Background: an optimization exercise with open tools, aiming at small area and a short achievable clock period. Do not read the settings as production practice. RTL that was checked went through simulation tests only; none was proved equivalent to the original. The series may have gaps, and a smaller design here may also do less where the tests do not look. No functional check of the RTL was part of runs 4 to 10.

==> flow/standard.sh <==
#!/bin/bash
# synth_recipe.tcl (not shown) runs the flow's synth.tcl, then flattens the netlist and writes it again
# the make line also repeats each setting of config.mk as NAME=value (left out here)
make -C /OpenROAD-flow-scripts/flow DESIGN_CONFIG=/design/flow/config.mk WORK_HOME=/design/flow/orfs CLKGATE_MAP_FILE= SYNTH_SCRIPT=/design/flow/synth_recipe.tcl "${@:-finish}"
==> flow/flow/run.sh <==
#!/bin/bash
set -euo pipefail
export SETUP_SLACK_MARGIN=6.8
export POST_GLOBAL_PLACE_TCL="$PWD/flow/ports.tcl"
export BUFFER_PORTS_ARGS="-buffer_cell sky130_fd_sc_hd__buf_2"
bash standard.sh > standard.log 2>&1
==> flow/config.mk <==
export PLATFORM = sky130hd
export DESIGN_NAME = vi_exe
export DESIGN_NICKNAME = vi_exe
export VERILOG_FILES = /design/flow/design.v
export SDC_FILE = /design/flow/constraint.sdc
export NUM_CORES = 4
export LEC_CHECK = 0
export CAP_MARGIN = 5
export CORE_MARGIN = 2
export CORE_UTILIZATION = 40
export CTS_CLUSTER_DIAMETER = 80
export CTS_CLUSTER_SIZE = 28
export SLEW_MARGIN = 5
export SYNTH_HIERARCHICAL = 1
==> flow/design.v <==
module alu_decode(
input	[31:0]	instr_i,
input	[31:0]	pc_i,
input	[31:0]	data_a_i,
input	[31:0]	data_b_i,
output	[31:0]	x_o,
output	[31:0]	y_o,
output		sub_o,		 
output		eq_o,		 
output		sum_o,		 
output		br_o,		 
output		sll_o,		 
output		sys_o,		 
output		mul_o,		 
output		illegal_o);
wire	[6:0]	opcode = instr_i[6:0];
wire	[2:0]	funct3 = instr_i[14:12];
wire	[6:0]	funct7 = instr_i[31:25];
wire is_r    = opcode == 7'b0110011;
wire is_i    = opcode == 7'b0010011;
wire is_ld   = opcode == 7'b0000011;
wire is_st   = opcode == 7'b0100011;
wire is_br   = opcode == 7'b1100011;
wire is_jal  = opcode == 7'b1101111;
wire is_sys  = opcode == 7'b1110011;
wire f3_0    = funct3 == 3'b000;
wire r_add   = is_r & f3_0 & (funct7 == 7'b0000000);
wire r_sub   = is_r & f3_0 & (funct7 == 7'b0100000);
wire r_sll   = is_r & (funct3 == 3'b001) & (funct7 == 7'b0000000);
wire i_add   = is_i & f3_0;
wire	imm_s = ~opcode[6] & opcode[5];
wire	imm_b = opcode[6] & ~opcode[3];
wire	imm_j = opcode[3];
wire	y_rs2 = ~opcode[6] & opcode[5] & opcode[4];
wire	y_inv = y_rs2 & funct7[5];
wire	[31:0]	imm;
assign imm[0]     = imm_s ? instr_i[7] : (imm_b | imm_j) ? 1'b0 : instr_i[20];
assign imm[4:1]   = (imm_s | imm_b) ? instr_i[11:8] : instr_i[24:21];
assign imm[10:5]  = instr_i[30:25];
assign imm[11]    = imm_b ? instr_i[7] : imm_j ? instr_i[20] : instr_i[31];
assign imm[19:12] = imm_j ? instr_i[19:12] : {8{instr_i[31]}};
assign imm[31:20] = {12{instr_i[31]}};
assign x_o = (opcode[6] & ~opcode[4]) ? pc_i : data_a_i;
assign y_o = y_rs2 ? (data_b_i ^ {32{y_inv}}) : imm;
assign sub_o = y_inv;
assign eq_o = data_a_i == data_b_i;
assign sum_o = r_add | r_sub | i_add | is_ld | is_st | is_jal;
assign br_o = is_br;
assign sll_o = r_sll;
assign sys_o = is_sys;
assign mul_o = is_r & (funct7 == 7'b0000001);
assign illegal_o = ~(is_r | i_add | is_ld | is_st | is_br | is_jal | is_sys);
endmodule
module int_alu(
input	[31:0]	x_i,
input	[31:0]	y_i,
input		sub_i,
input		eq_i,
input		sum_i,
input		br_i,
input		sll_i,
input		sys_i,
output	[31:0]	sum_o,		 
output		sel_sum_o,
output	[31:0]	other_o);	 
wire	[32:0]	sum_c = {x_i, 1'b1} + {y_i, sub_i};
assign sum_o = sum_c[32:1];
wire	[31:0]	shl = x_i << y_i[4:0];
assign sel_sum_o = sum_i | (br_i & eq_i);
wire sel_x   = (br_i & ~eq_i) | sys_i;
wire sel_shl = sll_i & ~(|y_i[31:5]);
assign other_o = ({32{sel_x}} & x_i) | ({32{sel_shl}} & shl);
endmodule
module mul_s1(
input [31:0] a,
input [31:0] b,
input [15:0] bone,
input [15:0] btwo,
input [15:0] bneg,
output [31:0] ra_n,
output [86:0] rb_n);
wire [32:0] bx = {b, 1'b0};
wire bone0 = bone[0];
wire btwo0 = btwo[0];
wire bneg0 = bneg[0];
wire [31:0] xa0 = a[31:0] ^ {32{bneg0}};
wire p0_0;
mul_bsel u_p0_0 (.x0(xa0[0]), .x1(bneg0), .one(bone0), .two(btwo0), .p(p0_0));
wire p0_1;
mul_bsel u_p0_1 (.x0(xa0[1]), .x1(xa0[0]), .one(bone0), .two(btwo0), .p(p0_1));
wire p0_2;
mul_bsel u_p0_2 (.x0(xa0[2]), .x1(xa0[1]), .one(bone0), .two(btwo0), .p(p0_2));
wire p0_3;
mul_bsel u_p0_3 (.x0(xa0[3]), .x1(xa0[2]), .one(bone0), .two(btwo0), .p(p0_3));
wire p0_4;
mul_bsel u_p0_4 (.x0(xa0[4]), .x1(xa0[3]), .one(bone0), .two(btwo0), .p(p0_4));
wire p0_5;
mul_bsel u_p0_5 (.x0(xa0[5]), .x1(xa0[4]), .one(bone0), .two(btwo0), .p(p0_5));
wire p0_6;
mul_bsel u_p0_6 (.x0(xa0[6]), .x1(xa0[5]), .one(bone0), .two(btwo0), .p(p0_6));
wire p0_7;
mul_bsel u_p0_7 (.x0(xa0[7]), .x1(xa0[6]), .one(bone0), .two(btwo0), .p(p0_7));
wire p0_8;
mul_bsel u_p0_8 (.x0(xa0[8]), .x1(xa0[7]), .one(bone0), .two(btwo0), .p(p0_8));
wire p0_9;
mul_bsel u_p0_9 (.x0(xa0[9]), .x1(xa0[8]), .one(bone0), .two(btwo0), .p(p0_9));
wire p0_10;
mul_bsel u_p0_10 (.x0(xa0[10]), .x1(xa0[9]), .one(bone0), .two(btwo0), .p(p0_10));
wire p0_11;
mul_bsel u_p0_11 (.x0(xa0[11]), .x1(xa0[10]), .one(bone0), .two(btwo0), .p(p0_11));
wire p0_12;
mul_bsel u_p0_12 (.x0(xa0[12]), .x1(xa0[11]), .one(bone0), .two(btwo0), .p(p0_12));
wire p0_13;
mul_bsel u_p0_13 (.x0(xa0[13]), .x1(xa0[12]), .one(bone0), .two(btwo0), .p(p0_13));
wire p0_14;
mul_bsel u_p0_14 (.x0(xa0[14]), .x1(xa0[13]), .one(bone0), .two(btwo0), .p(p0_14));
wire p0_15;
mul_bsel u_p0_15 (.x0(xa0[15]), .x1(xa0[14]), .one(bone0), .two(btwo0), .p(p0_15));
wire p0_16;
mul_bsel u_p0_16 (.x0(xa0[16]), .x1(xa0[15]), .one(bone0), .two(btwo0), .p(p0_16));
wire p0_17;
mul_bsel u_p0_17 (.x0(xa0[17]), .x1(xa0[16]), .one(bone0), .two(btwo0), .p(p0_17));
wire p0_18;
mul_bsel u_p0_18 (.x0(xa0[18]), .x1(xa0[17]), .one(bone0), .two(btwo0), .p(p0_18));
wire p0_19;
mul_bsel u_p0_19 (.x0(xa0[19]), .x1(xa0[18]), .one(bone0), .two(btwo0), .p(p0_19));
wire p0_20;
mul_bsel u_p0_20 (.x0(xa0[20]), .x1(xa0[19]), .one(bone0), .two(btwo0), .p(p0_20));
wire p0_21;
mul_bsel u_p0_21 (.x0(xa0[21]), .x1(xa0[20]), .one(bone0), .two(btwo0), .p(p0_21));
wire p0_22;
mul_bsel u_p0_22 (.x0(xa0[22]), .x1(xa0[21]), .one(bone0), .two(btwo0), .p(p0_22));
wire p0_23;
mul_bsel u_p0_23 (.x0(xa0[23]), .x1(xa0[22]), .one(bone0), .two(btwo0), .p(p0_23));
wire p0_24;
mul_bsel u_p0_24 (.x0(xa0[24]), .x1(xa0[23]), .one(bone0), .two(btwo0), .p(p0_24));
wire p0_25;
mul_bsel u_p0_25 (.x0(xa0[25]), .x1(xa0[24]), .one(bone0), .two(btwo0), .p(p0_25));
wire p0_26;
mul_bsel u_p0_26 (.x0(xa0[26]), .x1(xa0[25]), .one(bone0), .two(btwo0), .p(p0_26));
wire p0_27;
mul_bsel u_p0_27 (.x0(xa0[27]), .x1(xa0[26]), .one(bone0), .two(btwo0), .p(p0_27));
wire p0_28;
mul_bsel u_p0_28 (.x0(xa0[28]), .x1(xa0[27]), .one(bone0), .two(btwo0), .p(p0_28));
wire p0_29;
mul_bsel u_p0_29 (.x0(xa0[29]), .x1(xa0[28]), .one(bone0), .two(btwo0), .p(p0_29));
wire p0_30;
mul_bsel u_p0_30 (.x0(xa0[30]), .x1(xa0[29]), .one(bone0), .two(btwo0), .p(p0_30));
wire p0_31;
mul_bsel u_p0_31 (.x0(xa0[31]), .x1(xa0[30]), .one(bone0), .two(btwo0), .p(p0_31));
wire bone1 = bone[1];
wire btwo1 = btwo[1];
wire bneg1 = bneg[1];
wire [29:0] xa1 = a[29:0] ^ {30{bneg1}};
wire p1_0;
mul_bsel u_p1_0 (.x0(xa1[0]), .x1(bneg1), .one(bone1), .two(btwo1), .p(p1_0));
wire p1_1;
mul_bsel u_p1_1 (.x0(xa1[1]), .x1(xa1[0]), .one(bone1), .two(btwo1), .p(p1_1));
wire p1_2;
mul_bsel u_p1_2 (.x0(xa1[2]), .x1(xa1[1]), .one(bone1), .two(btwo1), .p(p1_2));
wire p1_3;
mul_bsel u_p1_3 (.x0(xa1[3]), .x1(xa1[2]), .one(bone1), .two(btwo1), .p(p1_3));
wire p1_4;
mul_bsel u_p1_4 (.x0(xa1[4]), .x1(xa1[3]), .one(bone1), .two(btwo1), .p(p1_4));
wire p1_5;
mul_bsel u_p1_5 (.x0(xa1[5]), .x1(xa1[4]), .one(bone1), .two(btwo1), .p(p1_5));
wire p1_6;
mul_bsel u_p1_6 (.x0(xa1[6]), .x1(xa1[5]), .one(bone1), .two(btwo1), .p(p1_6));
wire p1_7;
mul_bsel u_p1_7 (.x0(xa1[7]), .x1(xa1[6]), .one(bone1), .two(btwo1), .p(p1_7));
wire p1_8;
mul_bsel u_p1_8 (.x0(xa1[8]), .x1(xa1[7]), .one(bone1), .two(btwo1), .p(p1_8));
wire p1_9;
mul_bsel u_p1_9 (.x0(xa1[9]), .x1(xa1[8]), .one(bone1), .two(btwo1), .p(p1_9));
wire p1_10;
mul_bsel u_p1_10 (.x0(xa1[10]), .x1(xa1[9]), .one(bone1), .two(btwo1), .p(p1_10));
wire p1_11;
mul_bsel u_p1_11 (.x0(xa1[11]), .x1(xa1[10]), .one(bone1), .two(btwo1), .p(p1_11));
wire p1_12;
mul_bsel u_p1_12 (.x0(xa1[12]), .x1(xa1[11]), .one(bone1), .two(btwo1), .p(p1_12));
wire p1_13;
mul_bsel u_p1_13 (.x0(xa1[13]), .x1(xa1[12]), .one(bone1), .two(btwo1), .p(p1_13));
wire p1_14;
mul_bsel u_p1_14 (.x0(xa1[14]), .x1(xa1[13]), .one(bone1), .two(btwo1), .p(p1_14));
wire p1_15;
mul_bsel u_p1_15 (.x0(xa1[15]), .x1(xa1[14]), .one(bone1), .two(btwo1), .p(p1_15));
wire p1_16;
mul_bsel u_p1_16 (.x0(xa1[16]), .x1(xa1[15]), .one(bone1), .two(btwo1), .p(p1_16));
wire p1_17;
mul_bsel u_p1_17 (.x0(xa1[17]), .x1(xa1[16]), .one(bone1), .two(btwo1), .p(p1_17));
wire p1_18;
mul_bsel u_p1_18 (.x0(xa1[18]), .x1(xa1[17]), .one(bone1), .two(btwo1), .p(p1_18));
wire p1_19;
mul_bsel u_p1_19 (.x0(xa1[19]), .x1(xa1[18]), .one(bone1), .two(btwo1), .p(p1_19));
wire p1_20;
mul_bsel u_p1_20 (.x0(xa1[20]), .x1(xa1[19]), .one(bone1), .two(btwo1), .p(p1_20));
wire p1_21;
mul_bsel u_p1_21 (.x0(xa1[21]), .x1(xa1[20]), .one(bone1), .two(btwo1), .p(p1_21));
wire p1_22;
mul_bsel u_p1_22 (.x0(xa1[22]), .x1(xa1[21]), .one(bone1), .two(btwo1), .p(p1_22));
wire p1_23;
mul_bsel u_p1_23 (.x0(xa1[23]), .x1(xa1[22]), .one(bone1), .two(btwo1), .p(p1_23));
wire p1_24;
mul_bsel u_p1_24 (.x0(xa1[24]), .x1(xa1[23]), .one(bone1), .two(btwo1), .p(p1_24));
wire p1_25;
mul_bsel u_p1_25 (.x0(xa1[25]), .x1(xa1[24]), .one(bone1), .two(btwo1), .p(p1_25));
wire p1_26;
mul_bsel u_p1_26 (.x0(xa1[26]), .x1(xa1[25]), .one(bone1), .two(btwo1), .p(p1_26));
wire p1_27;
mul_bsel u_p1_27 (.x0(xa1[27]), .x1(xa1[26]), .one(bone1), .two(btwo1), .p(p1_27));
wire p1_28;
mul_bsel u_p1_28 (.x0(xa1[28]), .x1(xa1[27]), .one(bone1), .two(btwo1), .p(p1_28));
wire p1_29;
mul_bsel u_p1_29 (.x0(xa1[29]), .x1(xa1[28]), .one(bone1), .two(btwo1), .p(p1_29));
wire bone2 = bone[2];
wire btwo2 = btwo[2];
wire bneg2 = bneg[2];
wire [27:0] xa2 = a[27:0] ^ {28{bneg2}};
wire p2_0;
mul_bsel u_p2_0 (.x0(xa2[0]), .x1(bneg2), .one(bone2), .two(btwo2), .p(p2_0));
wire p2_1;
mul_bsel u_p2_1 (.x0(xa2[1]), .x1(xa2[0]), .one(bone2), .two(btwo2), .p(p2_1));
wire p2_2;
mul_bsel u_p2_2 (.x0(xa2[2]), .x1(xa2[1]), .one(bone2), .two(btwo2), .p(p2_2));
wire p2_3;
mul_bsel u_p2_3 (.x0(xa2[3]), .x1(xa2[2]), .one(bone2), .two(btwo2), .p(p2_3));
wire p2_4;
mul_bsel u_p2_4 (.x0(xa2[4]), .x1(xa2[3]), .one(bone2), .two(btwo2), .p(p2_4));
wire p2_5;
mul_bsel u_p2_5 (.x0(xa2[5]), .x1(xa2[4]), .one(bone2), .two(btwo2), .p(p2_5));
wire p2_6;
mul_bsel u_p2_6 (.x0(xa2[6]), .x1(xa2[5]), .one(bone2), .two(btwo2), .p(p2_6));
wire p2_7;
mul_bsel u_p2_7 (.x0(xa2[7]), .x1(xa2[6]), .one(bone2), .two(btwo2), .p(p2_7));
wire p2_8;
mul_bsel u_p2_8 (.x0(xa2[8]), .x1(xa2[7]), .one(bone2), .two(btwo2), .p(p2_8));
wire p2_9;
mul_bsel u_p2_9 (.x0(xa2[9]), .x1(xa2[8]), .one(bone2), .two(btwo2), .p(p2_9));
wire p2_10;
mul_bsel u_p2_10 (.x0(xa2[10]), .x1(xa2[9]), .one(bone2), .two(btwo2), .p(p2_10));
wire p2_11;
mul_bsel u_p2_11 (.x0(xa2[11]), .x1(xa2[10]), .one(bone2), .two(btwo2), .p(p2_11));
wire p2_12;
mul_bsel u_p2_12 (.x0(xa2[12]), .x1(xa2[11]), .one(bone2), .two(btwo2), .p(p2_12));
wire p2_13;
mul_bsel u_p2_13 (.x0(xa2[13]), .x1(xa2[12]), .one(bone2), .two(btwo2), .p(p2_13));
wire p2_14;
mul_bsel u_p2_14 (.x0(xa2[14]), .x1(xa2[13]), .one(bone2), .two(btwo2), .p(p2_14));
wire p2_15;
mul_bsel u_p2_15 (.x0(xa2[15]), .x1(xa2[14]), .one(bone2), .two(btwo2), .p(p2_15));
wire p2_16;
mul_bsel u_p2_16 (.x0(xa2[16]), .x1(xa2[15]), .one(bone2), .two(btwo2), .p(p2_16));
wire p2_17;
mul_bsel u_p2_17 (.x0(xa2[17]), .x1(xa2[16]), .one(bone2), .two(btwo2), .p(p2_17));
wire p2_18;
mul_bsel u_p2_18 (.x0(xa2[18]), .x1(xa2[17]), .one(bone2), .two(btwo2), .p(p2_18));
wire p2_19;
mul_bsel u_p2_19 (.x0(xa2[19]), .x1(xa2[18]), .one(bone2), .two(btwo2), .p(p2_19));
wire p2_20;
mul_bsel u_p2_20 (.x0(xa2[20]), .x1(xa2[19]), .one(bone2), .two(btwo2), .p(p2_20));
wire p2_21;
mul_bsel u_p2_21 (.x0(xa2[21]), .x1(xa2[20]), .one(bone2), .two(btwo2), .p(p2_21));
wire p2_22;
mul_bsel u_p2_22 (.x0(xa2[22]), .x1(xa2[21]), .one(bone2), .two(btwo2), .p(p2_22));
wire p2_23;
mul_bsel u_p2_23 (.x0(xa2[23]), .x1(xa2[22]), .one(bone2), .two(btwo2), .p(p2_23));
wire p2_24;
mul_bsel u_p2_24 (.x0(xa2[24]), .x1(xa2[23]), .one(bone2), .two(btwo2), .p(p2_24));
wire p2_25;
mul_bsel u_p2_25 (.x0(xa2[25]), .x1(xa2[24]), .one(bone2), .two(btwo2), .p(p2_25));
wire p2_26;
mul_bsel u_p2_26 (.x0(xa2[26]), .x1(xa2[25]), .one(bone2), .two(btwo2), .p(p2_26));
wire p2_27;
mul_bsel u_p2_27 (.x0(xa2[27]), .x1(xa2[26]), .one(bone2), .two(btwo2), .p(p2_27));
wire bone3 = bone[3];
wire btwo3 = btwo[3];
wire bneg3 = bneg[3];
wire [25:0] xa3 = a[25:0] ^ {26{bneg3}};
wire p3_0;
mul_bsel u_p3_0 (.x0(xa3[0]), .x1(bneg3), .one(bone3), .two(btwo3), .p(p3_0));
wire p3_1;
mul_bsel u_p3_1 (.x0(xa3[1]), .x1(xa3[0]), .one(bone3), .two(btwo3), .p(p3_1));
wire p3_2;
mul_bsel u_p3_2 (.x0(xa3[2]), .x1(xa3[1]), .one(bone3), .two(btwo3), .p(p3_2));
wire p3_3;
mul_bsel u_p3_3 (.x0(xa3[3]), .x1(xa3[2]), .one(bone3), .two(btwo3), .p(p3_3));
wire p3_4;
mul_bsel u_p3_4 (.x0(xa3[4]), .x1(xa3[3]), .one(bone3), .two(btwo3), .p(p3_4));
wire p3_5;
mul_bsel u_p3_5 (.x0(xa3[5]), .x1(xa3[4]), .one(bone3), .two(btwo3), .p(p3_5));
wire p3_6;
mul_bsel u_p3_6 (.x0(xa3[6]), .x1(xa3[5]), .one(bone3), .two(btwo3), .p(p3_6));
wire p3_7;
mul_bsel u_p3_7 (.x0(xa3[7]), .x1(xa3[6]), .one(bone3), .two(btwo3), .p(p3_7));
wire p3_8;
mul_bsel u_p3_8 (.x0(xa3[8]), .x1(xa3[7]), .one(bone3), .two(btwo3), .p(p3_8));
wire p3_9;
mul_bsel u_p3_9 (.x0(xa3[9]), .x1(xa3[8]), .one(bone3), .two(btwo3), .p(p3_9));
wire p3_10;
mul_bsel u_p3_10 (.x0(xa3[10]), .x1(xa3[9]), .one(bone3), .two(btwo3), .p(p3_10));
wire p3_11;
mul_bsel u_p3_11 (.x0(xa3[11]), .x1(xa3[10]), .one(bone3), .two(btwo3), .p(p3_11));
wire p3_12;
mul_bsel u_p3_12 (.x0(xa3[12]), .x1(xa3[11]), .one(bone3), .two(btwo3), .p(p3_12));
wire p3_13;
mul_bsel u_p3_13 (.x0(xa3[13]), .x1(xa3[12]), .one(bone3), .two(btwo3), .p(p3_13));
wire p3_14;
mul_bsel u_p3_14 (.x0(xa3[14]), .x1(xa3[13]), .one(bone3), .two(btwo3), .p(p3_14));
wire p3_15;
mul_bsel u_p3_15 (.x0(xa3[15]), .x1(xa3[14]), .one(bone3), .two(btwo3), .p(p3_15));
wire p3_16;
mul_bsel u_p3_16 (.x0(xa3[16]), .x1(xa3[15]), .one(bone3), .two(btwo3), .p(p3_16));
wire p3_17;
mul_bsel u_p3_17 (.x0(xa3[17]), .x1(xa3[16]), .one(bone3), .two(btwo3), .p(p3_17));
wire p3_18;
mul_bsel u_p3_18 (.x0(xa3[18]), .x1(xa3[17]), .one(bone3), .two(btwo3), .p(p3_18));
wire p3_19;
mul_bsel u_p3_19 (.x0(xa3[19]), .x1(xa3[18]), .one(bone3), .two(btwo3), .p(p3_19));
wire p3_20;
mul_bsel u_p3_20 (.x0(xa3[20]), .x1(xa3[19]), .one(bone3), .two(btwo3), .p(p3_20));
wire p3_21;
mul_bsel u_p3_21 (.x0(xa3[21]), .x1(xa3[20]), .one(bone3), .two(btwo3), .p(p3_21));
wire p3_22;
mul_bsel u_p3_22 (.x0(xa3[22]), .x1(xa3[21]), .one(bone3), .two(btwo3), .p(p3_22));
wire p3_23;
mul_bsel u_p3_23 (.x0(xa3[23]), .x1(xa3[22]), .one(bone3), .two(btwo3), .p(p3_23));
wire p3_24;
mul_bsel u_p3_24 (.x0(xa3[24]), .x1(xa3[23]), .one(bone3), .two(btwo3), .p(p3_24));
wire p3_25;
mul_bsel u_p3_25 (.x0(xa3[25]), .x1(xa3[24]), .one(bone3), .two(btwo3), .p(p3_25));
wire bone4 = bone[4];
wire btwo4 = btwo[4];
wire bneg4 = bneg[4];
wire [23:0] xa4 = a[23:0] ^ {24{bneg4}};
wire p4_0;
mul_bsel u_p4_0 (.x0(xa4[0]), .x1(bneg4), .one(bone4), .two(btwo4), .p(p4_0));
wire p4_1;
mul_bsel u_p4_1 (.x0(xa4[1]), .x1(xa4[0]), .one(bone4), .two(btwo4), .p(p4_1));
wire p4_2;
mul_bsel u_p4_2 (.x0(xa4[2]), .x1(xa4[1]), .one(bone4), .two(btwo4), .p(p4_2));
wire p4_3;
mul_bsel u_p4_3 (.x0(xa4[3]), .x1(xa4[2]), .one(bone4), .two(btwo4), .p(p4_3));
wire p4_4;
mul_bsel u_p4_4 (.x0(xa4[4]), .x1(xa4[3]), .one(bone4), .two(btwo4), .p(p4_4));
wire p4_5;
mul_bsel u_p4_5 (.x0(xa4[5]), .x1(xa4[4]), .one(bone4), .two(btwo4), .p(p4_5));
wire p4_6;
mul_bsel u_p4_6 (.x0(xa4[6]), .x1(xa4[5]), .one(bone4), .two(btwo4), .p(p4_6));
wire p4_7;
mul_bsel u_p4_7 (.x0(xa4[7]), .x1(xa4[6]), .one(bone4), .two(btwo4), .p(p4_7));
wire p4_8;
mul_bsel u_p4_8 (.x0(xa4[8]), .x1(xa4[7]), .one(bone4), .two(btwo4), .p(p4_8));
wire p4_9;
mul_bsel u_p4_9 (.x0(xa4[9]), .x1(xa4[8]), .one(bone4), .two(btwo4), .p(p4_9));
wire p4_10;
mul_bsel u_p4_10 (.x0(xa4[10]), .x1(xa4[9]), .one(bone4), .two(btwo4), .p(p4_10));
wire p4_11;
mul_bsel u_p4_11 (.x0(xa4[11]), .x1(xa4[10]), .one(bone4), .two(btwo4), .p(p4_11));
wire p4_12;
mul_bsel u_p4_12 (.x0(xa4[12]), .x1(xa4[11]), .one(bone4), .two(btwo4), .p(p4_12));
wire p4_13;
mul_bsel u_p4_13 (.x0(xa4[13]), .x1(xa4[12]), .one(bone4), .two(btwo4), .p(p4_13));
wire p4_14;
mul_bsel u_p4_14 (.x0(xa4[14]), .x1(xa4[13]), .one(bone4), .two(btwo4), .p(p4_14));
wire p4_15;
mul_bsel u_p4_15 (.x0(xa4[15]), .x1(xa4[14]), .one(bone4), .two(btwo4), .p(p4_15));
wire p4_16;
mul_bsel u_p4_16 (.x0(xa4[16]), .x1(xa4[15]), .one(bone4), .two(btwo4), .p(p4_16));
wire p4_17;
mul_bsel u_p4_17 (.x0(xa4[17]), .x1(xa4[16]), .one(bone4), .two(btwo4), .p(p4_17));
wire p4_18;
mul_bsel u_p4_18 (.x0(xa4[18]), .x1(xa4[17]), .one(bone4), .two(btwo4), .p(p4_18));
wire p4_19;
mul_bsel u_p4_19 (.x0(xa4[19]), .x1(xa4[18]), .one(bone4), .two(btwo4), .p(p4_19));
wire p4_20;
mul_bsel u_p4_20 (.x0(xa4[20]), .x1(xa4[19]), .one(bone4), .two(btwo4), .p(p4_20));
wire p4_21;
mul_bsel u_p4_21 (.x0(xa4[21]), .x1(xa4[20]), .one(bone4), .two(btwo4), .p(p4_21));
wire p4_22;
mul_bsel u_p4_22 (.x0(xa4[22]), .x1(xa4[21]), .one(bone4), .two(btwo4), .p(p4_22));
wire p4_23;
mul_bsel u_p4_23 (.x0(xa4[23]), .x1(xa4[22]), .one(bone4), .two(btwo4), .p(p4_23));
wire bone5 = bone[5];
wire btwo5 = btwo[5];
wire bneg5 = bneg[5];
wire [21:0] xa5 = a[21:0] ^ {22{bneg5}};
wire p5_0;
mul_bsel u_p5_0 (.x0(xa5[0]), .x1(bneg5), .one(bone5), .two(btwo5), .p(p5_0));
wire p5_1;
mul_bsel u_p5_1 (.x0(xa5[1]), .x1(xa5[0]), .one(bone5), .two(btwo5), .p(p5_1));
wire p5_2;
mul_bsel u_p5_2 (.x0(xa5[2]), .x1(xa5[1]), .one(bone5), .two(btwo5), .p(p5_2));
wire p5_3;
mul_bsel u_p5_3 (.x0(xa5[3]), .x1(xa5[2]), .one(bone5), .two(btwo5), .p(p5_3));
wire p5_4;
mul_bsel u_p5_4 (.x0(xa5[4]), .x1(xa5[3]), .one(bone5), .two(btwo5), .p(p5_4));
wire p5_5;
mul_bsel u_p5_5 (.x0(xa5[5]), .x1(xa5[4]), .one(bone5), .two(btwo5), .p(p5_5));
wire p5_6;
mul_bsel u_p5_6 (.x0(xa5[6]), .x1(xa5[5]), .one(bone5), .two(btwo5), .p(p5_6));
wire p5_7;
mul_bsel u_p5_7 (.x0(xa5[7]), .x1(xa5[6]), .one(bone5), .two(btwo5), .p(p5_7));
wire p5_8;
mul_bsel u_p5_8 (.x0(xa5[8]), .x1(xa5[7]), .one(bone5), .two(btwo5), .p(p5_8));
wire p5_9;
mul_bsel u_p5_9 (.x0(xa5[9]), .x1(xa5[8]), .one(bone5), .two(btwo5), .p(p5_9));
wire p5_10;
mul_bsel u_p5_10 (.x0(xa5[10]), .x1(xa5[9]), .one(bone5), .two(btwo5), .p(p5_10));
wire p5_11;
mul_bsel u_p5_11 (.x0(xa5[11]), .x1(xa5[10]), .one(bone5), .two(btwo5), .p(p5_11));
wire p5_12;
mul_bsel u_p5_12 (.x0(xa5[12]), .x1(xa5[11]), .one(bone5), .two(btwo5), .p(p5_12));
wire p5_13;
mul_bsel u_p5_13 (.x0(xa5[13]), .x1(xa5[12]), .one(bone5), .two(btwo5), .p(p5_13));
wire p5_14;
mul_bsel u_p5_14 (.x0(xa5[14]), .x1(xa5[13]), .one(bone5), .two(btwo5), .p(p5_14));
wire p5_15;
mul_bsel u_p5_15 (.x0(xa5[15]), .x1(xa5[14]), .one(bone5), .two(btwo5), .p(p5_15));
wire p5_16;
mul_bsel u_p5_16 (.x0(xa5[16]), .x1(xa5[15]), .one(bone5), .two(btwo5), .p(p5_16));
wire p5_17;
mul_bsel u_p5_17 (.x0(xa5[17]), .x1(xa5[16]), .one(bone5), .two(btwo5), .p(p5_17));
wire p5_18;
mul_bsel u_p5_18 (.x0(xa5[18]), .x1(xa5[17]), .one(bone5), .two(btwo5), .p(p5_18));
wire p5_19;
mul_bsel u_p5_19 (.x0(xa5[19]), .x1(xa5[18]), .one(bone5), .two(btwo5), .p(p5_19));
wire p5_20;
mul_bsel u_p5_20 (.x0(xa5[20]), .x1(xa5[19]), .one(bone5), .two(btwo5), .p(p5_20));
wire p5_21;
mul_bsel u_p5_21 (.x0(xa5[21]), .x1(xa5[20]), .one(bone5), .two(btwo5), .p(p5_21));
wire bone6 = bone[6];
wire btwo6 = btwo[6];
wire bneg6 = bneg[6];
wire [19:0] xa6 = a[19:0] ^ {20{bneg6}};
wire p6_0;
mul_bsel u_p6_0 (.x0(xa6[0]), .x1(bneg6), .one(bone6), .two(btwo6), .p(p6_0));
wire p6_1;
mul_bsel u_p6_1 (.x0(xa6[1]), .x1(xa6[0]), .one(bone6), .two(btwo6), .p(p6_1));
wire p6_2;
mul_bsel u_p6_2 (.x0(xa6[2]), .x1(xa6[1]), .one(bone6), .two(btwo6), .p(p6_2));
wire p6_3;
mul_bsel u_p6_3 (.x0(xa6[3]), .x1(xa6[2]), .one(bone6), .two(btwo6), .p(p6_3));
wire p6_4;
mul_bsel u_p6_4 (.x0(xa6[4]), .x1(xa6[3]), .one(bone6), .two(btwo6), .p(p6_4));
wire p6_5;
mul_bsel u_p6_5 (.x0(xa6[5]), .x1(xa6[4]), .one(bone6), .two(btwo6), .p(p6_5));
wire p6_6;
mul_bsel u_p6_6 (.x0(xa6[6]), .x1(xa6[5]), .one(bone6), .two(btwo6), .p(p6_6));
wire p6_7;
mul_bsel u_p6_7 (.x0(xa6[7]), .x1(xa6[6]), .one(bone6), .two(btwo6), .p(p6_7));
wire p6_8;
mul_bsel u_p6_8 (.x0(xa6[8]), .x1(xa6[7]), .one(bone6), .two(btwo6), .p(p6_8));
wire p6_9;
mul_bsel u_p6_9 (.x0(xa6[9]), .x1(xa6[8]), .one(bone6), .two(btwo6), .p(p6_9));
wire p6_10;
mul_bsel u_p6_10 (.x0(xa6[10]), .x1(xa6[9]), .one(bone6), .two(btwo6), .p(p6_10));
wire p6_11;
mul_bsel u_p6_11 (.x0(xa6[11]), .x1(xa6[10]), .one(bone6), .two(btwo6), .p(p6_11));
wire p6_12;
mul_bsel u_p6_12 (.x0(xa6[12]), .x1(xa6[11]), .one(bone6), .two(btwo6), .p(p6_12));
wire p6_13;
mul_bsel u_p6_13 (.x0(xa6[13]), .x1(xa6[12]), .one(bone6), .two(btwo6), .p(p6_13));
wire p6_14;
mul_bsel u_p6_14 (.x0(xa6[14]), .x1(xa6[13]), .one(bone6), .two(btwo6), .p(p6_14));
wire p6_15;
mul_bsel u_p6_15 (.x0(xa6[15]), .x1(xa6[14]), .one(bone6), .two(btwo6), .p(p6_15));
wire p6_16;
mul_bsel u_p6_16 (.x0(xa6[16]), .x1(xa6[15]), .one(bone6), .two(btwo6), .p(p6_16));
wire p6_17;
mul_bsel u_p6_17 (.x0(xa6[17]), .x1(xa6[16]), .one(bone6), .two(btwo6), .p(p6_17));
wire p6_18;
mul_bsel u_p6_18 (.x0(xa6[18]), .x1(xa6[17]), .one(bone6), .two(btwo6), .p(p6_18));
wire p6_19;
mul_bsel u_p6_19 (.x0(xa6[19]), .x1(xa6[18]), .one(bone6), .two(btwo6), .p(p6_19));
wire bone7 = bone[7];
wire btwo7 = btwo[7];
wire bneg7 = bneg[7];
wire [17:0] xa7 = a[17:0] ^ {18{bneg7}};
wire p7_0;
mul_bsel u_p7_0 (.x0(xa7[0]), .x1(bneg7), .one(bone7), .two(btwo7), .p(p7_0));
wire p7_1;
mul_bsel u_p7_1 (.x0(xa7[1]), .x1(xa7[0]), .one(bone7), .two(btwo7), .p(p7_1));
wire p7_2;
mul_bsel u_p7_2 (.x0(xa7[2]), .x1(xa7[1]), .one(bone7), .two(btwo7), .p(p7_2));
wire p7_3;
mul_bsel u_p7_3 (.x0(xa7[3]), .x1(xa7[2]), .one(bone7), .two(btwo7), .p(p7_3));
wire p7_4;
mul_bsel u_p7_4 (.x0(xa7[4]), .x1(xa7[3]), .one(bone7), .two(btwo7), .p(p7_4));
wire p7_5;
mul_bsel u_p7_5 (.x0(xa7[5]), .x1(xa7[4]), .one(bone7), .two(btwo7), .p(p7_5));
wire p7_6;
mul_bsel u_p7_6 (.x0(xa7[6]), .x1(xa7[5]), .one(bone7), .two(btwo7), .p(p7_6));
wire p7_7;
mul_bsel u_p7_7 (.x0(xa7[7]), .x1(xa7[6]), .one(bone7), .two(btwo7), .p(p7_7));
wire p7_8;
mul_bsel u_p7_8 (.x0(xa7[8]), .x1(xa7[7]), .one(bone7), .two(btwo7), .p(p7_8));
wire p7_9;
mul_bsel u_p7_9 (.x0(xa7[9]), .x1(xa7[8]), .one(bone7), .two(btwo7), .p(p7_9));
wire p7_10;
mul_bsel u_p7_10 (.x0(xa7[10]), .x1(xa7[9]), .one(bone7), .two(btwo7), .p(p7_10));
wire p7_11;
mul_bsel u_p7_11 (.x0(xa7[11]), .x1(xa7[10]), .one(bone7), .two(btwo7), .p(p7_11));
wire p7_12;
mul_bsel u_p7_12 (.x0(xa7[12]), .x1(xa7[11]), .one(bone7), .two(btwo7), .p(p7_12));
wire p7_13;
mul_bsel u_p7_13 (.x0(xa7[13]), .x1(xa7[12]), .one(bone7), .two(btwo7), .p(p7_13));
wire p7_14;
mul_bsel u_p7_14 (.x0(xa7[14]), .x1(xa7[13]), .one(bone7), .two(btwo7), .p(p7_14));
wire p7_15;
mul_bsel u_p7_15 (.x0(xa7[15]), .x1(xa7[14]), .one(bone7), .two(btwo7), .p(p7_15));
wire p7_16;
mul_bsel u_p7_16 (.x0(xa7[16]), .x1(xa7[15]), .one(bone7), .two(btwo7), .p(p7_16));
wire p7_17;
mul_bsel u_p7_17 (.x0(xa7[17]), .x1(xa7[16]), .one(bone7), .two(btwo7), .p(p7_17));
wire bone8 = bone[8];
wire btwo8 = btwo[8];
wire bneg8 = bneg[8];
wire [15:0] xa8 = a[15:0] ^ {16{bneg8}};
wire p8_0;
mul_bsel u_p8_0 (.x0(xa8[0]), .x1(bneg8), .one(bone8), .two(btwo8), .p(p8_0));
wire p8_1;
mul_bsel u_p8_1 (.x0(xa8[1]), .x1(xa8[0]), .one(bone8), .two(btwo8), .p(p8_1));
wire p8_2;
mul_bsel u_p8_2 (.x0(xa8[2]), .x1(xa8[1]), .one(bone8), .two(btwo8), .p(p8_2));
wire p8_3;
mul_bsel u_p8_3 (.x0(xa8[3]), .x1(xa8[2]), .one(bone8), .two(btwo8), .p(p8_3));
wire p8_4;
mul_bsel u_p8_4 (.x0(xa8[4]), .x1(xa8[3]), .one(bone8), .two(btwo8), .p(p8_4));
wire p8_5;
mul_bsel u_p8_5 (.x0(xa8[5]), .x1(xa8[4]), .one(bone8), .two(btwo8), .p(p8_5));
wire p8_6;
mul_bsel u_p8_6 (.x0(xa8[6]), .x1(xa8[5]), .one(bone8), .two(btwo8), .p(p8_6));
wire p8_7;
mul_bsel u_p8_7 (.x0(xa8[7]), .x1(xa8[6]), .one(bone8), .two(btwo8), .p(p8_7));
wire p8_8;
mul_bsel u_p8_8 (.x0(xa8[8]), .x1(xa8[7]), .one(bone8), .two(btwo8), .p(p8_8));
wire p8_9;
mul_bsel u_p8_9 (.x0(xa8[9]), .x1(xa8[8]), .one(bone8), .two(btwo8), .p(p8_9));
wire p8_10;
mul_bsel u_p8_10 (.x0(xa8[10]), .x1(xa8[9]), .one(bone8), .two(btwo8), .p(p8_10));
wire p8_11;
mul_bsel u_p8_11 (.x0(xa8[11]), .x1(xa8[10]), .one(bone8), .two(btwo8), .p(p8_11));
wire p8_12;
mul_bsel u_p8_12 (.x0(xa8[12]), .x1(xa8[11]), .one(bone8), .two(btwo8), .p(p8_12));
wire p8_13;
mul_bsel u_p8_13 (.x0(xa8[13]), .x1(xa8[12]), .one(bone8), .two(btwo8), .p(p8_13));
wire p8_14;
mul_bsel u_p8_14 (.x0(xa8[14]), .x1(xa8[13]), .one(bone8), .two(btwo8), .p(p8_14));
wire p8_15;
mul_bsel u_p8_15 (.x0(xa8[15]), .x1(xa8[14]), .one(bone8), .two(btwo8), .p(p8_15));
wire bone9 = bone[9];
wire btwo9 = btwo[9];
wire bneg9 = bneg[9];
wire [13:0] xa9 = a[13:0] ^ {14{bneg9}};
wire p9_0;
mul_bsel u_p9_0 (.x0(xa9[0]), .x1(bneg9), .one(bone9), .two(btwo9), .p(p9_0));
wire p9_1;
mul_bsel u_p9_1 (.x0(xa9[1]), .x1(xa9[0]), .one(bone9), .two(btwo9), .p(p9_1));
wire p9_2;
mul_bsel u_p9_2 (.x0(xa9[2]), .x1(xa9[1]), .one(bone9), .two(btwo9), .p(p9_2));
wire p9_3;
mul_bsel u_p9_3 (.x0(xa9[3]), .x1(xa9[2]), .one(bone9), .two(btwo9), .p(p9_3));
wire p9_4;
mul_bsel u_p9_4 (.x0(xa9[4]), .x1(xa9[3]), .one(bone9), .two(btwo9), .p(p9_4));
wire p9_5;
mul_bsel u_p9_5 (.x0(xa9[5]), .x1(xa9[4]), .one(bone9), .two(btwo9), .p(p9_5));
wire p9_6;
mul_bsel u_p9_6 (.x0(xa9[6]), .x1(xa9[5]), .one(bone9), .two(btwo9), .p(p9_6));
wire p9_7;
mul_bsel u_p9_7 (.x0(xa9[7]), .x1(xa9[6]), .one(bone9), .two(btwo9), .p(p9_7));
wire p9_8;
mul_bsel u_p9_8 (.x0(xa9[8]), .x1(xa9[7]), .one(bone9), .two(btwo9), .p(p9_8));
wire p9_9;
mul_bsel u_p9_9 (.x0(xa9[9]), .x1(xa9[8]), .one(bone9), .two(btwo9), .p(p9_9));
wire p9_10;
mul_bsel u_p9_10 (.x0(xa9[10]), .x1(xa9[9]), .one(bone9), .two(btwo9), .p(p9_10));
wire p9_11;
mul_bsel u_p9_11 (.x0(xa9[11]), .x1(xa9[10]), .one(bone9), .two(btwo9), .p(p9_11));
wire p9_12;
mul_bsel u_p9_12 (.x0(xa9[12]), .x1(xa9[11]), .one(bone9), .two(btwo9), .p(p9_12));
wire p9_13;
mul_bsel u_p9_13 (.x0(xa9[13]), .x1(xa9[12]), .one(bone9), .two(btwo9), .p(p9_13));
wire bone10 = bone[10];
wire btwo10 = btwo[10];
wire bneg10 = bneg[10];
wire [11:0] xa10 = a[11:0] ^ {12{bneg10}};
wire p10_0;
mul_bsel u_p10_0 (.x0(xa10[0]), .x1(bneg10), .one(bone10), .two(btwo10), .p(p10_0));
wire p10_1;
mul_bsel u_p10_1 (.x0(xa10[1]), .x1(xa10[0]), .one(bone10), .two(btwo10), .p(p10_1));
wire p10_2;
mul_bsel u_p10_2 (.x0(xa10[2]), .x1(xa10[1]), .one(bone10), .two(btwo10), .p(p10_2));
wire p10_3;
mul_bsel u_p10_3 (.x0(xa10[3]), .x1(xa10[2]), .one(bone10), .two(btwo10), .p(p10_3));
wire p10_4;
mul_bsel u_p10_4 (.x0(xa10[4]), .x1(xa10[3]), .one(bone10), .two(btwo10), .p(p10_4));
wire p10_5;
mul_bsel u_p10_5 (.x0(xa10[5]), .x1(xa10[4]), .one(bone10), .two(btwo10), .p(p10_5));
wire p10_6;
mul_bsel u_p10_6 (.x0(xa10[6]), .x1(xa10[5]), .one(bone10), .two(btwo10), .p(p10_6));
wire p10_7;
mul_bsel u_p10_7 (.x0(xa10[7]), .x1(xa10[6]), .one(bone10), .two(btwo10), .p(p10_7));
wire p10_8;
mul_bsel u_p10_8 (.x0(xa10[8]), .x1(xa10[7]), .one(bone10), .two(btwo10), .p(p10_8));
wire p10_9;
mul_bsel u_p10_9 (.x0(xa10[9]), .x1(xa10[8]), .one(bone10), .two(btwo10), .p(p10_9));
wire p10_10;
mul_bsel u_p10_10 (.x0(xa10[10]), .x1(xa10[9]), .one(bone10), .two(btwo10), .p(p10_10));
wire p10_11;
mul_bsel u_p10_11 (.x0(xa10[11]), .x1(xa10[10]), .one(bone10), .two(btwo10), .p(p10_11));
wire bone11 = bone[11];
wire btwo11 = btwo[11];
wire bneg11 = bneg[11];
wire [9:0] xa11 = a[9:0] ^ {10{bneg11}};
wire p11_0;
mul_bsel u_p11_0 (.x0(xa11[0]), .x1(bneg11), .one(bone11), .two(btwo11), .p(p11_0));
wire p11_1;
mul_bsel u_p11_1 (.x0(xa11[1]), .x1(xa11[0]), .one(bone11), .two(btwo11), .p(p11_1));
wire p11_2;
mul_bsel u_p11_2 (.x0(xa11[2]), .x1(xa11[1]), .one(bone11), .two(btwo11), .p(p11_2));
wire p11_3;
mul_bsel u_p11_3 (.x0(xa11[3]), .x1(xa11[2]), .one(bone11), .two(btwo11), .p(p11_3));
wire p11_4;
mul_bsel u_p11_4 (.x0(xa11[4]), .x1(xa11[3]), .one(bone11), .two(btwo11), .p(p11_4));
wire p11_5;
mul_bsel u_p11_5 (.x0(xa11[5]), .x1(xa11[4]), .one(bone11), .two(btwo11), .p(p11_5));
wire p11_6;
mul_bsel u_p11_6 (.x0(xa11[6]), .x1(xa11[5]), .one(bone11), .two(btwo11), .p(p11_6));
wire p11_7;
mul_bsel u_p11_7 (.x0(xa11[7]), .x1(xa11[6]), .one(bone11), .two(btwo11), .p(p11_7));
wire p11_8;
mul_bsel u_p11_8 (.x0(xa11[8]), .x1(xa11[7]), .one(bone11), .two(btwo11), .p(p11_8));
wire p11_9;
mul_bsel u_p11_9 (.x0(xa11[9]), .x1(xa11[8]), .one(bone11), .two(btwo11), .p(p11_9));
wire bone12 = bone[12];
wire btwo12 = btwo[12];
wire bneg12 = bneg[12];
wire [7:0] xa12 = a[7:0] ^ {8{bneg12}};
wire p12_0;
mul_bsel u_p12_0 (.x0(xa12[0]), .x1(bneg12), .one(bone12), .two(btwo12), .p(p12_0));
wire p12_1;
mul_bsel u_p12_1 (.x0(xa12[1]), .x1(xa12[0]), .one(bone12), .two(btwo12), .p(p12_1));
wire p12_2;
mul_bsel u_p12_2 (.x0(xa12[2]), .x1(xa12[1]), .one(bone12), .two(btwo12), .p(p12_2));
wire p12_3;
mul_bsel u_p12_3 (.x0(xa12[3]), .x1(xa12[2]), .one(bone12), .two(btwo12), .p(p12_3));
wire p12_4;
mul_bsel u_p12_4 (.x0(xa12[4]), .x1(xa12[3]), .one(bone12), .two(btwo12), .p(p12_4));
wire p12_5;
mul_bsel u_p12_5 (.x0(xa12[5]), .x1(xa12[4]), .one(bone12), .two(btwo12), .p(p12_5));
wire p12_6;
mul_bsel u_p12_6 (.x0(xa12[6]), .x1(xa12[5]), .one(bone12), .two(btwo12), .p(p12_6));
wire p12_7;
mul_bsel u_p12_7 (.x0(xa12[7]), .x1(xa12[6]), .one(bone12), .two(btwo12), .p(p12_7));
wire bone13 = bone[13];
wire btwo13 = btwo[13];
wire bneg13 = bneg[13];
wire [5:0] xa13 = a[5:0] ^ {6{bneg13}};
wire p13_0;
mul_bsel u_p13_0 (.x0(xa13[0]), .x1(bneg13), .one(bone13), .two(btwo13), .p(p13_0));
wire p13_1;
mul_bsel u_p13_1 (.x0(xa13[1]), .x1(xa13[0]), .one(bone13), .two(btwo13), .p(p13_1));
wire p13_2;
mul_bsel u_p13_2 (.x0(xa13[2]), .x1(xa13[1]), .one(bone13), .two(btwo13), .p(p13_2));
wire p13_3;
mul_bsel u_p13_3 (.x0(xa13[3]), .x1(xa13[2]), .one(bone13), .two(btwo13), .p(p13_3));
wire p13_4;
mul_bsel u_p13_4 (.x0(xa13[4]), .x1(xa13[3]), .one(bone13), .two(btwo13), .p(p13_4));
wire p13_5;
mul_bsel u_p13_5 (.x0(xa13[5]), .x1(xa13[4]), .one(bone13), .two(btwo13), .p(p13_5));
wire bone14 = bone[14];
wire btwo14 = btwo[14];
wire bneg14 = bneg[14];
wire [3:0] xa14 = a[3:0] ^ {4{bneg14}};
wire p14_0;
mul_bsel u_p14_0 (.x0(xa14[0]), .x1(bneg14), .one(bone14), .two(btwo14), .p(p14_0));
wire p14_1;
mul_bsel u_p14_1 (.x0(xa14[1]), .x1(xa14[0]), .one(bone14), .two(btwo14), .p(p14_1));
wire p14_2;
mul_bsel u_p14_2 (.x0(xa14[2]), .x1(xa14[1]), .one(bone14), .two(btwo14), .p(p14_2));
wire p14_3;
mul_bsel u_p14_3 (.x0(xa14[3]), .x1(xa14[2]), .one(bone14), .two(btwo14), .p(p14_3));
wire bone15 = bone[15];
wire btwo15 = btwo[15];
wire bneg15 = bneg[15];
wire [1:0] xa15 = a[1:0] ^ {2{bneg15}};
wire p15_0;
mul_bsel u_p15_0 (.x0(xa15[0]), .x1(bneg15), .one(bone15), .two(btwo15), .p(p15_0));
wire p15_1;
mul_bsel u_p15_1 (.x0(xa15[1]), .x1(xa15[0]), .one(bone15), .two(btwo15), .p(p15_1));
wire s1, c2;
mul_ha u_s1 (.a(p0_24), .b(p1_22), .s(s1), .co(c2));
wire s3, c4;
mul_ha u_s3 (.a(p0_25), .b(p1_23), .s(s3), .co(c4));
wire s5, c6;
mul_fa u_s5 (.a(p0_26), .b(p1_24), .c(p2_22), .s(s5), .co(c6));
wire s7, c8;
mul_ha u_s7 (.a(p3_20), .b(p4_18), .s(s7), .co(c8));
wire s9, c10;
mul_fa u_s9 (.a(p0_27), .b(p1_25), .c(p2_23), .s(s9), .co(c10));
wire s11, c12;
mul_ha u_s11 (.a(p3_21), .b(p4_19), .s(s11), .co(c12));
wire s13, c14;
mul_fa u_s13 (.a(p0_28), .b(p1_26), .c(p2_24), .s(s13), .co(c14));
wire s15, c16;
mul_fa u_s15 (.a(p3_22), .b(p4_20), .c(p5_18), .s(s15), .co(c16));
wire s17, c18;
mul_ha u_s17 (.a(p6_16), .b(p7_14), .s(s17), .co(c18));
wire s19, c20;
mul_fa u_s19 (.a(p0_29), .b(p1_27), .c(p2_25), .s(s19), .co(c20));
wire s21, c22;
mul_fa u_s21 (.a(p3_23), .b(p4_21), .c(p5_19), .s(s21), .co(c22));
wire s23, c24;
mul_ha u_s23 (.a(p6_17), .b(p7_15), .s(s23), .co(c24));
wire s25, c26;
mul_fa u_s25 (.a(p0_30), .b(p1_28), .c(p2_26), .s(s25), .co(c26));
wire s27, c28;
mul_fa u_s27 (.a(p3_24), .b(p4_22), .c(p5_20), .s(s27), .co(c28));
wire s29, c30;
mul_fa u_s29 (.a(p6_18), .b(p7_16), .c(p8_14), .s(s29), .co(c30));
wire s31, c32;
mul_ha u_s31 (.a(p9_12), .b(p10_10), .s(s31), .co(c32));
wire s33, c34;
mul_fa u_s33 (.a(p0_31), .b(p1_29), .c(p2_27), .s(s33), .co(c34));
wire s35, c36;
mul_fa u_s35 (.a(p3_25), .b(p4_23), .c(p5_21), .s(s35), .co(c36));
wire s37, c38;
mul_fa u_s37 (.a(p6_19), .b(p7_17), .c(p8_15), .s(s37), .co(c38));
wire s39, c40;
mul_ha u_s39 (.a(p9_13), .b(p10_11), .s(s39), .co(c40));
wire s41, c42;
mul_ha u_s41 (.a(p0_16), .b(p1_14), .s(s41), .co(c42));
wire s43, c44;
mul_ha u_s43 (.a(p0_17), .b(p1_15), .s(s43), .co(c44));
wire s45, c46;
mul_fa u_s45 (.a(p0_18), .b(p1_16), .c(p2_14), .s(s45), .co(c46));
wire s47, c48;
mul_ha u_s47 (.a(p3_12), .b(p4_10), .s(s47), .co(c48));
wire s49, c50;
mul_fa u_s49 (.a(p0_19), .b(p1_17), .c(p2_15), .s(s49), .co(c50));
wire s51, c52;
mul_ha u_s51 (.a(p3_13), .b(p4_11), .s(s51), .co(c52));
wire s53, c54;
mul_fa u_s53 (.a(p0_20), .b(p1_18), .c(p2_16), .s(s53), .co(c54));
wire s55, c56;
mul_fa u_s55 (.a(p3_14), .b(p4_12), .c(p5_10), .s(s55), .co(c56));
wire s57, c58;
mul_ha u_s57 (.a(p6_8), .b(p7_6), .s(s57), .co(c58));
wire s59, c60;
mul_fa u_s59 (.a(p0_21), .b(p1_19), .c(p2_17), .s(s59), .co(c60));
wire s61, c62;
mul_fa u_s61 (.a(p3_15), .b(p4_13), .c(p5_11), .s(s61), .co(c62));
wire s63, c64;
mul_ha u_s63 (.a(p6_9), .b(p7_7), .s(s63), .co(c64));
wire s65, c66;
mul_fa u_s65 (.a(p0_22), .b(p1_20), .c(p2_18), .s(s65), .co(c66));
wire s67, c68;
mul_fa u_s67 (.a(p3_16), .b(p4_14), .c(p5_12), .s(s67), .co(c68));
wire s69, c70;
mul_fa u_s69 (.a(p6_10), .b(p7_8), .c(p8_6), .s(s69), .co(c70));
wire s71, c72;
mul_ha u_s71 (.a(p9_4), .b(p10_2), .s(s71), .co(c72));
wire s73, c74;
mul_fa u_s73 (.a(p0_23), .b(p1_21), .c(p2_19), .s(s73), .co(c74));
wire s75, c76;
mul_fa u_s75 (.a(p3_17), .b(p4_15), .c(p5_13), .s(s75), .co(c76));
wire s77, c78;
mul_fa u_s77 (.a(p6_11), .b(p7_9), .c(p8_7), .s(s77), .co(c78));
wire s79, c80;
mul_ha u_s79 (.a(p9_5), .b(p10_3), .s(s79), .co(c80));
wire s81, c82;
mul_fa u_s81 (.a(p2_20), .b(p3_18), .c(p4_16), .s(s81), .co(c82));
wire s83, c84;
mul_fa u_s83 (.a(p5_14), .b(p6_12), .c(p7_10), .s(s83), .co(c84));
wire s85, c86;
mul_fa u_s85 (.a(p8_8), .b(p9_6), .c(p10_4), .s(s85), .co(c86));
wire s87, c88;
mul_fa u_s87 (.a(p11_2), .b(p12_0), .c(bneg12), .s(s87), .co(c88));
wire s89, c90;
mul_fa u_s89 (.a(p2_21), .b(p3_19), .c(p4_17), .s(s89), .co(c90));
wire s91, c92;
mul_fa u_s91 (.a(p5_15), .b(p6_13), .c(p7_11), .s(s91), .co(c92));
wire s93, c94;
mul_fa u_s93 (.a(p8_9), .b(p9_7), .c(p10_5), .s(s93), .co(c94));
wire s95, c96;
mul_fa u_s95 (.a(p11_3), .b(p12_1), .c(s3), .s(s95), .co(c96));
wire s97, c98;
mul_fa u_s97 (.a(p5_16), .b(p6_14), .c(p7_12), .s(s97), .co(c98));
wire s99, c100;
mul_fa u_s99 (.a(p8_10), .b(p9_8), .c(p10_6), .s(s99), .co(c100));
wire s101, c102;
mul_fa u_s101 (.a(p11_4), .b(p12_2), .c(p13_0), .s(s101), .co(c102));
wire s103, c104;
mul_fa u_s103 (.a(bneg13), .b(s5), .c(s7), .s(s103), .co(c104));
wire s105, c106;
mul_fa u_s105 (.a(p5_17), .b(p6_15), .c(p7_13), .s(s105), .co(c106));
wire s107, c108;
mul_fa u_s107 (.a(p8_11), .b(p9_9), .c(p10_7), .s(s107), .co(c108));
wire s109, c110;
mul_fa u_s109 (.a(p11_5), .b(p12_3), .c(p13_1), .s(s109), .co(c110));
wire s111, c112;
mul_fa u_s111 (.a(s9), .b(s11), .c(c6), .s(s111), .co(c112));
wire s113, c114;
mul_fa u_s113 (.a(p8_12), .b(p9_10), .c(p10_8), .s(s113), .co(c114));
wire s115, c116;
mul_fa u_s115 (.a(p11_6), .b(p12_4), .c(p13_2), .s(s115), .co(c116));
wire s117, c118;
mul_fa u_s117 (.a(p14_0), .b(bneg14), .c(s13), .s(s117), .co(c118));
wire s119, c120;
mul_fa u_s119 (.a(s15), .b(s17), .c(c10), .s(s119), .co(c120));
wire s121, c122;
mul_fa u_s121 (.a(p8_13), .b(p9_11), .c(p10_9), .s(s121), .co(c122));
wire s123, c124;
mul_fa u_s123 (.a(p11_7), .b(p12_5), .c(p13_3), .s(s123), .co(c124));
wire s125, c126;
mul_fa u_s125 (.a(p14_1), .b(s19), .c(s21), .s(s125), .co(c126));
wire s127, c128;
mul_fa u_s127 (.a(s23), .b(c14), .c(c16), .s(s127), .co(c128));
wire s129, c130;
mul_fa u_s129 (.a(p11_8), .b(p12_6), .c(p13_4), .s(s129), .co(c130));
wire s131, c132;
mul_fa u_s131 (.a(p14_2), .b(p15_0), .c(bneg15), .s(s131), .co(c132));
wire s133, c134;
mul_fa u_s133 (.a(s25), .b(s27), .c(s29), .s(s133), .co(c134));
wire s135, c136;
mul_fa u_s135 (.a(s31), .b(c20), .c(c22), .s(s135), .co(c136));
wire s137, c138;
mul_fa u_s137 (.a(p11_9), .b(p12_7), .c(p13_5), .s(s137), .co(c138));
wire s139, c140;
mul_fa u_s139 (.a(p14_3), .b(p15_1), .c(s33), .s(s139), .co(c140));
wire s141, c142;
mul_fa u_s141 (.a(s35), .b(s37), .c(s39), .s(s141), .co(c142));
wire s143, c144;
mul_fa u_s143 (.a(c26), .b(c28), .c(c30), .s(s143), .co(c144));
wire s145, c146;
mul_ha u_s145 (.a(p0_10), .b(p1_8), .s(s145), .co(c146));
wire s147, c148;
mul_ha u_s147 (.a(p0_11), .b(p1_9), .s(s147), .co(c148));
wire s149, c150;
mul_fa u_s149 (.a(p0_12), .b(p1_10), .c(p2_8), .s(s149), .co(c150));
wire s151, c152;
mul_ha u_s151 (.a(p3_6), .b(p4_4), .s(s151), .co(c152));
wire s153, c154;
mul_fa u_s153 (.a(p0_13), .b(p1_11), .c(p2_9), .s(s153), .co(c154));
wire s155, c156;
mul_ha u_s155 (.a(p3_7), .b(p4_5), .s(s155), .co(c156));
wire s157, c158;
mul_fa u_s157 (.a(p0_14), .b(p1_12), .c(p2_10), .s(s157), .co(c158));
wire s159, c160;
mul_fa u_s159 (.a(p3_8), .b(p4_6), .c(p5_4), .s(s159), .co(c160));
wire s161, c162;
mul_ha u_s161 (.a(p6_2), .b(p7_0), .s(s161), .co(c162));
wire s163, c164;
mul_fa u_s163 (.a(p0_15), .b(p1_13), .c(p2_11), .s(s163), .co(c164));
wire s165, c166;
mul_fa u_s165 (.a(p3_9), .b(p4_7), .c(p5_5), .s(s165), .co(c166));
wire s167, c168;
mul_ha u_s167 (.a(p6_3), .b(p7_1), .s(s167), .co(c168));
wire s169, c170;
mul_fa u_s169 (.a(p2_12), .b(p3_10), .c(p4_8), .s(s169), .co(c170));
wire s171, c172;
mul_fa u_s171 (.a(p5_6), .b(p6_4), .c(p7_2), .s(s171), .co(c172));
wire s173, c174;
mul_fa u_s173 (.a(p8_0), .b(bneg8), .c(s41), .s(s173), .co(c174));
wire s175, c176;
mul_fa u_s175 (.a(p2_13), .b(p3_11), .c(p4_9), .s(s175), .co(c176));
wire s177, c178;
mul_fa u_s177 (.a(p5_7), .b(p6_5), .c(p7_3), .s(s177), .co(c178));
wire s179, c180;
mul_fa u_s179 (.a(p8_1), .b(s43), .c(c42), .s(s179), .co(c180));
wire s181, c182;
mul_fa u_s181 (.a(p5_8), .b(p6_6), .c(p7_4), .s(s181), .co(c182));
wire s183, c184;
mul_fa u_s183 (.a(p8_2), .b(p9_0), .c(bneg9), .s(s183), .co(c184));
wire s185, c186;
mul_fa u_s185 (.a(s45), .b(s47), .c(c44), .s(s185), .co(c186));
wire s187, c188;
mul_fa u_s187 (.a(p5_9), .b(p6_7), .c(p7_5), .s(s187), .co(c188));
wire s189, c190;
mul_fa u_s189 (.a(p8_3), .b(p9_1), .c(s49), .s(s189), .co(c190));
wire s191, c192;
mul_fa u_s191 (.a(s51), .b(c46), .c(c48), .s(s191), .co(c192));
wire s193, c194;
mul_fa u_s193 (.a(p8_4), .b(p9_2), .c(p10_0), .s(s193), .co(c194));
wire s195, c196;
mul_fa u_s195 (.a(bneg10), .b(s53), .c(s55), .s(s195), .co(c196));
wire s197, c198;
mul_fa u_s197 (.a(s57), .b(c50), .c(c52), .s(s197), .co(c198));
wire s199, c200;
mul_fa u_s199 (.a(p8_5), .b(p9_3), .c(p10_1), .s(s199), .co(c200));
wire s201, c202;
mul_fa u_s201 (.a(s59), .b(s61), .c(s63), .s(s201), .co(c202));
wire s203, c204;
mul_fa u_s203 (.a(c54), .b(c56), .c(c58), .s(s203), .co(c204));
wire s205, c206;
mul_fa u_s205 (.a(p11_0), .b(bneg11), .c(s65), .s(s205), .co(c206));
wire s207, c208;
mul_fa u_s207 (.a(s67), .b(s69), .c(s71), .s(s207), .co(c208));
wire s209, c210;
mul_fa u_s209 (.a(c60), .b(c62), .c(c64), .s(s209), .co(c210));
wire s211, c212;
mul_fa u_s211 (.a(p11_1), .b(s73), .c(s75), .s(s211), .co(c212));
wire s213, c214;
mul_fa u_s213 (.a(s77), .b(s79), .c(c66), .s(s213), .co(c214));
wire s215, c216;
mul_fa u_s215 (.a(c68), .b(c70), .c(c72), .s(s215), .co(c216));
wire s217, c218;
mul_fa u_s217 (.a(s1), .b(s81), .c(s83), .s(s217), .co(c218));
wire s219, c220;
mul_fa u_s219 (.a(s85), .b(s87), .c(c74), .s(s219), .co(c220));
wire s221, c222;
mul_fa u_s221 (.a(c76), .b(c78), .c(c80), .s(s221), .co(c222));
wire s223, c224;
mul_fa u_s223 (.a(c2), .b(s89), .c(s91), .s(s223), .co(c224));
wire s225, c226;
mul_fa u_s225 (.a(s93), .b(c82), .c(c84), .s(s225), .co(c226));
wire s227, c228;
mul_fa u_s227 (.a(c86), .b(c88), .c(s95), .s(s227), .co(c228));
wire s229, c230;
mul_fa u_s229 (.a(c4), .b(s97), .c(s99), .s(s229), .co(c230));
wire s231, c232;
mul_fa u_s231 (.a(s101), .b(c90), .c(c92), .s(s231), .co(c232));
wire s233, c234;
mul_fa u_s233 (.a(c94), .b(s103), .c(c96), .s(s233), .co(c234));
wire s235, c236;
mul_fa u_s235 (.a(c8), .b(s105), .c(s107), .s(s235), .co(c236));
wire s237, c238;
mul_fa u_s237 (.a(s109), .b(c98), .c(c100), .s(s237), .co(c238));
wire s239, c240;
mul_fa u_s239 (.a(c102), .b(s111), .c(c104), .s(s239), .co(c240));
wire s241, c242;
mul_fa u_s241 (.a(c12), .b(s113), .c(s115), .s(s241), .co(c242));
wire s243, c244;
mul_fa u_s243 (.a(c106), .b(c108), .c(c110), .s(s243), .co(c244));
wire s245, c246;
mul_fa u_s245 (.a(s117), .b(s119), .c(c112), .s(s245), .co(c246));
wire s247, c248;
mul_fa u_s247 (.a(c18), .b(s121), .c(s123), .s(s247), .co(c248));
wire s249, c250;
mul_fa u_s249 (.a(c114), .b(c116), .c(s125), .s(s249), .co(c250));
wire s251, c252;
mul_fa u_s251 (.a(s127), .b(c118), .c(c120), .s(s251), .co(c252));
wire s253, c254;
mul_fa u_s253 (.a(c24), .b(s129), .c(s131), .s(s253), .co(c254));
wire s255, c256;
mul_fa u_s255 (.a(c122), .b(c124), .c(s133), .s(s255), .co(c256));
wire s257, c258;
mul_fa u_s257 (.a(s135), .b(c126), .c(c128), .s(s257), .co(c258));
wire s259, c260;
mul_fa u_s259 (.a(c32), .b(s137), .c(c130), .s(s259), .co(c260));
wire s261, c262;
mul_fa u_s261 (.a(c132), .b(s139), .c(s141), .s(s261), .co(c262));
wire s263, c264;
mul_fa u_s263 (.a(s143), .b(c134), .c(c136), .s(s263), .co(c264));
wire s265, c266;
mul_ha u_s265 (.a(p0_6), .b(p1_4), .s(s265), .co(c266));
wire s267, c268;
mul_ha u_s267 (.a(p0_7), .b(p1_5), .s(s267), .co(c268));
wire s269, c270;
mul_fa u_s269 (.a(p0_8), .b(p1_6), .c(p2_4), .s(s269), .co(c270));
wire s271, c272;
mul_ha u_s271 (.a(p3_2), .b(p4_0), .s(s271), .co(c272));
wire s273, c274;
mul_fa u_s273 (.a(p0_9), .b(p1_7), .c(p2_5), .s(s273), .co(c274));
wire s275, c276;
mul_ha u_s275 (.a(p3_3), .b(p4_1), .s(s275), .co(c276));
wire s277, c278;
mul_fa u_s277 (.a(p2_6), .b(p3_4), .c(p4_2), .s(s277), .co(c278));
wire s279, c280;
mul_fa u_s279 (.a(p5_0), .b(bneg5), .c(s145), .s(s279), .co(c280));
wire s281, c282;
mul_fa u_s281 (.a(p2_7), .b(p3_5), .c(p4_3), .s(s281), .co(c282));
wire s283, c284;
mul_fa u_s283 (.a(p5_1), .b(s147), .c(c146), .s(s283), .co(c284));
wire s285, c286;
mul_fa u_s285 (.a(p5_2), .b(p6_0), .c(bneg6), .s(s285), .co(c286));
wire s287, c288;
mul_fa u_s287 (.a(s149), .b(s151), .c(c148), .s(s287), .co(c288));
wire s289, c290;
mul_fa u_s289 (.a(p5_3), .b(p6_1), .c(s153), .s(s289), .co(c290));
wire s291, c292;
mul_fa u_s291 (.a(s155), .b(c150), .c(c152), .s(s291), .co(c292));
wire s293, c294;
mul_fa u_s293 (.a(bneg7), .b(s157), .c(s159), .s(s293), .co(c294));
wire s295, c296;
mul_fa u_s295 (.a(s161), .b(c154), .c(c156), .s(s295), .co(c296));
wire s297, c298;
mul_fa u_s297 (.a(s163), .b(s165), .c(s167), .s(s297), .co(c298));
wire s299, c300;
mul_fa u_s299 (.a(c158), .b(c160), .c(c162), .s(s299), .co(c300));
wire s301, c302;
mul_fa u_s301 (.a(s169), .b(s171), .c(c164), .s(s301), .co(c302));
wire s303, c304;
mul_fa u_s303 (.a(c166), .b(c168), .c(s173), .s(s303), .co(c304));
wire s305, c306;
mul_fa u_s305 (.a(s175), .b(s177), .c(c170), .s(s305), .co(c306));
wire s307, c308;
mul_fa u_s307 (.a(c172), .b(s179), .c(c174), .s(s307), .co(c308));
wire s309, c310;
mul_fa u_s309 (.a(s181), .b(s183), .c(c176), .s(s309), .co(c310));
wire s311, c312;
mul_fa u_s311 (.a(c178), .b(s185), .c(c180), .s(s311), .co(c312));
wire s313, c314;
mul_fa u_s313 (.a(s187), .b(c182), .c(c184), .s(s313), .co(c314));
wire s315, c316;
mul_fa u_s315 (.a(s189), .b(s191), .c(c186), .s(s315), .co(c316));
wire s317, c318;
mul_fa u_s317 (.a(s193), .b(c188), .c(s195), .s(s317), .co(c318));
wire s319, c320;
mul_fa u_s319 (.a(s197), .b(c190), .c(c192), .s(s319), .co(c320));
wire s321, c322;
mul_fa u_s321 (.a(s199), .b(c194), .c(s201), .s(s321), .co(c322));
wire s323, c324;
mul_fa u_s323 (.a(s203), .b(c196), .c(c198), .s(s323), .co(c324));
wire s325, c326;
mul_fa u_s325 (.a(c200), .b(s205), .c(s207), .s(s325), .co(c326));
wire s327, c328;
mul_fa u_s327 (.a(s209), .b(c202), .c(c204), .s(s327), .co(c328));
wire s329, c330;
mul_fa u_s329 (.a(s211), .b(s213), .c(s215), .s(s329), .co(c330));
wire s331, c332;
mul_fa u_s331 (.a(c206), .b(c208), .c(c210), .s(s331), .co(c332));
wire s333, c334;
mul_fa u_s333 (.a(s217), .b(s219), .c(s221), .s(s333), .co(c334));
wire s335, c336;
mul_fa u_s335 (.a(c212), .b(c214), .c(c216), .s(s335), .co(c336));
wire s337, c338;
mul_fa u_s337 (.a(s223), .b(s225), .c(c218), .s(s337), .co(c338));
wire s339, c340;
mul_fa u_s339 (.a(c220), .b(c222), .c(s227), .s(s339), .co(c340));
wire s341, c342;
mul_fa u_s341 (.a(s229), .b(s231), .c(c224), .s(s341), .co(c342));
wire s343, c344;
mul_fa u_s343 (.a(c226), .b(s233), .c(c228), .s(s343), .co(c344));
wire s345, c346;
mul_fa u_s345 (.a(s235), .b(s237), .c(c230), .s(s345), .co(c346));
wire s347, c348;
mul_fa u_s347 (.a(c232), .b(s239), .c(c234), .s(s347), .co(c348));
wire s349, c350;
mul_fa u_s349 (.a(s241), .b(s243), .c(c236), .s(s349), .co(c350));
wire s351, c352;
mul_fa u_s351 (.a(c238), .b(s245), .c(c240), .s(s351), .co(c352));
wire s353, c354;
mul_fa u_s353 (.a(s247), .b(c242), .c(c244), .s(s353), .co(c354));
wire s355, c356;
mul_fa u_s355 (.a(s249), .b(s251), .c(c246), .s(s355), .co(c356));
wire s357, c358;
mul_fa u_s357 (.a(s253), .b(c248), .c(s255), .s(s357), .co(c358));
wire s359, c360;
mul_fa u_s359 (.a(s257), .b(c250), .c(c252), .s(s359), .co(c360));
wire s361, c362;
mul_fa u_s361 (.a(s259), .b(c254), .c(s261), .s(s361), .co(c362));
wire s363, c364;
mul_fa u_s363 (.a(s263), .b(c256), .c(c258), .s(s363), .co(c364));
assign ra_n = {s361, s357, s353, s349, s345, s341, s337, s333, s329, s325, s321, s317, s313, s309, s305, s301, s297, s293, s289, s285, s281, s277, s273, bneg4, p2_3, p2_2, p0_5, p0_4, p0_3, p0_2, p0_1, p0_0};
assign rb_n = {c360, c358, s363, c356, c354, s359, c352, c350, s355, c348, c346, s351, c344, c342, s347, c340, c338, s343, c336, c334, s339, c332, c330, s335, c328, c326, s331, c324, c322, s327, c320, c318, s323, c316, c314, s319, c312, c310, s315, c308, c306, s311, c304, c302, s307, c300, c298, s303, c296, c294, s299, c292, c290, s295, c288, c286, s291, c284, c282, s287, c280, c278, s283, c276, c274, s279, c272, c270, s275, c268, s271, s269, c266, s267, s265, p3_1, bneg3, p3_0, p2_1, p1_3, bneg2, p2_0, p1_2, p1_1, bneg1, p1_0, bneg0};
endmodule
module mul_s2(
input [31:0] ra_n,
input [86:0] rb_n,
output [31:0] x,
output [31:0] y);
wire s1, c2;
mul_ha u_s1 (.a(ra_n[4]), .b(rb_n[4]), .s(s1), .co(c2));
wire s3, c4;
mul_ha u_s3 (.a(ra_n[5]), .b(rb_n[7]), .s(s3), .co(c4));
wire s5, c6;
mul_fa u_s5 (.a(ra_n[6]), .b(rb_n[9]), .c(rb_n[10]), .s(s5), .co(c6));
wire s7, c8;
mul_fa u_s7 (.a(ra_n[7]), .b(rb_n[11]), .c(rb_n[13]), .s(s7), .co(c8));
wire s9, c10;
mul_fa u_s9 (.a(ra_n[8]), .b(rb_n[15]), .c(rb_n[16]), .s(s9), .co(c10));
wire s11, c12;
mul_fa u_s11 (.a(ra_n[9]), .b(rb_n[18]), .c(rb_n[19]), .s(s11), .co(c12));
wire s13, c14;
mul_fa u_s13 (.a(ra_n[10]), .b(rb_n[21]), .c(rb_n[22]), .s(s13), .co(c14));
wire s15, c16;
mul_fa u_s15 (.a(ra_n[11]), .b(rb_n[24]), .c(rb_n[25]), .s(s15), .co(c16));
wire s17, c18;
mul_fa u_s17 (.a(ra_n[12]), .b(rb_n[27]), .c(rb_n[28]), .s(s17), .co(c18));
wire s19, c20;
mul_fa u_s19 (.a(ra_n[13]), .b(rb_n[30]), .c(rb_n[31]), .s(s19), .co(c20));
wire s21, c22;
mul_fa u_s21 (.a(ra_n[14]), .b(rb_n[33]), .c(rb_n[34]), .s(s21), .co(c22));
wire s23, c24;
mul_fa u_s23 (.a(ra_n[15]), .b(rb_n[36]), .c(rb_n[37]), .s(s23), .co(c24));
wire s25, c26;
mul_fa u_s25 (.a(ra_n[16]), .b(rb_n[39]), .c(rb_n[40]), .s(s25), .co(c26));
wire s27, c28;
mul_fa u_s27 (.a(ra_n[17]), .b(rb_n[42]), .c(rb_n[43]), .s(s27), .co(c28));
wire s29, c30;
mul_fa u_s29 (.a(ra_n[18]), .b(rb_n[45]), .c(rb_n[46]), .s(s29), .co(c30));
wire s31, c32;
mul_fa u_s31 (.a(ra_n[19]), .b(rb_n[48]), .c(rb_n[49]), .s(s31), .co(c32));
wire s33, c34;
mul_fa u_s33 (.a(ra_n[20]), .b(rb_n[51]), .c(rb_n[52]), .s(s33), .co(c34));
wire s35, c36;
mul_fa u_s35 (.a(ra_n[21]), .b(rb_n[54]), .c(rb_n[55]), .s(s35), .co(c36));
wire s37, c38;
mul_fa u_s37 (.a(ra_n[22]), .b(rb_n[57]), .c(rb_n[58]), .s(s37), .co(c38));
wire s39, c40;
mul_fa u_s39 (.a(ra_n[23]), .b(rb_n[60]), .c(rb_n[61]), .s(s39), .co(c40));
wire s41, c42;
mul_fa u_s41 (.a(ra_n[24]), .b(rb_n[63]), .c(rb_n[64]), .s(s41), .co(c42));
wire s43, c44;
mul_fa u_s43 (.a(ra_n[25]), .b(rb_n[66]), .c(rb_n[67]), .s(s43), .co(c44));
wire s45, c46;
mul_fa u_s45 (.a(ra_n[26]), .b(rb_n[69]), .c(rb_n[70]), .s(s45), .co(c46));
wire s47, c48;
mul_fa u_s47 (.a(ra_n[27]), .b(rb_n[72]), .c(rb_n[73]), .s(s47), .co(c48));
wire s49, c50;
mul_fa u_s49 (.a(ra_n[28]), .b(rb_n[75]), .c(rb_n[76]), .s(s49), .co(c50));
wire s51, c52;
mul_fa u_s51 (.a(ra_n[29]), .b(rb_n[78]), .c(rb_n[79]), .s(s51), .co(c52));
wire s53, c54;
mul_fa u_s53 (.a(ra_n[30]), .b(rb_n[81]), .c(rb_n[82]), .s(s53), .co(c54));
wire s55, c56;
mul_fa u_s55 (.a(ra_n[31]), .b(rb_n[84]), .c(rb_n[85]), .s(s55), .co(c56));
wire s57, c58;
mul_ha u_s57 (.a(ra_n[2]), .b(rb_n[1]), .s(s57), .co(c58));
wire s59, c60;
mul_ha u_s59 (.a(ra_n[3]), .b(rb_n[3]), .s(s59), .co(c60));
wire s61, c62;
mul_fa u_s61 (.a(rb_n[5]), .b(rb_n[6]), .c(s1), .s(s61), .co(c62));
wire s63, c64;
mul_fa u_s63 (.a(rb_n[8]), .b(s3), .c(c2), .s(s63), .co(c64));
wire s65, c66;
mul_fa u_s65 (.a(rb_n[12]), .b(s5), .c(c4), .s(s65), .co(c66));
wire s67, c68;
mul_fa u_s67 (.a(rb_n[14]), .b(s7), .c(c6), .s(s67), .co(c68));
wire s69, c70;
mul_fa u_s69 (.a(rb_n[17]), .b(s9), .c(c8), .s(s69), .co(c70));
wire s71, c72;
mul_fa u_s71 (.a(rb_n[20]), .b(s11), .c(c10), .s(s71), .co(c72));
wire s73, c74;
mul_fa u_s73 (.a(rb_n[23]), .b(s13), .c(c12), .s(s73), .co(c74));
wire s75, c76;
mul_fa u_s75 (.a(rb_n[26]), .b(s15), .c(c14), .s(s75), .co(c76));
wire s77, c78;
mul_fa u_s77 (.a(rb_n[29]), .b(s17), .c(c16), .s(s77), .co(c78));
wire s79, c80;
mul_fa u_s79 (.a(rb_n[32]), .b(s19), .c(c18), .s(s79), .co(c80));
wire s81, c82;
mul_fa u_s81 (.a(rb_n[35]), .b(s21), .c(c20), .s(s81), .co(c82));
wire s83, c84;
mul_fa u_s83 (.a(rb_n[38]), .b(s23), .c(c22), .s(s83), .co(c84));
wire s85, c86;
mul_fa u_s85 (.a(rb_n[41]), .b(s25), .c(c24), .s(s85), .co(c86));
wire s87, c88;
mul_fa u_s87 (.a(rb_n[44]), .b(s27), .c(c26), .s(s87), .co(c88));
wire s89, c90;
mul_fa u_s89 (.a(rb_n[47]), .b(s29), .c(c28), .s(s89), .co(c90));
wire s91, c92;
mul_fa u_s91 (.a(rb_n[50]), .b(s31), .c(c30), .s(s91), .co(c92));
wire s93, c94;
mul_fa u_s93 (.a(rb_n[53]), .b(s33), .c(c32), .s(s93), .co(c94));
wire s95, c96;
mul_fa u_s95 (.a(rb_n[56]), .b(s35), .c(c34), .s(s95), .co(c96));
wire s97, c98;
mul_fa u_s97 (.a(rb_n[59]), .b(s37), .c(c36), .s(s97), .co(c98));
wire s99, c100;
mul_fa u_s99 (.a(rb_n[62]), .b(s39), .c(c38), .s(s99), .co(c100));
wire s101, c102;
mul_fa u_s101 (.a(rb_n[65]), .b(s41), .c(c40), .s(s101), .co(c102));
wire s103, c104;
mul_fa u_s103 (.a(rb_n[68]), .b(s43), .c(c42), .s(s103), .co(c104));
wire s105, c106;
mul_fa u_s105 (.a(rb_n[71]), .b(s45), .c(c44), .s(s105), .co(c106));
wire s107, c108;
mul_fa u_s107 (.a(rb_n[74]), .b(s47), .c(c46), .s(s107), .co(c108));
wire s109, c110;
mul_fa u_s109 (.a(rb_n[77]), .b(s49), .c(c48), .s(s109), .co(c110));
wire s111, c112;
mul_fa u_s111 (.a(rb_n[80]), .b(s51), .c(c50), .s(s111), .co(c112));
wire s113, c114;
mul_fa u_s113 (.a(rb_n[83]), .b(s53), .c(c52), .s(s113), .co(c114));
wire s115, c116;
mul_fa u_s115 (.a(rb_n[86]), .b(s55), .c(c54), .s(s115), .co(c116));
wire [31:0] x_n = {s115, s113, s111, s109, s107, s105, s103, s101, s99, s97, s95, s93, s91, s89, s87, s85, s83, s81, s79, s77, s75, s73, s71, s69, s67, s65, s63, s61, s59, rb_n[2], ra_n[1], ra_n[0]};
wire [31:0] y_n = {c114, c112, c110, c108, c106, c104, c102, c100, c98, c96, c94, c92, c90, c88, c86, c84, c82, c80, c78, c76, c74, c72, c70, c68, c66, c64, c62, c60, c58, s57, 1'b0, rb_n[0]};
assign x = x_n;
assign y = y_n;
endmodule
module mul_fa(input a, input b, input c, output s, output co);
assign s = a ^ b ^ c;
assign co = (a & b) | (a & c) | (b & c);
endmodule
module mul_bsel(input x0, input x1, input one, input two, output p);
assign p = (one & x0) | (two & x1);
endmodule
module mul_ha(input a, input b, output s, output co);
assign s = a ^ b;
assign co = a & b;
endmodule
module vi_exe(
input		clk_i,
input		rsn_i,
input		kill_i,
input	[31:0]	instr_i,
input	[31:0]	pc_i,
input	[31:0]	data_a_i,
input	[31:0]	data_b_i,
input	[4:0]	write_addr_i,
input		int_write_enable_i,
output	[31:0]	exe_result_o,
output		exe_illegal_o,
output	[4:0]	mult_wr_en_o,
output	[24:0]	mult_addr_o,
output	[31:0]	mult5_data_o,
output	[31:0]	mult5_instr_o,
output	[31:0]	mult5_pc_o);
wire clr = !rsn_i || kill_i;
wire	[31:0]	d_x, d_y;
wire		d_sub, d_eq, d_sum, d_br, d_sll, d_sys, d_mul, d_illegal;
alu_decode alu_decode(
	.instr_i	(instr_i),
	.pc_i		(pc_i),
	.data_a_i	(data_a_i),
	.data_b_i	(data_b_i),
	.x_o		(d_x),
	.y_o		(d_y),
	.sub_o		(d_sub),
	.eq_o		(d_eq),
	.sum_o		(d_sum),
	.br_o		(d_br),
	.sll_o		(d_sll),
	.sys_o		(d_sys),
	.mul_o		(d_mul),
	.illegal_o	(d_illegal)
);
wire		mul_f3 = instr_i[14:12] == 3'b000;
wire	[32:0]	b_ext = {data_b_i, 1'b0};
wire	[15:0]	d_booth_one, d_booth_two, d_booth_neg;
genvar gj;
generate
	for (gj = 0; gj < 16; gj = gj + 1) begin : booth_enc
		assign d_booth_one[gj] = mul_f3 & (b_ext[2*gj+1] ^ b_ext[2*gj]);
		assign d_booth_two[gj] = mul_f3 & ((b_ext[2*gj+2] & ~b_ext[2*gj+1] & ~b_ext[2*gj]) |
		                                   (~b_ext[2*gj+2] & b_ext[2*gj+1] & b_ext[2*gj]));
		assign d_booth_neg[gj] = mul_f3 & b_ext[2*gj+2] & ~(b_ext[2*gj+1] & b_ext[2*gj]);
	end
endgenerate
reg	[31:0]	exe_instruction;
reg	[31:0]	exe_pc;
reg	[31:0]	exe_x;
reg	[31:0]	exe_y;
reg	[4:0]	exe_write_addr;
reg		exe_valid;
reg		exe_sub, exe_eq;
reg		exe_sum, exe_br, exe_sll, exe_sys, exe_mul_we, exe_ill;
reg	[15:0]	exe_booth_one, exe_booth_two, exe_booth_neg;
always @(posedge clk_i)
begin
	exe_instruction <= instr_i;
	exe_pc <= pc_i;
	exe_x <= d_x;
	exe_y <= d_y;
	exe_write_addr <= write_addr_i;
	exe_booth_one <= d_booth_one;
	exe_booth_two <= d_booth_two;
	exe_booth_neg <= d_booth_neg;
	exe_valid <= !clr;
	exe_sub <= d_sub;
	exe_eq <= d_eq;
	exe_sum <= !clr && d_sum;
	exe_br <= !clr && d_br;
	exe_sll <= !clr && d_sll;
	exe_sys <= !clr && d_sys;
	exe_mul_we <= !clr && d_mul && int_write_enable_i;	 
	exe_ill <= clr || d_illegal;
end
wire	[31:0]	alu_sum, alu_other;
wire		alu_sel_sum;
int_alu int_alu(
	.x_i		(exe_x),
	.y_i		(exe_y),
	.sub_i		(exe_sub),
	.eq_i		(exe_eq),
	.sum_i		(exe_sum),
	.br_i		(exe_br),
	.sll_i		(exe_sll),
	.sys_i		(exe_sys),
	.sum_o		(alu_sum),
	.sel_sum_o	(alu_sel_sum),
	.other_o	(alu_other)
);
wire	[31:0]	mul_ra;
wire	[87-1:0]	mul_rb;
mul_s1 mul_s1(
	.a		(exe_x),
	.b		(exe_y),
	.bone		(exe_booth_one),
	.btwo		(exe_booth_two),
	.bneg		(exe_booth_neg),
	.ra_n		(mul_ra),
	.rb_n		(mul_rb)
);
wire	[31:0]	exe_result_d;
wire		en = !clr;
genvar gi;
generate
	for (gi = 0; gi < 32; gi = gi + 1) begin : res_mux
		res_sel res_sel(.sum(alu_sum[gi]), .sel(alu_sel_sum), .other(alu_other[gi]),
		                .en(en), .y(exe_result_d[gi]));
	end
endgenerate
reg	[31:0]	exe_result;
reg		exe_illegal;
always @(posedge clk_i)
begin
	exe_result <= exe_result_d;
	exe_illegal <= clr ? 1'b0 : exe_ill;
end
assign exe_result_o = exe_result;
assign exe_illegal_o = exe_illegal;
reg	[31:0]	mult1_instruction;
reg	[31:0]	mult1_pc;
reg	[4:0]	mult1_write_addr;
reg		mult1_int_write_enable;
reg		mult1_valid;
reg		mult1_pk_sel;	 
reg	[31:0]	mult1_ra;
reg	[87-1:14]	mult1_rb;
always @(posedge clk_i)
begin
	mult1_instruction[24:7] <= exe_instruction[24:7];
	{mult1_instruction[31:25], mult1_instruction[6:0]} <= exe_mul_we ? mul_rb[13:0] :
		{exe_instruction[31:25], exe_instruction[6:0]};
	mult1_pc <= exe_pc;
	mult1_write_addr <= exe_write_addr;
	mult1_int_write_enable <= !clr && exe_mul_we;
	mult1_pk_sel <= exe_mul_we;
	mult1_valid <= !clr && exe_valid;
	mult1_ra <= mul_ra;
	mult1_rb <= mul_rb[87-1:14];
end
wire	[31:0]	mul_x, mul_y;
mul_s2 mul_s2(
	.ra_n		(mult1_ra),
	.rb_n		({mult1_rb, mult1_instruction[31:25], mult1_instruction[6:0]}),
	.x		(mul_x),
	.y		(mul_y)
);
wire	[16:0]	mult1_lo = mul_x[15:0] + mul_y[15:0];
reg	[13:0]	mult2_pk, mult3_pk, mult4_pk;
reg	[17:0]	mult2_instr_mid, mult3_instr_mid, mult4_instr_mid;
reg	[1:0]	mult2_data_lo;
reg	[15:0]	mult2_x_hi, mult2_y_hi;
reg		mult2_carry;
reg	[17:0]	mult3_data_hi, mult4_data_hi;
reg	[31:0]	mult2_pc, mult3_pc, mult4_pc;
reg	[4:0]	mult2_write_addr, mult3_write_addr, mult4_write_addr;
reg		mult2_int_write_enable, mult3_int_write_enable, mult4_int_write_enable;
reg		mult2_valid, mult3_valid, mult4_valid;
wire	[15:0]	mult2_hi;
add16bk add16bk(
	.x	(mult2_x_hi),
	.y	(mult2_y_hi),
	.ci	(mult2_carry),
	.s	(mult2_hi)
);
always @(posedge clk_i)
begin
	mult2_pk <= mult1_pk_sel ? mult1_lo[13:0] :
	            {mult1_instruction[31:25], mult1_instruction[6:0]};
	mult2_instr_mid <= mult1_instruction[24:7];
	mult2_data_lo <= mult1_lo[15:14];
	mult2_x_hi <= mul_x[31:16];
	mult2_y_hi <= mul_y[31:16];
	mult2_carry <= mult1_lo[16];
	mult2_pc <= mult1_pc;
	mult2_write_addr <= mult1_write_addr;
	mult2_int_write_enable <= !clr && mult1_int_write_enable;
	mult2_valid <= !clr && mult1_valid;
	mult3_pk <= mult2_pk;
	mult3_instr_mid <= mult2_instr_mid;
	mult3_data_hi <= {mult2_hi, mult2_data_lo};
	mult3_pc <= mult2_pc;
	mult3_write_addr <= mult2_write_addr;
	mult3_int_write_enable <= !clr && mult2_int_write_enable;
	mult3_valid <= !clr && mult2_valid;
	mult4_pk <= mult3_pk;
	mult4_instr_mid <= mult3_instr_mid;
	mult4_data_hi <= mult3_data_hi;
	mult4_pc <= mult3_pc;
	mult4_write_addr <= mult3_write_addr;
	mult4_int_write_enable <= !clr && mult3_int_write_enable;
	mult4_valid <= !clr && mult3_valid;
end
wire		m5_load = !clr && mult4_valid;
reg	[31:0]	mult5_instruction;
reg	[31:0]	mult5_pc;
reg	[4:0]	mult5_write_addr;
reg		mult5_int_write_enable;
reg	[31:0]	mult5_int_write_data;
always @(posedge clk_i)
begin
	mult5_instruction <= !m5_load ? 32'b0 :
		{mult4_int_write_enable ? 7'b0000001 : mult4_pk[13:7], mult4_instr_mid,
		 mult4_int_write_enable ? 7'b0110011 : mult4_pk[6:0]};
	mult5_pc <= m5_load ? mult4_pc : 32'b0;
	mult5_write_addr <= mult4_write_addr;
	mult5_int_write_enable <= !clr && mult4_int_write_enable;
	mult5_int_write_data <= {mult4_data_hi, mult4_pk};
end
assign mult_wr_en_o = {mult5_int_write_enable, mult4_int_write_enable, mult3_int_write_enable,
                       mult2_int_write_enable, mult1_int_write_enable};
assign mult_addr_o = {mult5_write_addr, mult4_write_addr, mult3_write_addr,
                      mult2_write_addr, mult1_write_addr};
assign mult5_data_o = mult5_int_write_data;
assign mult5_instr_o = mult5_instruction;
assign mult5_pc_o = mult5_pc;
endmodule
module res_sel(input sum, input sel, input other, input en, output y);
assign y = ((sum & sel) | other) & en;
endmodule
module add16bk(input [15:0] x, input [15:0] y, input ci, output [15:0] s);
wire [15:0] g0 = x & y;
wire [15:0] p0 = x ^ y;
wire [15:0] G0 = {g0[15:1], g0[0] | (p0[0] & ci)};
wire g1_1 = G0[1] | (p0[1] & G0[0]);
wire p1_1 = p0[1] & p0[0];
wire g1_3 = G0[3] | (p0[3] & G0[2]);
wire p1_3 = p0[3] & p0[2];
wire g1_5 = G0[5] | (p0[5] & G0[4]);
wire p1_5 = p0[5] & p0[4];
wire g1_7 = G0[7] | (p0[7] & G0[6]);
wire p1_7 = p0[7] & p0[6];
wire g1_9 = G0[9] | (p0[9] & G0[8]);
wire p1_9 = p0[9] & p0[8];
wire g1_11 = G0[11] | (p0[11] & G0[10]);
wire p1_11 = p0[11] & p0[10];
wire g1_13 = G0[13] | (p0[13] & G0[12]);
wire p1_13 = p0[13] & p0[12];
wire g1_15 = G0[15] | (p0[15] & G0[14]);
wire p1_15 = p0[15] & p0[14];
wire g2_3 = g1_3 | (p1_3 & g1_1);
wire p2_3 = p1_3 & p1_1;
wire g2_7 = g1_7 | (p1_7 & g1_5);
wire p2_7 = p1_7 & p1_5;
wire g2_11 = g1_11 | (p1_11 & g1_9);
wire p2_11 = p1_11 & p1_9;
wire g2_15 = g1_15 | (p1_15 & g1_13);
wire p2_15 = p1_15 & p1_13;
wire g3_7 = g2_7 | (p2_7 & g2_3);
wire p3_7 = p2_7 & p2_3;
wire g3_15 = g2_15 | (p2_15 & g2_11);
wire p3_15 = p2_15 & p2_11;
wire g4_15 = g3_15 | (p3_15 & g3_7);
wire p4_15 = p3_15 & p3_7;
wire g5_11 = g2_11 | (p2_11 & g3_7);
wire g6_5 = g1_5 | (p1_5 & g2_3);
wire g6_9 = g1_9 | (p1_9 & g3_7);
wire g6_13 = g1_13 | (p1_13 & g5_11);
wire g7_2 = G0[2] | (p0[2] & g1_1);
wire g7_4 = G0[4] | (p0[4] & g2_3);
wire g7_6 = G0[6] | (p0[6] & g6_5);
wire g7_8 = G0[8] | (p0[8] & g3_7);
wire g7_10 = G0[10] | (p0[10] & g6_9);
wire g7_12 = G0[12] | (p0[12] & g5_11);
wire g7_14 = G0[14] | (p0[14] & g6_13);
assign s = p0 ^ {g7_14, g6_13, g7_12, g5_11, g7_10, g6_9, g7_8, g3_7, g7_6, g6_5, g7_4, g2_3, g7_2, g1_1, G0[0], ci};
endmodule
==> flow/constraint.sdc <==
create_clock -name core_clock -period 10.0 [get_ports {clk_i}]
set_input_delay 2.0000 -clock core_clock [delete_from_list [all_inputs] [get_ports {clk_i}]]
set_output_delay 2.0000 -clock core_clock [all_outputs]
set_load 0.01 [all_outputs]
==> flow/flow/ports.tcl <==
# Run after global placement (POST_GLOBAL_PLACE_TCL): the flow's buffer_ports
# gave every port a buf_2; the input ports' buffers become buf_1 (the
# resizer may size them up again where timing needs it).
foreach inst [get_cells input*] {
  if {[get_property [get_lib_cells -of_objects $inst] name] == "sky130_fd_sc_hd__buf_2"} {
    replace_cell $inst sky130_fd_sc_hd__buf_1
  }
}
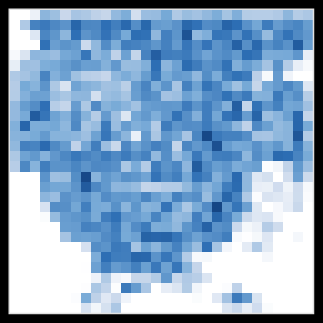
run_1/util_map.png
Scale: 1 px per um. The die is cut into 30 by 30 equal tiles; white is low, dark blue is high, 0 to 100% covered.
emptiest ninth of the die	bottom right
tiles over 75% full	4.6%
nearly empty tiles	20%
fullest tile	91%
mean over tiles	40%
post-layout util: 43.36%
core area: 0.08837 mm^2
Initial Util: 40.37%

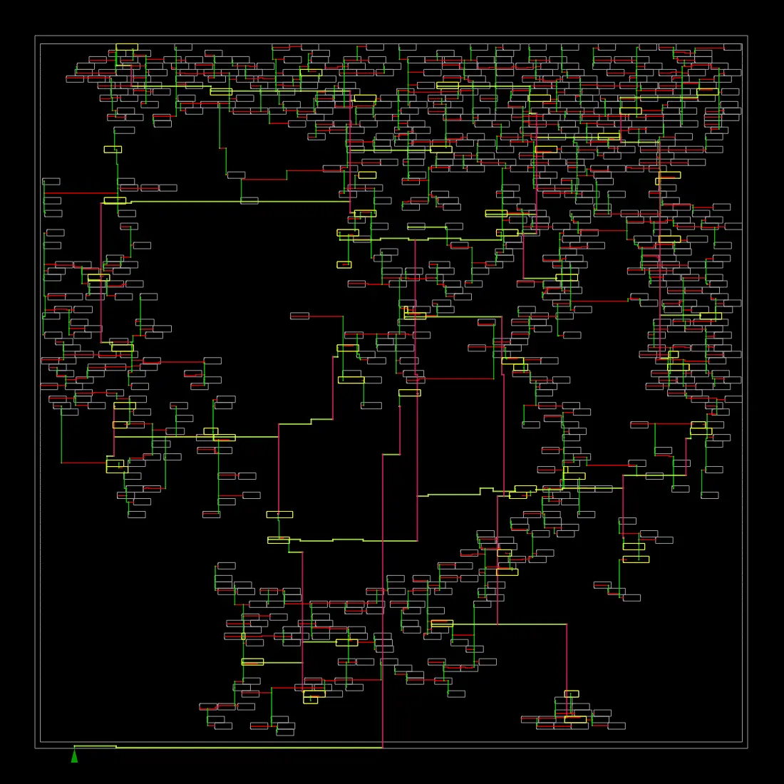
run_1/clock_nets.png
Clk Latency, worst-skew pair: 640 ps
Num CTS Buffers: 41
clkbuf count: 44

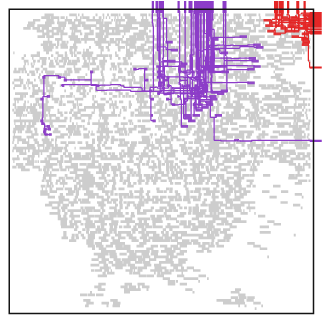
run_1/port_trees.png
Scale: 1 px per um.
port	color	direction	end cells	wire
mult_addr_o	red	output	25	561 um
instr_i	purple	input	112	4390 um
PortBufs: 295
I/O Pins: 296

==> flow_summary.ini, run 1 <==
[logic_synthesis]
synth_commonest_cells = 786 x dfxtp_1, 325 x xor2_1, 293 x a22o_1
synthArstFlopShare_pct = 0
synth_ff_type = dfxtp_1
yosysWarnings = 7
syn_avg_cell_area_um2 = 11.95
seq_area_frac_synth_pct = 44.10
synth_compound_area_share_pct = 12.83
synth_enable_flop_cells = 0
synth_top_family_by_area = adder cells
yosysTopAreaCell = dfxtp_1
synth_most_common_cell = dfxtp_1
yosys.area_share.simple_pct = 6.347
synth_mux_area_share_pct = 4.131

[timing]
finalHoldViolCount = 0
layout_worst_path_cycle_share_pct = 31.53
hold-worst-slack_ps = 290.5
finalClockSkew_ps = 44.44
setup_viol = 0
relSlewSlack_pct = 17.91

[grt]
use_met2_pct = 32.69
grt_pass1_vias = 22200
grt_usage_pct = 20.13
grtUsageMet3_pct = 3.860
antenna_found_initial = 9
gr-total-overflow = 0
met1_usage_pct = 27.49
grt-busiest-layer = met2
grt_max_degree = 63

[clock_tree]
cts_tree = built
post_cts_resize_count = 41
cts_sinks = 786
clock_tree.buffer_depth = 3
cts.clk_slew.worst_paths_ps = 110

[floorplan]
die_height_um = 302.7
row_count = 109
floorplan.die_area_mm2 = 0.09160
die_w_um = 302.7

[drt]
vias_per_cell = 5.186
drtIter0Drc = 1889
postRouteAntennaNets = 0
met3_length_um = 6861
drt_first_pass_iters = 5
wl_per_cell_um = 22.09
wl_um = 94140

[layout]
drive_gt1_share_pct = 15.10
dominant-cell-class = multi-input gates
n_fill_cell = 8407
syn_to_final_growth_pct = 7.399
sh_seq_area_pct = 41.24
multi_input_area_share_pct = 45.83
multi_input_area_mm2 = 0.01756
most-common-layout-cells = 752 x dfxtp_1, 316 x xor2_1, 293 x a22o_1
largest_reg_flops = 73
seq_cell_count = 786
signal_buffers = 362
multi_input_gates = 1853
clkCellAreaFrac_pct = 3.533
buf_share_pct = 5.263
register_area_mm2 = 0.01580

[placement]
pre_cts_slack_ps = 6186
dp_hpwl_um = 70220
dpl.cell_count = 4180
placed_area_mm2 = 0.03646

[run]
cap_violations = 0

[worst_setup_path]
crit_fanout = 10
arrival_ps = 3650

[worst_hold_path]
min-delay-path-class = reg2reg

[run_status]
outcome = no timing/DRC/antenna violations
==> run 1: Yosys stat by module (local to each module, per instance), excerpt <==
| module | times used | cells |
|---|---|---|
| mul_s1 | 1 | 455 |
| int_alu | 1 | 456 |
| mul_s2 | 1 | 65 |
| mul_ha | 30 | 1 |
| res_sel | 32 | 2 |
| mul_bsel | 272 | 1 |
==> run 1: worst max-delay path: stages, from the launching register on <==
cell and delay (ps):
dfxtp_2 580, xor2_1 220, a22o_1 200, fa_1 460, fa_1 530, fa_1 590
fa_1 410
==> run 1: logic make-up after synthesis <==
logic type	count (synthesis)
adders and majority gates	326
muxes	113
DFF	786
and+or+nand+nor	431
other	1
xor gates and xnor gates	387
buffers and inverters	346
AOI/OAI and AO/OA	595
==> run 1: path summary, 6_finish.rpt <==
path,start,to,slack [ps],cells past startpoint
worst max-delay path,exe_x[23]$_DFF_P_,mult1_rb[75]$_DFF_P_,6850,6
worst min-delay path,mult1_pc[26]$_DFF_P_,mult2_pc[26]$_DFF_P_,290,0
worst max register to register,exe_x[23]$_DFF_P_,mult1_rb[75]$_DFF_P_,6850,6
worst min register to register,mult1_pc[26]$_DFF_P_,mult2_pc[26]$_DFF_P_,290,0
--- run 2 (diff from run 1) ---
==> flow/flow/ports.tcl (replaced) <==
# Run after global placement (POST_GLOBAL_PLACE_TCL): the flow's buffer_ports
# gave every port a buf_2; the input ports' buffers become buf_1 (the
# resizer may size them up again where timing needs it).
foreach inst [concat [get_cells input*] [get_cells output*]] {
  if {[get_property [get_lib_cells -of_objects $inst] name] == "sky130_fd_sc_hd__buf_2"} {
    replace_cell $inst sky130_fd_sc_hd__buf_1
  }
}
--- a/flow/config.mk
+++ b/flow/config.mk
@@ -6,9 +6,9 @@
 export NUM_CORES = 4
 export LEC_CHECK = 0
-export CAP_MARGIN = 5
+export CAP_MARGIN = 20
 export CORE_MARGIN = 2
 export CORE_UTILIZATION = 40
 export CTS_CLUSTER_DIAMETER = 80
 export CTS_CLUSTER_SIZE = 28
-export SLEW_MARGIN = 5
+export SLEW_MARGIN = 20
 export SYNTH_HIERARCHICAL = 1
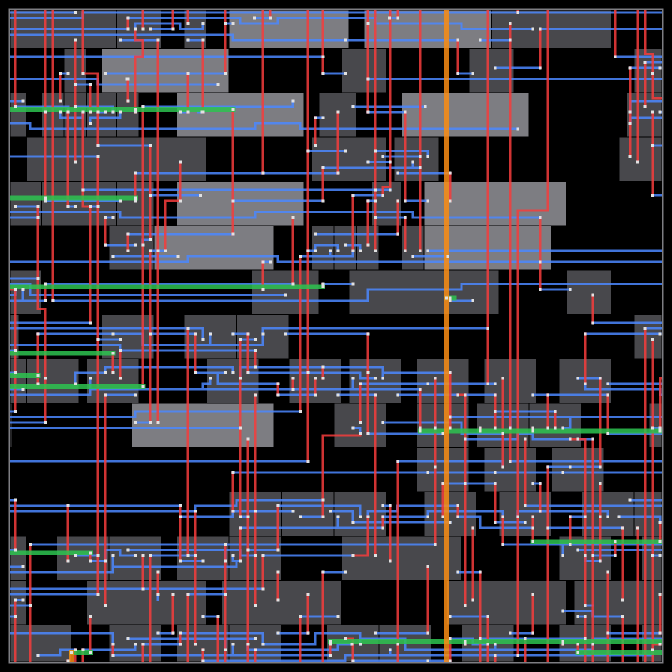
run_2/closeup.png
Region (131, 131) to (171, 171) um. Cells in gray, sequential cells in the stronger gray; small squares are vias.
layer	color
M3	green
M1	blue
M2	red
M4	orange
netlist names of flops here include	exe_booth_neg (4), exe_booth_one (3), exe_booth_two (3)
cells with their middle in the window	84
most frequent	xor2_1 (21), a22o_1 (21), nor2_1 (7)
sequential cells in the window	10

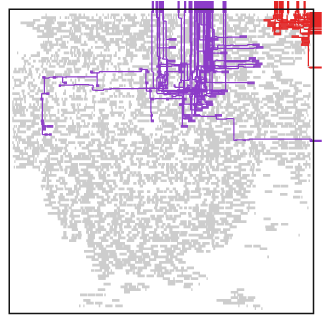
run_2/port_trees.png
Scale: 1 px per um.
port	color	direction	end cells	wire
mult_addr_o	red	output	25	566 um
instr_i	purple	input	112	4410 um

==> run 2 against run 1 <==
Critical path depth decreased by 5. Non-clock buffer count fell by 7. Utilization hardly changed. Clock-buffer cell count grew 1. Cell count did not move. Routed wire length up 0.82%. Sequential share of layout area barely moved. First-iteration DRC count down 7.6%. Register-to-register slack hardly changed. Global-route usage increased by 0.12 points. Worst hold slack improved by 29 ps.
==> flow_summary.ini, run 2 <==
[clock_tree]
cts_sinks = 786
cts.clk_slew.worst_paths_ps = 100
clkLatencyLatePin_ps = 640
cts_tree = built
post_cts_resize_count = 64
clock_tree.buffer_depth = 3

[timing]
setup_viol = 0
finalClockSkew_ps = 31.86
layout_worst_path_cycle_share_pct = 31.44
rsz0062_at_grt = yes
hold-worst-slack_ps = 319.4
finalHoldViolCount = 0

[placement]
placed_area_mm2 = 0.03626
dpl.cell_count = 4180
dp_hpwl_um = 70140
io_buffer_count = 295

[worst_setup_path]
rr_endpoint = mult1_rb[72]$_DFF_P_
cp_slowest_stage_delay_ps = 370
cp_slowest_cell = dfxtp_2
worstPathCellList = buf_2
arrival_ps = 1140
crit_fanout = 1
crit_path_start_kind = flop
reg2regPathDepth = 7
cp_top_family = flip-flops
cp_num_buf_inv = 1

[drt]
drt_first_pass_iters = 5
postRouteAntennaNets = 0
drtIter0Drc = 1746
wl_per_cell_um = 22.27
wl_um = 94920
vias_per_cell = 5.198

[worst_hold_path]
min_delay_path_depth = 0
min-delay-path-class = reg2reg
min_delay_worst_endpoint = mult5_int_write_data[31]$_DFF_P_

[floorplan]
initial_utilization_pct = 40.37
die_height_um = 302.7
row_count = 109
ios = 296
core_mm2 = 0.08837
floorplan.die_area_mm2 = 0.09160
die_w_um = 302.7

[grt]
grt_max_degree = 63
grt_usage_pct = 20.25
gr-total-overflow = 0
grtUsageMet3_pct = 4.203
met1_usage_pct = 27.43
use_met2_pct = 32.41
grt_pass1_vias = 22300
grt-busiest-layer = met2
antenna_found_initial = 10

[layout]
post-route-cell-area_mm2 = 0.03834
most-common-layout-cells = 750 x dfxtp_1, 316 x xor2_1, 293 x a22o_1
n_fill_cell = 8346
drive_gt1_share_pct = 11.58
post-route-util_pct = 43.38
largest_reg_flops = 73
syn_to_final_growth_pct = 7.449
register_area_mm2 = 0.01580
multi_input_area_mm2 = 0.01758

[logic_synthesis]
synth_ff_type = dfxtp_1
yosysWarnings = 7
yosysTopAreaCell = dfxtp_1
synth_enable_flop_cells = 0
seq_area_frac_synth_pct = 44.10
synth_commonest_cells = 786 x dfxtp_1, 325 x xor2_1, 293 x a22o_1
yosys.area_share.simple_pct = 6.347
syn_avg_cell_area_um2 = 11.95
synth_most_common_cell = dfxtp_1
synth_compound_area_share_pct = 12.83
synthArstFlopShare_pct = 0
synth_mux_area_share_pct = 4.131

[run_status]
outcome = no timing/DRC/antenna violations

[run]
cap_violations = 0
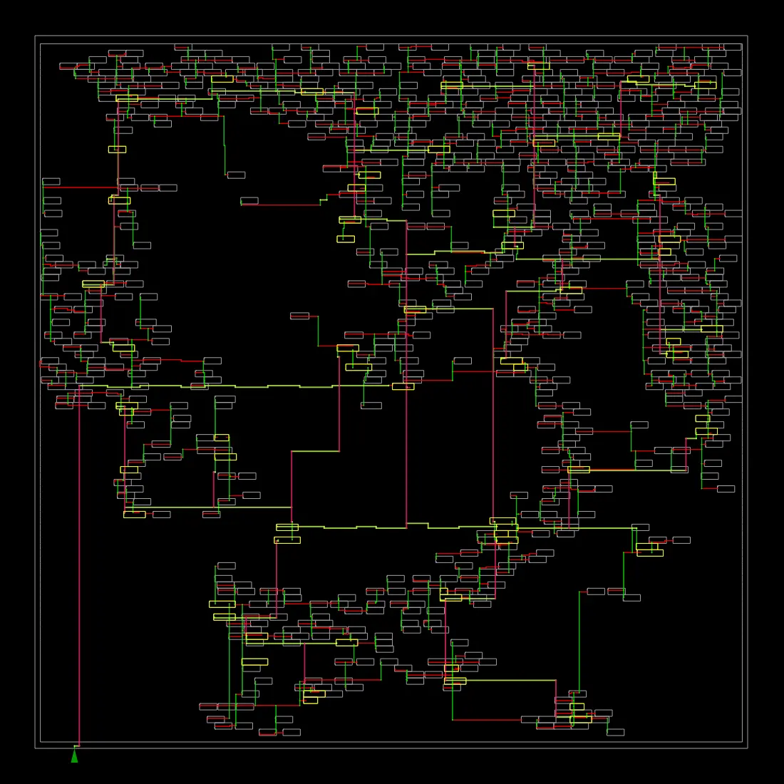
run_2/clock_nets.png
Num CTS Buffers: 43
clkbuf count: 45

==> run 2: worst max-delay path by stage <==
| stage | endpoint | slack (ps) | depth (start not counted) | from |
|---|---|---|---|---|
| floorplan | mult1_rb[72]$_DFF_P_ | 6820 | 6 | exe_booth_one[0]$_DFF_P_ |
| global placement | mult5_pc[26]$_SDFF_PN0_ | 6310 | 4 | kill_i |
| detailed placement | exe_eq$_DFF_P_ | 6200 | 5 | data_b_i[13] |
| CTS | mult1_ra[31]$_DFF_P_ | 6780 | 7 | exe_booth_neg[4]$_DFF_P_ |
| global route | exe_result[22]$_DFF_P_ | 6740 | 12 | exe_x[9]$_DFF_P_ |
| finish | mult5_pc_o[23] | 6860 | 1 | mult5_pc[23]$_SDFF_PN0_ |
==> run 2: area by class of cell <==
type	count	area share, %
diodes	6	0.03916
well taps	1165	3.802
multi-input cells	1854	45.85
flip-flops and latches	786	41.22
inverters	31	0.3035
clock inverters	20	1.084
clock buffers	45	2.852
repair buffers	355	4.853
--- run 3 (diff from run 2) ---
==> flow/flow/ports.tcl (replaced) <==
# Run after global placement (POST_GLOBAL_PLACE_TCL): the flow's buffer_ports
# gave every port a buf_2; the input ports' buffers become buf_1 (the
# resizer may size them up again where timing needs it).
foreach inst [get_cells input*] {
  if {[get_property [get_lib_cells -of_objects $inst] name] == "sky130_fd_sc_hd__buf_2"} {
    replace_cell $inst sky130_fd_sc_hd__buf_1
  }
}
--- a/flow/config.mk
+++ b/flow/config.mk
@@ -9,6 +9,7 @@
 export CORE_MARGIN = 2
 export CORE_UTILIZATION = 40
-export CTS_CLUSTER_DIAMETER = 80
-export CTS_CLUSTER_SIZE = 28
+export CTS_BUF_LIST = sky130_fd_sc_hd__clkbuf_8
+export CTS_CLUSTER_DIAMETER = 60
+export CTS_CLUSTER_SIZE = 20
 export SLEW_MARGIN = 20
 export SYNTH_HIERARCHICAL = 1
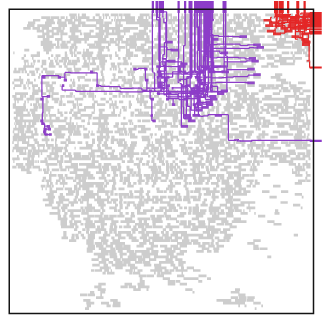
run_3/port_trees.png
Scale: 1 px per um.
port	color	direction	end cells	wire
instr_i	purple	input	112	4360 um
mult_addr_o	red	output	25	724 um

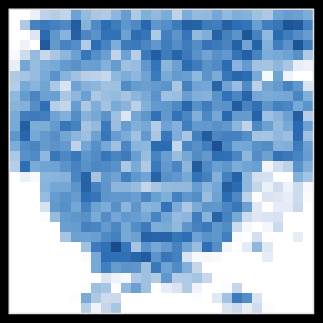
run_3/util_map.png
Scale: 1 px per um. The die is cut into 30 by 30 equal tiles; white is low, dark blue is high, 0 to 100% covered.
fullest tile	89%
mean over tiles	41%
tiles over 75% full	6.6%
emptiest ninth of the die	bottom right
nearly empty tiles	19%
post-layout util: 44.46%

==> run 3 against run 2 <==
Synthesized cell count unchanged. Non-clock buffer count is 14 higher. Worst setup slack got worse by 88 ps. Clock-buffer cell count up 31. First-iteration DRC count rose by 12%.
==> flow_summary.ini, run 3 <==
[timing]
tightest_slew_ps = 1094
rsz0062_at_grt = yes
relSlewSlack_pct = 27.06
finalHoldViolCount = 0
layout_worst_path_cycle_share_pct = 32.32
worst_slack_ps = 6768
fmax_mhz = 309.4
setup_tns_ps = 0
period_needed_ps = 3232
slew_violations = 0
setup_viol = 0
finalClockSkew_ps = 87.41
hold-worst-slack_ps = 274.4

[floorplan]
die_w_um = 302.7
row_count = 109
die_height_um = 302.7
ios = 296
floorplan.die_area_mm2 = 0.09160
core_mm2 = 0.08837
initial_utilization_pct = 40.37

[worst_setup_path]
cp_slowest_stage_delay_ps = 350
critPathRequiredTime_ps = 8000
cp_top_family = flip-flops
crit_path_start_kind = flop
arrival_ps = 1230
crit_fanout = 1
worstPathCellList = buf_6
crit_path_end_kind = primary output
path_class = reg2out
cp_num_buf_inv = 1
cp_slowest_cell = dfxtp_2

[run_status]
outcome = no timing/DRC/antenna violations

[clock_tree]
cts_tree = built
cts.clk_slew.worst_paths_ps = 110
hold_buffers = 0
clock_tree.buffer_depth = 3
post_cts_resize_count = 185
clkLatencyLatePin_ps = 770
h-tree-depth = 3
cts-root-buf = clkbuf_8
post_cts_buffers = 2

[logic_synthesis]
yosys.area_share.simple_pct = 6.347
synth_xor_area_share_pct = 9.521
seq_area_frac_synth_pct = 44.10
synth_top_area_share_pct = 44.10
synth_top_family_by_area = adder cells
synth_commonest_cells = 786 x dfxtp_1, 325 x xor2_1, 293 x a22o_1
yosysWarnings = 7
synth_mux_area_share_pct = 4.131
synth_area_leaders = dfxtp_1 44%, fa_1 12%, xor2_1 8.0%
netlist_area_mm2 = 0.03568
synth_cells = 2985
synthAdderAreaFrac_pct = 16.08
synth_ff_type = dfxtp_1
yosysTopAreaCell = dfxtp_1
synth_seq_cells = 786
synth_most_common_cell = dfxtp_1
syn_avg_cell_area_um2 = 11.95
synthArstFlopShare_pct = 0
yosysUniqueCellTypes = 87
synth_compound_area_share_pct = 12.83
synth_enable_flop_cells = 0

[layout]
syn_to_final_growth_pct = 10.13
most-common-layout-cells = 656 x dfxtp_1, 317 x xor2_1, 293 x a22o_1
drive_gt1_share_pct = 19.65
largest_reg_flops = 73
n_fill_cell = 8301
largest-register = mult1_rb
layout_commonest_cell = dfxtp_1
final_cells = 4318
final_nets = 3573
post-route-cell-area_mm2 = 0.03929

[placement]
placed_area_mm2 = 0.03646
pre_cts_slack_ps = 6186
io_buffer_count = 295
dpl.cell_count = 4180
dp_hpwl_um = 70220

[drt]
top_layer = met5
drtIter0Drc = 1949
drc = 0
drt-met1-wl_um = 40940
vias = 22250
wl_um = 95420
drt_first_pass_iters = 7
wl_met2_um = 44080
vias_per_cell = 5.153
met3_length_um = 7518
postRouteAntennaNets = 0
wl_per_cell_um = 22.10

[grt]
grtUsageMet3_pct = 4.862
gr-total-overflow = 0
use_met2_pct = 32.68
antenna_found_initial = 9
grt_usage_pct = 20.44
grt-busiest-layer = met2
grt_pass1_vias = 22410
grt_first_pass_wirelength_um = 139400
grt_max_degree = 63
met1_usage_pct = 27.03

[run]
cap_violations = 0

[worst_hold_path]
min-delay-path-class = reg2reg
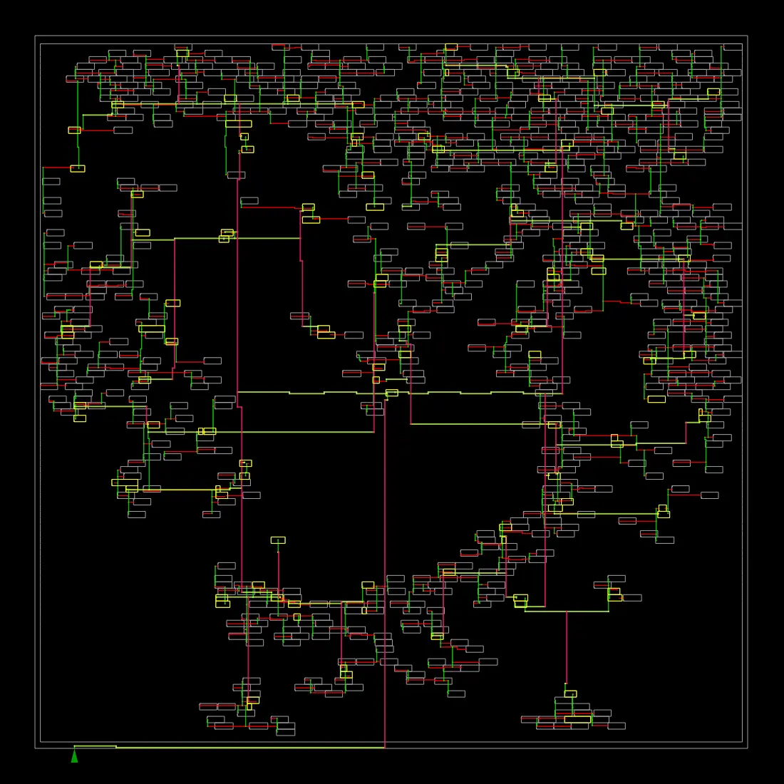
run_3/clock_nets.png
CTS Sinks: 786
clkbuf count: 76
num sequential: 786
Num CTS Buffers: 69

-- run 3: worst paths after layout --
kind / startpoint / slack (ps) / to / cells past startpoint
setup / recovery: exe_result[31]$_DFF_P_ / 6770 / exe_result_o[31] / 1
hold / removal: mult3_pc[25]$_DFF_P_ / 270 / mult4_pc[25]$_DFF_P_ / 0
setup reg to reg: exe_booth_neg[2]$_DFF_P_ / 6800 / mult1_rb[72]$_DFF_P_ / 7
hold reg to reg: mult3_pc[25]$_DFF_P_ / 270 / mult4_pc[25]$_DFF_P_ / 0
-- run 3: modules after synthesis (local to each module, per instance), excerpt --
module | cell area [um^2] | cells inside
vi_exe | 18260 | 1159
int_alu | 3481 | 456
add16bk | 588.1 | 65
mul_s2 | 484.2 | 65
mul_ha | 12.51 | 1
mul_bsel | 8.758 | 1
-- run 3: area by class of cell --
class                           count  area [um^2]  area share [%]
Tap cell                         1165         1458           3.710
Clock inverter                     35        466.7           1.188
Multi-Input combinational cell   1853        17550           44.66
Timing Repair Buffer              369         2724           6.932
Clock buffer                       76         1046           2.662
Antenna cell                        3        7.507         0.01911
Inverter                           31        116.4          0.2961
Sequential cell                   786        15930           40.54
--- run 4 (diff from run 3) ---
--- a/flow/design.v
+++ b/flow/design.v
@@ -914,43 +914,43 @@
 mul_fa u_s223 (.a(c2), .b(s89), .c(s91), .s(s223), .co(c224));
 wire s225, c226;
-mul_fa u_s225 (.a(s93), .b(c82), .c(c84), .s(s225), .co(c226));
+mul_fa u_s225 (.a(s93), .b(s95), .c(c82), .s(s225), .co(c226));
 wire s227, c228;
-mul_fa u_s227 (.a(c86), .b(c88), .c(s95), .s(s227), .co(c228));
+mul_fa u_s227 (.a(c84), .b(c86), .c(c88), .s(s227), .co(c228));
 wire s229, c230;
 mul_fa u_s229 (.a(c4), .b(s97), .c(s99), .s(s229), .co(c230));
 wire s231, c232;
-mul_fa u_s231 (.a(s101), .b(c90), .c(c92), .s(s231), .co(c232));
+mul_fa u_s231 (.a(s101), .b(s103), .c(c90), .s(s231), .co(c232));
 wire s233, c234;
-mul_fa u_s233 (.a(c94), .b(s103), .c(c96), .s(s233), .co(c234));
+mul_fa u_s233 (.a(c92), .b(c94), .c(c96), .s(s233), .co(c234));
 wire s235, c236;
 mul_fa u_s235 (.a(c8), .b(s105), .c(s107), .s(s235), .co(c236));
 wire s237, c238;
-mul_fa u_s237 (.a(s109), .b(c98), .c(c100), .s(s237), .co(c238));
+mul_fa u_s237 (.a(s109), .b(s111), .c(c98), .s(s237), .co(c238));
 wire s239, c240;
-mul_fa u_s239 (.a(c102), .b(s111), .c(c104), .s(s239), .co(c240));
+mul_fa u_s239 (.a(c100), .b(c102), .c(c104), .s(s239), .co(c240));
 wire s241, c242;
 mul_fa u_s241 (.a(c12), .b(s113), .c(s115), .s(s241), .co(c242));
 wire s243, c244;
-mul_fa u_s243 (.a(c106), .b(c108), .c(c110), .s(s243), .co(c244));
+mul_fa u_s243 (.a(s117), .b(s119), .c(c106), .s(s243), .co(c244));
 wire s245, c246;
-mul_fa u_s245 (.a(s117), .b(s119), .c(c112), .s(s245), .co(c246));
+mul_fa u_s245 (.a(c108), .b(c110), .c(c112), .s(s245), .co(c246));
 wire s247, c248;
 mul_fa u_s247 (.a(c18), .b(s121), .c(s123), .s(s247), .co(c248));
 wire s249, c250;
-mul_fa u_s249 (.a(c114), .b(c116), .c(s125), .s(s249), .co(c250));
+mul_fa u_s249 (.a(s125), .b(s127), .c(c114), .s(s249), .co(c250));
 wire s251, c252;
-mul_fa u_s251 (.a(s127), .b(c118), .c(c120), .s(s251), .co(c252));
+mul_fa u_s251 (.a(c116), .b(c118), .c(c120), .s(s251), .co(c252));
 wire s253, c254;
 mul_fa u_s253 (.a(c24), .b(s129), .c(s131), .s(s253), .co(c254));
 wire s255, c256;
-mul_fa u_s255 (.a(c122), .b(c124), .c(s133), .s(s255), .co(c256));
+mul_fa u_s255 (.a(s133), .b(s135), .c(c122), .s(s255), .co(c256));
 wire s257, c258;
-mul_fa u_s257 (.a(s135), .b(c126), .c(c128), .s(s257), .co(c258));
+mul_fa u_s257 (.a(c124), .b(c126), .c(c128), .s(s257), .co(c258));
 wire s259, c260;
-mul_fa u_s259 (.a(c32), .b(s137), .c(c130), .s(s259), .co(c260));
+mul_fa u_s259 (.a(c32), .b(s137), .c(s139), .s(s259), .co(c260));
 wire s261, c262;
-mul_fa u_s261 (.a(c132), .b(s139), .c(s141), .s(s261), .co(c262));
+mul_fa u_s261 (.a(s141), .b(s143), .c(c130), .s(s261), .co(c262));
 wire s263, c264;
-mul_fa u_s263 (.a(s143), .b(c134), .c(c136), .s(s263), .co(c264));
+mul_fa u_s263 (.a(c132), .b(c134), .c(c136), .s(s263), .co(c264));
 wire s265, c266;
 mul_ha u_s265 (.a(p0_6), .b(p1_4), .s(s265), .co(c266));
@@ -990,31 +990,31 @@
 mul_fa u_s299 (.a(c158), .b(c160), .c(c162), .s(s299), .co(c300));
 wire s301, c302;
-mul_fa u_s301 (.a(s169), .b(s171), .c(c164), .s(s301), .co(c302));
+mul_fa u_s301 (.a(s169), .b(s171), .c(s173), .s(s301), .co(c302));
 wire s303, c304;
-mul_fa u_s303 (.a(c166), .b(c168), .c(s173), .s(s303), .co(c304));
+mul_fa u_s303 (.a(c164), .b(c166), .c(c168), .s(s303), .co(c304));
 wire s305, c306;
-mul_fa u_s305 (.a(s175), .b(s177), .c(c170), .s(s305), .co(c306));
+mul_fa u_s305 (.a(s175), .b(s177), .c(s179), .s(s305), .co(c306));
 wire s307, c308;
-mul_fa u_s307 (.a(c172), .b(s179), .c(c174), .s(s307), .co(c308));
+mul_fa u_s307 (.a(c170), .b(c172), .c(c174), .s(s307), .co(c308));
 wire s309, c310;
-mul_fa u_s309 (.a(s181), .b(s183), .c(c176), .s(s309), .co(c310));
+mul_fa u_s309 (.a(s181), .b(s183), .c(s185), .s(s309), .co(c310));
 wire s311, c312;
-mul_fa u_s311 (.a(c178), .b(s185), .c(c180), .s(s311), .co(c312));
+mul_fa u_s311 (.a(c176), .b(c178), .c(c180), .s(s311), .co(c312));
 wire s313, c314;
-mul_fa u_s313 (.a(s187), .b(c182), .c(c184), .s(s313), .co(c314));
+mul_fa u_s313 (.a(s187), .b(s189), .c(s191), .s(s313), .co(c314));
 wire s315, c316;
-mul_fa u_s315 (.a(s189), .b(s191), .c(c186), .s(s315), .co(c316));
+mul_fa u_s315 (.a(c182), .b(c184), .c(c186), .s(s315), .co(c316));
 wire s317, c318;
-mul_fa u_s317 (.a(s193), .b(c188), .c(s195), .s(s317), .co(c318));
+mul_fa u_s317 (.a(s193), .b(s195), .c(s197), .s(s317), .co(c318));
 wire s319, c320;
-mul_fa u_s319 (.a(s197), .b(c190), .c(c192), .s(s319), .co(c320));
+mul_fa u_s319 (.a(c188), .b(c190), .c(c192), .s(s319), .co(c320));
 wire s321, c322;
-mul_fa u_s321 (.a(s199), .b(c194), .c(s201), .s(s321), .co(c322));
+mul_fa u_s321 (.a(s199), .b(s201), .c(s203), .s(s321), .co(c322));
 wire s323, c324;
-mul_fa u_s323 (.a(s203), .b(c196), .c(c198), .s(s323), .co(c324));
+mul_fa u_s323 (.a(c194), .b(c196), .c(c198), .s(s323), .co(c324));
 wire s325, c326;
-mul_fa u_s325 (.a(c200), .b(s205), .c(s207), .s(s325), .co(c326));
+mul_fa u_s325 (.a(s205), .b(s207), .c(s209), .s(s325), .co(c326));
 wire s327, c328;
-mul_fa u_s327 (.a(s209), .b(c202), .c(c204), .s(s327), .co(c328));
+mul_fa u_s327 (.a(c200), .b(c202), .c(c204), .s(s327), .co(c328));
 wire s329, c330;
 mul_fa u_s329 (.a(s211), .b(s213), .c(s215), .s(s329), .co(c330));
@@ -1026,33 +1026,33 @@
 mul_fa u_s335 (.a(c212), .b(c214), .c(c216), .s(s335), .co(c336));
 wire s337, c338;
-mul_fa u_s337 (.a(s223), .b(s225), .c(c218), .s(s337), .co(c338));
+mul_fa u_s337 (.a(s223), .b(s225), .c(s227), .s(s337), .co(c338));
 wire s339, c340;
-mul_fa u_s339 (.a(c220), .b(c222), .c(s227), .s(s339), .co(c340));
+mul_fa u_s339 (.a(c218), .b(c220), .c(c222), .s(s339), .co(c340));
 wire s341, c342;
-mul_fa u_s341 (.a(s229), .b(s231), .c(c224), .s(s341), .co(c342));
+mul_fa u_s341 (.a(s229), .b(s231), .c(s233), .s(s341), .co(c342));
 wire s343, c344;
-mul_fa u_s343 (.a(c226), .b(s233), .c(c228), .s(s343), .co(c344));
+mul_fa u_s343 (.a(c224), .b(c226), .c(c228), .s(s343), .co(c344));
 wire s345, c346;
-mul_fa u_s345 (.a(s235), .b(s237), .c(c230), .s(s345), .co(c346));
+mul_fa u_s345 (.a(s235), .b(s237), .c(s239), .s(s345), .co(c346));
 wire s347, c348;
-mul_fa u_s347 (.a(c232), .b(s239), .c(c234), .s(s347), .co(c348));
+mul_fa u_s347 (.a(c230), .b(c232), .c(c234), .s(s347), .co(c348));
 wire s349, c350;
-mul_fa u_s349 (.a(s241), .b(s243), .c(c236), .s(s349), .co(c350));
+mul_fa u_s349 (.a(s241), .b(s243), .c(s245), .s(s349), .co(c350));
 wire s351, c352;
-mul_fa u_s351 (.a(c238), .b(s245), .c(c240), .s(s351), .co(c352));
+mul_fa u_s351 (.a(c236), .b(c238), .c(c240), .s(s351), .co(c352));
 wire s353, c354;
-mul_fa u_s353 (.a(s247), .b(c242), .c(c244), .s(s353), .co(c354));
+mul_fa u_s353 (.a(s247), .b(s249), .c(s251), .s(s353), .co(c354));
 wire s355, c356;
-mul_fa u_s355 (.a(s249), .b(s251), .c(c246), .s(s355), .co(c356));
+mul_fa u_s355 (.a(c242), .b(c244), .c(c246), .s(s355), .co(c356));
 wire s357, c358;
-mul_fa u_s357 (.a(s253), .b(c248), .c(s255), .s(s357), .co(c358));
+mul_fa u_s357 (.a(s253), .b(s255), .c(s257), .s(s357), .co(c358));
 wire s359, c360;
-mul_fa u_s359 (.a(s257), .b(c250), .c(c252), .s(s359), .co(c360));
+mul_fa u_s359 (.a(c248), .b(c250), .c(c252), .s(s359), .co(c360));
 wire s361, c362;
-mul_fa u_s361 (.a(s259), .b(c254), .c(s261), .s(s361), .co(c362));
+mul_fa u_s361 (.a(s259), .b(s261), .c(s263), .s(s361), .co(c362));
 wire s363, c364;
-mul_fa u_s363 (.a(s263), .b(c256), .c(c258), .s(s363), .co(c364));
-assign ra_n = {s361, s357, s353, s349, s345, s341, s337, s333, s329, s325, s321, s317, s313, s309, s305, s301, s297, s293, s289, s285, s281, s277, s273, bneg4, p2_3, p2_2, p0_5, p0_4, p0_3, p0_2, p0_1, p0_0};
-assign rb_n = {c360, c358, s363, c356, c354, s359, c352, c350, s355, c348, c346, s351, c344, c342, s347, c340, c338, s343, c336, c334, s339, c332, c330, s335, c328, c326, s331, c324, c322, s327, c320, c318, s323, c316, c314, s319, c312, c310, s315, c308, c306, s311, c304, c302, s307, c300, c298, s303, c296, c294, s299, c292, c290, s295, c288, c286, s291, c284, c282, s287, c280, c278, s283, c276, c274, s279, c272, c270, s275, c268, s271, s269, c266, s267, s265, p3_1, bneg3, p3_0, p2_1, p1_3, bneg2, p2_0, p1_2, p1_1, bneg1, p1_0, bneg0};
+mul_fa u_s363 (.a(c254), .b(c256), .c(c258), .s(s363), .co(c364));
+assign ra_n = {s277, s275, s273, c272, c270, s271, s269, c268, bneg4, s267, p3_1, p2_3, c266, s265, p3_0, p2_2, bneg3, p2_1, p1_3, p0_5, p2_0, p1_2, p0_4, bneg2, p1_1, p0_3, p1_0, p0_2, bneg1, p0_1, p0_0, bneg0};
+assign rb_n = {c360, c358, s363, s361, c356, c354, s359, s357, c352, c350, s355, s353, c348, c346, s351, s349, c344, c342, s347, s345, c340, c338, s343, s341, c336, c334, s339, s337, c332, c330, s335, s333, c328, c326, s331, s329, c324, c322, s327, s325, c320, c318, s323, s321, c316, c314, s319, s317, c312, c310, s315, s313, c308, c306, s311, s309, c304, c302, s307, s305, c300, c298, s303, s301, c296, c294, s299, s297, c292, c290, s295, s293, c288, c286, s291, s289, c284, c282, s287, s285, c280, c278, s283, s281, c276, c274, s279};
 endmodule
 module mul_s2(
@@ -1062,121 +1062,121 @@
 output [31:0] y);
 wire s1, c2;
-mul_ha u_s1 (.a(ra_n[4]), .b(rb_n[4]), .s(s1), .co(c2));
+mul_ha u_s1 (.a(ra_n[8]), .b(ra_n[9]), .s(s1), .co(c2));
 wire s3, c4;
-mul_ha u_s3 (.a(ra_n[5]), .b(rb_n[7]), .s(s3), .co(c4));
+mul_ha u_s3 (.a(ra_n[12]), .b(ra_n[13]), .s(s3), .co(c4));
 wire s5, c6;
-mul_fa u_s5 (.a(ra_n[6]), .b(rb_n[9]), .c(rb_n[10]), .s(s5), .co(c6));
+mul_fa u_s5 (.a(ra_n[15]), .b(ra_n[16]), .c(ra_n[17]), .s(s5), .co(c6));
 wire s7, c8;
-mul_fa u_s7 (.a(ra_n[7]), .b(rb_n[11]), .c(rb_n[13]), .s(s7), .co(c8));
+mul_fa u_s7 (.a(ra_n[19]), .b(ra_n[20]), .c(ra_n[21]), .s(s7), .co(c8));
 wire s9, c10;
-mul_fa u_s9 (.a(ra_n[8]), .b(rb_n[15]), .c(rb_n[16]), .s(s9), .co(c10));
+mul_fa u_s9 (.a(ra_n[23]), .b(ra_n[24]), .c(ra_n[25]), .s(s9), .co(c10));
 wire s11, c12;
-mul_fa u_s11 (.a(ra_n[9]), .b(rb_n[18]), .c(rb_n[19]), .s(s11), .co(c12));
+mul_fa u_s11 (.a(ra_n[27]), .b(ra_n[28]), .c(ra_n[29]), .s(s11), .co(c12));
 wire s13, c14;
-mul_fa u_s13 (.a(ra_n[10]), .b(rb_n[21]), .c(rb_n[22]), .s(s13), .co(c14));
+mul_fa u_s13 (.a(ra_n[31]), .b(rb_n[0]), .c(rb_n[1]), .s(s13), .co(c14));
 wire s15, c16;
-mul_fa u_s15 (.a(ra_n[11]), .b(rb_n[24]), .c(rb_n[25]), .s(s15), .co(c16));
+mul_fa u_s15 (.a(rb_n[3]), .b(rb_n[4]), .c(rb_n[5]), .s(s15), .co(c16));
 wire s17, c18;
-mul_fa u_s17 (.a(ra_n[12]), .b(rb_n[27]), .c(rb_n[28]), .s(s17), .co(c18));
+mul_fa u_s17 (.a(rb_n[7]), .b(rb_n[8]), .c(rb_n[9]), .s(s17), .co(c18));
 wire s19, c20;
-mul_fa u_s19 (.a(ra_n[13]), .b(rb_n[30]), .c(rb_n[31]), .s(s19), .co(c20));
+mul_fa u_s19 (.a(rb_n[11]), .b(rb_n[12]), .c(rb_n[13]), .s(s19), .co(c20));
 wire s21, c22;
-mul_fa u_s21 (.a(ra_n[14]), .b(rb_n[33]), .c(rb_n[34]), .s(s21), .co(c22));
+mul_fa u_s21 (.a(rb_n[15]), .b(rb_n[16]), .c(rb_n[17]), .s(s21), .co(c22));
 wire s23, c24;
-mul_fa u_s23 (.a(ra_n[15]), .b(rb_n[36]), .c(rb_n[37]), .s(s23), .co(c24));
+mul_fa u_s23 (.a(rb_n[19]), .b(rb_n[20]), .c(rb_n[21]), .s(s23), .co(c24));
 wire s25, c26;
-mul_fa u_s25 (.a(ra_n[16]), .b(rb_n[39]), .c(rb_n[40]), .s(s25), .co(c26));
+mul_fa u_s25 (.a(rb_n[23]), .b(rb_n[24]), .c(rb_n[25]), .s(s25), .co(c26));
 wire s27, c28;
-mul_fa u_s27 (.a(ra_n[17]), .b(rb_n[42]), .c(rb_n[43]), .s(s27), .co(c28));
+mul_fa u_s27 (.a(rb_n[27]), .b(rb_n[28]), .c(rb_n[29]), .s(s27), .co(c28));
 wire s29, c30;
-mul_fa u_s29 (.a(ra_n[18]), .b(rb_n[45]), .c(rb_n[46]), .s(s29), .co(c30));
+mul_fa u_s29 (.a(rb_n[31]), .b(rb_n[32]), .c(rb_n[33]), .s(s29), .co(c30));
 wire s31, c32;
-mul_fa u_s31 (.a(ra_n[19]), .b(rb_n[48]), .c(rb_n[49]), .s(s31), .co(c32));
+mul_fa u_s31 (.a(rb_n[35]), .b(rb_n[36]), .c(rb_n[37]), .s(s31), .co(c32));
 wire s33, c34;
-mul_fa u_s33 (.a(ra_n[20]), .b(rb_n[51]), .c(rb_n[52]), .s(s33), .co(c34));
+mul_fa u_s33 (.a(rb_n[39]), .b(rb_n[40]), .c(rb_n[41]), .s(s33), .co(c34));
 wire s35, c36;
-mul_fa u_s35 (.a(ra_n[21]), .b(rb_n[54]), .c(rb_n[55]), .s(s35), .co(c36));
+mul_fa u_s35 (.a(rb_n[43]), .b(rb_n[44]), .c(rb_n[45]), .s(s35), .co(c36));
 wire s37, c38;
-mul_fa u_s37 (.a(ra_n[22]), .b(rb_n[57]), .c(rb_n[58]), .s(s37), .co(c38));
+mul_fa u_s37 (.a(rb_n[47]), .b(rb_n[48]), .c(rb_n[49]), .s(s37), .co(c38));
 wire s39, c40;
-mul_fa u_s39 (.a(ra_n[23]), .b(rb_n[60]), .c(rb_n[61]), .s(s39), .co(c40));
+mul_fa u_s39 (.a(rb_n[51]), .b(rb_n[52]), .c(rb_n[53]), .s(s39), .co(c40));
 wire s41, c42;
-mul_fa u_s41 (.a(ra_n[24]), .b(rb_n[63]), .c(rb_n[64]), .s(s41), .co(c42));
+mul_fa u_s41 (.a(rb_n[55]), .b(rb_n[56]), .c(rb_n[57]), .s(s41), .co(c42));
 wire s43, c44;
-mul_fa u_s43 (.a(ra_n[25]), .b(rb_n[66]), .c(rb_n[67]), .s(s43), .co(c44));
+mul_fa u_s43 (.a(rb_n[59]), .b(rb_n[60]), .c(rb_n[61]), .s(s43), .co(c44));
 wire s45, c46;
-mul_fa u_s45 (.a(ra_n[26]), .b(rb_n[69]), .c(rb_n[70]), .s(s45), .co(c46));
+mul_fa u_s45 (.a(rb_n[63]), .b(rb_n[64]), .c(rb_n[65]), .s(s45), .co(c46));
 wire s47, c48;
-mul_fa u_s47 (.a(ra_n[27]), .b(rb_n[72]), .c(rb_n[73]), .s(s47), .co(c48));
+mul_fa u_s47 (.a(rb_n[67]), .b(rb_n[68]), .c(rb_n[69]), .s(s47), .co(c48));
 wire s49, c50;
-mul_fa u_s49 (.a(ra_n[28]), .b(rb_n[75]), .c(rb_n[76]), .s(s49), .co(c50));
+mul_fa u_s49 (.a(rb_n[71]), .b(rb_n[72]), .c(rb_n[73]), .s(s49), .co(c50));
 wire s51, c52;
-mul_fa u_s51 (.a(ra_n[29]), .b(rb_n[78]), .c(rb_n[79]), .s(s51), .co(c52));
+mul_fa u_s51 (.a(rb_n[75]), .b(rb_n[76]), .c(rb_n[77]), .s(s51), .co(c52));
 wire s53, c54;
-mul_fa u_s53 (.a(ra_n[30]), .b(rb_n[81]), .c(rb_n[82]), .s(s53), .co(c54));
+mul_fa u_s53 (.a(rb_n[79]), .b(rb_n[80]), .c(rb_n[81]), .s(s53), .co(c54));
 wire s55, c56;
-mul_fa u_s55 (.a(ra_n[31]), .b(rb_n[84]), .c(rb_n[85]), .s(s55), .co(c56));
+mul_fa u_s55 (.a(rb_n[83]), .b(rb_n[84]), .c(rb_n[85]), .s(s55), .co(c56));
 wire s57, c58;
-mul_ha u_s57 (.a(ra_n[2]), .b(rb_n[1]), .s(s57), .co(c58));
+mul_ha u_s57 (.a(ra_n[3]), .b(ra_n[4]), .s(s57), .co(c58));
 wire s59, c60;
-mul_ha u_s59 (.a(ra_n[3]), .b(rb_n[3]), .s(s59), .co(c60));
+mul_ha u_s59 (.a(ra_n[6]), .b(ra_n[7]), .s(s59), .co(c60));
 wire s61, c62;
-mul_fa u_s61 (.a(rb_n[5]), .b(rb_n[6]), .c(s1), .s(s61), .co(c62));
+mul_fa u_s61 (.a(ra_n[10]), .b(ra_n[11]), .c(s1), .s(s61), .co(c62));
 wire s63, c64;
-mul_fa u_s63 (.a(rb_n[8]), .b(s3), .c(c2), .s(s63), .co(c64));
+mul_fa u_s63 (.a(ra_n[14]), .b(s3), .c(c2), .s(s63), .co(c64));
 wire s65, c66;
-mul_fa u_s65 (.a(rb_n[12]), .b(s5), .c(c4), .s(s65), .co(c66));
+mul_fa u_s65 (.a(ra_n[18]), .b(s5), .c(c4), .s(s65), .co(c66));
 wire s67, c68;
-mul_fa u_s67 (.a(rb_n[14]), .b(s7), .c(c6), .s(s67), .co(c68));
+mul_fa u_s67 (.a(ra_n[22]), .b(s7), .c(c6), .s(s67), .co(c68));
 wire s69, c70;
-mul_fa u_s69 (.a(rb_n[17]), .b(s9), .c(c8), .s(s69), .co(c70));
+mul_fa u_s69 (.a(ra_n[26]), .b(s9), .c(c8), .s(s69), .co(c70));
 wire s71, c72;
-mul_fa u_s71 (.a(rb_n[20]), .b(s11), .c(c10), .s(s71), .co(c72));
+mul_fa u_s71 (.a(ra_n[30]), .b(s11), .c(c10), .s(s71), .co(c72));
 wire s73, c74;
-mul_fa u_s73 (.a(rb_n[23]), .b(s13), .c(c12), .s(s73), .co(c74));
+mul_fa u_s73 (.a(rb_n[2]), .b(s13), .c(c12), .s(s73), .co(c74));
 wire s75, c76;
-mul_fa u_s75 (.a(rb_n[26]), .b(s15), .c(c14), .s(s75), .co(c76));
+mul_fa u_s75 (.a(rb_n[6]), .b(s15), .c(c14), .s(s75), .co(c76));
 wire s77, c78;
-mul_fa u_s77 (.a(rb_n[29]), .b(s17), .c(c16), .s(s77), .co(c78));
+mul_fa u_s77 (.a(rb_n[10]), .b(s17), .c(c16), .s(s77), .co(c78));
 wire s79, c80;
-mul_fa u_s79 (.a(rb_n[32]), .b(s19), .c(c18), .s(s79), .co(c80));
+mul_fa u_s79 (.a(rb_n[14]), .b(s19), .c(c18), .s(s79), .co(c80));
 wire s81, c82;
-mul_fa u_s81 (.a(rb_n[35]), .b(s21), .c(c20), .s(s81), .co(c82));
+mul_fa u_s81 (.a(rb_n[18]), .b(s21), .c(c20), .s(s81), .co(c82));
 wire s83, c84;
-mul_fa u_s83 (.a(rb_n[38]), .b(s23), .c(c22), .s(s83), .co(c84));
+mul_fa u_s83 (.a(rb_n[22]), .b(s23), .c(c22), .s(s83), .co(c84));
 wire s85, c86;
-mul_fa u_s85 (.a(rb_n[41]), .b(s25), .c(c24), .s(s85), .co(c86));
+mul_fa u_s85 (.a(rb_n[26]), .b(s25), .c(c24), .s(s85), .co(c86));
 wire s87, c88;
-mul_fa u_s87 (.a(rb_n[44]), .b(s27), .c(c26), .s(s87), .co(c88));
+mul_fa u_s87 (.a(rb_n[30]), .b(s27), .c(c26), .s(s87), .co(c88));
 wire s89, c90;
-mul_fa u_s89 (.a(rb_n[47]), .b(s29), .c(c28), .s(s89), .co(c90));
+mul_fa u_s89 (.a(rb_n[34]), .b(s29), .c(c28), .s(s89), .co(c90));
 wire s91, c92;
-mul_fa u_s91 (.a(rb_n[50]), .b(s31), .c(c30), .s(s91), .co(c92));
+mul_fa u_s91 (.a(rb_n[38]), .b(s31), .c(c30), .s(s91), .co(c92));
 wire s93, c94;
-mul_fa u_s93 (.a(rb_n[53]), .b(s33), .c(c32), .s(s93), .co(c94));
+mul_fa u_s93 (.a(rb_n[42]), .b(s33), .c(c32), .s(s93), .co(c94));
 wire s95, c96;
-mul_fa u_s95 (.a(rb_n[56]), .b(s35), .c(c34), .s(s95), .co(c96));
+mul_fa u_s95 (.a(rb_n[46]), .b(s35), .c(c34), .s(s95), .co(c96));
 wire s97, c98;
-mul_fa u_s97 (.a(rb_n[59]), .b(s37), .c(c36), .s(s97), .co(c98));
+mul_fa u_s97 (.a(rb_n[50]), .b(s37), .c(c36), .s(s97), .co(c98));
 wire s99, c100;
-mul_fa u_s99 (.a(rb_n[62]), .b(s39), .c(c38), .s(s99), .co(c100));
+mul_fa u_s99 (.a(rb_n[54]), .b(s39), .c(c38), .s(s99), .co(c100));
 wire s101, c102;
-mul_fa u_s101 (.a(rb_n[65]), .b(s41), .c(c40), .s(s101), .co(c102));
+mul_fa u_s101 (.a(rb_n[58]), .b(s41), .c(c40), .s(s101), .co(c102));
 wire s103, c104;
-mul_fa u_s103 (.a(rb_n[68]), .b(s43), .c(c42), .s(s103), .co(c104));
+mul_fa u_s103 (.a(rb_n[62]), .b(s43), .c(c42), .s(s103), .co(c104));
 wire s105, c106;
-mul_fa u_s105 (.a(rb_n[71]), .b(s45), .c(c44), .s(s105), .co(c106));
+mul_fa u_s105 (.a(rb_n[66]), .b(s45), .c(c44), .s(s105), .co(c106));
 wire s107, c108;
-mul_fa u_s107 (.a(rb_n[74]), .b(s47), .c(c46), .s(s107), .co(c108));
+mul_fa u_s107 (.a(rb_n[70]), .b(s47), .c(c46), .s(s107), .co(c108));
 wire s109, c110;
-mul_fa u_s109 (.a(rb_n[77]), .b(s49), .c(c48), .s(s109), .co(c110));
+mul_fa u_s109 (.a(rb_n[74]), .b(s49), .c(c48), .s(s109), .co(c110));
 wire s111, c112;
-mul_fa u_s111 (.a(rb_n[80]), .b(s51), .c(c50), .s(s111), .co(c112));
+mul_fa u_s111 (.a(rb_n[78]), .b(s51), .c(c50), .s(s111), .co(c112));
 wire s113, c114;
-mul_fa u_s113 (.a(rb_n[83]), .b(s53), .c(c52), .s(s113), .co(c114));
+mul_fa u_s113 (.a(rb_n[82]), .b(s53), .c(c52), .s(s113), .co(c114));
 wire s115, c116;
 mul_fa u_s115 (.a(rb_n[86]), .b(s55), .c(c54), .s(s115), .co(c116));
-wire [31:0] x_n = {s115, s113, s111, s109, s107, s105, s103, s101, s99, s97, s95, s93, s91, s89, s87, s85, s83, s81, s79, s77, s75, s73, s71, s69, s67, s65, s63, s61, s59, rb_n[2], ra_n[1], ra_n[0]};
-wire [31:0] y_n = {c114, c112, c110, c108, c106, c104, c102, c100, c98, c96, c94, c92, c90, c88, c86, c84, c82, c80, c78, c76, c74, c72, c70, c68, c66, c64, c62, c60, c58, s57, 1'b0, rb_n[0]};
+wire [31:0] x_n = {s115, s113, s111, s109, s107, s105, s103, s101, s99, s97, s95, s93, s91, s89, s87, s85, s83, s81, s79, s77, s75, s73, s71, s69, s67, s65, s63, s61, s59, ra_n[5], ra_n[2], ra_n[0]};
+wire [31:0] y_n = {c114, c112, c110, c108, c106, c104, c102, c100, c98, c96, c94, c92, c90, c88, c86, c84, c82, c80, c78, c76, c74, c72, c70, c68, c66, c64, c62, c60, c58, s57, 1'b0, ra_n[1]};
 assign x = x_n;
 assign y = y_n;
@@ -1302,5 +1302,5 @@
 	for (gi = 0; gi < 32; gi = gi + 1) begin : res_mux
 		res_sel res_sel(.sum(alu_sum[gi]), .sel(alu_sel_sum), .other(alu_other[gi]),
-		                .en(en), .y(exe_result_d[gi]));
+		                .ra(mul_ra[gi]), .mul(exe_mul_we), .en(en), .y(exe_result_d[gi]));
 	end
 endgenerate
@@ -1319,24 +1319,18 @@
 reg		mult1_int_write_enable;
 reg		mult1_valid;
-reg		mult1_pk_sel;	 
-reg	[31:0]	mult1_ra;
-reg	[87-1:14]	mult1_rb;
+reg	[87-1:0]	mult1_rb;
 always @(posedge clk_i)
 begin
-	mult1_instruction[24:7] <= exe_instruction[24:7];
-	{mult1_instruction[31:25], mult1_instruction[6:0]} <= exe_mul_we ? mul_rb[13:0] :
-		{exe_instruction[31:25], exe_instruction[6:0]};
+	mult1_instruction <= exe_instruction;
 	mult1_pc <= exe_pc;
 	mult1_write_addr <= exe_write_addr;
 	mult1_int_write_enable <= !clr && exe_mul_we;
-	mult1_pk_sel <= exe_mul_we;
 	mult1_valid <= !clr && exe_valid;
-	mult1_ra <= mul_ra;
-	mult1_rb <= mul_rb[87-1:14];
+	mult1_rb <= mul_rb;
 end
 wire	[31:0]	mul_x, mul_y;
 mul_s2 mul_s2(
-	.ra_n		(mult1_ra),
-	.rb_n		({mult1_rb, mult1_instruction[31:25], mult1_instruction[6:0]}),
+	.ra_n		(exe_result),
+	.rb_n		(mult1_rb),
 	.x		(mul_x),
 	.y		(mul_y)
@@ -1362,5 +1356,5 @@
 always @(posedge clk_i)
 begin
-	mult2_pk <= mult1_pk_sel ? mult1_lo[13:0] :
+	mult2_pk <= mult1_int_write_enable ? mult1_lo[13:0] :
 	            {mult1_instruction[31:25], mult1_instruction[6:0]};
 	mult2_instr_mid <= mult1_instruction[24:7];
@@ -1412,6 +1406,6 @@
 assign mult5_pc_o = mult5_pc;
 endmodule
-module res_sel(input sum, input sel, input other, input en, output y);
-assign y = ((sum & sel) | other) & en;
+module res_sel(input sum, input sel, input other, input ra, input mul, input en, output y);
+assign y = ((sum & sel) | other | (ra & mul)) & en;
 endmodule
 module add16bk(input [15:0] x, input [15:0] y, input ci, output [15:0] s);
==> flow/flow/run.sh (replaced) <==
#!/bin/bash
set -euo pipefail
export SETUP_SLACK_MARGIN=6.8
export BUFFER_PORTS_ARGS="-buffer_cell sky130_fd_sc_hd__buf_2"
bash standard.sh > standard.log 2>&1
--- a/flow/config.mk
+++ b/flow/config.mk
@@ -9,7 +9,6 @@
 export CORE_MARGIN = 2
 export CORE_UTILIZATION = 40
-export CTS_BUF_LIST = sky130_fd_sc_hd__clkbuf_8
-export CTS_CLUSTER_DIAMETER = 60
-export CTS_CLUSTER_SIZE = 20
+export CTS_CLUSTER_DIAMETER = 80
+export CTS_CLUSTER_SIZE = 28
 export SLEW_MARGIN = 20
 export SYNTH_HIERARCHICAL = 1
removed: flow/flow/ports.tcl
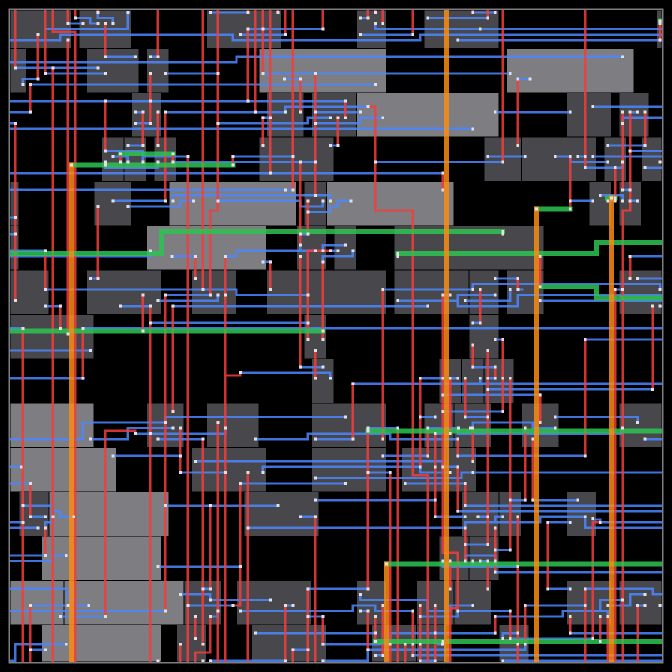
run_4/closeup.png
Region (131, 131) to (171, 171) um. Cells in gray, sequential cells in the stronger gray; small squares are vias.
layer	color
M4	orange
M1	blue
M2	red
M3	green
sequential cells in the window	12
netlist names of flops here include	exe_y (6), exe_booth_one (3), exe_booth_neg (2)
most frequent	ha_1 (12), a21oi_1 (10), nor2_1 (9)
cells with their middle in the window	82

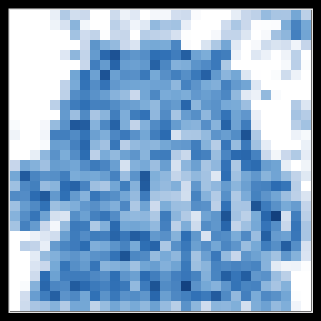
run_4/util_map.png
Scale: 1 px per um. The die is cut into 30 by 30 equal tiles; white is low, dark blue is high, 0 to 100% covered.
emptiest ninth of the die	top left
nearly empty tiles	16%
fullest tile	94%
densest ninth of the die	bottom middle
post-layout util: 43.97%
core area: 0.08797 mm^2

==> run 4 against run 3 <==
Utilization down 0.49 points. Clock skew down 50 ps. Worst hold slack better by 41 ps. Non-clock buffer count down 10. Global-route usage up 0.55 points. Largest cell class unchanged.
==> flow_summary.ini, run 4 <==
[layout]
buf_share_pct = 5.903
largest_reg_flops = 87
final_nets = 3513
most-common-layout-cells = 700 x dfxtp_1, 316 x xor2_1, 293 x a22o_1
multi_input_area_share_pct = 45.71
largest-register = mult1_rb
register_area_mm2 = 0.01549
layout_commonest_cell = dfxtp_1
clkCellAreaFrac_pct = 4.241
sh_seq_area_pct = 40.05
inv_count = 31
signal_buffers = 359
n_fill_cell = 8227
seq_cell_count = 767
nClkBuffers = 48
num_antenna_cells = 3
multi_input_area_mm2 = 0.01768
syn_to_final_growth_pct = 9.341
dominant-cell-class = multi-input gates
drive_gt1_share_pct = 21.52
multi_input_gates = 1845

[drt]
vias_per_cell = 5.243
postRouteAntennaNets = 0
vias = 22250
top_layer = met5
met3_length_um = 6557
wl_um = 96490
wl_per_cell_um = 22.73
drc = 0
wl_met2_um = 44780
drt-met1-wl_um = 42260
drtIter0Drc = 1799
drt_first_pass_iters = 5

[clock_tree]
cts.clk_slew.worst_paths_ps = 100
cts_tree = built
clock_tree.buffer_depth = 3
h-tree-depth = 2
cts_buffers = 46
post_cts_resize_count = 83
clkLatencyLatePin_ps = 650
post_cts_buffers = 4
cts_sinks = 767
hold_buffers = 0
cts-root-buf = clkbuf_16

[logic_synthesis]
yosysTopAreaCell = dfxtp_1
synth_top_area_share_pct = 43.41
synthAdderAreaFrac_pct = 16.22
synth_cells = 2953
synth_area_leaders = dfxtp_1 43%, fa_1 13%, xor2_1 8.0%
yosysUniqueCellTypes = 86
synth_commonest_cells = 767 x dfxtp_1, 325 x xor2_1, 293 x a22o_1
synth_ff_type = dfxtp_1
synth_top_family_by_area = adder cells
seq_area_frac_synth_pct = 43.41
yosys.area_share.simple_pct = 6.342
syn_avg_cell_area_um2 = 11.98
synth_mux_area_share_pct = 3.650
synth_xor_area_share_pct = 9.578
synth_seq_cells = 767
yosysWarnings = 7
synth_enable_flop_cells = 0
synthArstFlopShare_pct = 0
synth_compound_area_share_pct = 13.87
synth_most_common_cell = dfxtp_1
netlist_area_mm2 = 0.03538

[worst_setup_path]
path_class = reg2out
critPathRequiredTime_ps = 8000
cp_top_family = flip-flops
cp_num_buf_inv = 2
crit_fanout = 2
crit_path_start_kind = flop
crit_path_end_kind = primary output
cp_slowest_cell = dfxtp_4
arrival_ps = 1220
cp_slowest_stage_delay_ps = 360
worstPathCellList = buf_12 > buf_6

[grt]
grtUsageMet3_pct = 4.099
grt_first_pass_wirelength_um = 143400
grt_pass1_vias = 22970
met1_usage_pct = 27.76
antenna_found_initial = 6
use_met2_pct = 34.57
grt-busiest-layer = met2
gr-total-overflow = 0
grt_max_degree = 101
grt_usage_pct = 20.99

[timing]
finalClockSkew_ps = 37.61
slew_violations = 0
finalHoldViolCount = 0
fmax_mhz = 310.3
relSlewSlack_pct = 25.27
layout_worst_path_cycle_share_pct = 32.22
rsz0062_at_grt = yes
tightest_slew_ps = 1121
hold-worst-slack_ps = 315.0
period_needed_ps = 3222
setup_viol = 0
setup_tns_ps = 0

[floorplan]
die_height_um = 301.4
row_count = 109
die_w_um = 301.4
tap_cells = 1165
initial_utilization_pct = 40.21
floorplan.die_area_mm2 = 0.09083
ios = 296

[worst_hold_path]
min-delay-path-class = reg2reg

[run]
cap_violations = 0

[placement]
gp_congestion = 0.9055
dp_hpwl_um = 70000
io_buffer_count = 295

[run_status]
outcome = no timing/DRC/antenna violations
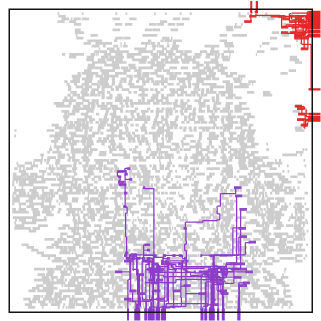
run_4/port_trees.png
Scale: 1 px per um.
port	color	direction	end cells	wire
instr_i	purple	input	112	3640 um
mult_addr_o	red	output	25	630 um

run 4: path summary, 6_finish.rpt:
kind / endpoint / cells past startpoint / slack, ps / start
setup / recovery: mult_wr_en_o[0] / 2 / 6780 / mult1_int_write_enable$_DFF_P_
hold / removal: mult2_pc[15]$_DFF_P_ / 0 / 310 / mult1_pc[15]$_DFF_P_
setup reg to reg: mult1_rb[79]$_DFF_P_ / 7 / 6850 / exe_x[18]$_DFF_P_
hold reg to reg: mult2_pc[15]$_DFF_P_ / 0 / 310 / mult1_pc[15]$_DFF_P_
run 4: through the flow:
step | instances | utilization, % | worst slack, ps | area (um^2)
3_3_place_gp | 4144 | 41.27 | 5985 | 36310
3_5_place_dp | 4144 | 41.27 | 5910 | 36310
2_1_floorplan | 2953 | - | 6809 | 35380
6_report | 4244 | 43.97 | 6778 | 38680
5_1_grt | 4243 | 43.97 | 6744 | 38680
4_1_cts | 4224 | 43.45 | 6724 | 38220
--- run 5 (diff from run 4) ---
--- a/flow/design.v
+++ b/flow/design.v
@@ -32,6 +32,5 @@
 wire	imm_b = opcode[6] & ~opcode[3];
 wire	imm_j = opcode[3];
-wire	y_rs2 = ~opcode[6] & opcode[5] & opcode[4];
-wire	y_inv = y_rs2 & funct7[5];
+wire	y_inv = is_r & funct7[5];
 wire	[31:0]	imm;
 assign imm[0]     = imm_s ? instr_i[7] : (imm_b | imm_j) ? 1'b0 : instr_i[20];
@@ -42,5 +41,5 @@
 assign imm[31:20] = {12{instr_i[31]}};
 assign x_o = (opcode[6] & ~opcode[4]) ? pc_i : data_a_i;
-assign y_o = y_rs2 ? (data_b_i ^ {32{y_inv}}) : imm;
+assign y_o = is_r ? (data_b_i ^ {32{y_inv}}) : imm;
 assign sub_o = y_inv;
 assign eq_o = data_a_i == data_b_i;
@@ -64,6 +63,10 @@
 output		sel_sum_o,
 output	[31:0]	other_o);	 
-wire	[32:0]	sum_c = {x_i, 1'b1} + {y_i, sub_i};
-assign sum_o = sum_c[32:1];
+add32 add32(
+	.x	(x_i),
+	.y	(y_i),
+	.ci	(sub_i),
+	.s	(sum_o)
+);
 wire	[31:0]	shl = x_i << y_i[4:0];
 assign sel_sum_o = sum_i | (br_i & eq_i);
@@ -72,4 +75,139 @@
 assign other_o = ({32{sel_x}} & x_i) | ({32{sel_shl}} & shl);
 endmodule
+module add32(input [31:0] x, input [31:0] y, input ci, output [31:0] s);
+wire [31:0] g0 = x & y;
+wire [31:0] p0 = x ^ y;
+wire [31:0] G0 = {g0[31:1], g0[0] | (p0[0] & ci)};
+wire g1_1 = G0[1] | (p0[1] & G0[0]);
+wire g1_3 = G0[3] | (p0[3] & G0[2]);
+wire p1_3 = p0[3] & p0[2];
+wire g1_5 = G0[5] | (p0[5] & G0[4]);
+wire p1_5 = p0[5] & p0[4];
+wire g1_7 = G0[7] | (p0[7] & G0[6]);
+wire p1_7 = p0[7] & p0[6];
+wire g1_9 = G0[9] | (p0[9] & G0[8]);
+wire p1_9 = p0[9] & p0[8];
+wire g1_11 = G0[11] | (p0[11] & G0[10]);
+wire p1_11 = p0[11] & p0[10];
+wire g1_13 = G0[13] | (p0[13] & G0[12]);
+wire p1_13 = p0[13] & p0[12];
+wire g1_15 = G0[15] | (p0[15] & G0[14]);
+wire p1_15 = p0[15] & p0[14];
+wire g1_17 = G0[17] | (p0[17] & G0[16]);
+wire p1_17 = p0[17] & p0[16];
+wire g1_19 = G0[19] | (p0[19] & G0[18]);
+wire p1_19 = p0[19] & p0[18];
+wire g1_21 = G0[21] | (p0[21] & G0[20]);
+wire p1_21 = p0[21] & p0[20];
+wire g1_23 = G0[23] | (p0[23] & G0[22]);
+wire p1_23 = p0[23] & p0[22];
+wire g1_25 = G0[25] | (p0[25] & G0[24]);
+wire p1_25 = p0[25] & p0[24];
+wire g1_27 = G0[27] | (p0[27] & G0[26]);
+wire p1_27 = p0[27] & p0[26];
+wire g1_29 = G0[29] | (p0[29] & G0[28]);
+wire p1_29 = p0[29] & p0[28];
+wire g1_31 = G0[31] | (p0[31] & G0[30]);
+wire p1_31 = p0[31] & p0[30];
+wire g2_2 = G0[2] | (p0[2] & g1_1);
+wire g2_3 = g1_3 | (p1_3 & g1_1);
+wire g2_6 = G0[6] | (p0[6] & g1_5);
+wire p2_6 = p0[6] & p1_5;
+wire g2_7 = g1_7 | (p1_7 & g1_5);
+wire p2_7 = p1_7 & p1_5;
+wire g2_10 = G0[10] | (p0[10] & g1_9);
+wire p2_10 = p0[10] & p1_9;
+wire g2_11 = g1_11 | (p1_11 & g1_9);
+wire p2_11 = p1_11 & p1_9;
+wire g2_14 = G0[14] | (p0[14] & g1_13);
+wire p2_14 = p0[14] & p1_13;
+wire g2_15 = g1_15 | (p1_15 & g1_13);
+wire p2_15 = p1_15 & p1_13;
+wire g2_18 = G0[18] | (p0[18] & g1_17);
+wire p2_18 = p0[18] & p1_17;
+wire g2_19 = g1_19 | (p1_19 & g1_17);
+wire p2_19 = p1_19 & p1_17;
+wire g2_22 = G0[22] | (p0[22] & g1_21);
+wire p2_22 = p0[22] & p1_21;
+wire g2_23 = g1_23 | (p1_23 & g1_21);
+wire p2_23 = p1_23 & p1_21;
+wire g2_26 = G0[26] | (p0[26] & g1_25);
+wire p2_26 = p0[26] & p1_25;
+wire g2_27 = g1_27 | (p1_27 & g1_25);
+wire p2_27 = p1_27 & p1_25;
+wire g2_30 = G0[30] | (p0[30] & g1_29);
+wire p2_30 = p0[30] & p1_29;
+wire g2_31 = g1_31 | (p1_31 & g1_29);
+wire p2_31 = p1_31 & p1_29;
+wire g3_4 = G0[4] | (p0[4] & g2_3);
+wire g3_5 = g1_5 | (p1_5 & g2_3);
+wire g3_6 = g2_6 | (p2_6 & g2_3);
+wire g3_7 = g2_7 | (p2_7 & g2_3);
+wire g3_12 = G0[12] | (p0[12] & g2_11);
+wire p3_12 = p0[12] & p2_11;
+wire g3_13 = g1_13 | (p1_13 & g2_11);
+wire p3_13 = p1_13 & p2_11;
+wire g3_14 = g2_14 | (p2_14 & g2_11);
+wire p3_14 = p2_14 & p2_11;
+wire g3_15 = g2_15 | (p2_15 & g2_11);
+wire p3_15 = p2_15 & p2_11;
+wire g3_20 = G0[20] | (p0[20] & g2_19);
+wire p3_20 = p0[20] & p2_19;
+wire g3_21 = g1_21 | (p1_21 & g2_19);
+wire p3_21 = p1_21 & p2_19;
+wire g3_22 = g2_22 | (p2_22 & g2_19);
+wire p3_22 = p2_22 & p2_19;
+wire g3_23 = g2_23 | (p2_23 & g2_19);
+wire p3_23 = p2_23 & p2_19;
+wire g3_28 = G0[28] | (p0[28] & g2_27);
+wire p3_28 = p0[28] & p2_27;
+wire g3_29 = g1_29 | (p1_29 & g2_27);
+wire p3_29 = p1_29 & p2_27;
+wire g3_30 = g2_30 | (p2_30 & g2_27);
+wire p3_30 = p2_30 & p2_27;
+wire g3_31 = g2_31 | (p2_31 & g2_27);
+wire p3_31 = p2_31 & p2_27;
+wire g4_8 = G0[8] | (p0[8] & g3_7);
+wire g4_9 = g1_9 | (p1_9 & g3_7);
+wire g4_10 = g2_10 | (p2_10 & g3_7);
+wire g4_11 = g2_11 | (p2_11 & g3_7);
+wire g4_12 = g3_12 | (p3_12 & g3_7);
+wire g4_13 = g3_13 | (p3_13 & g3_7);
+wire g4_14 = g3_14 | (p3_14 & g3_7);
+wire g4_15 = g3_15 | (p3_15 & g3_7);
+wire g4_24 = G0[24] | (p0[24] & g3_23);
+wire p4_24 = p0[24] & p3_23;
+wire g4_25 = g1_25 | (p1_25 & g3_23);
+wire p4_25 = p1_25 & p3_23;
+wire g4_26 = g2_26 | (p2_26 & g3_23);
+wire p4_26 = p2_26 & p3_23;
+wire g4_27 = g2_27 | (p2_27 & g3_23);
+wire p4_27 = p2_27 & p3_23;
+wire g4_28 = g3_28 | (p3_28 & g3_23);
+wire p4_28 = p3_28 & p3_23;
+wire g4_29 = g3_29 | (p3_29 & g3_23);
+wire p4_29 = p3_29 & p3_23;
+wire g4_30 = g3_30 | (p3_30 & g3_23);
+wire p4_30 = p3_30 & p3_23;
+wire g4_31 = g3_31 | (p3_31 & g3_23);
+wire p4_31 = p3_31 & p3_23;
+wire g5_16 = G0[16] | (p0[16] & g4_15);
+wire g5_17 = g1_17 | (p1_17 & g4_15);
+wire g5_18 = g2_18 | (p2_18 & g4_15);
+wire g5_19 = g2_19 | (p2_19 & g4_15);
+wire g5_20 = g3_20 | (p3_20 & g4_15);
+wire g5_21 = g3_21 | (p3_21 & g4_15);
+wire g5_22 = g3_22 | (p3_22 & g4_15);
+wire g5_23 = g3_23 | (p3_23 & g4_15);
+wire g5_24 = g4_24 | (p4_24 & g4_15);
+wire g5_25 = g4_25 | (p4_25 & g4_15);
+wire g5_26 = g4_26 | (p4_26 & g4_15);
+wire g5_27 = g4_27 | (p4_27 & g4_15);
+wire g5_28 = g4_28 | (p4_28 & g4_15);
+wire g5_29 = g4_29 | (p4_29 & g4_15);
+wire g5_30 = g4_30 | (p4_30 & g4_15);
+wire g5_31 = g4_31 | (p4_31 & g4_15);
+assign s = p0 ^ {g5_30, g5_29, g5_28, g5_27, g5_26, g5_25, g5_24, g5_23, g5_22, g5_21, g5_20, g5_19, g5_18, g5_17, g5_16, g4_15, g4_14, g4_13, g4_12, g4_11, g4_10, g4_9, g4_8, g3_7, g3_6, g3_5, g3_4, g2_3, g2_2, g1_1, G0[0], ci};
+endmodule
 module mul_s1(
 input [31:0] a,
@@ -1347,11 +1485,5 @@
 reg		mult2_int_write_enable, mult3_int_write_enable, mult4_int_write_enable;
 reg		mult2_valid, mult3_valid, mult4_valid;
-wire	[15:0]	mult2_hi;
-add16bk add16bk(
-	.x	(mult2_x_hi),
-	.y	(mult2_y_hi),
-	.ci	(mult2_carry),
-	.s	(mult2_hi)
-);
+wire	[15:0]	mult2_hi = mult2_x_hi + mult2_y_hi + mult2_carry;
 always @(posedge clk_i)
 begin
@@ -1409,49 +1541,2 @@
 assign y = ((sum & sel) | other | (ra & mul)) & en;
 endmodule
-module add16bk(input [15:0] x, input [15:0] y, input ci, output [15:0] s);
-wire [15:0] g0 = x & y;
-wire [15:0] p0 = x ^ y;
-wire [15:0] G0 = {g0[15:1], g0[0] | (p0[0] & ci)};
-wire g1_1 = G0[1] | (p0[1] & G0[0]);
-wire p1_1 = p0[1] & p0[0];
-wire g1_3 = G0[3] | (p0[3] & G0[2]);
-wire p1_3 = p0[3] & p0[2];
-wire g1_5 = G0[5] | (p0[5] & G0[4]);
-wire p1_5 = p0[5] & p0[4];
-wire g1_7 = G0[7] | (p0[7] & G0[6]);
-wire p1_7 = p0[7] & p0[6];
-wire g1_9 = G0[9] | (p0[9] & G0[8]);
-wire p1_9 = p0[9] & p0[8];
-wire g1_11 = G0[11] | (p0[11] & G0[10]);
-wire p1_11 = p0[11] & p0[10];
-wire g1_13 = G0[13] | (p0[13] & G0[12]);
-wire p1_13 = p0[13] & p0[12];
-wire g1_15 = G0[15] | (p0[15] & G0[14]);
-wire p1_15 = p0[15] & p0[14];
-wire g2_3 = g1_3 | (p1_3 & g1_1);
-wire p2_3 = p1_3 & p1_1;
-wire g2_7 = g1_7 | (p1_7 & g1_5);
-wire p2_7 = p1_7 & p1_5;
-wire g2_11 = g1_11 | (p1_11 & g1_9);
-wire p2_11 = p1_11 & p1_9;
-wire g2_15 = g1_15 | (p1_15 & g1_13);
-wire p2_15 = p1_15 & p1_13;
-wire g3_7 = g2_7 | (p2_7 & g2_3);
-wire p3_7 = p2_7 & p2_3;
-wire g3_15 = g2_15 | (p2_15 & g2_11);
-wire p3_15 = p2_15 & p2_11;
-wire g4_15 = g3_15 | (p3_15 & g3_7);
-wire p4_15 = p3_15 & p3_7;
-wire g5_11 = g2_11 | (p2_11 & g3_7);
-wire g6_5 = g1_5 | (p1_5 & g2_3);
-wire g6_9 = g1_9 | (p1_9 & g3_7);
-wire g6_13 = g1_13 | (p1_13 & g5_11);
-wire g7_2 = G0[2] | (p0[2] & g1_1);
-wire g7_4 = G0[4] | (p0[4] & g2_3);
-wire g7_6 = G0[6] | (p0[6] & g6_5);
-wire g7_8 = G0[8] | (p0[8] & g3_7);
-wire g7_10 = G0[10] | (p0[10] & g6_9);
-wire g7_12 = G0[12] | (p0[12] & g5_11);
-wire g7_14 = G0[14] | (p0[14] & g6_13);
-assign s = p0 ^ {g7_14, g6_13, g7_12, g5_11, g7_10, g6_9, g7_8, g3_7, g7_6, g6_5, g7_4, g2_3, g7_2, g1_1, G0[0], ci};
-endmodule
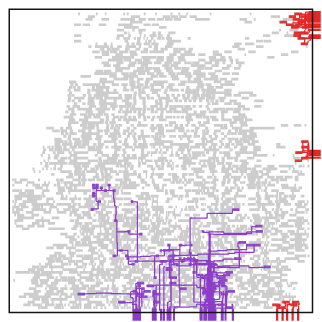
run_5/port_trees.png
Scale: 1 px per um.
port	color	direction	end cells	wire
mult_addr_o	red	output	25	440 um
instr_i	purple	input	111	3120 um

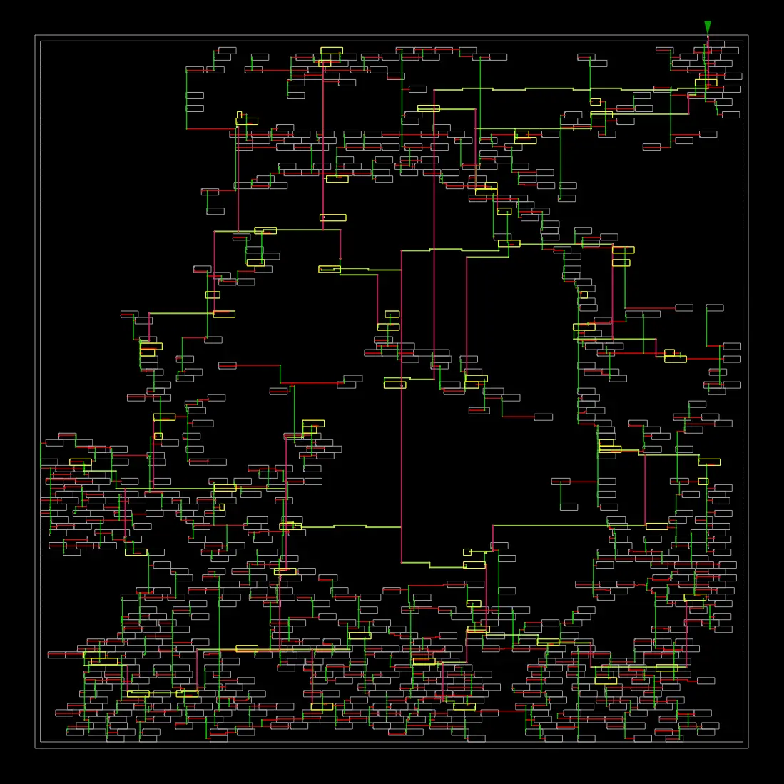
run_5/clock_nets.png
clkbuf count: 45
Num CTS Buffers: 43
CTS Sinks: 767
clk_skew: 51.14 ps

==> run 5 against run 4 <==
Sequential share of layout area is 0.13 points lower. First-iteration DRC count is 10% higher. Non-clock buffer count is 17 higher. Fmax is 1.5% lower. Clock skew is 14 ps higher. Clock-buffer cell count is 3 lower. Worst hold slack better by 12 ps. Critical endpoint is now exe_result[27]$_DFF_P_. Highest routed layer unchanged.
==> flow_summary.ini, run 5 <==
[placement]
placed_area_mm2 = 0.03642
pre_cts_slack_ps = 5983
gp_congestion = 0.9357
dpl.cell_count = 4138
dp_hpwl_um = 69710
io_buffer_count = 295

[logic_synthesis]
synth_seq_cells = 767
yosysWarnings = 7
synth_top_area_share_pct = 43.31
netlist_area_mm2 = 0.03545
yosysUniqueCellTypes = 94
synth_enable_flop_cells = 0
synth_cells = 2943
synthArstFlopShare_pct = 0
seq_area_frac_synth_pct = 43.31
synth_most_common_cell = dfxtp_1
syn_avg_cell_area_um2 = 12.05
synth_area_leaders = dfxtp_1 43%, fa_1 12%, xor2_1 8.1%
synth_ff_type = dfxtp_1

[clock_tree]
post_cts_buffers = 14
cts-root-buf = clkbuf_16
cts.clk_slew.worst_paths_ps = 100
clock_tree.buffer_depth = 3
clkLatencyLatePin_ps = 640
cts_tree = built
post_cts_resize_count = 106
hold_buffers = 0
h-tree-depth = 2

[layout]
inv_count = 35
signal_buffers = 376
multi_input_area_share_pct = 45.96
register_area_mm2 = 0.01549
layout_commonest_cell = dfxtp_1
most-common-layout-cells = 708 x dfxtp_1, 316 x xor2_1, 294 x buf_2
sh_seq_area_pct = 39.92
largest-register = mult1_rb
clkCellAreaFrac_pct = 3.657
largest_reg_flops = 87
final_cells = 4240
syn_to_final_growth_pct = 9.426
multi_input_area_mm2 = 0.01783
post-route-cell-area_mm2 = 0.03880
n_fill_cell = 8298
multi_input_gates = 1825

[worst_setup_path]
path_class = reg2reg
r2r-start = exe_x[11]$_DFF_P_
crit_path_start_kind = flop
r2r_slack_ps = 6730
cp_slowest_cell = a221oi_2
reg2regPathDepth = 13
rr_endpoint = exe_result[27]$_DFF_P_
cp_slowest_stage_delay_ps = 390
crit_fanout = 17

[drt]
drtIter0Drc = 1987
drc = 0
vias_per_cell = 5.313
postRouteAntennaNets = 0
wl_um = 96750
drt_first_pass_iters = 5

[floorplan]
ios = 296
die_height_um = 301.7
tap_cells = 1165
floorplan.die_area_mm2 = 0.09103

[timing]
setup_viol = 0
hold-worst-slack_ps = 326.6
tightest_slew_ps = 1068
fmax_mhz = 305.7
slew_violations = 0
relSlewSlack_pct = 28.78
finalHoldViolCount = 0
rsz0062_at_grt = yes

[worst_hold_path]
min_delay_path_depth = 0
min_from = mult2_data_lo[1]$_DFF_P_
min-delay-path-class = reg2reg

[run]
cap_violations = 0

[grt]
grt_max_degree = 61
grt_first_pass_wirelength_um = 143100
grt_pass1_vias = 22560
gr-total-overflow = 0

[run_status]
outcome = no timing/DRC/antenna violations
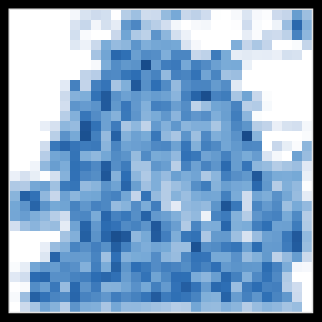
run_5/util_map.png
Scale: 1 px per um. The die is cut into 30 by 30 equal tiles; white is low, dark blue is high, 0 to 100% covered.
emptiest ninth of the die	top left
densest ninth of the die	bottom middle
mean over tiles	41%
core area: 0.08810 mm^2
Initial Util: 40.24%
post-layout util: 44.04%

==> run 5: changes by cell type after synthesis, sizes merged, moves of 6 or more <==
| cell | change |
|---|---|
| clkbuf | +6 |
| a211oi | -7 |
| mux2i | +10 |
| mux2 | +7 |
| a21oi | -12 |
| a32o | +11 |
| nand2 | -17 |
| nand3 | +7 |
| and3 | +9 |
| a21boi | +6 |
| o21ai | -25 |
| a22o | -12 |
==> run 5: worst max-delay path, delay by kind of cell (launching register included) <==
kind            cells  cell delay [ps]
compound gates      7             1720
buf+inv             3              440
flops               1              380
fa+ha+maj           1              320
xor+xnor            1              180
simple gates        1               80
==> run 5: cells by family after synthesis <==
logic type / after synthesis / share of synthesized area (%)
AND/OR/NAND/NOR: 443 / 6.504
flip-flops: 767 / 43.31
adder cells (fa/ha/maj): 323 / 16.04
buffers and inverters: 351 / 7.086
XOR/XNOR: 385 / 9.532
other: 1 / 0.01058
AO/OA/AOI/OAI: 554 / 12.93
multiplexers: 119 / 4.588
==> run 5: layer usage <==
layer	track usage [%]	up-vias	wire [um]
met4	6.966	8	3438
li1	-	10230	-
met1	28.13	11180	41770
met2	34.11	917	44240
met3	3.667	184	7243
met5	0	-	51
--- run 6: outline of the changes from run 5 ---
flow/design.v: 1542 -> 1503 lines; modules unchanged: 3
  alu_decode: edited, 52 -> 39 lines
  int_alu: edited, 24 -> 41 lines
  mul_s1: edited, 984 -> 951 lines
  mul_s2: edited, 126 -> 124 lines
  mul_bsel: edited, 3 -> 3 lines
  vi_exe: edited, 207 -> 199 lines
  res_or: new, 3 lines
  removed: res_sel
==> module res_or as of run 6 <==
module res_or(input alu, input ra, input en, output y);
assign y = alu | (ra & en);
endmodule
==> module alu_decode as of run 6 <==
module alu_decode(
input	[31:0]	instr_i,
output		use_pc_o,	 
output		use_rs2_o,	 
output		sub_o,		 
output		st_o,		 
output		br_o,		 
output		jal_o,		 
output		sum_o,		 
output		sll_o,		 
output		sys_o,		 
output		mul_o,		 
output		illegal_o);
wire	[6:0]	opcode = instr_i[6:0];
wire	[2:0]	funct3 = instr_i[14:12];
wire	[6:0]	funct7 = instr_i[31:25];
wire is_r    = opcode == 7'b0110011;
wire is_i    = opcode == 7'b0010011;
wire is_ld   = opcode == 7'b0000011;
wire is_st   = opcode == 7'b0100011;
wire is_br   = opcode == 7'b1100011;
wire is_jal  = opcode == 7'b1101111;
wire is_sys  = opcode == 7'b1110011;
wire f3_0    = funct3 == 3'b000;
wire r_add   = is_r & f3_0 & (funct7 == 7'b0000000);
wire r_sub   = is_r & f3_0 & (funct7 == 7'b0100000);
wire i_add   = is_i & f3_0;
assign use_pc_o  = is_br | is_jal;
assign use_rs2_o = r_add | r_sub;
assign sub_o     = r_sub;
assign st_o      = is_st;
assign br_o      = is_br;
assign jal_o     = is_jal;
assign sum_o     = r_add | r_sub | i_add | is_ld | is_st | is_jal;
assign sll_o     = is_r & (funct3 == 3'b001) & (funct7 == 7'b0000000);
assign sys_o     = is_sys;
assign mul_o     = is_r & (funct7 == 7'b0000001);
assign illegal_o = ~(is_r | i_add | is_ld | is_st | is_br | is_jal | is_sys);
endmodule
==> module int_alu as of run 6 <==
module int_alu(
input	[31:0]	pc_i,
input	[31:0]	instr_i,
input	[31:0]	data_a_i,
input	[31:0]	data_b_i,
input		use_pc_i,
input		use_rs2_i,
input		sub_i,
input		st_i,
input		br_i,
input		jal_i,
input		sum_i,
input		sll_i,
input		sys_i,
input		en_i,		 
output	[31:0]	data_out_o);
wire	[31:0]	imm;
assign imm[0]     = st_i ? instr_i[7] : (br_i | jal_i) ? 1'b0 : instr_i[20];
assign imm[4:1]   = (st_i | br_i) ? instr_i[11:8] : instr_i[24:21];
assign imm[10:5]  = instr_i[30:25];
assign imm[11]    = br_i ? instr_i[7] : jal_i ? instr_i[20] : instr_i[31];
assign imm[19:12] = jal_i ? instr_i[19:12] : {8{instr_i[31]}};
assign imm[31:20] = {12{instr_i[31]}};
wire	[31:0]	op_x = use_pc_i ? pc_i : data_a_i;
wire	[31:0]	op_y = use_rs2_i ? (data_b_i ^ {32{sub_i}}) : imm;
wire	[31:0]	sum;
add32 add32(
	.x	(op_x),
	.y	(op_y),
	.ci	(sub_i),
	.s	(sum)
);
wire		eq = data_a_i == data_b_i;
wire	[31:0]	shl = data_a_i << data_b_i[4:0];
wire sel_sum = en_i & (sum_i | (br_i & eq));
wire sel_pc  = en_i & br_i & ~eq;
wire sel_shl = en_i & sll_i & ~(|data_b_i[31:5]);
wire sel_a   = en_i & sys_i;
assign data_out_o = ({32{sel_sum}} & sum) | ({32{sel_pc}} & pc_i) |
                    ({32{sel_shl}} & shl) | ({32{sel_a}} & data_a_i);
endmodule
==> module vi_exe as of run 6 <==
module vi_exe(
input		clk_i,
input		rsn_i,
input		kill_i,
input	[31:0]	instr_i,
input	[31:0]	pc_i,
input	[31:0]	data_a_i,
input	[31:0]	data_b_i,
input	[4:0]	write_addr_i,
input		int_write_enable_i,
output	[31:0]	exe_result_o,
output		exe_illegal_o,
output	[4:0]	mult_wr_en_o,
output	[24:0]	mult_addr_o,
output	[31:0]	mult5_data_o,
output	[31:0]	mult5_instr_o,
output	[31:0]	mult5_pc_o);
wire clr = !rsn_i || kill_i;
wire d_use_pc, d_use_rs2, d_sub, d_st, d_br, d_jal, d_sum, d_sll, d_sys, d_mul, d_illegal;
alu_decode alu_decode(
	.instr_i	(instr_i),
	.use_pc_o	(d_use_pc),
	.use_rs2_o	(d_use_rs2),
	.sub_o		(d_sub),
	.st_o		(d_st),
	.br_o		(d_br),
	.jal_o		(d_jal),
	.sum_o		(d_sum),
	.sll_o		(d_sll),
	.sys_o		(d_sys),
	.mul_o		(d_mul),
	.illegal_o	(d_illegal)
);
reg	[31:0]	exe_instruction;
reg	[31:0]	exe_pc;
reg	[31:0]	exe_read_data_a;
reg	[31:0]	exe_read_data_b;
reg	[4:0]	exe_write_addr;
reg		exe_int_write_enable;
reg		exe_valid;
reg		exe_use_pc, exe_use_rs2, exe_sub, exe_st, exe_jal;
reg		exe_br, exe_sum, exe_sll, exe_sys, exe_mul, exe_ill;
reg	[15:0]	exe_booth_one, exe_booth_two;
wire	[32:0]	b_ext = {data_b_i, 1'b0};
wire	[15:0]	d_booth_one, d_booth_two;
genvar gj;
generate
	for (gj = 0; gj < 16; gj = gj + 1) begin : booth_enc
		assign d_booth_one[gj] = b_ext[2*gj+1] ^ b_ext[2*gj];
		assign d_booth_two[gj] = (b_ext[2*gj+2] & ~b_ext[2*gj+1] & ~b_ext[2*gj]) |
		                         (~b_ext[2*gj+2] & b_ext[2*gj+1] & b_ext[2*gj]);
	end
endgenerate
always @(posedge clk_i)
begin
	exe_instruction <= instr_i;
	exe_pc <= pc_i;
	exe_read_data_a <= data_a_i;
	exe_read_data_b <= data_b_i;
	exe_write_addr <= write_addr_i;
	exe_int_write_enable <= int_write_enable_i;
	exe_booth_one <= d_booth_one;
	exe_booth_two <= d_booth_two;
	exe_valid <= !clr;
	exe_use_pc <= d_use_pc;
	exe_use_rs2 <= d_use_rs2;
	exe_sub <= d_sub;
	exe_st <= d_st;
	exe_jal <= d_jal;
	exe_br <= !clr && d_br;
	exe_sum <= !clr && d_sum;
	exe_sll <= !clr && d_sll;
	exe_sys <= !clr && d_sys;
	exe_mul <= !clr && d_mul;
	exe_ill <= clr || d_illegal;
end
wire	[31:0]	alu_result;
int_alu int_alu(
	.pc_i		(exe_pc),
	.instr_i	(exe_instruction),
	.data_a_i	(exe_read_data_a),
	.data_b_i	(exe_read_data_b),
	.use_pc_i	(exe_use_pc),
	.use_rs2_i	(exe_use_rs2),
	.sub_i		(exe_sub),
	.st_i		(exe_st),
	.br_i		(exe_br),
	.jal_i		(exe_jal),
	.sum_i		(exe_sum),
	.sll_i		(exe_sll),
	.sys_i		(exe_sys),
	.en_i		(!clr),
	.data_out_o	(alu_result)
);
wire	[31:0]	mul_ra;
wire	[87-1:0]	mul_rb;
mul_s1 mul_s1(
	.a		(exe_read_data_a),
	.b		(exe_read_data_b),
	.bone		(exe_booth_one),
	.btwo		(exe_booth_two),
	.ra_n		(mul_ra),
	.rb_n		(mul_rb)
);
wire	[31:0]	exe_result_d;
wire		mul_en = exe_mul && !clr;
genvar gi;
generate
	for (gi = 0; gi < 32; gi = gi + 1) begin : res_mux
		res_or res_or(.alu(alu_result[gi]), .ra(mul_ra[gi]), .en(mul_en), .y(exe_result_d[gi]));
	end
endgenerate
reg	[31:0]	exe_result;
reg		exe_illegal;
always @(posedge clk_i)
begin
	exe_result <= exe_result_d;
	exe_illegal <= clr ? 1'b0 : exe_ill;
end
assign exe_result_o = exe_result;
assign exe_illegal_o = exe_illegal;
reg	[31:0]	mult1_instruction;
reg	[31:0]	mult1_pc;
reg	[4:0]	mult1_write_addr;
reg		mult1_int_write_enable;
reg		mult1_valid;
reg	[87-1:0]	mult1_rb;
always @(posedge clk_i)
begin
	mult1_instruction <= exe_instruction;
	mult1_pc <= exe_pc;
	mult1_write_addr <= exe_write_addr;
	mult1_int_write_enable <= !clr && exe_mul && exe_int_write_enable;
	mult1_valid <= !clr && exe_valid;
	mult1_rb <= mul_rb;
end
wire	[31:0]	mul_p;
mul_s2 mul_s2(
	.ra_n		(exe_result),
	.rb_n		(mult1_rb),
	.p		(mul_p)
);
wire	[31:0]	mult1_data = (mult1_instruction[14:12] == 3'b000) ? mul_p : 32'b0;
reg	[13:0]	mult2_pk, mult3_pk, mult4_pk;
reg	[17:0]	mult2_instr_mid, mult3_instr_mid, mult4_instr_mid;
reg	[17:0]	mult2_data_hi, mult3_data_hi, mult4_data_hi;
reg	[31:0]	mult2_pc, mult3_pc, mult4_pc;
reg	[4:0]	mult2_write_addr, mult3_write_addr, mult4_write_addr;
reg		mult2_int_write_enable, mult3_int_write_enable, mult4_int_write_enable;
reg		mult2_valid, mult3_valid, mult4_valid;
always @(posedge clk_i)
begin
	mult2_pk <= mult1_int_write_enable ? mult1_data[13:0] :
	            {mult1_instruction[31:25], mult1_instruction[6:0]};
	mult2_instr_mid <= mult1_instruction[24:7];
	mult2_data_hi <= mult1_data[31:14];
	mult2_pc <= mult1_pc;
	mult2_write_addr <= mult1_write_addr;
	mult2_int_write_enable <= !clr && mult1_int_write_enable;
	mult2_valid <= !clr && mult1_valid;
	mult3_pk <= mult2_pk;
	mult3_instr_mid <= mult2_instr_mid;
	mult3_data_hi <= mult2_data_hi;
	mult3_pc <= mult2_pc;
	mult3_write_addr <= mult2_write_addr;
	mult3_int_write_enable <= !clr && mult2_int_write_enable;
	mult3_valid <= !clr && mult2_valid;
	mult4_pk <= mult3_pk;
	mult4_instr_mid <= mult3_instr_mid;
	mult4_data_hi <= mult3_data_hi;
	mult4_pc <= mult3_pc;
	mult4_write_addr <= mult3_write_addr;
	mult4_int_write_enable <= !clr && mult3_int_write_enable;
	mult4_valid <= !clr && mult3_valid;
end
wire		m5_load = !clr && mult4_valid;
reg	[31:0]	mult5_instruction;
reg	[31:0]	mult5_pc;
reg	[4:0]	mult5_write_addr;
reg		mult5_int_write_enable;
reg	[31:0]	mult5_int_write_data;
always @(posedge clk_i)
begin
	mult5_instruction <= !m5_load ? 32'b0 :
		{mult4_int_write_enable ? 7'b0000001 : mult4_pk[13:7], mult4_instr_mid,
		 mult4_int_write_enable ? 7'b0110011 : mult4_pk[6:0]};
	mult5_pc <= m5_load ? mult4_pc : 32'b0;
	mult5_write_addr <= mult4_write_addr;
	mult5_int_write_enable <= !clr && mult4_int_write_enable;
	mult5_int_write_data <= {mult4_data_hi, mult4_pk};
end
assign mult_wr_en_o = {mult5_int_write_enable, mult4_int_write_enable, mult3_int_write_enable,
                       mult2_int_write_enable, mult1_int_write_enable};
assign mult_addr_o = {mult5_write_addr, mult4_write_addr, mult3_write_addr,
                      mult2_write_addr, mult1_write_addr};
assign mult5_data_o = mult5_int_write_data;
assign mult5_instr_o = mult5_instruction;
assign mult5_pc_o = mult5_pc;
endmodule
==> module mul_bsel as of run 6 <==
module mul_bsel(input x0, input x1, input one, input two, input neg, output p);
assign p = ((one & x0) | (two & x1)) ^ neg;
endmodule
--- a/flow/config.mk
+++ b/flow/config.mk
@@ -9,6 +9,3 @@
 export CORE_MARGIN = 2
 export CORE_UTILIZATION = 40
-export CTS_CLUSTER_DIAMETER = 80
-export CTS_CLUSTER_SIZE = 28
 export SLEW_MARGIN = 20
-export SYNTH_HIERARCHICAL = 1
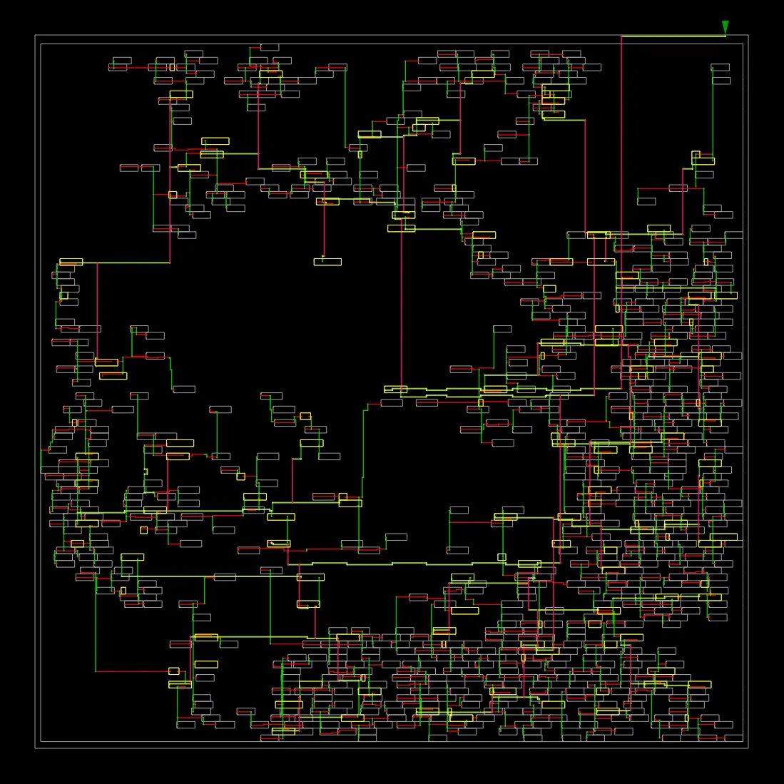
run_6/clock_nets.png
num sequential: 737
Num CTS Buffers: 77
clk_skew: 67.06 ps

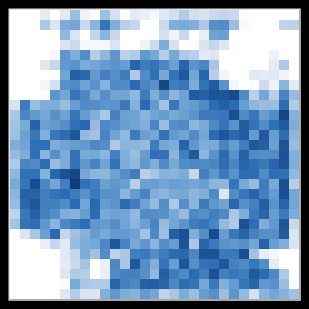
run_6/util_map.png
Scale: 1 px per um. The die is cut into 29 by 29 equal tiles; white is low, dark blue is high, 0 to 100% covered.
fullest tile	95%
mean over tiles	46%
emptiest ninth of the die	top right
nearly empty tiles	15%
tiles over 75% full	12%
post-layout util: 49.15%
Initial Util: 40.40%
core area: 0.08055 mm^2

==> run 6 against run 5 <==
Die area decreased by 8.1%. Fmax decreased by 13%. Still clean. Utilization increased by 5.1 points. Register-to-register slack got worse by 470 ps. Largest cell class unchanged. Synthesized area decreased by 8.2%. Clock-buffer cell count increased by 60. Critical path type unchanged. Critical endpoint is now exe_result[29]$_DFF_P_. Worst setup slack got worse by 470 ps. Non-clock buffer count increased by 51.
==> flow_summary.ini, run 6 <==
[grt]
antenna_found_initial = 3
grt_first_pass_wirelength_um = 149800
grtUsageMet3_pct = 5.268
use_met2_pct = 38.87
met1_usage_pct = 31.06
grt_pass1_vias = 22990
gr-total-overflow = 0
grt-busiest-layer = met2
grt_max_degree = 56
grt_usage_pct = 24.36

[layout]
multi_input_gates = 1756
multi_input_area_mm2 = 0.01688
post-route-cell-area_mm2 = 0.03959
buf_share_pct = 7.806
sh_seq_area_pct = 37.75
num_antenna_cells = 2
final_nets = 3586
clkCellAreaFrac_pct = 6.909
n_fill_cell = 7265
largest_reg_flops = 87
dominant-cell-class = multi-input gates
final_cells = 4283
nClkBuffers = 105
signal_buffers = 427
largest-register = mult1_rb
most-common-layout-cells = 677 x dfxtp_1, 268 x buf_2, 247 x a22oi_1
drive_gt1_share_pct = 25.58
syn_to_final_growth_pct = 21.66
layout_commonest_cell = dfxtp_1
register_area_mm2 = 0.01494
multi_input_area_share_pct = 42.63
inv_count = 161

[run]
cap_violations = 0

[timing]
relSlewSlack_pct = 47.92
slew_violations = 0
setup_viol = 0
layout_worst_path_cycle_share_pct = 37.45
period_needed_ps = 3745
tightest_slew_ps = 780.2
finalHoldViolCount = 0
setup_tns_ps = 0
rsz0062_at_grt = yes
fmax_mhz = 267.0
worst_slack_ps = 6255
hold-worst-slack_ps = 299.4

[logic_synthesis]
synth_top_family_by_area = adder cells
syn_avg_cell_area_um2 = 11.17
synth_cells = 2914
synth_commonest_cells = 737 x dfxtp_1, 259 x a22oi_1, 236 x xnor2_1
synth_enable_flop_cells = 0
synth_mux_area_share_pct = 4.541
seq_area_frac_synth_pct = 45.34
yosys.area_share.simple_pct = 6.263
synth_area_leaders = dfxtp_1 45%, fa_1 12%, xnor2_1 6.4%
netlist_area_mm2 = 0.03254
synth_ff_type = dfxtp_1
yosysUniqueCellTypes = 60
synthArstFlopShare_pct = 0
synthAdderAreaFrac_pct = 15.68
synth_top_area_share_pct = 45.34
synth_seq_cells = 737
yosysTopAreaCell = dfxtp_1
synth_most_common_cell = dfxtp_1
yosysWarnings = 1
synth_compound_area_share_pct = 11.77
synth_xor_area_share_pct = 11.06

[worst_setup_path]
path_class = reg2reg
crit_path_end_kind = flop
cp_top_family = adder cells
cp_slowest_cell = fa_2
cp_num_buf_inv = 4
arrival_ps = 4260
cp_slowest_stage_delay_ps = 570
worstPathCellList = buf_12 > buf_16 > buf_8 > buf_6 > a22oi_2 > xor2_1 > fa_1 > fa_2 > fa_2 > fa_2 > o21ai_2 > a221oi_2 > o31ai_1
critPathRequiredTime_ps = 10520
crit_path_start_kind = flop
cpMostUsedCell = fa_2
crit_fanout = 4

[clock_tree]
cts.clk_slew.worst_paths_ps = 60
cts_sinks = 737
clock_tree.buffer_depth = 3
cts-root-buf = clkbuf_16
h-tree-depth = 3
clkLatencyLatePin_ps = 660
cts_tree = built
hold_buffers = 0

[floorplan]
ios = 296
tap_cells = 1060
row_count = 104
floorplan.die_area_mm2 = 0.08365

[drt]
drc = 0
met3_length_um = 9308
wl_per_cell_um = 24.07
drtIter0Drc = 2397
wl_um = 103100
top_layer = met4
drt_first_pass_iters = 6
postRouteAntennaNets = 0
wl_met2_um = 47520
drt-met1-wl_um = 40810
vias = 23160
vias_per_cell = 5.408

[worst_hold_path]
min-delay-path-class = reg2reg

[placement]
dpl.cell_count = 4067
io_buffer_count = 295
pre_cts_slack_ps = 5551
gp_congestion = 0.9060
placed_area_mm2 = 0.03482
dp_hpwl_um = 69580

[run_status]
outcome = no timing/DRC/antenna violations
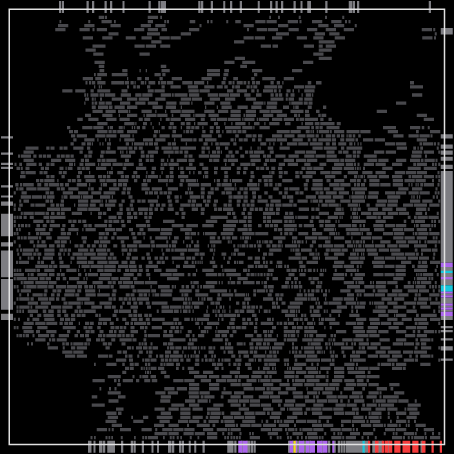
run_6/pinout.png
Scale: 1.5 px per um. Pins as bars across the die edge, other pins in gray.
port	color	pins	direction	edge
rsn_i	yellow	1	input	bottom
mult_wr_en_o	cyan	5	output	4 right, 1 bottom
instr_i	purple	32	input	23 bottom, 9 right
mult_addr_o	red	25	output	bottom
all pins by edge	120 bottom, 92 right, 52 left, 32 top
height of the die: 289.2 um
Die Wd: 289.2 um

-- run 6: changes by cell type after synthesis, sizes merged, moves of 20 or more --
| cell | change |
|---|---|
| a22o | -281 |
| nor2b | -37 |
| o21ai | +43 |
| dfxtp | -30 |
| nor2 | -39 |
| xnor2 | +181 |
| a22oi | +257 |
| fa | -21 |
| and2 | -20 |
| nor3 | +27 |
| clkbuf | +110 |
| inv | +127 |
| buf | -166 |
| xor2 | -155 |
-- run 6: worst paths after layout --
kind | startpoint | endpoint | slack [ps] | cells past startpoint
worst min-delay path | mult2_data_hi[3]$_SDFF_PN0_ | mult3_data_hi[3]$_DFF_P_ | 300 | 0
worst max-delay path | exe_booth_one[0]$_DFF_P_ | exe_result[29]$_DFF_P_ | 6250 | 13
worst min register to register | mult2_data_hi[3]$_SDFF_PN0_ | mult3_data_hi[3]$_DFF_P_ | 300 | 0
worst max register to register | exe_booth_one[0]$_DFF_P_ | exe_result[29]$_DFF_P_ | 6250 | 13
-- run 6: timing repair --
action	in CTS	in global routing
endpoints found under the setup margin	122	64
buffers inserted	38	32
cloned	3	1
pin swaps	91	66
gates resized for setup	259	81
--- run 7 (diff from run 6) ---
--- a/flow/config.mk
+++ b/flow/config.mk
@@ -10,2 +10,3 @@
 export CORE_UTILIZATION = 40
 export SLEW_MARGIN = 20
+export SYNTH_HIERARCHICAL = 1
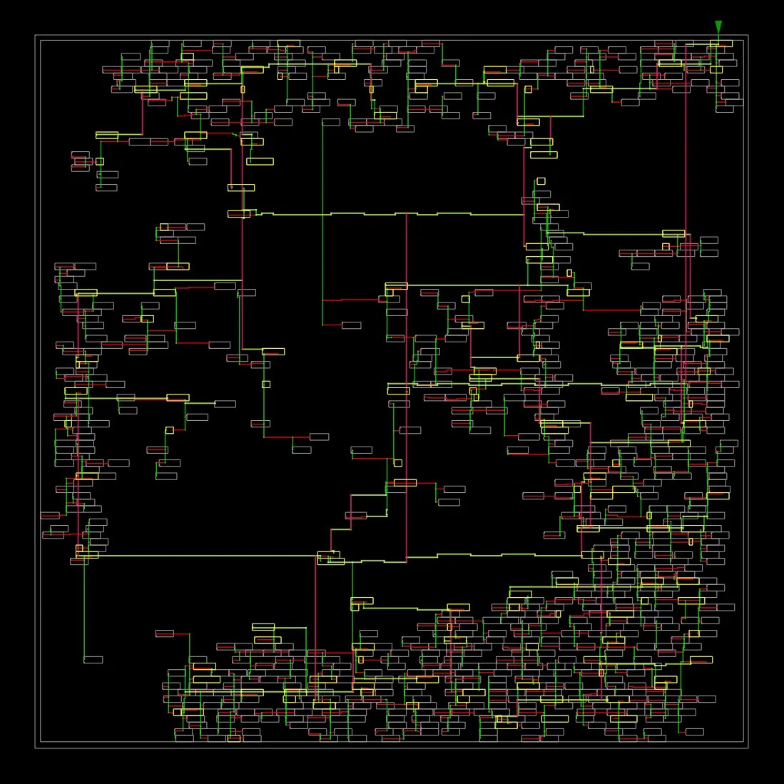
run_7/clock_nets.png
clk_skew: 47.73 ps
Clk Latency, worst-skew pair: 670 ps
CTS Sinks: 737
clkbuf count: 99

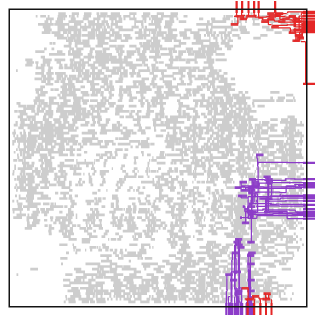
run_7/port_trees.png
Scale: 1 px per um.
port	color	direction	end cells	wire
mult_addr_o	red	output	25	572 um
instr_i	purple	input	48	2080 um

==> run 7 against run 6 <==
Utilization up 0.068 points. Clock-buffer cell count decreased by 6. First-iteration DRC count is 22% lower. Synthesized area is 4.8% higher. Synthesized cell count shrank 5.8%. Critical endpoint is now exe_result[25]$_DFF_P_. Via count up 0.46%. Non-clock buffer count increased by 31.
==> flow_summary.ini, run 7 <==
[floorplan]
ios = 296
row_count = 107
core_mm2 = 0.08488
floorplan.die_area_mm2 = 0.08758

[layout]
final_cells = 4311
post-route-cell-area_mm2 = 0.04178
largest-register = mult1_rb
final_nets = 3549
most-common-layout-cells = 645 x dfxtp_1, 350 x xnor2_1, 271 x buf_2
syn_to_final_growth_pct = 22.54
largest_reg_flops = 87
register_area_mm2 = 0.01502
n_fill_cell = 7572
layout_commonest_cell = dfxtp_1
drive_gt1_share_pct = 36.54
post-route-util_pct = 49.22

[logic_synthesis]
synth_area_leaders = dfxtp_1 43%, fa_1 13%, a22oi_2 9.4%
synth_commonest_cells = 737 x dfxtp_1, 357 x xnor2_1, 256 x a22oi_2
yosys.area_share.simple_pct = 5.997
synth_enable_flop_cells = 0
synthAdderAreaFrac_pct = 16.30
synth_top_area_share_pct = 43.28
seq_area_frac_synth_pct = 43.28
yosysUniqueCellTypes = 84
yosysTopAreaCell = dfxtp_1
synth_cells = 2746
synthArstFlopShare_pct = 0
syn_avg_cell_area_um2 = 12.42
synth_seq_cells = 737
synth_ff_type = dfxtp_1

[worst_setup_path]
critPathRequiredTime_ps = 10540
cp_num_cells = 16
cp_num_buf_inv = 3
setup.worst_path.start = exe_use_rs2$_DFF_P_
crit_path_start_kind = flop
path_class = reg2reg
r2r_slack_ps = 6240
crit_path_end = exe_result[25]$_DFF_P_
crit_path_end_kind = flop
r2r-start = exe_use_rs2$_DFF_P_
worstPathCellList = buf_12 > buf_4 > a211oi_1 > a21oi_1 > ha_1 > a21oi_1 > o21ai_0 > a32oi_1 > o21ai_2 > a21boi_2 > inv_1 > a21oi_2 > xnor2_1 > a222oi_1 > o211ai_1 > a21o_1
arrival_ps = 4300
cpMostUsedCell = a21oi_1
cp_slowest_cell = a211oi_1

[timing]
fmax_mhz = 266.1
layout_worst_path_cycle_share_pct = 37.58
worst_slack_ps = 6242
tightest_slew_ps = 1050
setup_tns_ps = 0
setup_viol = 0
rsz0062_at_grt = yes
period_needed_ps = 3758
finalHoldViolCount = 0
slew_violations = 0

[drt]
drtIter0Drc = 1872
postRouteAntennaNets = 0
wl_per_cell_um = 26.28
vias_per_cell = 5.397
drc = 0
vias = 23270

[grt]
grt_first_pass_wirelength_um = 161800
gr-total-overflow = 0
grt_max_degree = 56
antenna_found_initial = 6
grt_pass1_vias = 24090
grt_usage_pct = 25.47

[worst_hold_path]
min_delay_worst_endpoint = mult2_pc[1]$_DFF_P_
min_delay_path_depth = 0
min-delay-path-class = reg2reg
min_from = mult1_pc[1]$_DFF_P_

[placement]
pre_cts_slack_ps = 5611
io_buffer_count = 295
dp_hpwl_um = 76450
gp_congestion = 0.9238
dpl.cell_count = 4050
placed_area_mm2 = 0.03634

[clock_tree]
clock_tree.buffer_depth = 3
h-tree-depth = 3
cts_buffers = 78
cts_tree = built
post_cts_buffers = 83
cts-root-buf = clkbuf_16
cts.clk_slew.worst_paths_ps = 60
hold_buffers = 0

[run_status]
outcome = no timing/DRC/antenna violations

[run]
cap_violations = 0
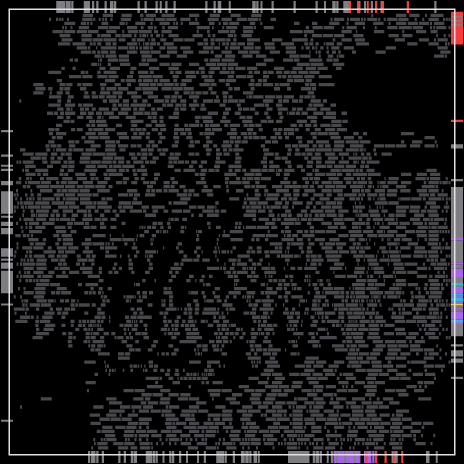
run_7/pinout.png
Scale: 1.5 px per um. Pins as bars across the die edge, other pins in gray.
port	color	pins	direction	edge
mult_wr_en_o	cyan	5	output	right
instr_i	purple	32	input	17 right, 15 bottom
rsn_i	yellow	1	input	right
mult_addr_o	red	25	output	14 right, 6 top, 5 bottom
all pins by edge	100 right, 95 bottom, 57 top, 44 left
Die Wd: 295.9 um
height of the die: 295.9 um

[run 7: cell types whose count changed in the layout (fill, tap and decap cells not counted), moves of 26 or more]
cell,previous run,this run
inv_1,153,48
o21ai_0,69,28
nand2_1,89,115
xnor2_1,231,350
a22oi_2,12,257
dfxtp_1,677,645
a22oi_1,247,17
a21o_1,17,51
nor2_1,63,32
and2_1,29,93
and3_1,59,13
fa_1,181,216
xor2_1,172,40
[run 7: routing by layer]
| layer | GRT usage (%) | wire length [um] |
|---|---|---|
| met1 | 32.22 | 45400 |
| met2 | 41.97 | 53340 |
| met3 | 4.609 | 8791 |
| met4 | 12.45 | 5768 |
| met5 | 0 | 13 |
[run 7: area by class of cell]
class                      count  share of cell area, %
antenna                        1               0.005990
clock inverter                46                  1.677
sequential                   737                  35.95
multi-input combinational   1773                  44.87
inverter                      53                 0.4762
clock buffer                  99                  5.199
tap                         1144                  3.426
timing repair buffer         458                  8.398
## Run 8: files that changed since run 7, shown whole
removed: flow/flow/run.sh
removed: flow/standard.sh
==> flow/design.v <==
module int_alu(
input clk_i,
input rsn_i,
input [31:0] pc_i,
input [31:0] instr_i,
input [31:0] data_a_i,
input [31:0] data_b_i,
output [31:0] data_out_o,
output	illegal_inst_o);
wire	[6:0]	opcode;
wire	[6:0]	funct7;
wire	[2:0]	funct3;
reg	[31:0]	result;
reg		illegal_inst;
wire	[31:0]	unsigned_ext_imm;
wire	[31:0]	ext_imm;
wire	[31:0] jal_ext_imm;
wire	[31:0] branch_ext_imm;
wire	[31:0] store_ext_imm;
wire	[31:0] load_ext_imm;
assign	opcode = instr_i[6:0];
assign	funct7 = instr_i[31:25];
assign	funct3 = instr_i[14:12];	
assign	ext_imm = {{20{instr_i[31]}},instr_i[31:20]};
assign	unsigned_ext_imm = {20'b0, instr_i[31:20]};
assign  jal_ext_imm = {{11{instr_i[31]}},instr_i[31],instr_i[19:12],instr_i[20],instr_i[30:21],1'b0};
assign  branch_ext_imm = { {19{instr_i[31]}}, instr_i[31], instr_i[7], instr_i[30:25], instr_i[11:8], 1'b0 };
assign  store_ext_imm = { {20{instr_i[31]}}, instr_i[31:25], instr_i[11:7] };
assign  load_ext_imm = { {20{instr_i[31]}}, instr_i[31:20] };
assign  data_out_o = result;
assign  illegal_inst_o = illegal_inst;
always@(*)
begin
	illegal_inst = 1'b0;
	result = 32'b0;
	case (opcode)
	7'b0110011: begin 
		case (funct3)
		3'b000: begin 
			case(funct7)
			7'b0000000: result = data_a_i + data_b_i;  
			7'b0100000: result = data_a_i - data_b_i;  
			7'b0000001: result = data_a_i * data_b_i;  
			endcase
		end
		3'b001: begin
			case(funct7)
			7'b0000000: result = data_a_i << data_b_i;  
			endcase
		end
		endcase
	end
	7'b0010011: begin
		case(funct3)
		3'b000: begin
			result = data_a_i + ext_imm;  
		end
		default: begin
			result = 32'b0;
			illegal_inst = 1'b1;
		end
		endcase
	end
	7'b0000011: begin
		result = data_a_i + load_ext_imm;  
	end
	7'b0100011: begin
		result = data_a_i + store_ext_imm;  
	end
	7'b1100011: begin
		result =  (data_a_i == data_b_i) ? (pc_i + branch_ext_imm) : pc_i;  
	end
	7'b1101111: begin
		result = pc_i + jal_ext_imm;  
	end
	7'b1110011: begin
		result = data_a_i;
	end
	default: begin
		result = 32'b0;
		illegal_inst = 1'b1;
	end
	endcase
end
endmodule
module exe_mult1_latch(
input		clk_i,
input		rsn_i,
input 		kill_i,
input	[31:0]	exe_int_write_data_i,
input	[4:0]	exe_write_addr_i,
input		exe_int_write_enable_i,
input	[31:0]	exe_instruction_i,
input	[31:0]	exe_pc_i,
output	[31:0]	mult1_int_write_data_o,
output	[4:0]	mult1_write_addr_o,
output		mult1_int_write_enable_o,
output	[31:0]	mult1_instruction_o,
output 	[31:0]	mult1_pc_o);
reg	[31:0]	mult1_int_write_data;
reg	[4:0]	mult1_write_addr;
reg		mult1_int_write_enable;
reg	[31:0]	mult1_instruction;
reg 	[31:0]	mult1_pc;
assign mult1_int_write_data_o = mult1_int_write_data;
assign mult1_write_addr_o = mult1_write_addr;
assign mult1_int_write_enable_o = mult1_int_write_enable;
assign mult1_instruction_o = mult1_instruction;
assign mult1_pc_o = mult1_pc;
always @(posedge clk_i)
begin
	if (!rsn_i || kill_i) begin
		mult1_int_write_data = 32'b0;
		mult1_write_addr = 5'b0;
		mult1_int_write_enable = 1'b0;
		mult1_instruction = 32'b0;
		mult1_pc = 32'b0;
	end
	else begin
		if (exe_instruction_i[31:25] == 7'b0000001 && exe_instruction_i[6:0] == 7'b0110011) begin
			mult1_int_write_data = exe_int_write_data_i;
			mult1_write_addr = exe_write_addr_i;
			mult1_int_write_enable = exe_int_write_enable_i;
			mult1_instruction = exe_instruction_i;
			mult1_pc = exe_pc_i;
		end
		else begin
			mult1_int_write_enable = 1'b0;
			mult1_instruction = exe_instruction_i;
			mult1_pc = exe_pc_i;
		end
	end
end
endmodule
module mult1_mult2_latch(
input		clk_i,
input		rsn_i,
input		kill_i,
input	[31:0]	mult1_int_write_data_i,
input	[4:0]	mult1_write_addr_i,
input		mult1_int_write_enable_i,
input	[31:0]	mult1_instruction_i,
input	[31:0]	mult1_pc_i,
output	[31:0]	mult2_int_write_data_o,
output	[4:0]	mult2_write_addr_o,
output		mult2_int_write_enable_o,
output	[31:0]	mult2_instruction_o,
output 	[31:0]	mult2_pc_o);
reg	[31:0]	mult2_int_write_data;
reg	[4:0]	mult2_write_addr;
reg		mult2_int_write_enable;
reg	[31:0]	mult2_instruction;
reg 	[31:0]	mult2_pc;
assign mult2_int_write_data_o = mult2_int_write_data;
assign mult2_write_addr_o = mult2_write_addr;
assign mult2_int_write_enable_o = mult2_int_write_enable;
assign mult2_instruction_o = mult2_instruction;
assign mult2_pc_o = mult2_pc;
always @(posedge clk_i)
begin
	if (!rsn_i || kill_i) begin
		mult2_int_write_data = 32'b0;
		mult2_write_addr = 5'b0;
		mult2_int_write_enable = 1'b0;
		mult2_instruction = 32'b0;
		mult2_pc = 32'b0;
	end
	else begin
		mult2_int_write_data = mult1_int_write_data_i;
		mult2_write_addr = mult1_write_addr_i;
		mult2_int_write_enable = mult1_int_write_enable_i;
		mult2_instruction = mult1_instruction_i;
		mult2_pc = mult1_pc_i;
	end
end
endmodule
module mult2_mult3_latch(
input		clk_i,
input		rsn_i,
input		kill_i,
input	[31:0]	mult2_int_write_data_i,
input	[4:0]	mult2_write_addr_i,
input		mult2_int_write_enable_i,
input	[31:0]	mult2_instruction_i,
input	[31:0]	mult2_pc_i,
output	[31:0]	mult3_int_write_data_o,
output	[4:0]	mult3_write_addr_o,
output		mult3_int_write_enable_o,
output	[31:0]	mult3_instruction_o,
output 	[31:0]	mult3_pc_o);
reg	[31:0]	mult3_int_write_data;
reg	[4:0]	mult3_write_addr;
reg		mult3_int_write_enable;
reg	[31:0]	mult3_instruction;
reg 	[31:0]	mult3_pc;
assign mult3_int_write_data_o = mult3_int_write_data;
assign mult3_write_addr_o = mult3_write_addr;
assign mult3_int_write_enable_o = mult3_int_write_enable;
assign mult3_instruction_o = mult3_instruction;
assign mult3_pc_o = mult3_pc;
always @(posedge clk_i)
begin
	if (!rsn_i || kill_i) begin
		mult3_int_write_data = 32'b0;
		mult3_write_addr = 5'b0;
		mult3_int_write_enable = 1'b0;
		mult3_instruction = 32'b0;
		mult3_pc = 32'b0;
	end
	else begin
		mult3_int_write_data = mult2_int_write_data_i;
		mult3_write_addr = mult2_write_addr_i;
		mult3_int_write_enable = mult2_int_write_enable_i;
		mult3_instruction = mult2_instruction_i;
		mult3_pc = mult2_pc_i;
	end
end
endmodule
module mult3_mult4_latch(
input		clk_i,
input		rsn_i,
input		kill_i,
input	[31:0]	mult3_int_write_data_i,
input	[4:0]	mult3_write_addr_i,
input		mult3_int_write_enable_i,
input	[31:0]	mult3_instruction_i,
input	[31:0]	mult3_pc_i,
output	[31:0]	mult4_int_write_data_o,
output	[4:0]	mult4_write_addr_o,
output		mult4_int_write_enable_o,
output	[31:0]	mult4_instruction_o,
output 	[31:0]	mult4_pc_o);
reg	[31:0]	mult4_int_write_data;
reg	[4:0]	mult4_write_addr;
reg		mult4_int_write_enable;
reg	[31:0]	mult4_instruction;
reg 	[31:0]	mult4_pc;
assign mult4_int_write_data_o = mult4_int_write_data;
assign mult4_write_addr_o = mult4_write_addr;
assign mult4_int_write_enable_o = mult4_int_write_enable;
assign mult4_instruction_o = mult4_instruction;
assign mult4_pc_o = mult4_pc;
always @(posedge clk_i)
begin
	if (!rsn_i || kill_i) begin
		mult4_int_write_data = 32'b0;
		mult4_write_addr = 5'b0;
		mult4_int_write_enable = 1'b0;
		mult4_instruction = 32'b0;
		mult4_pc = 32'b0;
	end
	else begin
		mult4_int_write_data = mult3_int_write_data_i;
		mult4_write_addr = mult3_write_addr_i;
		mult4_int_write_enable = mult3_int_write_enable_i;
		mult4_instruction = mult3_instruction_i;
		mult4_pc = mult3_pc_i;
	end
end
endmodule
module mult4_mult5_latch(
input		clk_i,
input		rsn_i,
input		kill_i,
input	[31:0]	mult4_int_write_data_i,
input	[4:0]	mult4_write_addr_i,
input		mult4_int_write_enable_i,
input	[31:0]	mult4_instruction_i,
input	[31:0]	mult4_pc_i,
output	[31:0]	mult5_int_write_data_o,
output	[4:0]	mult5_write_addr_o,
output		mult5_int_write_enable_o,
output	[31:0]	mult5_instruction_o,
output 	[31:0]	mult5_pc_o);
reg	[31:0]	mult5_int_write_data;
reg	[4:0]	mult5_write_addr;
reg		mult5_int_write_enable;
reg	[31:0]	mult5_instruction;
reg 	[31:0]	mult5_pc;
assign mult5_int_write_data_o = mult5_int_write_data;
assign mult5_write_addr_o = mult5_write_addr;
assign mult5_int_write_enable_o = mult5_int_write_enable;
assign mult5_instruction_o = mult5_instruction;
assign mult5_pc_o = mult5_pc;
always @(posedge clk_i)
begin
	if (!rsn_i || kill_i) begin
		mult5_int_write_data = 32'b0;
		mult5_write_addr = 5'b0;
		mult5_int_write_enable = 1'b0;
		mult5_instruction = 32'b0;
		mult5_pc = 32'b0;
	end
	else begin
		mult5_int_write_data = mult4_int_write_data_i;
		mult5_write_addr = mult4_write_addr_i;
		mult5_int_write_enable = mult4_int_write_enable_i;
		mult5_instruction = mult4_instruction_i;
		mult5_pc = mult4_pc_i;
	end
end
endmodule
module vi_exe(
input		clk_i,
input		rsn_i,
input		kill_i,
input	[31:0]	instr_i,
input	[31:0]	pc_i,
input	[31:0]	data_a_i,
input	[31:0]	data_b_i,
input	[4:0]	write_addr_i,
input		int_write_enable_i,
output	[31:0]	exe_result_o,
output		exe_illegal_o,
output	[4:0]	mult_wr_en_o,
output	[24:0]	mult_addr_o,
output	[31:0]	mult5_data_o,
output	[31:0]	mult5_instr_o,
output	[31:0]	mult5_pc_o);
reg	[31:0]	exe_instruction;
reg	[31:0]	exe_pc;
reg	[31:0]	exe_read_data_a;
reg	[31:0]	exe_read_data_b;
reg	[4:0]	exe_write_addr;
reg		exe_int_write_enable;
always @(posedge clk_i)
begin
	if (!rsn_i || kill_i) begin
		exe_instruction <= 32'b0;
		exe_pc <= 32'b0;
		exe_read_data_a <= 32'b0;
		exe_read_data_b <= 32'b0;
		exe_write_addr <= 5'b0;
		exe_int_write_enable <= 1'b0;
	end
	else begin
		exe_instruction <= instr_i;
		exe_pc <= pc_i;
		exe_read_data_a <= data_a_i;
		exe_read_data_b <= data_b_i;
		exe_write_addr <= write_addr_i;
		exe_int_write_enable <= int_write_enable_i;
	end
end
wire	[31:0]	el_int_data_out;
wire		el_illegal_inst;
int_alu int_alu(
	.clk_i			(clk_i),
	.rsn_i			(rsn_i),
	.pc_i			(exe_pc),
	.instr_i		(exe_instruction),
	.data_a_i		(exe_read_data_a),
	.data_b_i		(exe_read_data_b),
	.data_out_o		(el_int_data_out),
	.illegal_inst_o 	(el_illegal_inst)
);
reg	[31:0]	exe_result;
reg		exe_illegal;
always @(posedge clk_i)
begin
	if (!rsn_i || kill_i) begin
		exe_result <= 32'b0;
		exe_illegal <= 1'b0;
	end
	else begin
		exe_result <= el_int_data_out;
		exe_illegal <= el_illegal_inst;
	end
end
assign exe_result_o = exe_result;
assign exe_illegal_o = exe_illegal;
wire [31:0] mult1_instruction;
wire [31:0] mult1_pc;
wire [31:0] mult1_int_write_data;
wire [4:0] mult1_write_addr;
wire mult1_int_write_enable;
wire [31:0] mult2_instruction;
wire [31:0] mult2_pc;
wire [31:0] mult2_int_write_data;
wire [4:0] mult2_write_addr;
wire mult2_int_write_enable;
wire [31:0] mult3_instruction;
wire [31:0] mult3_pc;
wire [31:0] mult3_int_write_data;
wire [4:0] mult3_write_addr;
wire mult3_int_write_enable;
wire [31:0] mult4_instruction;
wire [31:0] mult4_pc;
wire [31:0] mult4_int_write_data;
wire [4:0] mult4_write_addr;
wire mult4_int_write_enable;
wire [31:0] mult5_instruction;
wire [31:0] mult5_pc;
wire [31:0] mult5_int_write_data;
wire [4:0] mult5_write_addr;
wire mult5_int_write_enable;
exe_mult1_latch exe_mult1_latch(
	.clk_i				(clk_i),
	.rsn_i				(rsn_i),
	.kill_i				(kill_i),
	.exe_int_write_data_i		(el_int_data_out),
	.exe_write_addr_i		(exe_write_addr),
	.exe_int_write_enable_i		(exe_int_write_enable),
	.exe_instruction_i		(exe_instruction),
	.exe_pc_i			(exe_pc),
	.mult1_int_write_data_o		(mult1_int_write_data),
	.mult1_write_addr_o		(mult1_write_addr),
	.mult1_int_write_enable_o	(mult1_int_write_enable),
	.mult1_instruction_o		(mult1_instruction),
	.mult1_pc_o			(mult1_pc)
);
mult1_mult2_latch mult1_mult2_latch(
	.clk_i				(clk_i),
	.rsn_i				(rsn_i),
	.kill_i				(kill_i),
	.mult1_int_write_data_i		(mult1_int_write_data),
	.mult1_write_addr_i		(mult1_write_addr),
	.mult1_int_write_enable_i	(mult1_int_write_enable),
	.mult1_instruction_i		(mult1_instruction),
	.mult1_pc_i			(mult1_pc),
	.mult2_int_write_data_o		(mult2_int_write_data),
	.mult2_write_addr_o		(mult2_write_addr),
	.mult2_int_write_enable_o	(mult2_int_write_enable),
	.mult2_instruction_o		(mult2_instruction),
	.mult2_pc_o			(mult2_pc)
);
mult2_mult3_latch mult2_mult3_latch(
	.clk_i				(clk_i),
	.rsn_i				(rsn_i),
	.kill_i				(kill_i),
	.mult2_int_write_data_i		(mult2_int_write_data),
	.mult2_write_addr_i		(mult2_write_addr),
	.mult2_int_write_enable_i	(mult2_int_write_enable),
	.mult2_instruction_i		(mult2_instruction),
	.mult2_pc_i			(mult2_pc),
	.mult3_int_write_data_o		(mult3_int_write_data),
	.mult3_write_addr_o		(mult3_write_addr),
	.mult3_int_write_enable_o	(mult3_int_write_enable),
	.mult3_instruction_o		(mult3_instruction),
	.mult3_pc_o			(mult3_pc)
);
mult3_mult4_latch mult3_mult4_latch(
	.clk_i				(clk_i),
	.rsn_i				(rsn_i),
	.kill_i				(kill_i),
	.mult3_int_write_data_i		(mult3_int_write_data),
	.mult3_write_addr_i		(mult3_write_addr),
	.mult3_int_write_enable_i	(mult3_int_write_enable),
	.mult3_instruction_i		(mult3_instruction),
	.mult3_pc_i			(mult3_pc),
	.mult4_int_write_data_o		(mult4_int_write_data),
	.mult4_write_addr_o		(mult4_write_addr),
	.mult4_int_write_enable_o	(mult4_int_write_enable),
	.mult4_instruction_o		(mult4_instruction),
	.mult4_pc_o			(mult4_pc)
);
mult4_mult5_latch mult4_mult5_latch(
	.clk_i				(clk_i),
	.rsn_i				(rsn_i),
	.kill_i				(kill_i),
	.mult4_int_write_data_i		(mult4_int_write_data),
	.mult4_write_addr_i		(mult4_write_addr),
	.mult4_int_write_enable_i	(mult4_int_write_enable),
	.mult4_instruction_i		(mult4_instruction),
	.mult4_pc_i			(mult4_pc),
	.mult5_int_write_data_o		(mult5_int_write_data),
	.mult5_write_addr_o		(mult5_write_addr),
	.mult5_int_write_enable_o	(mult5_int_write_enable),
	.mult5_instruction_o		(mult5_instruction),
	.mult5_pc_o			(mult5_pc)
);
assign mult_wr_en_o = {mult5_int_write_enable, mult4_int_write_enable, mult3_int_write_enable,
                       mult2_int_write_enable, mult1_int_write_enable};
assign mult_addr_o = {mult5_write_addr, mult4_write_addr, mult3_write_addr,
                      mult2_write_addr, mult1_write_addr};
assign mult5_data_o = mult5_int_write_data;
assign mult5_instr_o = mult5_instruction;
assign mult5_pc_o = mult5_pc;
endmodule
==> flow/run.sh <==
#!/bin/bash
# synth_recipe.tcl (not shown) runs the flow's synth.tcl, then flattens the netlist and writes it again
# the make line also repeats each setting of config.mk as NAME=value (left out here)
make -C /OpenROAD-flow-scripts/flow DESIGN_CONFIG=/design/flow/config.mk WORK_HOME=/design/flow/orfs CLKGATE_MAP_FILE= SYNTH_SCRIPT=/design/flow/synth_recipe.tcl finish
==> flow/config.mk <==
export PLATFORM = sky130hd
export DESIGN_NAME = vi_exe
export DESIGN_NICKNAME = vi_exe
export VERILOG_FILES = /design/flow/design.v
export SDC_FILE = /design/flow/constraint.sdc
export NUM_CORES = 4
export LEC_CHECK = 0
export CAP_MARGIN = 20
export CORE_MARGIN = 2
export CORE_UTILIZATION = 40
export SLEW_MARGIN = 20
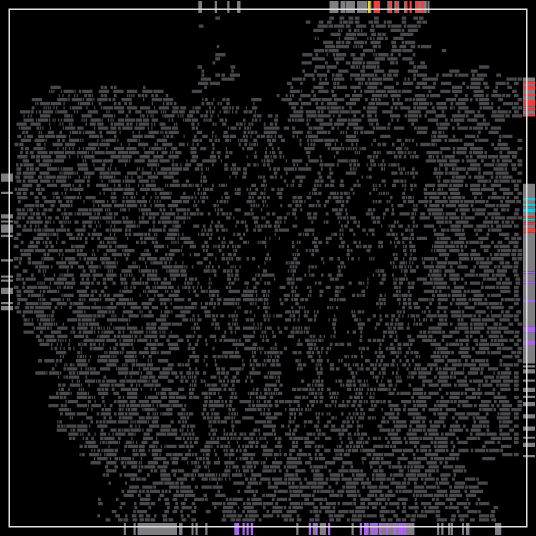
run_8/pinout.png
Scale: 1.5 px per um. Pins as bars across the die edge, other pins in gray.
port	color	pins	direction	edge
instr_i	purple	32	input	24 bottom, 8 right
mult_wr_en_o	cyan	5	output	right
mult_addr_o	red	25	output	13 right, 12 top
rsn_i	yellow	1	input	top
all pins by edge	124 right, 98 bottom, 52 top, 22 left
height of the die: 344.0 um
Die Wd: 344.0 um

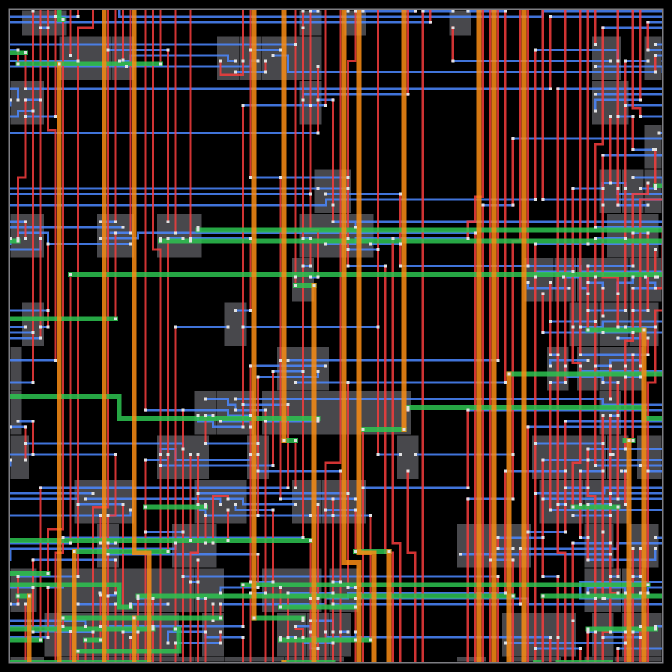
run_8/closeup.png
Region (152, 152) to (192, 192) um. Cells in gray, sequential cells in the stronger gray; small squares are vias.
layer	color
M2	red
M4	orange
M1	blue
M3	green
cells with their middle in the window	73
sequential cells in the window	0
most frequent	nand2_1 (12), nor2_1 (11), a21oi_1 (6)

==> run 8 against run 7 <==
Still clean. Worst hold slack improved by 100 ps. Synthesized cell count is 85% higher. Clock-buffer cell count increased by 2. Clock skew shrank 11 ps. Critical path depth rose by 9. Largest cell class unchanged. Highest routed layer is now met4.
==> flow_summary.ini, run 8 <==
[floorplan]
tap_cells = 1512
initial_utilization_pct = 40.38
floorplan.die_area_mm2 = 0.1183
row_count = 124
ios = 296

[layout]
multi_input_area_mm2 = 0.02969
nClkBuffers = 101
multi_input_gates = 3622
dominant-cell-class = multi-input gates
sh_seq_area_pct = 25.48
layout_commonest_cell = and2_1
seq_cell_count = 677
post-route-cell-area_mm2 = 0.05321
final_nets = 6067
syn_to_final_growth_pct = 15.08
num_antenna_cells = 3
signal_buffers = 407
buf_share_pct = 7.176
inv_count = 472
final_cells = 6825
clkCellAreaFrac_pct = 4.637
register_area_mm2 = 0.01356
multi_input_area_share_pct = 55.80
most-common-layout-cells = 893 x and2_1, 671 x dfxtp_1, 468 x inv_1
n_fill_cell = 11070

[grt]
grt_pass1_vias = 36910
met1_usage_pct = 33.79
use_met2_pct = 45.25
grt_max_degree = 241
antenna_found_initial = 1
grt_usage_pct = 27.47
grt_first_pass_wirelength_um = 241500
grt-busiest-layer = met2
grtUsageMet3_pct = 5.434
gr-total-overflow = 0

[logic_synthesis]
synth_xor_area_share_pct = 3.155
synth_compound_area_share_pct = 12.41
synth_seq_cells = 677
netlist_area_mm2 = 0.04624
synth_most_common_cell = and2_1
synth_commonest_cells = 893 x and2_1, 677 x dfxtp_1, 468 x inv_1
yosysUniqueCellTypes = 94
synth_area_leaders = dfxtp_1 29%, fa_1 18%, and2_1 12%
synth_cells = 5080
synth_enable_flop_cells = 0
yosysWarnings = 7
synthArstFlopShare_pct = 0
synthAdderAreaFrac_pct = 25.07
syn_avg_cell_area_um2 = 9.102
yosys.area_share.simple_pct = 21.42
synth_ff_type = dfxtp_1
seq_area_frac_synth_pct = 29.31
synth_top_family_by_area = adder cells
synth_mux_area_share_pct = 2.048
yosysTopAreaCell = dfxtp_1

[worst_setup_path]
critPathRequiredTime_ps = 10550
r2r_slack_ps = 1720
cp_num_buf_inv = 5
crit_fanout = 19
arrival_ps = 8840
rr_endpoint = exe_result[28]$_SDFF_PP0_
cp_slowest_stage_delay_ps = 640
cpMostUsedCell = fa_1
crit_path_start_kind = flop
crit_path_end_kind = flop
crit_path_end = exe_result[28]$_SDFF_PP0_
reg2regPathDepth = 25
cp_num_cells = 25
r2r-start = exe_read_data_a[12]$_SDFF_PP0_
cp_top_family = adder cells
path_class = reg2reg
cp_slowest_cell = dfxtp_1

[placement]
dp_hpwl_um = 127300
placed_area_mm2 = 0.05074
io_buffer_count = 295
gp_congestion = 0.9936
pre_cts_slack_ps = 1789

[timing]
layout_worst_path_cycle_share_pct = 82.84
finalClockSkew_ps = 36.53
slew_violations = 0
period_needed_ps = 8284
rsz0062_at_grt = no
setup_viol = 0
tightest_slew_ps = 1094
setup_tns_ps = 0
relSlewSlack_pct = 27.09
hold-worst-slack_ps = 418.9
fmax_mhz = 120.7
finalHoldViolCount = 0
worst_slack_ps = 1716

[clock_tree]
clock_tree.buffer_depth = 3
cts_sinks = 677
cts_buffers = 72
h-tree-depth = 3
hold_buffers = 0
cts_tree = built
clkLatencyLatePin_ps = 660
cts-root-buf = clkbuf_16
post_cts_resize_count = 0
post_cts_buffers = 0

[drt]
wl_per_cell_um = 23.98
vias = 37020
vias_per_cell = 5.424
postRouteAntennaNets = 0
wl_um = 163700
met3_length_um = 12370
wl_met2_um = 76050
drt-met1-wl_um = 65360
drtIter0Drc = 3203
drt_first_pass_iters = 6
drc = 0

[run_status]
outcome = no timing/DRC/antenna violations

[worst_hold_path]
min-delay-path-class = reg2reg
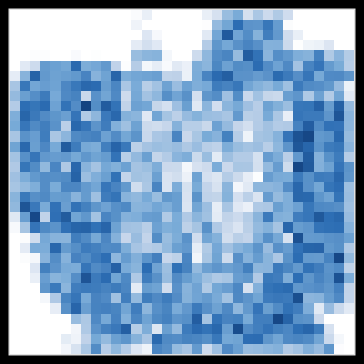
run_8/util_map.png
Scale: 1 px per um. The die is cut into 34 by 34 equal tiles; white is low, dark blue is high, 0 to 100% covered.
fullest tile	93%
nearly empty tiles	13%
mean over tiles	43%
tiles over 75% full	6.5%
post-layout util: 46.47%
core area: 0.1145 mm^2

## run 8: changes by cell type in the layout (fill, tap and decap cells not counted), sizes merged, moves of 175 or more
cell,change
a22oi,-250
inv,+412
nand2,+291
fa,+192
ha,+175
buf,-341
clkdlybuf4s50,+295
nor2,+182
xnor2,-243
and2,+794
## run 8: how the worst min path moves through the flow
stage	cells after the start	slack (ps)	endpoint	start
after floorplan	1	410	mult1_mult2_latch.mult2_instruction[0]$_SDFF_PP0_	exe_mult1_latch.mult1_instruction[0]$_SDFF_PP0_
after global placement	1	410	mult1_mult2_latch.mult2_pc[20]$_SDFF_PP0_	exe_mult1_latch.mult1_pc[20]$_SDFF_PP0_
after detailed placement	1	410	mult1_mult2_latch.mult2_pc[4]$_SDFF_PP0_	exe_mult1_latch.mult1_pc[4]$_SDFF_PP0_
after CTS	1	420	mult1_mult2_latch.mult2_pc[10]$_SDFF_PP0_	exe_mult1_latch.mult1_pc[10]$_SDFF_PP0_
after global routing	1	420	mult1_mult2_latch.mult2_pc[10]$_SDFF_PP0_	exe_mult1_latch.mult1_pc[10]$_SDFF_PP0_
final	1	420	mult1_mult2_latch.mult2_pc[10]$_SDFF_PP0_	exe_mult1_latch.mult1_pc[10]$_SDFF_PP0_
--- run 9: outline of the changes from run 8 ---
flow/design.v: 479 -> 1332 lines; modules unchanged: 0
  alu_decode: new, 39 lines
  int_alu: edited, 85 -> 34 lines
  mul_s1: new, 949 lines
  mul_s2: new, 124 lines
  mul_fa: new, 4 lines
  mul_bsel: new, 3 lines
  mul_ha: new, 4 lines
  vi_exe: edited, 177 -> 175 lines
  removed: exe_mult1_latch, mult1_mult2_latch, mult2_mult3_latch, mult3_mult4_latch, mult4_mult5_latch
==> module mul_s2 as of run 9 <==
module mul_s2(
input [31:0] ra_n,
input [86:0] rb_n,
output [31:0] p);
wire s1, c2;
mul_ha u_s1 (.a(ra_n[4]), .b(rb_n[4]), .s(s1), .co(c2));
wire s3, c4;
mul_ha u_s3 (.a(ra_n[5]), .b(rb_n[7]), .s(s3), .co(c4));
wire s5, c6;
mul_fa u_s5 (.a(ra_n[6]), .b(rb_n[9]), .c(rb_n[10]), .s(s5), .co(c6));
wire s7, c8;
mul_fa u_s7 (.a(ra_n[7]), .b(rb_n[12]), .c(rb_n[13]), .s(s7), .co(c8));
wire s9, c10;
mul_fa u_s9 (.a(ra_n[8]), .b(rb_n[15]), .c(rb_n[16]), .s(s9), .co(c10));
wire s11, c12;
mul_fa u_s11 (.a(ra_n[9]), .b(rb_n[18]), .c(rb_n[19]), .s(s11), .co(c12));
wire s13, c14;
mul_fa u_s13 (.a(ra_n[10]), .b(rb_n[21]), .c(rb_n[22]), .s(s13), .co(c14));
wire s15, c16;
mul_fa u_s15 (.a(ra_n[11]), .b(rb_n[24]), .c(rb_n[25]), .s(s15), .co(c16));
wire s17, c18;
mul_fa u_s17 (.a(ra_n[12]), .b(rb_n[27]), .c(rb_n[28]), .s(s17), .co(c18));
wire s19, c20;
mul_fa u_s19 (.a(ra_n[13]), .b(rb_n[30]), .c(rb_n[31]), .s(s19), .co(c20));
wire s21, c22;
mul_fa u_s21 (.a(ra_n[14]), .b(rb_n[33]), .c(rb_n[34]), .s(s21), .co(c22));
wire s23, c24;
mul_fa u_s23 (.a(ra_n[15]), .b(rb_n[36]), .c(rb_n[37]), .s(s23), .co(c24));
wire s25, c26;
mul_fa u_s25 (.a(ra_n[16]), .b(rb_n[39]), .c(rb_n[40]), .s(s25), .co(c26));
wire s27, c28;
mul_fa u_s27 (.a(ra_n[17]), .b(rb_n[42]), .c(rb_n[43]), .s(s27), .co(c28));
wire s29, c30;
mul_fa u_s29 (.a(ra_n[18]), .b(rb_n[45]), .c(rb_n[46]), .s(s29), .co(c30));
wire s31, c32;
mul_fa u_s31 (.a(ra_n[19]), .b(rb_n[48]), .c(rb_n[49]), .s(s31), .co(c32));
wire s33, c34;
mul_fa u_s33 (.a(ra_n[20]), .b(rb_n[51]), .c(rb_n[52]), .s(s33), .co(c34));
wire s35, c36;
mul_fa u_s35 (.a(ra_n[21]), .b(rb_n[54]), .c(rb_n[55]), .s(s35), .co(c36));
wire s37, c38;
mul_fa u_s37 (.a(ra_n[22]), .b(rb_n[57]), .c(rb_n[58]), .s(s37), .co(c38));
wire s39, c40;
mul_fa u_s39 (.a(ra_n[23]), .b(rb_n[60]), .c(rb_n[61]), .s(s39), .co(c40));
wire s41, c42;
mul_fa u_s41 (.a(ra_n[24]), .b(rb_n[63]), .c(rb_n[64]), .s(s41), .co(c42));
wire s43, c44;
mul_fa u_s43 (.a(ra_n[25]), .b(rb_n[66]), .c(rb_n[67]), .s(s43), .co(c44));
wire s45, c46;
mul_fa u_s45 (.a(ra_n[26]), .b(rb_n[69]), .c(rb_n[70]), .s(s45), .co(c46));
wire s47, c48;
mul_fa u_s47 (.a(ra_n[27]), .b(rb_n[72]), .c(rb_n[73]), .s(s47), .co(c48));
wire s49, c50;
mul_fa u_s49 (.a(ra_n[28]), .b(rb_n[75]), .c(rb_n[76]), .s(s49), .co(c50));
wire s51, c52;
mul_fa u_s51 (.a(ra_n[29]), .b(rb_n[78]), .c(rb_n[79]), .s(s51), .co(c52));
wire s53, c54;
mul_fa u_s53 (.a(ra_n[30]), .b(rb_n[81]), .c(rb_n[82]), .s(s53), .co(c54));
wire s55, c56;
mul_fa u_s55 (.a(ra_n[31]), .b(rb_n[84]), .c(rb_n[85]), .s(s55), .co(c56));
wire s57, c58;
mul_ha u_s57 (.a(ra_n[2]), .b(rb_n[1]), .s(s57), .co(c58));
wire s59, c60;
mul_ha u_s59 (.a(ra_n[3]), .b(rb_n[3]), .s(s59), .co(c60));
wire s61, c62;
mul_fa u_s61 (.a(rb_n[5]), .b(rb_n[6]), .c(s1), .s(s61), .co(c62));
wire s63, c64;
mul_fa u_s63 (.a(rb_n[8]), .b(s3), .c(c2), .s(s63), .co(c64));
wire s65, c66;
mul_fa u_s65 (.a(rb_n[11]), .b(s5), .c(c4), .s(s65), .co(c66));
wire s67, c68;
mul_fa u_s67 (.a(rb_n[14]), .b(s7), .c(c6), .s(s67), .co(c68));
wire s69, c70;
mul_fa u_s69 (.a(rb_n[17]), .b(s9), .c(c8), .s(s69), .co(c70));
wire s71, c72;
mul_fa u_s71 (.a(rb_n[20]), .b(s11), .c(c10), .s(s71), .co(c72));
wire s73, c74;
mul_fa u_s73 (.a(rb_n[23]), .b(s13), .c(c12), .s(s73), .co(c74));
wire s75, c76;
mul_fa u_s75 (.a(rb_n[26]), .b(s15), .c(c14), .s(s75), .co(c76));
wire s77, c78;
mul_fa u_s77 (.a(rb_n[29]), .b(s17), .c(c16), .s(s77), .co(c78));
wire s79, c80;
mul_fa u_s79 (.a(rb_n[32]), .b(s19), .c(c18), .s(s79), .co(c80));
wire s81, c82;
mul_fa u_s81 (.a(rb_n[35]), .b(s21), .c(c20), .s(s81), .co(c82));
wire s83, c84;
mul_fa u_s83 (.a(rb_n[38]), .b(s23), .c(c22), .s(s83), .co(c84));
wire s85, c86;
mul_fa u_s85 (.a(rb_n[41]), .b(s25), .c(c24), .s(s85), .co(c86));
wire s87, c88;
mul_fa u_s87 (.a(rb_n[44]), .b(s27), .c(c26), .s(s87), .co(c88));
wire s89, c90;
mul_fa u_s89 (.a(rb_n[47]), .b(s29), .c(c28), .s(s89), .co(c90));
wire s91, c92;
mul_fa u_s91 (.a(rb_n[50]), .b(s31), .c(c30), .s(s91), .co(c92));
wire s93, c94;
mul_fa u_s93 (.a(rb_n[53]), .b(s33), .c(c32), .s(s93), .co(c94));
wire s95, c96;
mul_fa u_s95 (.a(rb_n[56]), .b(s35), .c(c34), .s(s95), .co(c96));
wire s97, c98;
mul_fa u_s97 (.a(rb_n[59]), .b(s37), .c(c36), .s(s97), .co(c98));
wire s99, c100;
mul_fa u_s99 (.a(rb_n[62]), .b(s39), .c(c38), .s(s99), .co(c100));
wire s101, c102;
mul_fa u_s101 (.a(rb_n[65]), .b(s41), .c(c40), .s(s101), .co(c102));
wire s103, c104;
mul_fa u_s103 (.a(rb_n[68]), .b(s43), .c(c42), .s(s103), .co(c104));
wire s105, c106;
mul_fa u_s105 (.a(rb_n[71]), .b(s45), .c(c44), .s(s105), .co(c106));
wire s107, c108;
mul_fa u_s107 (.a(rb_n[74]), .b(s47), .c(c46), .s(s107), .co(c108));
wire s109, c110;
mul_fa u_s109 (.a(rb_n[77]), .b(s49), .c(c48), .s(s109), .co(c110));
wire s111, c112;
mul_fa u_s111 (.a(rb_n[80]), .b(s51), .c(c50), .s(s111), .co(c112));
wire s113, c114;
mul_fa u_s113 (.a(rb_n[83]), .b(s53), .c(c52), .s(s113), .co(c114));
wire s115, c116;
mul_fa u_s115 (.a(rb_n[86]), .b(s55), .c(c54), .s(s115), .co(c116));
wire [31:0] x_n = {s115, s113, s111, s109, s107, s105, s103, s101, s99, s97, s95, s93, s91, s89, s87, s85, s83, s81, s79, s77, s75, s73, s71, s69, s67, s65, s63, s61, s59, rb_n[2], ra_n[1], ra_n[0]};
wire [31:0] y_n = {c114, c112, c110, c108, c106, c104, c102, c100, c98, c96, c94, c92, c90, c88, c86, c84, c82, c80, c78, c76, c74, c72, c70, c68, c66, c64, c62, c60, c58, s57, 1'b0, rb_n[0]};
assign p = x_n + y_n;
endmodule
==> module mul_bsel as of run 9 <==
module mul_bsel(input x0, input x1, input one, input two, input neg, output p);
assign p = ((one & x0) | (two & x1)) ^ neg;
endmodule
==> module mul_ha as of run 9 <==
module mul_ha(input a, input b, output s, output co);
assign s = a ^ b;
assign co = a & b;
endmodule
==> module alu_decode as of run 9 <==
module alu_decode(
input	[31:0]	instr_i,
output		use_pc_o,	 
output		use_rs2_o,	 
output		sub_o,		 
output		st_o,		 
output		br_o,		 
output		jal_o,		 
output		sum_o,		 
output		sll_o,		 
output		sys_o,		 
output		mul_o,		 
output		illegal_o);
wire	[6:0]	opcode = instr_i[6:0];
wire	[2:0]	funct3 = instr_i[14:12];
wire	[6:0]	funct7 = instr_i[31:25];
wire is_r    = opcode == 7'b0110011;
wire is_i    = opcode == 7'b0010011;
wire is_ld   = opcode == 7'b0000011;
wire is_st   = opcode == 7'b0100011;
wire is_br   = opcode == 7'b1100011;
wire is_jal  = opcode == 7'b1101111;
wire is_sys  = opcode == 7'b1110011;
wire f3_0    = funct3 == 3'b000;
wire r_add   = is_r & f3_0 & (funct7 == 7'b0000000);
wire r_sub   = is_r & f3_0 & (funct7 == 7'b0100000);
wire i_add   = is_i & f3_0;
assign use_pc_o  = is_br | is_jal;
assign use_rs2_o = r_add | r_sub;
assign sub_o     = r_sub;
assign st_o      = is_st;
assign br_o      = is_br;
assign jal_o     = is_jal;
assign sum_o     = r_add | r_sub | i_add | is_ld | is_st | is_jal;
assign sll_o     = is_r & (funct3 == 3'b001) & (funct7 == 7'b0000000);
assign sys_o     = is_sys;
assign mul_o     = is_r & (funct7 == 7'b0000001);
assign illegal_o = ~(is_r | i_add | is_ld | is_st | is_br | is_jal | is_sys);
endmodule
==> flow/flow/run.sh (new file) <==
#!/bin/bash
set -euo pipefail
export SETUP_SLACK_MARGIN=6.7
export BUFFER_PORTS_ARGS="-buffer_cell sky130_fd_sc_hd__buf_2"
bash standard.sh > standard.log 2>&1
==> flow/standard.sh (new file) <==
#!/bin/bash
# synth_recipe.tcl (not shown) runs the flow's synth.tcl, then flattens the netlist and writes it again
# the make line also repeats each setting of config.mk as NAME=value (left out here)
make -C /OpenROAD-flow-scripts/flow DESIGN_CONFIG=/design/flow/config.mk WORK_HOME=/design/flow/orfs CLKGATE_MAP_FILE= SYNTH_SCRIPT=/design/flow/synth_recipe.tcl "${@:-finish}"
removed: flow/run.sh
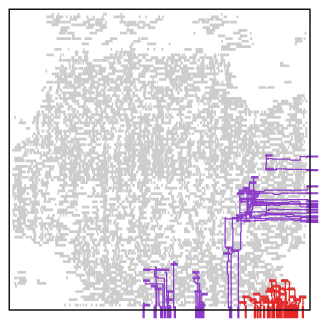
run_9/port_trees.png
Scale: 1 px per um.
port	color	direction	end cells	wire
instr_i	purple	input	51	2010 um
mult_addr_o	red	output	25	442 um

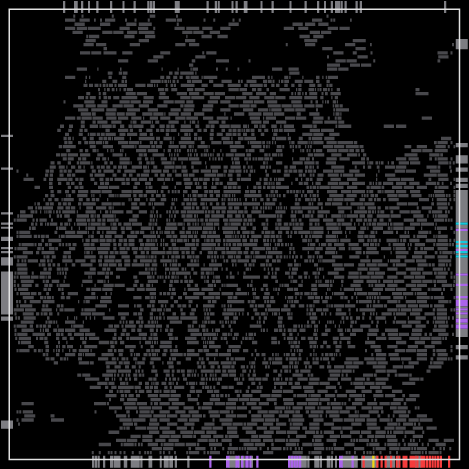
run_9/pinout.png
Scale: 1.5 px per um. Pins as bars across the die edge, other pins in gray.
port	color	pins	direction	edge
instr_i	purple	32	input	18 bottom, 14 right
rsn_i	yellow	1	input	bottom
mult_addr_o	red	25	output	bottom
mult_wr_en_o	cyan	5	output	right
all pins by edge	126 bottom, 93 right, 40 left, 37 top
Die Wd: 299.2 um
height of the die: 299.2 um

==> run 9 against run 8 <==
Cell count down 27%. Critical path depth down 12. First-iteration DRC count up 15%. Via count down 23%. Critical path type unchanged.
==> flow_summary.ini, run 9 <==
[clock_tree]
cts_buffers = 76
cts_sinks = 706
cts_tree = built
h-tree-depth = 3
clock_tree.buffer_depth = 3
cts-root-buf = clkbuf_16
hold_buffers = 0
clkLatencyLatePin_ps = 690
cts.clk_slew.worst_paths_ps = 70

[worst_setup_path]
cp_slowest_cell = fa_2
cp_slowest_stage_delay_ps = 540
arrival_ps = 4570
critPathRequiredTime_ps = 10560
crit_path_end = exe_result[29]$_SDFF_PN0_
rr_endpoint = exe_result[29]$_SDFF_PN0_
worstPathCellList = buf_6 > o22ai_4 > buf_12 > a22oi_2 > xnor2_1 > fa_1 > fa_1 > fa_2 > inv_2 > fa_2 > a222oi_1 > o21ai_1 > a22o_1
cp_num_buf_inv = 3
cp_top_family = adder cells
r2r-start = exe_read_data_b[9]$_DFF_P_
r2r_slack_ps = 5990
crit_path_start_kind = flop
reg2regPathDepth = 13
path_class = reg2reg
setup.worst_path.start = exe_read_data_b[9]$_DFF_P_
cp_num_cells = 13
crit_fanout = 6
crit_path_end_kind = flop

[drt]
wl_um = 124100
vias_per_cell = 5.709
wl_per_cell_um = 24.84
drc = 0
postRouteAntennaNets = 0
drtIter0Drc = 3699
vias = 28520
drt_first_pass_iters = 8

[worst_hold_path]
min-delay-path-class = reg2reg
min_delay_worst_endpoint = mult4_pc[21]$_DFF_P_
min_from = mult3_pc[21]$_DFF_P_
min_delay_path_depth = 0

[layout]
post-route-cell-area_mm2 = 0.04358
layout_commonest_cell = dfxtp_1
largest_reg_flops = 87
largest-register = mult1_rb
most-common-layout-cells = 638 x dfxtp_1, 294 x buf_2, 245 x xnor2_1
drive_gt1_share_pct = 28.20
final_nets = 4215
syn_to_final_growth_pct = 25.05
n_fill_cell = 7799

[timing]
slew_violations = 0
rsz0062_at_grt = yes
finalClockSkew_ps = 38.76
relSlewSlack_pct = 38.61
period_needed_ps = 4013
layout_worst_path_cycle_share_pct = 40.13
finalHoldViolCount = 0
hold-worst-slack_ps = 308.0
setup_viol = 0
tightest_slew_ps = 920.8
fmax_mhz = 249.2
setup_tns_ps = 0

[grt]
grt_pass1_vias = 26830
antenna_found_initial = 6
grt_first_pass_wirelength_um = 179700
grt_usage_pct = 27.07
gr-total-overflow = 0
grt_max_degree = 56

[floorplan]
row_count = 108
ios = 296
floorplan.die_area_mm2 = 0.08951

[placement]
io_buffer_count = 295
dp_hpwl_um = 80190
placed_area_mm2 = 0.03707
gp_congestion = 0.9321

[logic_synthesis]
yosys.area_share.simple_pct = 8.429
syn_avg_cell_area_um2 = 9.946
synth_area_leaders = dfxtp_1 41%, fa_1 11%, xnor2_1 6.6%
synthAdderAreaFrac_pct = 15.75
yosysUniqueCellTypes = 83
synth_commonest_cells = 706 x dfxtp_1, 262 x xnor2_1, 228 x a21oi_1
synth_most_common_cell = dfxtp_1
synth_seq_cells = 706
yosysWarnings = 1
synth_compound_area_share_pct = 17.09
synth_xor_area_share_pct = 7.999
synth_top_area_share_pct = 40.55
netlist_area_mm2 = 0.03485
synth_cells = 3504
synth_top_family_by_area = compound AO/OA/AOI/OAI gates
seq_area_frac_synth_pct = 40.55
synthArstFlopShare_pct = 0
synth_mux_area_share_pct = 3.978
yosysTopAreaCell = dfxtp_1
synth_ff_type = dfxtp_1
synth_enable_flop_cells = 0

[run]
cap_violations = 0

[run_status]
outcome = no timing/DRC/antenna violations
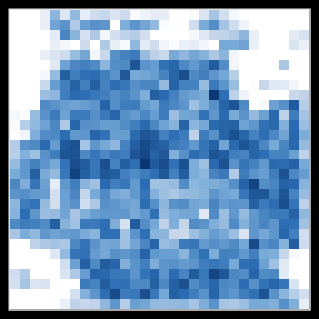
run_9/util_map.png
Scale: 1 px per um. The die is cut into 30 by 30 equal tiles; white is low, dark blue is high, 0 to 100% covered.
fullest tile	98%
emptiest ninth of the die	top right
mean over tiles	47%
nearly empty tiles	14%
tiles over 75% full	15%
core area: 0.08662 mm^2
Initial Util: 40.24%
post-layout util: 50.31%

==> run 9: layout make-up <==
cell class | count | area, um^2 | share of cell area (%)
antenna | 1 | 2.502 | 0.005742
clock buffer | 102 | 2141 | 4.912
clock inverter | 33 | 440.4 | 1.011
inverter | 173 | 763.2 | 1.751
multi-input combinational | 2283 | 19910 | 45.69
sequential | 706 | 14310 | 32.84
tap | 1155 | 1445 | 3.316
timing repair buffer | 541 | 4546 | 10.43
timing repair inverter | 2 | 17.52 | 0.04019
==> run 9: per-layer routing <==
layer	vias to the layer above	wire [um]	track usage, %
met3	363	12750	5.704
met5	-	0	0
met4	0	8866	16.50
li1	12690	-	-
met2	1777	54430	41.55
met1	13690	48070	35.00
==> run 9: per-stage QoR <==
step / setup slack (ps) / instances
final: 5987 / 4996
after global routing: 5871 / 4995
after CTS: 6028 / 4947
after detailed placement: 4904 / 4665
after global placement: 4964 / 4665
after floorplan: 5933 / 3504
==> run 9: what timing repair did <==
action                                  CTS  global route
buffers inserted                        128            45
pin swaps                               147           135
endpoints found under the setup margin  138            66
gates cloned                             19             3
resized for setup                       359           115
--- run 10: outline of the changes from run 9 ---
flow/design.v: 1332 -> 2106 lines; modules unchanged: 0
  int_alu: edited, 34 -> 41 lines
  mul_s1: edited, 949 -> 1841 lines
  mul_s2: edited, 124 -> 99 lines
  vi_exe: edited, 175 -> 125 lines
  removed: alu_decode, mul_fa, mul_bsel, mul_ha
==> module vi_exe as of run 10 <==
module vi_exe(
input		clk_i,
input		rsn_i,
input		kill_i,
input	[31:0]	instr_i,
input	[31:0]	pc_i,
input	[31:0]	data_a_i,
input	[31:0]	data_b_i,
input	[4:0]	write_addr_i,
input		int_write_enable_i,
output	[31:0]	exe_result_o,
output		exe_illegal_o,
output	[4:0]	mult_wr_en_o,
output	[24:0]	mult_addr_o,
output	[31:0]	mult5_data_o,
output	[31:0]	mult5_instr_o,
output	[31:0]	mult5_pc_o);
wire clr = !rsn_i || kill_i;
reg	[31:0]	exe_instruction;
reg	[31:0]	exe_pc;
reg	[31:0]	exe_read_data_a;
reg	[31:0]	exe_read_data_b;
reg	[4:0]	exe_write_addr;
reg		exe_int_write_enable;
reg		exe_valid;
always @(posedge clk_i)
begin
	exe_instruction[31:7] <= instr_i[31:7];
	exe_instruction[6:0] <= clr ? 7'b0 : instr_i[6:0];
	exe_pc <= pc_i;
	exe_read_data_a <= data_a_i;
	exe_read_data_b <= data_b_i;
	exe_write_addr <= write_addr_i;
	exe_int_write_enable <= int_write_enable_i;
	exe_valid <= !clr;
end
wire	[31:0]	alu_result;
wire		alu_illegal;
int_alu int_alu(
	.pc_i			(exe_pc),
	.instr_i		(exe_instruction),
	.data_a_i		(exe_read_data_a),
	.data_b_i		(exe_read_data_b),
	.data_out_o		(alu_result),
	.illegal_inst_o		(alu_illegal)
);
wire exe_is_mul = exe_instruction[6:0] == 7'b0110011 && exe_instruction[31:25] == 7'b0000001;
wire	[31:0]	mul_ra_n;
wire	[61-1:0]	mul_rb_n;
mul_s1 mul_s1(
	.a		(exe_read_data_a),
	.b		(exe_read_data_b),
	.ra_n		(mul_ra_n),
	.rb_n		(mul_rb_n)
);
reg	[31:0]	exe_result;
reg		exe_illegal;
always @(posedge clk_i)
begin
	exe_result <= clr ? 32'b0 : (alu_result | ({32{exe_is_mul}} & mul_ra_n));
	exe_illegal <= clr ? 1'b0 : alu_illegal;
end
assign exe_result_o = exe_result;
assign exe_illegal_o = exe_illegal;
reg	[31:0]	mult1_instruction;
reg	[31:0]	mult1_pc;
reg	[4:0]	mult1_write_addr;
reg		mult1_int_write_enable;
reg		mult1_valid;
reg	[61-1:0]	mult1_rb_n;
always @(posedge clk_i)
begin
	mult1_instruction <= exe_instruction;
	mult1_pc <= exe_pc;
	mult1_write_addr <= exe_write_addr;
	mult1_int_write_enable <= !clr && exe_is_mul && exe_int_write_enable;
	mult1_valid <= !clr && exe_valid;
	mult1_rb_n <= mul_rb_n;
end
wire	[31:0]	mul_p;
mul_s2 mul_s2(
	.ra_n		(exe_result),
	.rb_n		(mult1_rb_n),
	.p		(mul_p)
);
reg	[31:0]	mult2_instruction, mult3_instruction, mult4_instruction, mult5_instruction;
reg	[31:0]	mult2_pc, mult3_pc, mult4_pc, mult5_pc;
reg	[4:0]	mult2_write_addr, mult3_write_addr, mult4_write_addr, mult5_write_addr;
reg		mult2_int_write_enable, mult3_int_write_enable, mult4_int_write_enable, mult5_int_write_enable;
reg		mult2_valid, mult3_valid, mult4_valid;
reg	[31:0]	mult2_int_write_data, mult3_int_write_data, mult4_int_write_data, mult5_int_write_data;
always @(posedge clk_i)
begin
	mult2_instruction <= mult1_instruction;
	mult2_pc <= mult1_pc;
	mult2_write_addr <= mult1_write_addr;
	mult2_int_write_enable <= !clr && mult1_int_write_enable;
	mult2_valid <= !clr && mult1_valid;
	mult2_int_write_data <= (mult1_instruction[14:12] == 3'b000) ? mul_p : 32'b0;
	mult3_instruction <= mult2_instruction;
	mult3_pc <= mult2_pc;
	mult3_write_addr <= mult2_write_addr;
	mult3_int_write_enable <= !clr && mult2_int_write_enable;
	mult3_valid <= !clr && mult2_valid;
	mult3_int_write_data <= mult2_int_write_data;
	mult4_instruction <= mult3_instruction;
	mult4_pc <= mult3_pc;
	mult4_write_addr <= mult3_write_addr;
	mult4_int_write_enable <= !clr && mult3_int_write_enable;
	mult4_valid <= !clr && mult3_valid;
	mult4_int_write_data <= mult3_int_write_data;
	mult5_instruction <= (!clr && mult4_valid) ? mult4_instruction : 32'b0;
	mult5_pc <= (!clr && mult4_valid) ? mult4_pc : 32'b0;
	mult5_write_addr <= mult4_write_addr;
	mult5_int_write_enable <= !clr && mult4_int_write_enable;
	mult5_int_write_data <= mult4_int_write_data;
end
assign mult_wr_en_o = {mult5_int_write_enable, mult4_int_write_enable, mult3_int_write_enable,
                       mult2_int_write_enable, mult1_int_write_enable};
assign mult_addr_o = {mult5_write_addr, mult4_write_addr, mult3_write_addr,
                      mult2_write_addr, mult1_write_addr};
assign mult5_data_o = mult5_int_write_data;
assign mult5_instr_o = mult5_instruction;
assign mult5_pc_o = mult5_pc;
endmodule
==> flow/run.sh (new file) <==
#!/bin/bash
# synth_recipe.tcl (not shown) runs the flow's synth.tcl, then flattens the netlist and writes it again
# the make line also repeats each setting of config.mk as NAME=value (left out here)
make -C /OpenROAD-flow-scripts/flow DESIGN_CONFIG=/design/flow/config.mk WORK_HOME=/design/flow/orfs CLKGATE_MAP_FILE= SYNTH_SCRIPT=/design/flow/synth_recipe.tcl finish
removed: flow/flow/run.sh
removed: flow/standard.sh
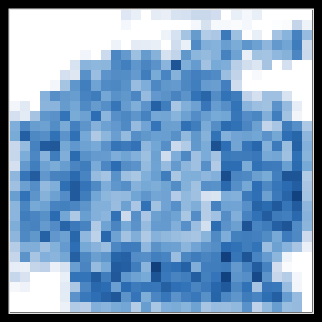
run_10/util_map.png
Scale: 1 px per um. The die is cut into 30 by 30 equal tiles; white is low, dark blue is high, 0 to 100% covered.
nearly empty tiles	15%
tiles over 75% full	8.1%
mean over tiles	45%
Initial Util: 40.32%
core area: 0.08837 mm^2
post-layout util: 47.80%

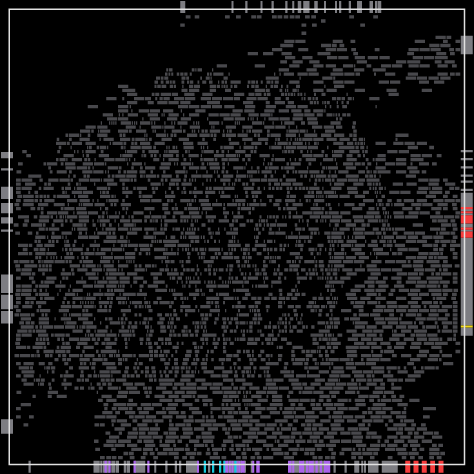
run_10/pinout.png
Scale: 1.5 px per um. Pins as bars across the die edge, other pins in gray.
port	color	pins	direction	edge
mult_addr_o	red	25	output	15 bottom, 10 right
rsn_i	yellow	1	input	right
mult_wr_en_o	cyan	5	output	bottom
instr_i	purple	32	input	bottom
all pins by edge	134 bottom, 85 right, 48 left, 29 top
height of the die: 302.5 um
Die Wd: 302.5 um

==> run 10 against run 9 <==
Utilization down 2.5 points. Routed wire length down 13%. Clock-buffer cell count down 5. Flip-flop and latch count up 5. Sequential share of layout area up 0.89 points. Non-clock buffer count down 192. Cell area down 3.1%. Register-to-register slack worse by 920 ps. First-iteration DRC count down 43%. Critical path type unchanged.
==> flow_summary.ini, run 10 <==
[grt]
use_met2_pct = 39.01
grt_first_pass_wirelength_um = 160600
antenna_found_initial = 13
grt_max_degree = 84
grt_pass1_vias = 25230
met1_usage_pct = 30.16
grtUsageMet3_pct = 5.335
gr-total-overflow = 0
grt_usage_pct = 23.90
grt-busiest-layer = met2

[logic_synthesis]
synth_area_leaders = dfxtp_1 40%, fa_1 23%, and2_1 7.6%
netlist_area_mm2 = 0.03563
synth_seq_cells = 711
seq_area_frac_synth_pct = 39.95
synthAdderAreaFrac_pct = 26.68
synth_commonest_cells = 711 x dfxtp_1, 432 x and2_1, 408 x fa_1
yosysTopAreaCell = dfxtp_1
synthArstFlopShare_pct = 0
syn_avg_cell_area_um2 = 10.85
synth_enable_flop_cells = 0
synth_most_common_cell = dfxtp_1
synth_xor_area_share_pct = 3.761
yosys.area_share.simple_pct = 14.09
synth_ff_type = dfxtp_1
synth_top_family_by_area = adder cells
yosysWarnings = 1
synth_mux_area_share_pct = 2.746
synth_cells = 3283
synth_top_area_share_pct = 39.95
yosysUniqueCellTypes = 72
synth_compound_area_share_pct = 7.093

[worst_setup_path]
cp_num_buf_inv = 1
critPathRequiredTime_ps = 10470
crit_fanout = 37
path_class = reg2reg
arrival_ps = 5410
cp_slowest_cell = nor2_1
cp_slowest_stage_delay_ps = 690
crit_path_end_kind = flop
worstPathCellList = and3_1 > nand2_1 > nor2_1 > a21o_1 > buf_4 > mux2_2 > ha_1 > a21oi_1 > a2bb2oi_1 > o31ai_4 > a211oi_2 > a2111oi_4 > or3_1 > a21oi_2 > xor2_1 > o22ai_1
r2r_slack_ps = 5060
crit_path_start_kind = flop
cp_top_family = compound AO/OA/AOI/OAI gates

[placement]
dpl.cell_count = 4599
dp_hpwl_um = 78420
gp_congestion = 0.9350
pre_cts_slack_ps = 5097
placed_area_mm2 = 0.03969
io_buffer_count = 295

[layout]
drive_gt1_share_pct = 7.207
largest_reg_flops = 61
final_cells = 4733
most-common-layout-cells = 698 x dfxtp_1, 432 x and2_1, 408 x fa_1
layout_commonest_cell = dfxtp_1
final_nets = 4162
syn_to_final_growth_pct = 18.55
largest-register = mult1_rb_n
post-route-cell-area_mm2 = 0.04224

[clock_tree]
clock_tree.buffer_depth = 3
post_cts_buffers = 0
cts_buffers = 74
cts.clk_slew.worst_paths_ps = 60
cts-root-buf = clkbuf_16
clkLatencyLatePin_ps = 670
h-tree-depth = 3
hold_buffers = 0
cts_sinks = 711
post_cts_resize_count = 0
cts_tree = built

[timing]
fmax_mhz = 202.5
tightest_slew_ps = 1094
layout_worst_path_cycle_share_pct = 49.38
setup_viol = 0
rsz0062_at_grt = no
relSlewSlack_pct = 26.97
period_needed_ps = 4938
worst_slack_ps = 5062
finalClockSkew_ps = 62.85
finalHoldViolCount = 0
setup_tns_ps = 0
hold-worst-slack_ps = 320.8
slew_violations = 0

[floorplan]
ios = 296
row_count = 109
floorplan.die_area_mm2 = 0.09148

[run]
cap_violations = 0

[drt]
drt_first_pass_iters = 9
vias_per_cell = 5.145
wl_met2_um = 50120
postRouteAntennaNets = 0
vias = 24350
drt-met1-wl_um = 43490
met3_length_um = 9112
wl_um = 108400
wl_per_cell_um = 22.91
top_layer = met5
drtIter0Drc = 2112
drc = 0

[run_status]
outcome = no timing/DRC/antenna violations

[worst_hold_path]
min-delay-path-class = reg2reg
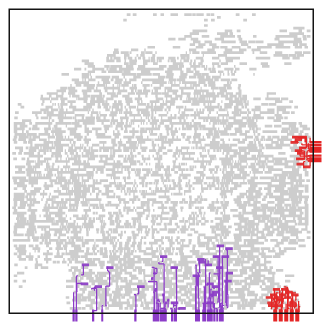
run_10/port_trees.png
Scale: 1 px per um.
port	color	direction	end cells	wire
mult_addr_o	red	output	25	509 um
instr_i	purple	input	32	1210 um

-- run 10: cell types whose count changed in the layout (fill, tap and decap cells not counted), sizes merged, moves of 146 or more --
cell | previous run | this run
a22oi | 149 | 3
and2 | 22 | 432
buf | 527 | 54
clkdlybuf4s50 | 0 | 295
fa | 189 | 408
inv | 177 | 331
xnor2 | 266 | 101
-- run 10: worst paths after layout --
kind | from | to | cells past startpoint
setup reg to reg | exe_instruction[0]$_SDFF_PN0_ | exe_result[28]$_SDFF_PN0_ | 16
setup / recovery | exe_instruction[0]$_SDFF_PN0_ | exe_result[28]$_SDFF_PN0_ | 16
hold / removal | mult3_instruction[5]$_DFF_P_ | mult4_instruction[5]$_DFF_P_ | 0
hold reg to reg | mult3_instruction[5]$_DFF_P_ | mult4_instruction[5]$_DFF_P_ | 0
-- run 10: final cells by class --
type                       count  area [um^2]
fill                        8145        46130
multi-input combinational   2046        19390
sequential                   711        14250
timing repair buffer         349         3358
clock buffer                  97         2110
tap                         1165         1458
inverter                     328         1231
clock inverter                35        435.4
antenna                        2        5.005

==> layout pictures side by side <==
Ports around the boundary.
Scale: 1.5 px per um. Pins as bars across the die edge, other pins in gray.
Plate I
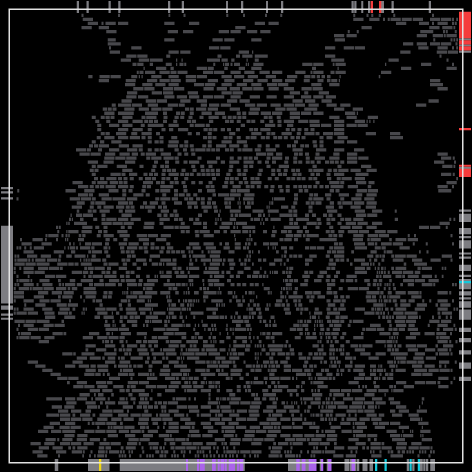
Plate II
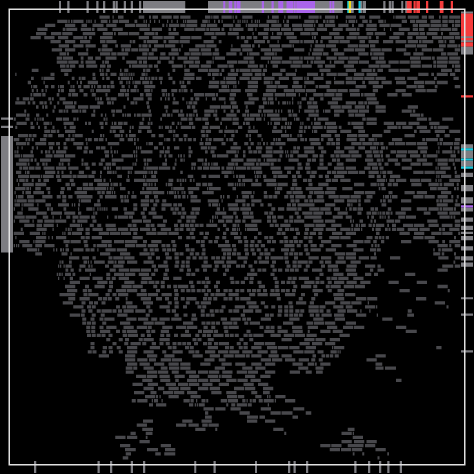
Run 3 is Plate II.
Run 4 is Plate I.

Key to Plate I:
port	color	pins	direction	edge
mult_addr_o	red	25	output	23 right, 2 top
rsn_i	yellow	1	input	bottom
mult_wr_en_o	cyan	5	output	4 bottom, 1 right
instr_i	purple	32	input	bottom

## static timing again, ports no longer ideal
How much do the figures lean on ideal ports? The routed layouts below were timed once more, with nothing changed but the port constraints. Step 1: set_driving_cell puts a clkbuf_16 on clk_i and a buf_2 on each other input, an assumption about the parent block. Step 2 times the ports against the registers' clock, not the clock port: input delays grow and output delays shrink by t, the midpoint of the rising clock arrivals with the driver on. Three values: ideal ports, drivers, drivers and shift; two values: the first two.
| run | t (ns) | setup WS [ns] | clock arrival spread, ns |
|---|---|---|---|
| run 1 | 0.678 | 6.847 / 6.791 / 6.241 | 0.045 / 0.045 |
| run 2 | 0.693 | 6.856 / 6.787 / 6.219 | 0.042 / 0.042 |
| run 3 | 0.780 | 6.768 / 6.712 / 6.180 | 0.093 / 0.093 |
| run 4 | 0.690 | 6.778 / 6.716 / 6.359 | 0.041 / 0.042 |
| run 5 | 0.684 | 6.729 / 6.729 / 6.232 | 0.052 / 0.051 |
| run 6 | 0.698 | 6.255 / 6.255 / 5.999 | 0.074 / 0.075 |
| run 7 | 0.713 | 6.242 / 6.242 / 6.030 | 0.048 / 0.048 |
| run 8 | 0.712 | 1.716 / 1.716 / 1.716 | 0.037 / 0.037 |
| run 9 | 0.740 | 5.987 / 5.987 / 5.987 | 0.039 / 0.039 |
| run 10 | 0.697 | 5.062 / 5.062 / 5.062 | 0.063 / 0.063 |
After both steps every run listed still meets setup and hold. The setup slack of run 2, which loses most, moves by -0.069 ns with the drivers and by -0.637 ns with both steps.
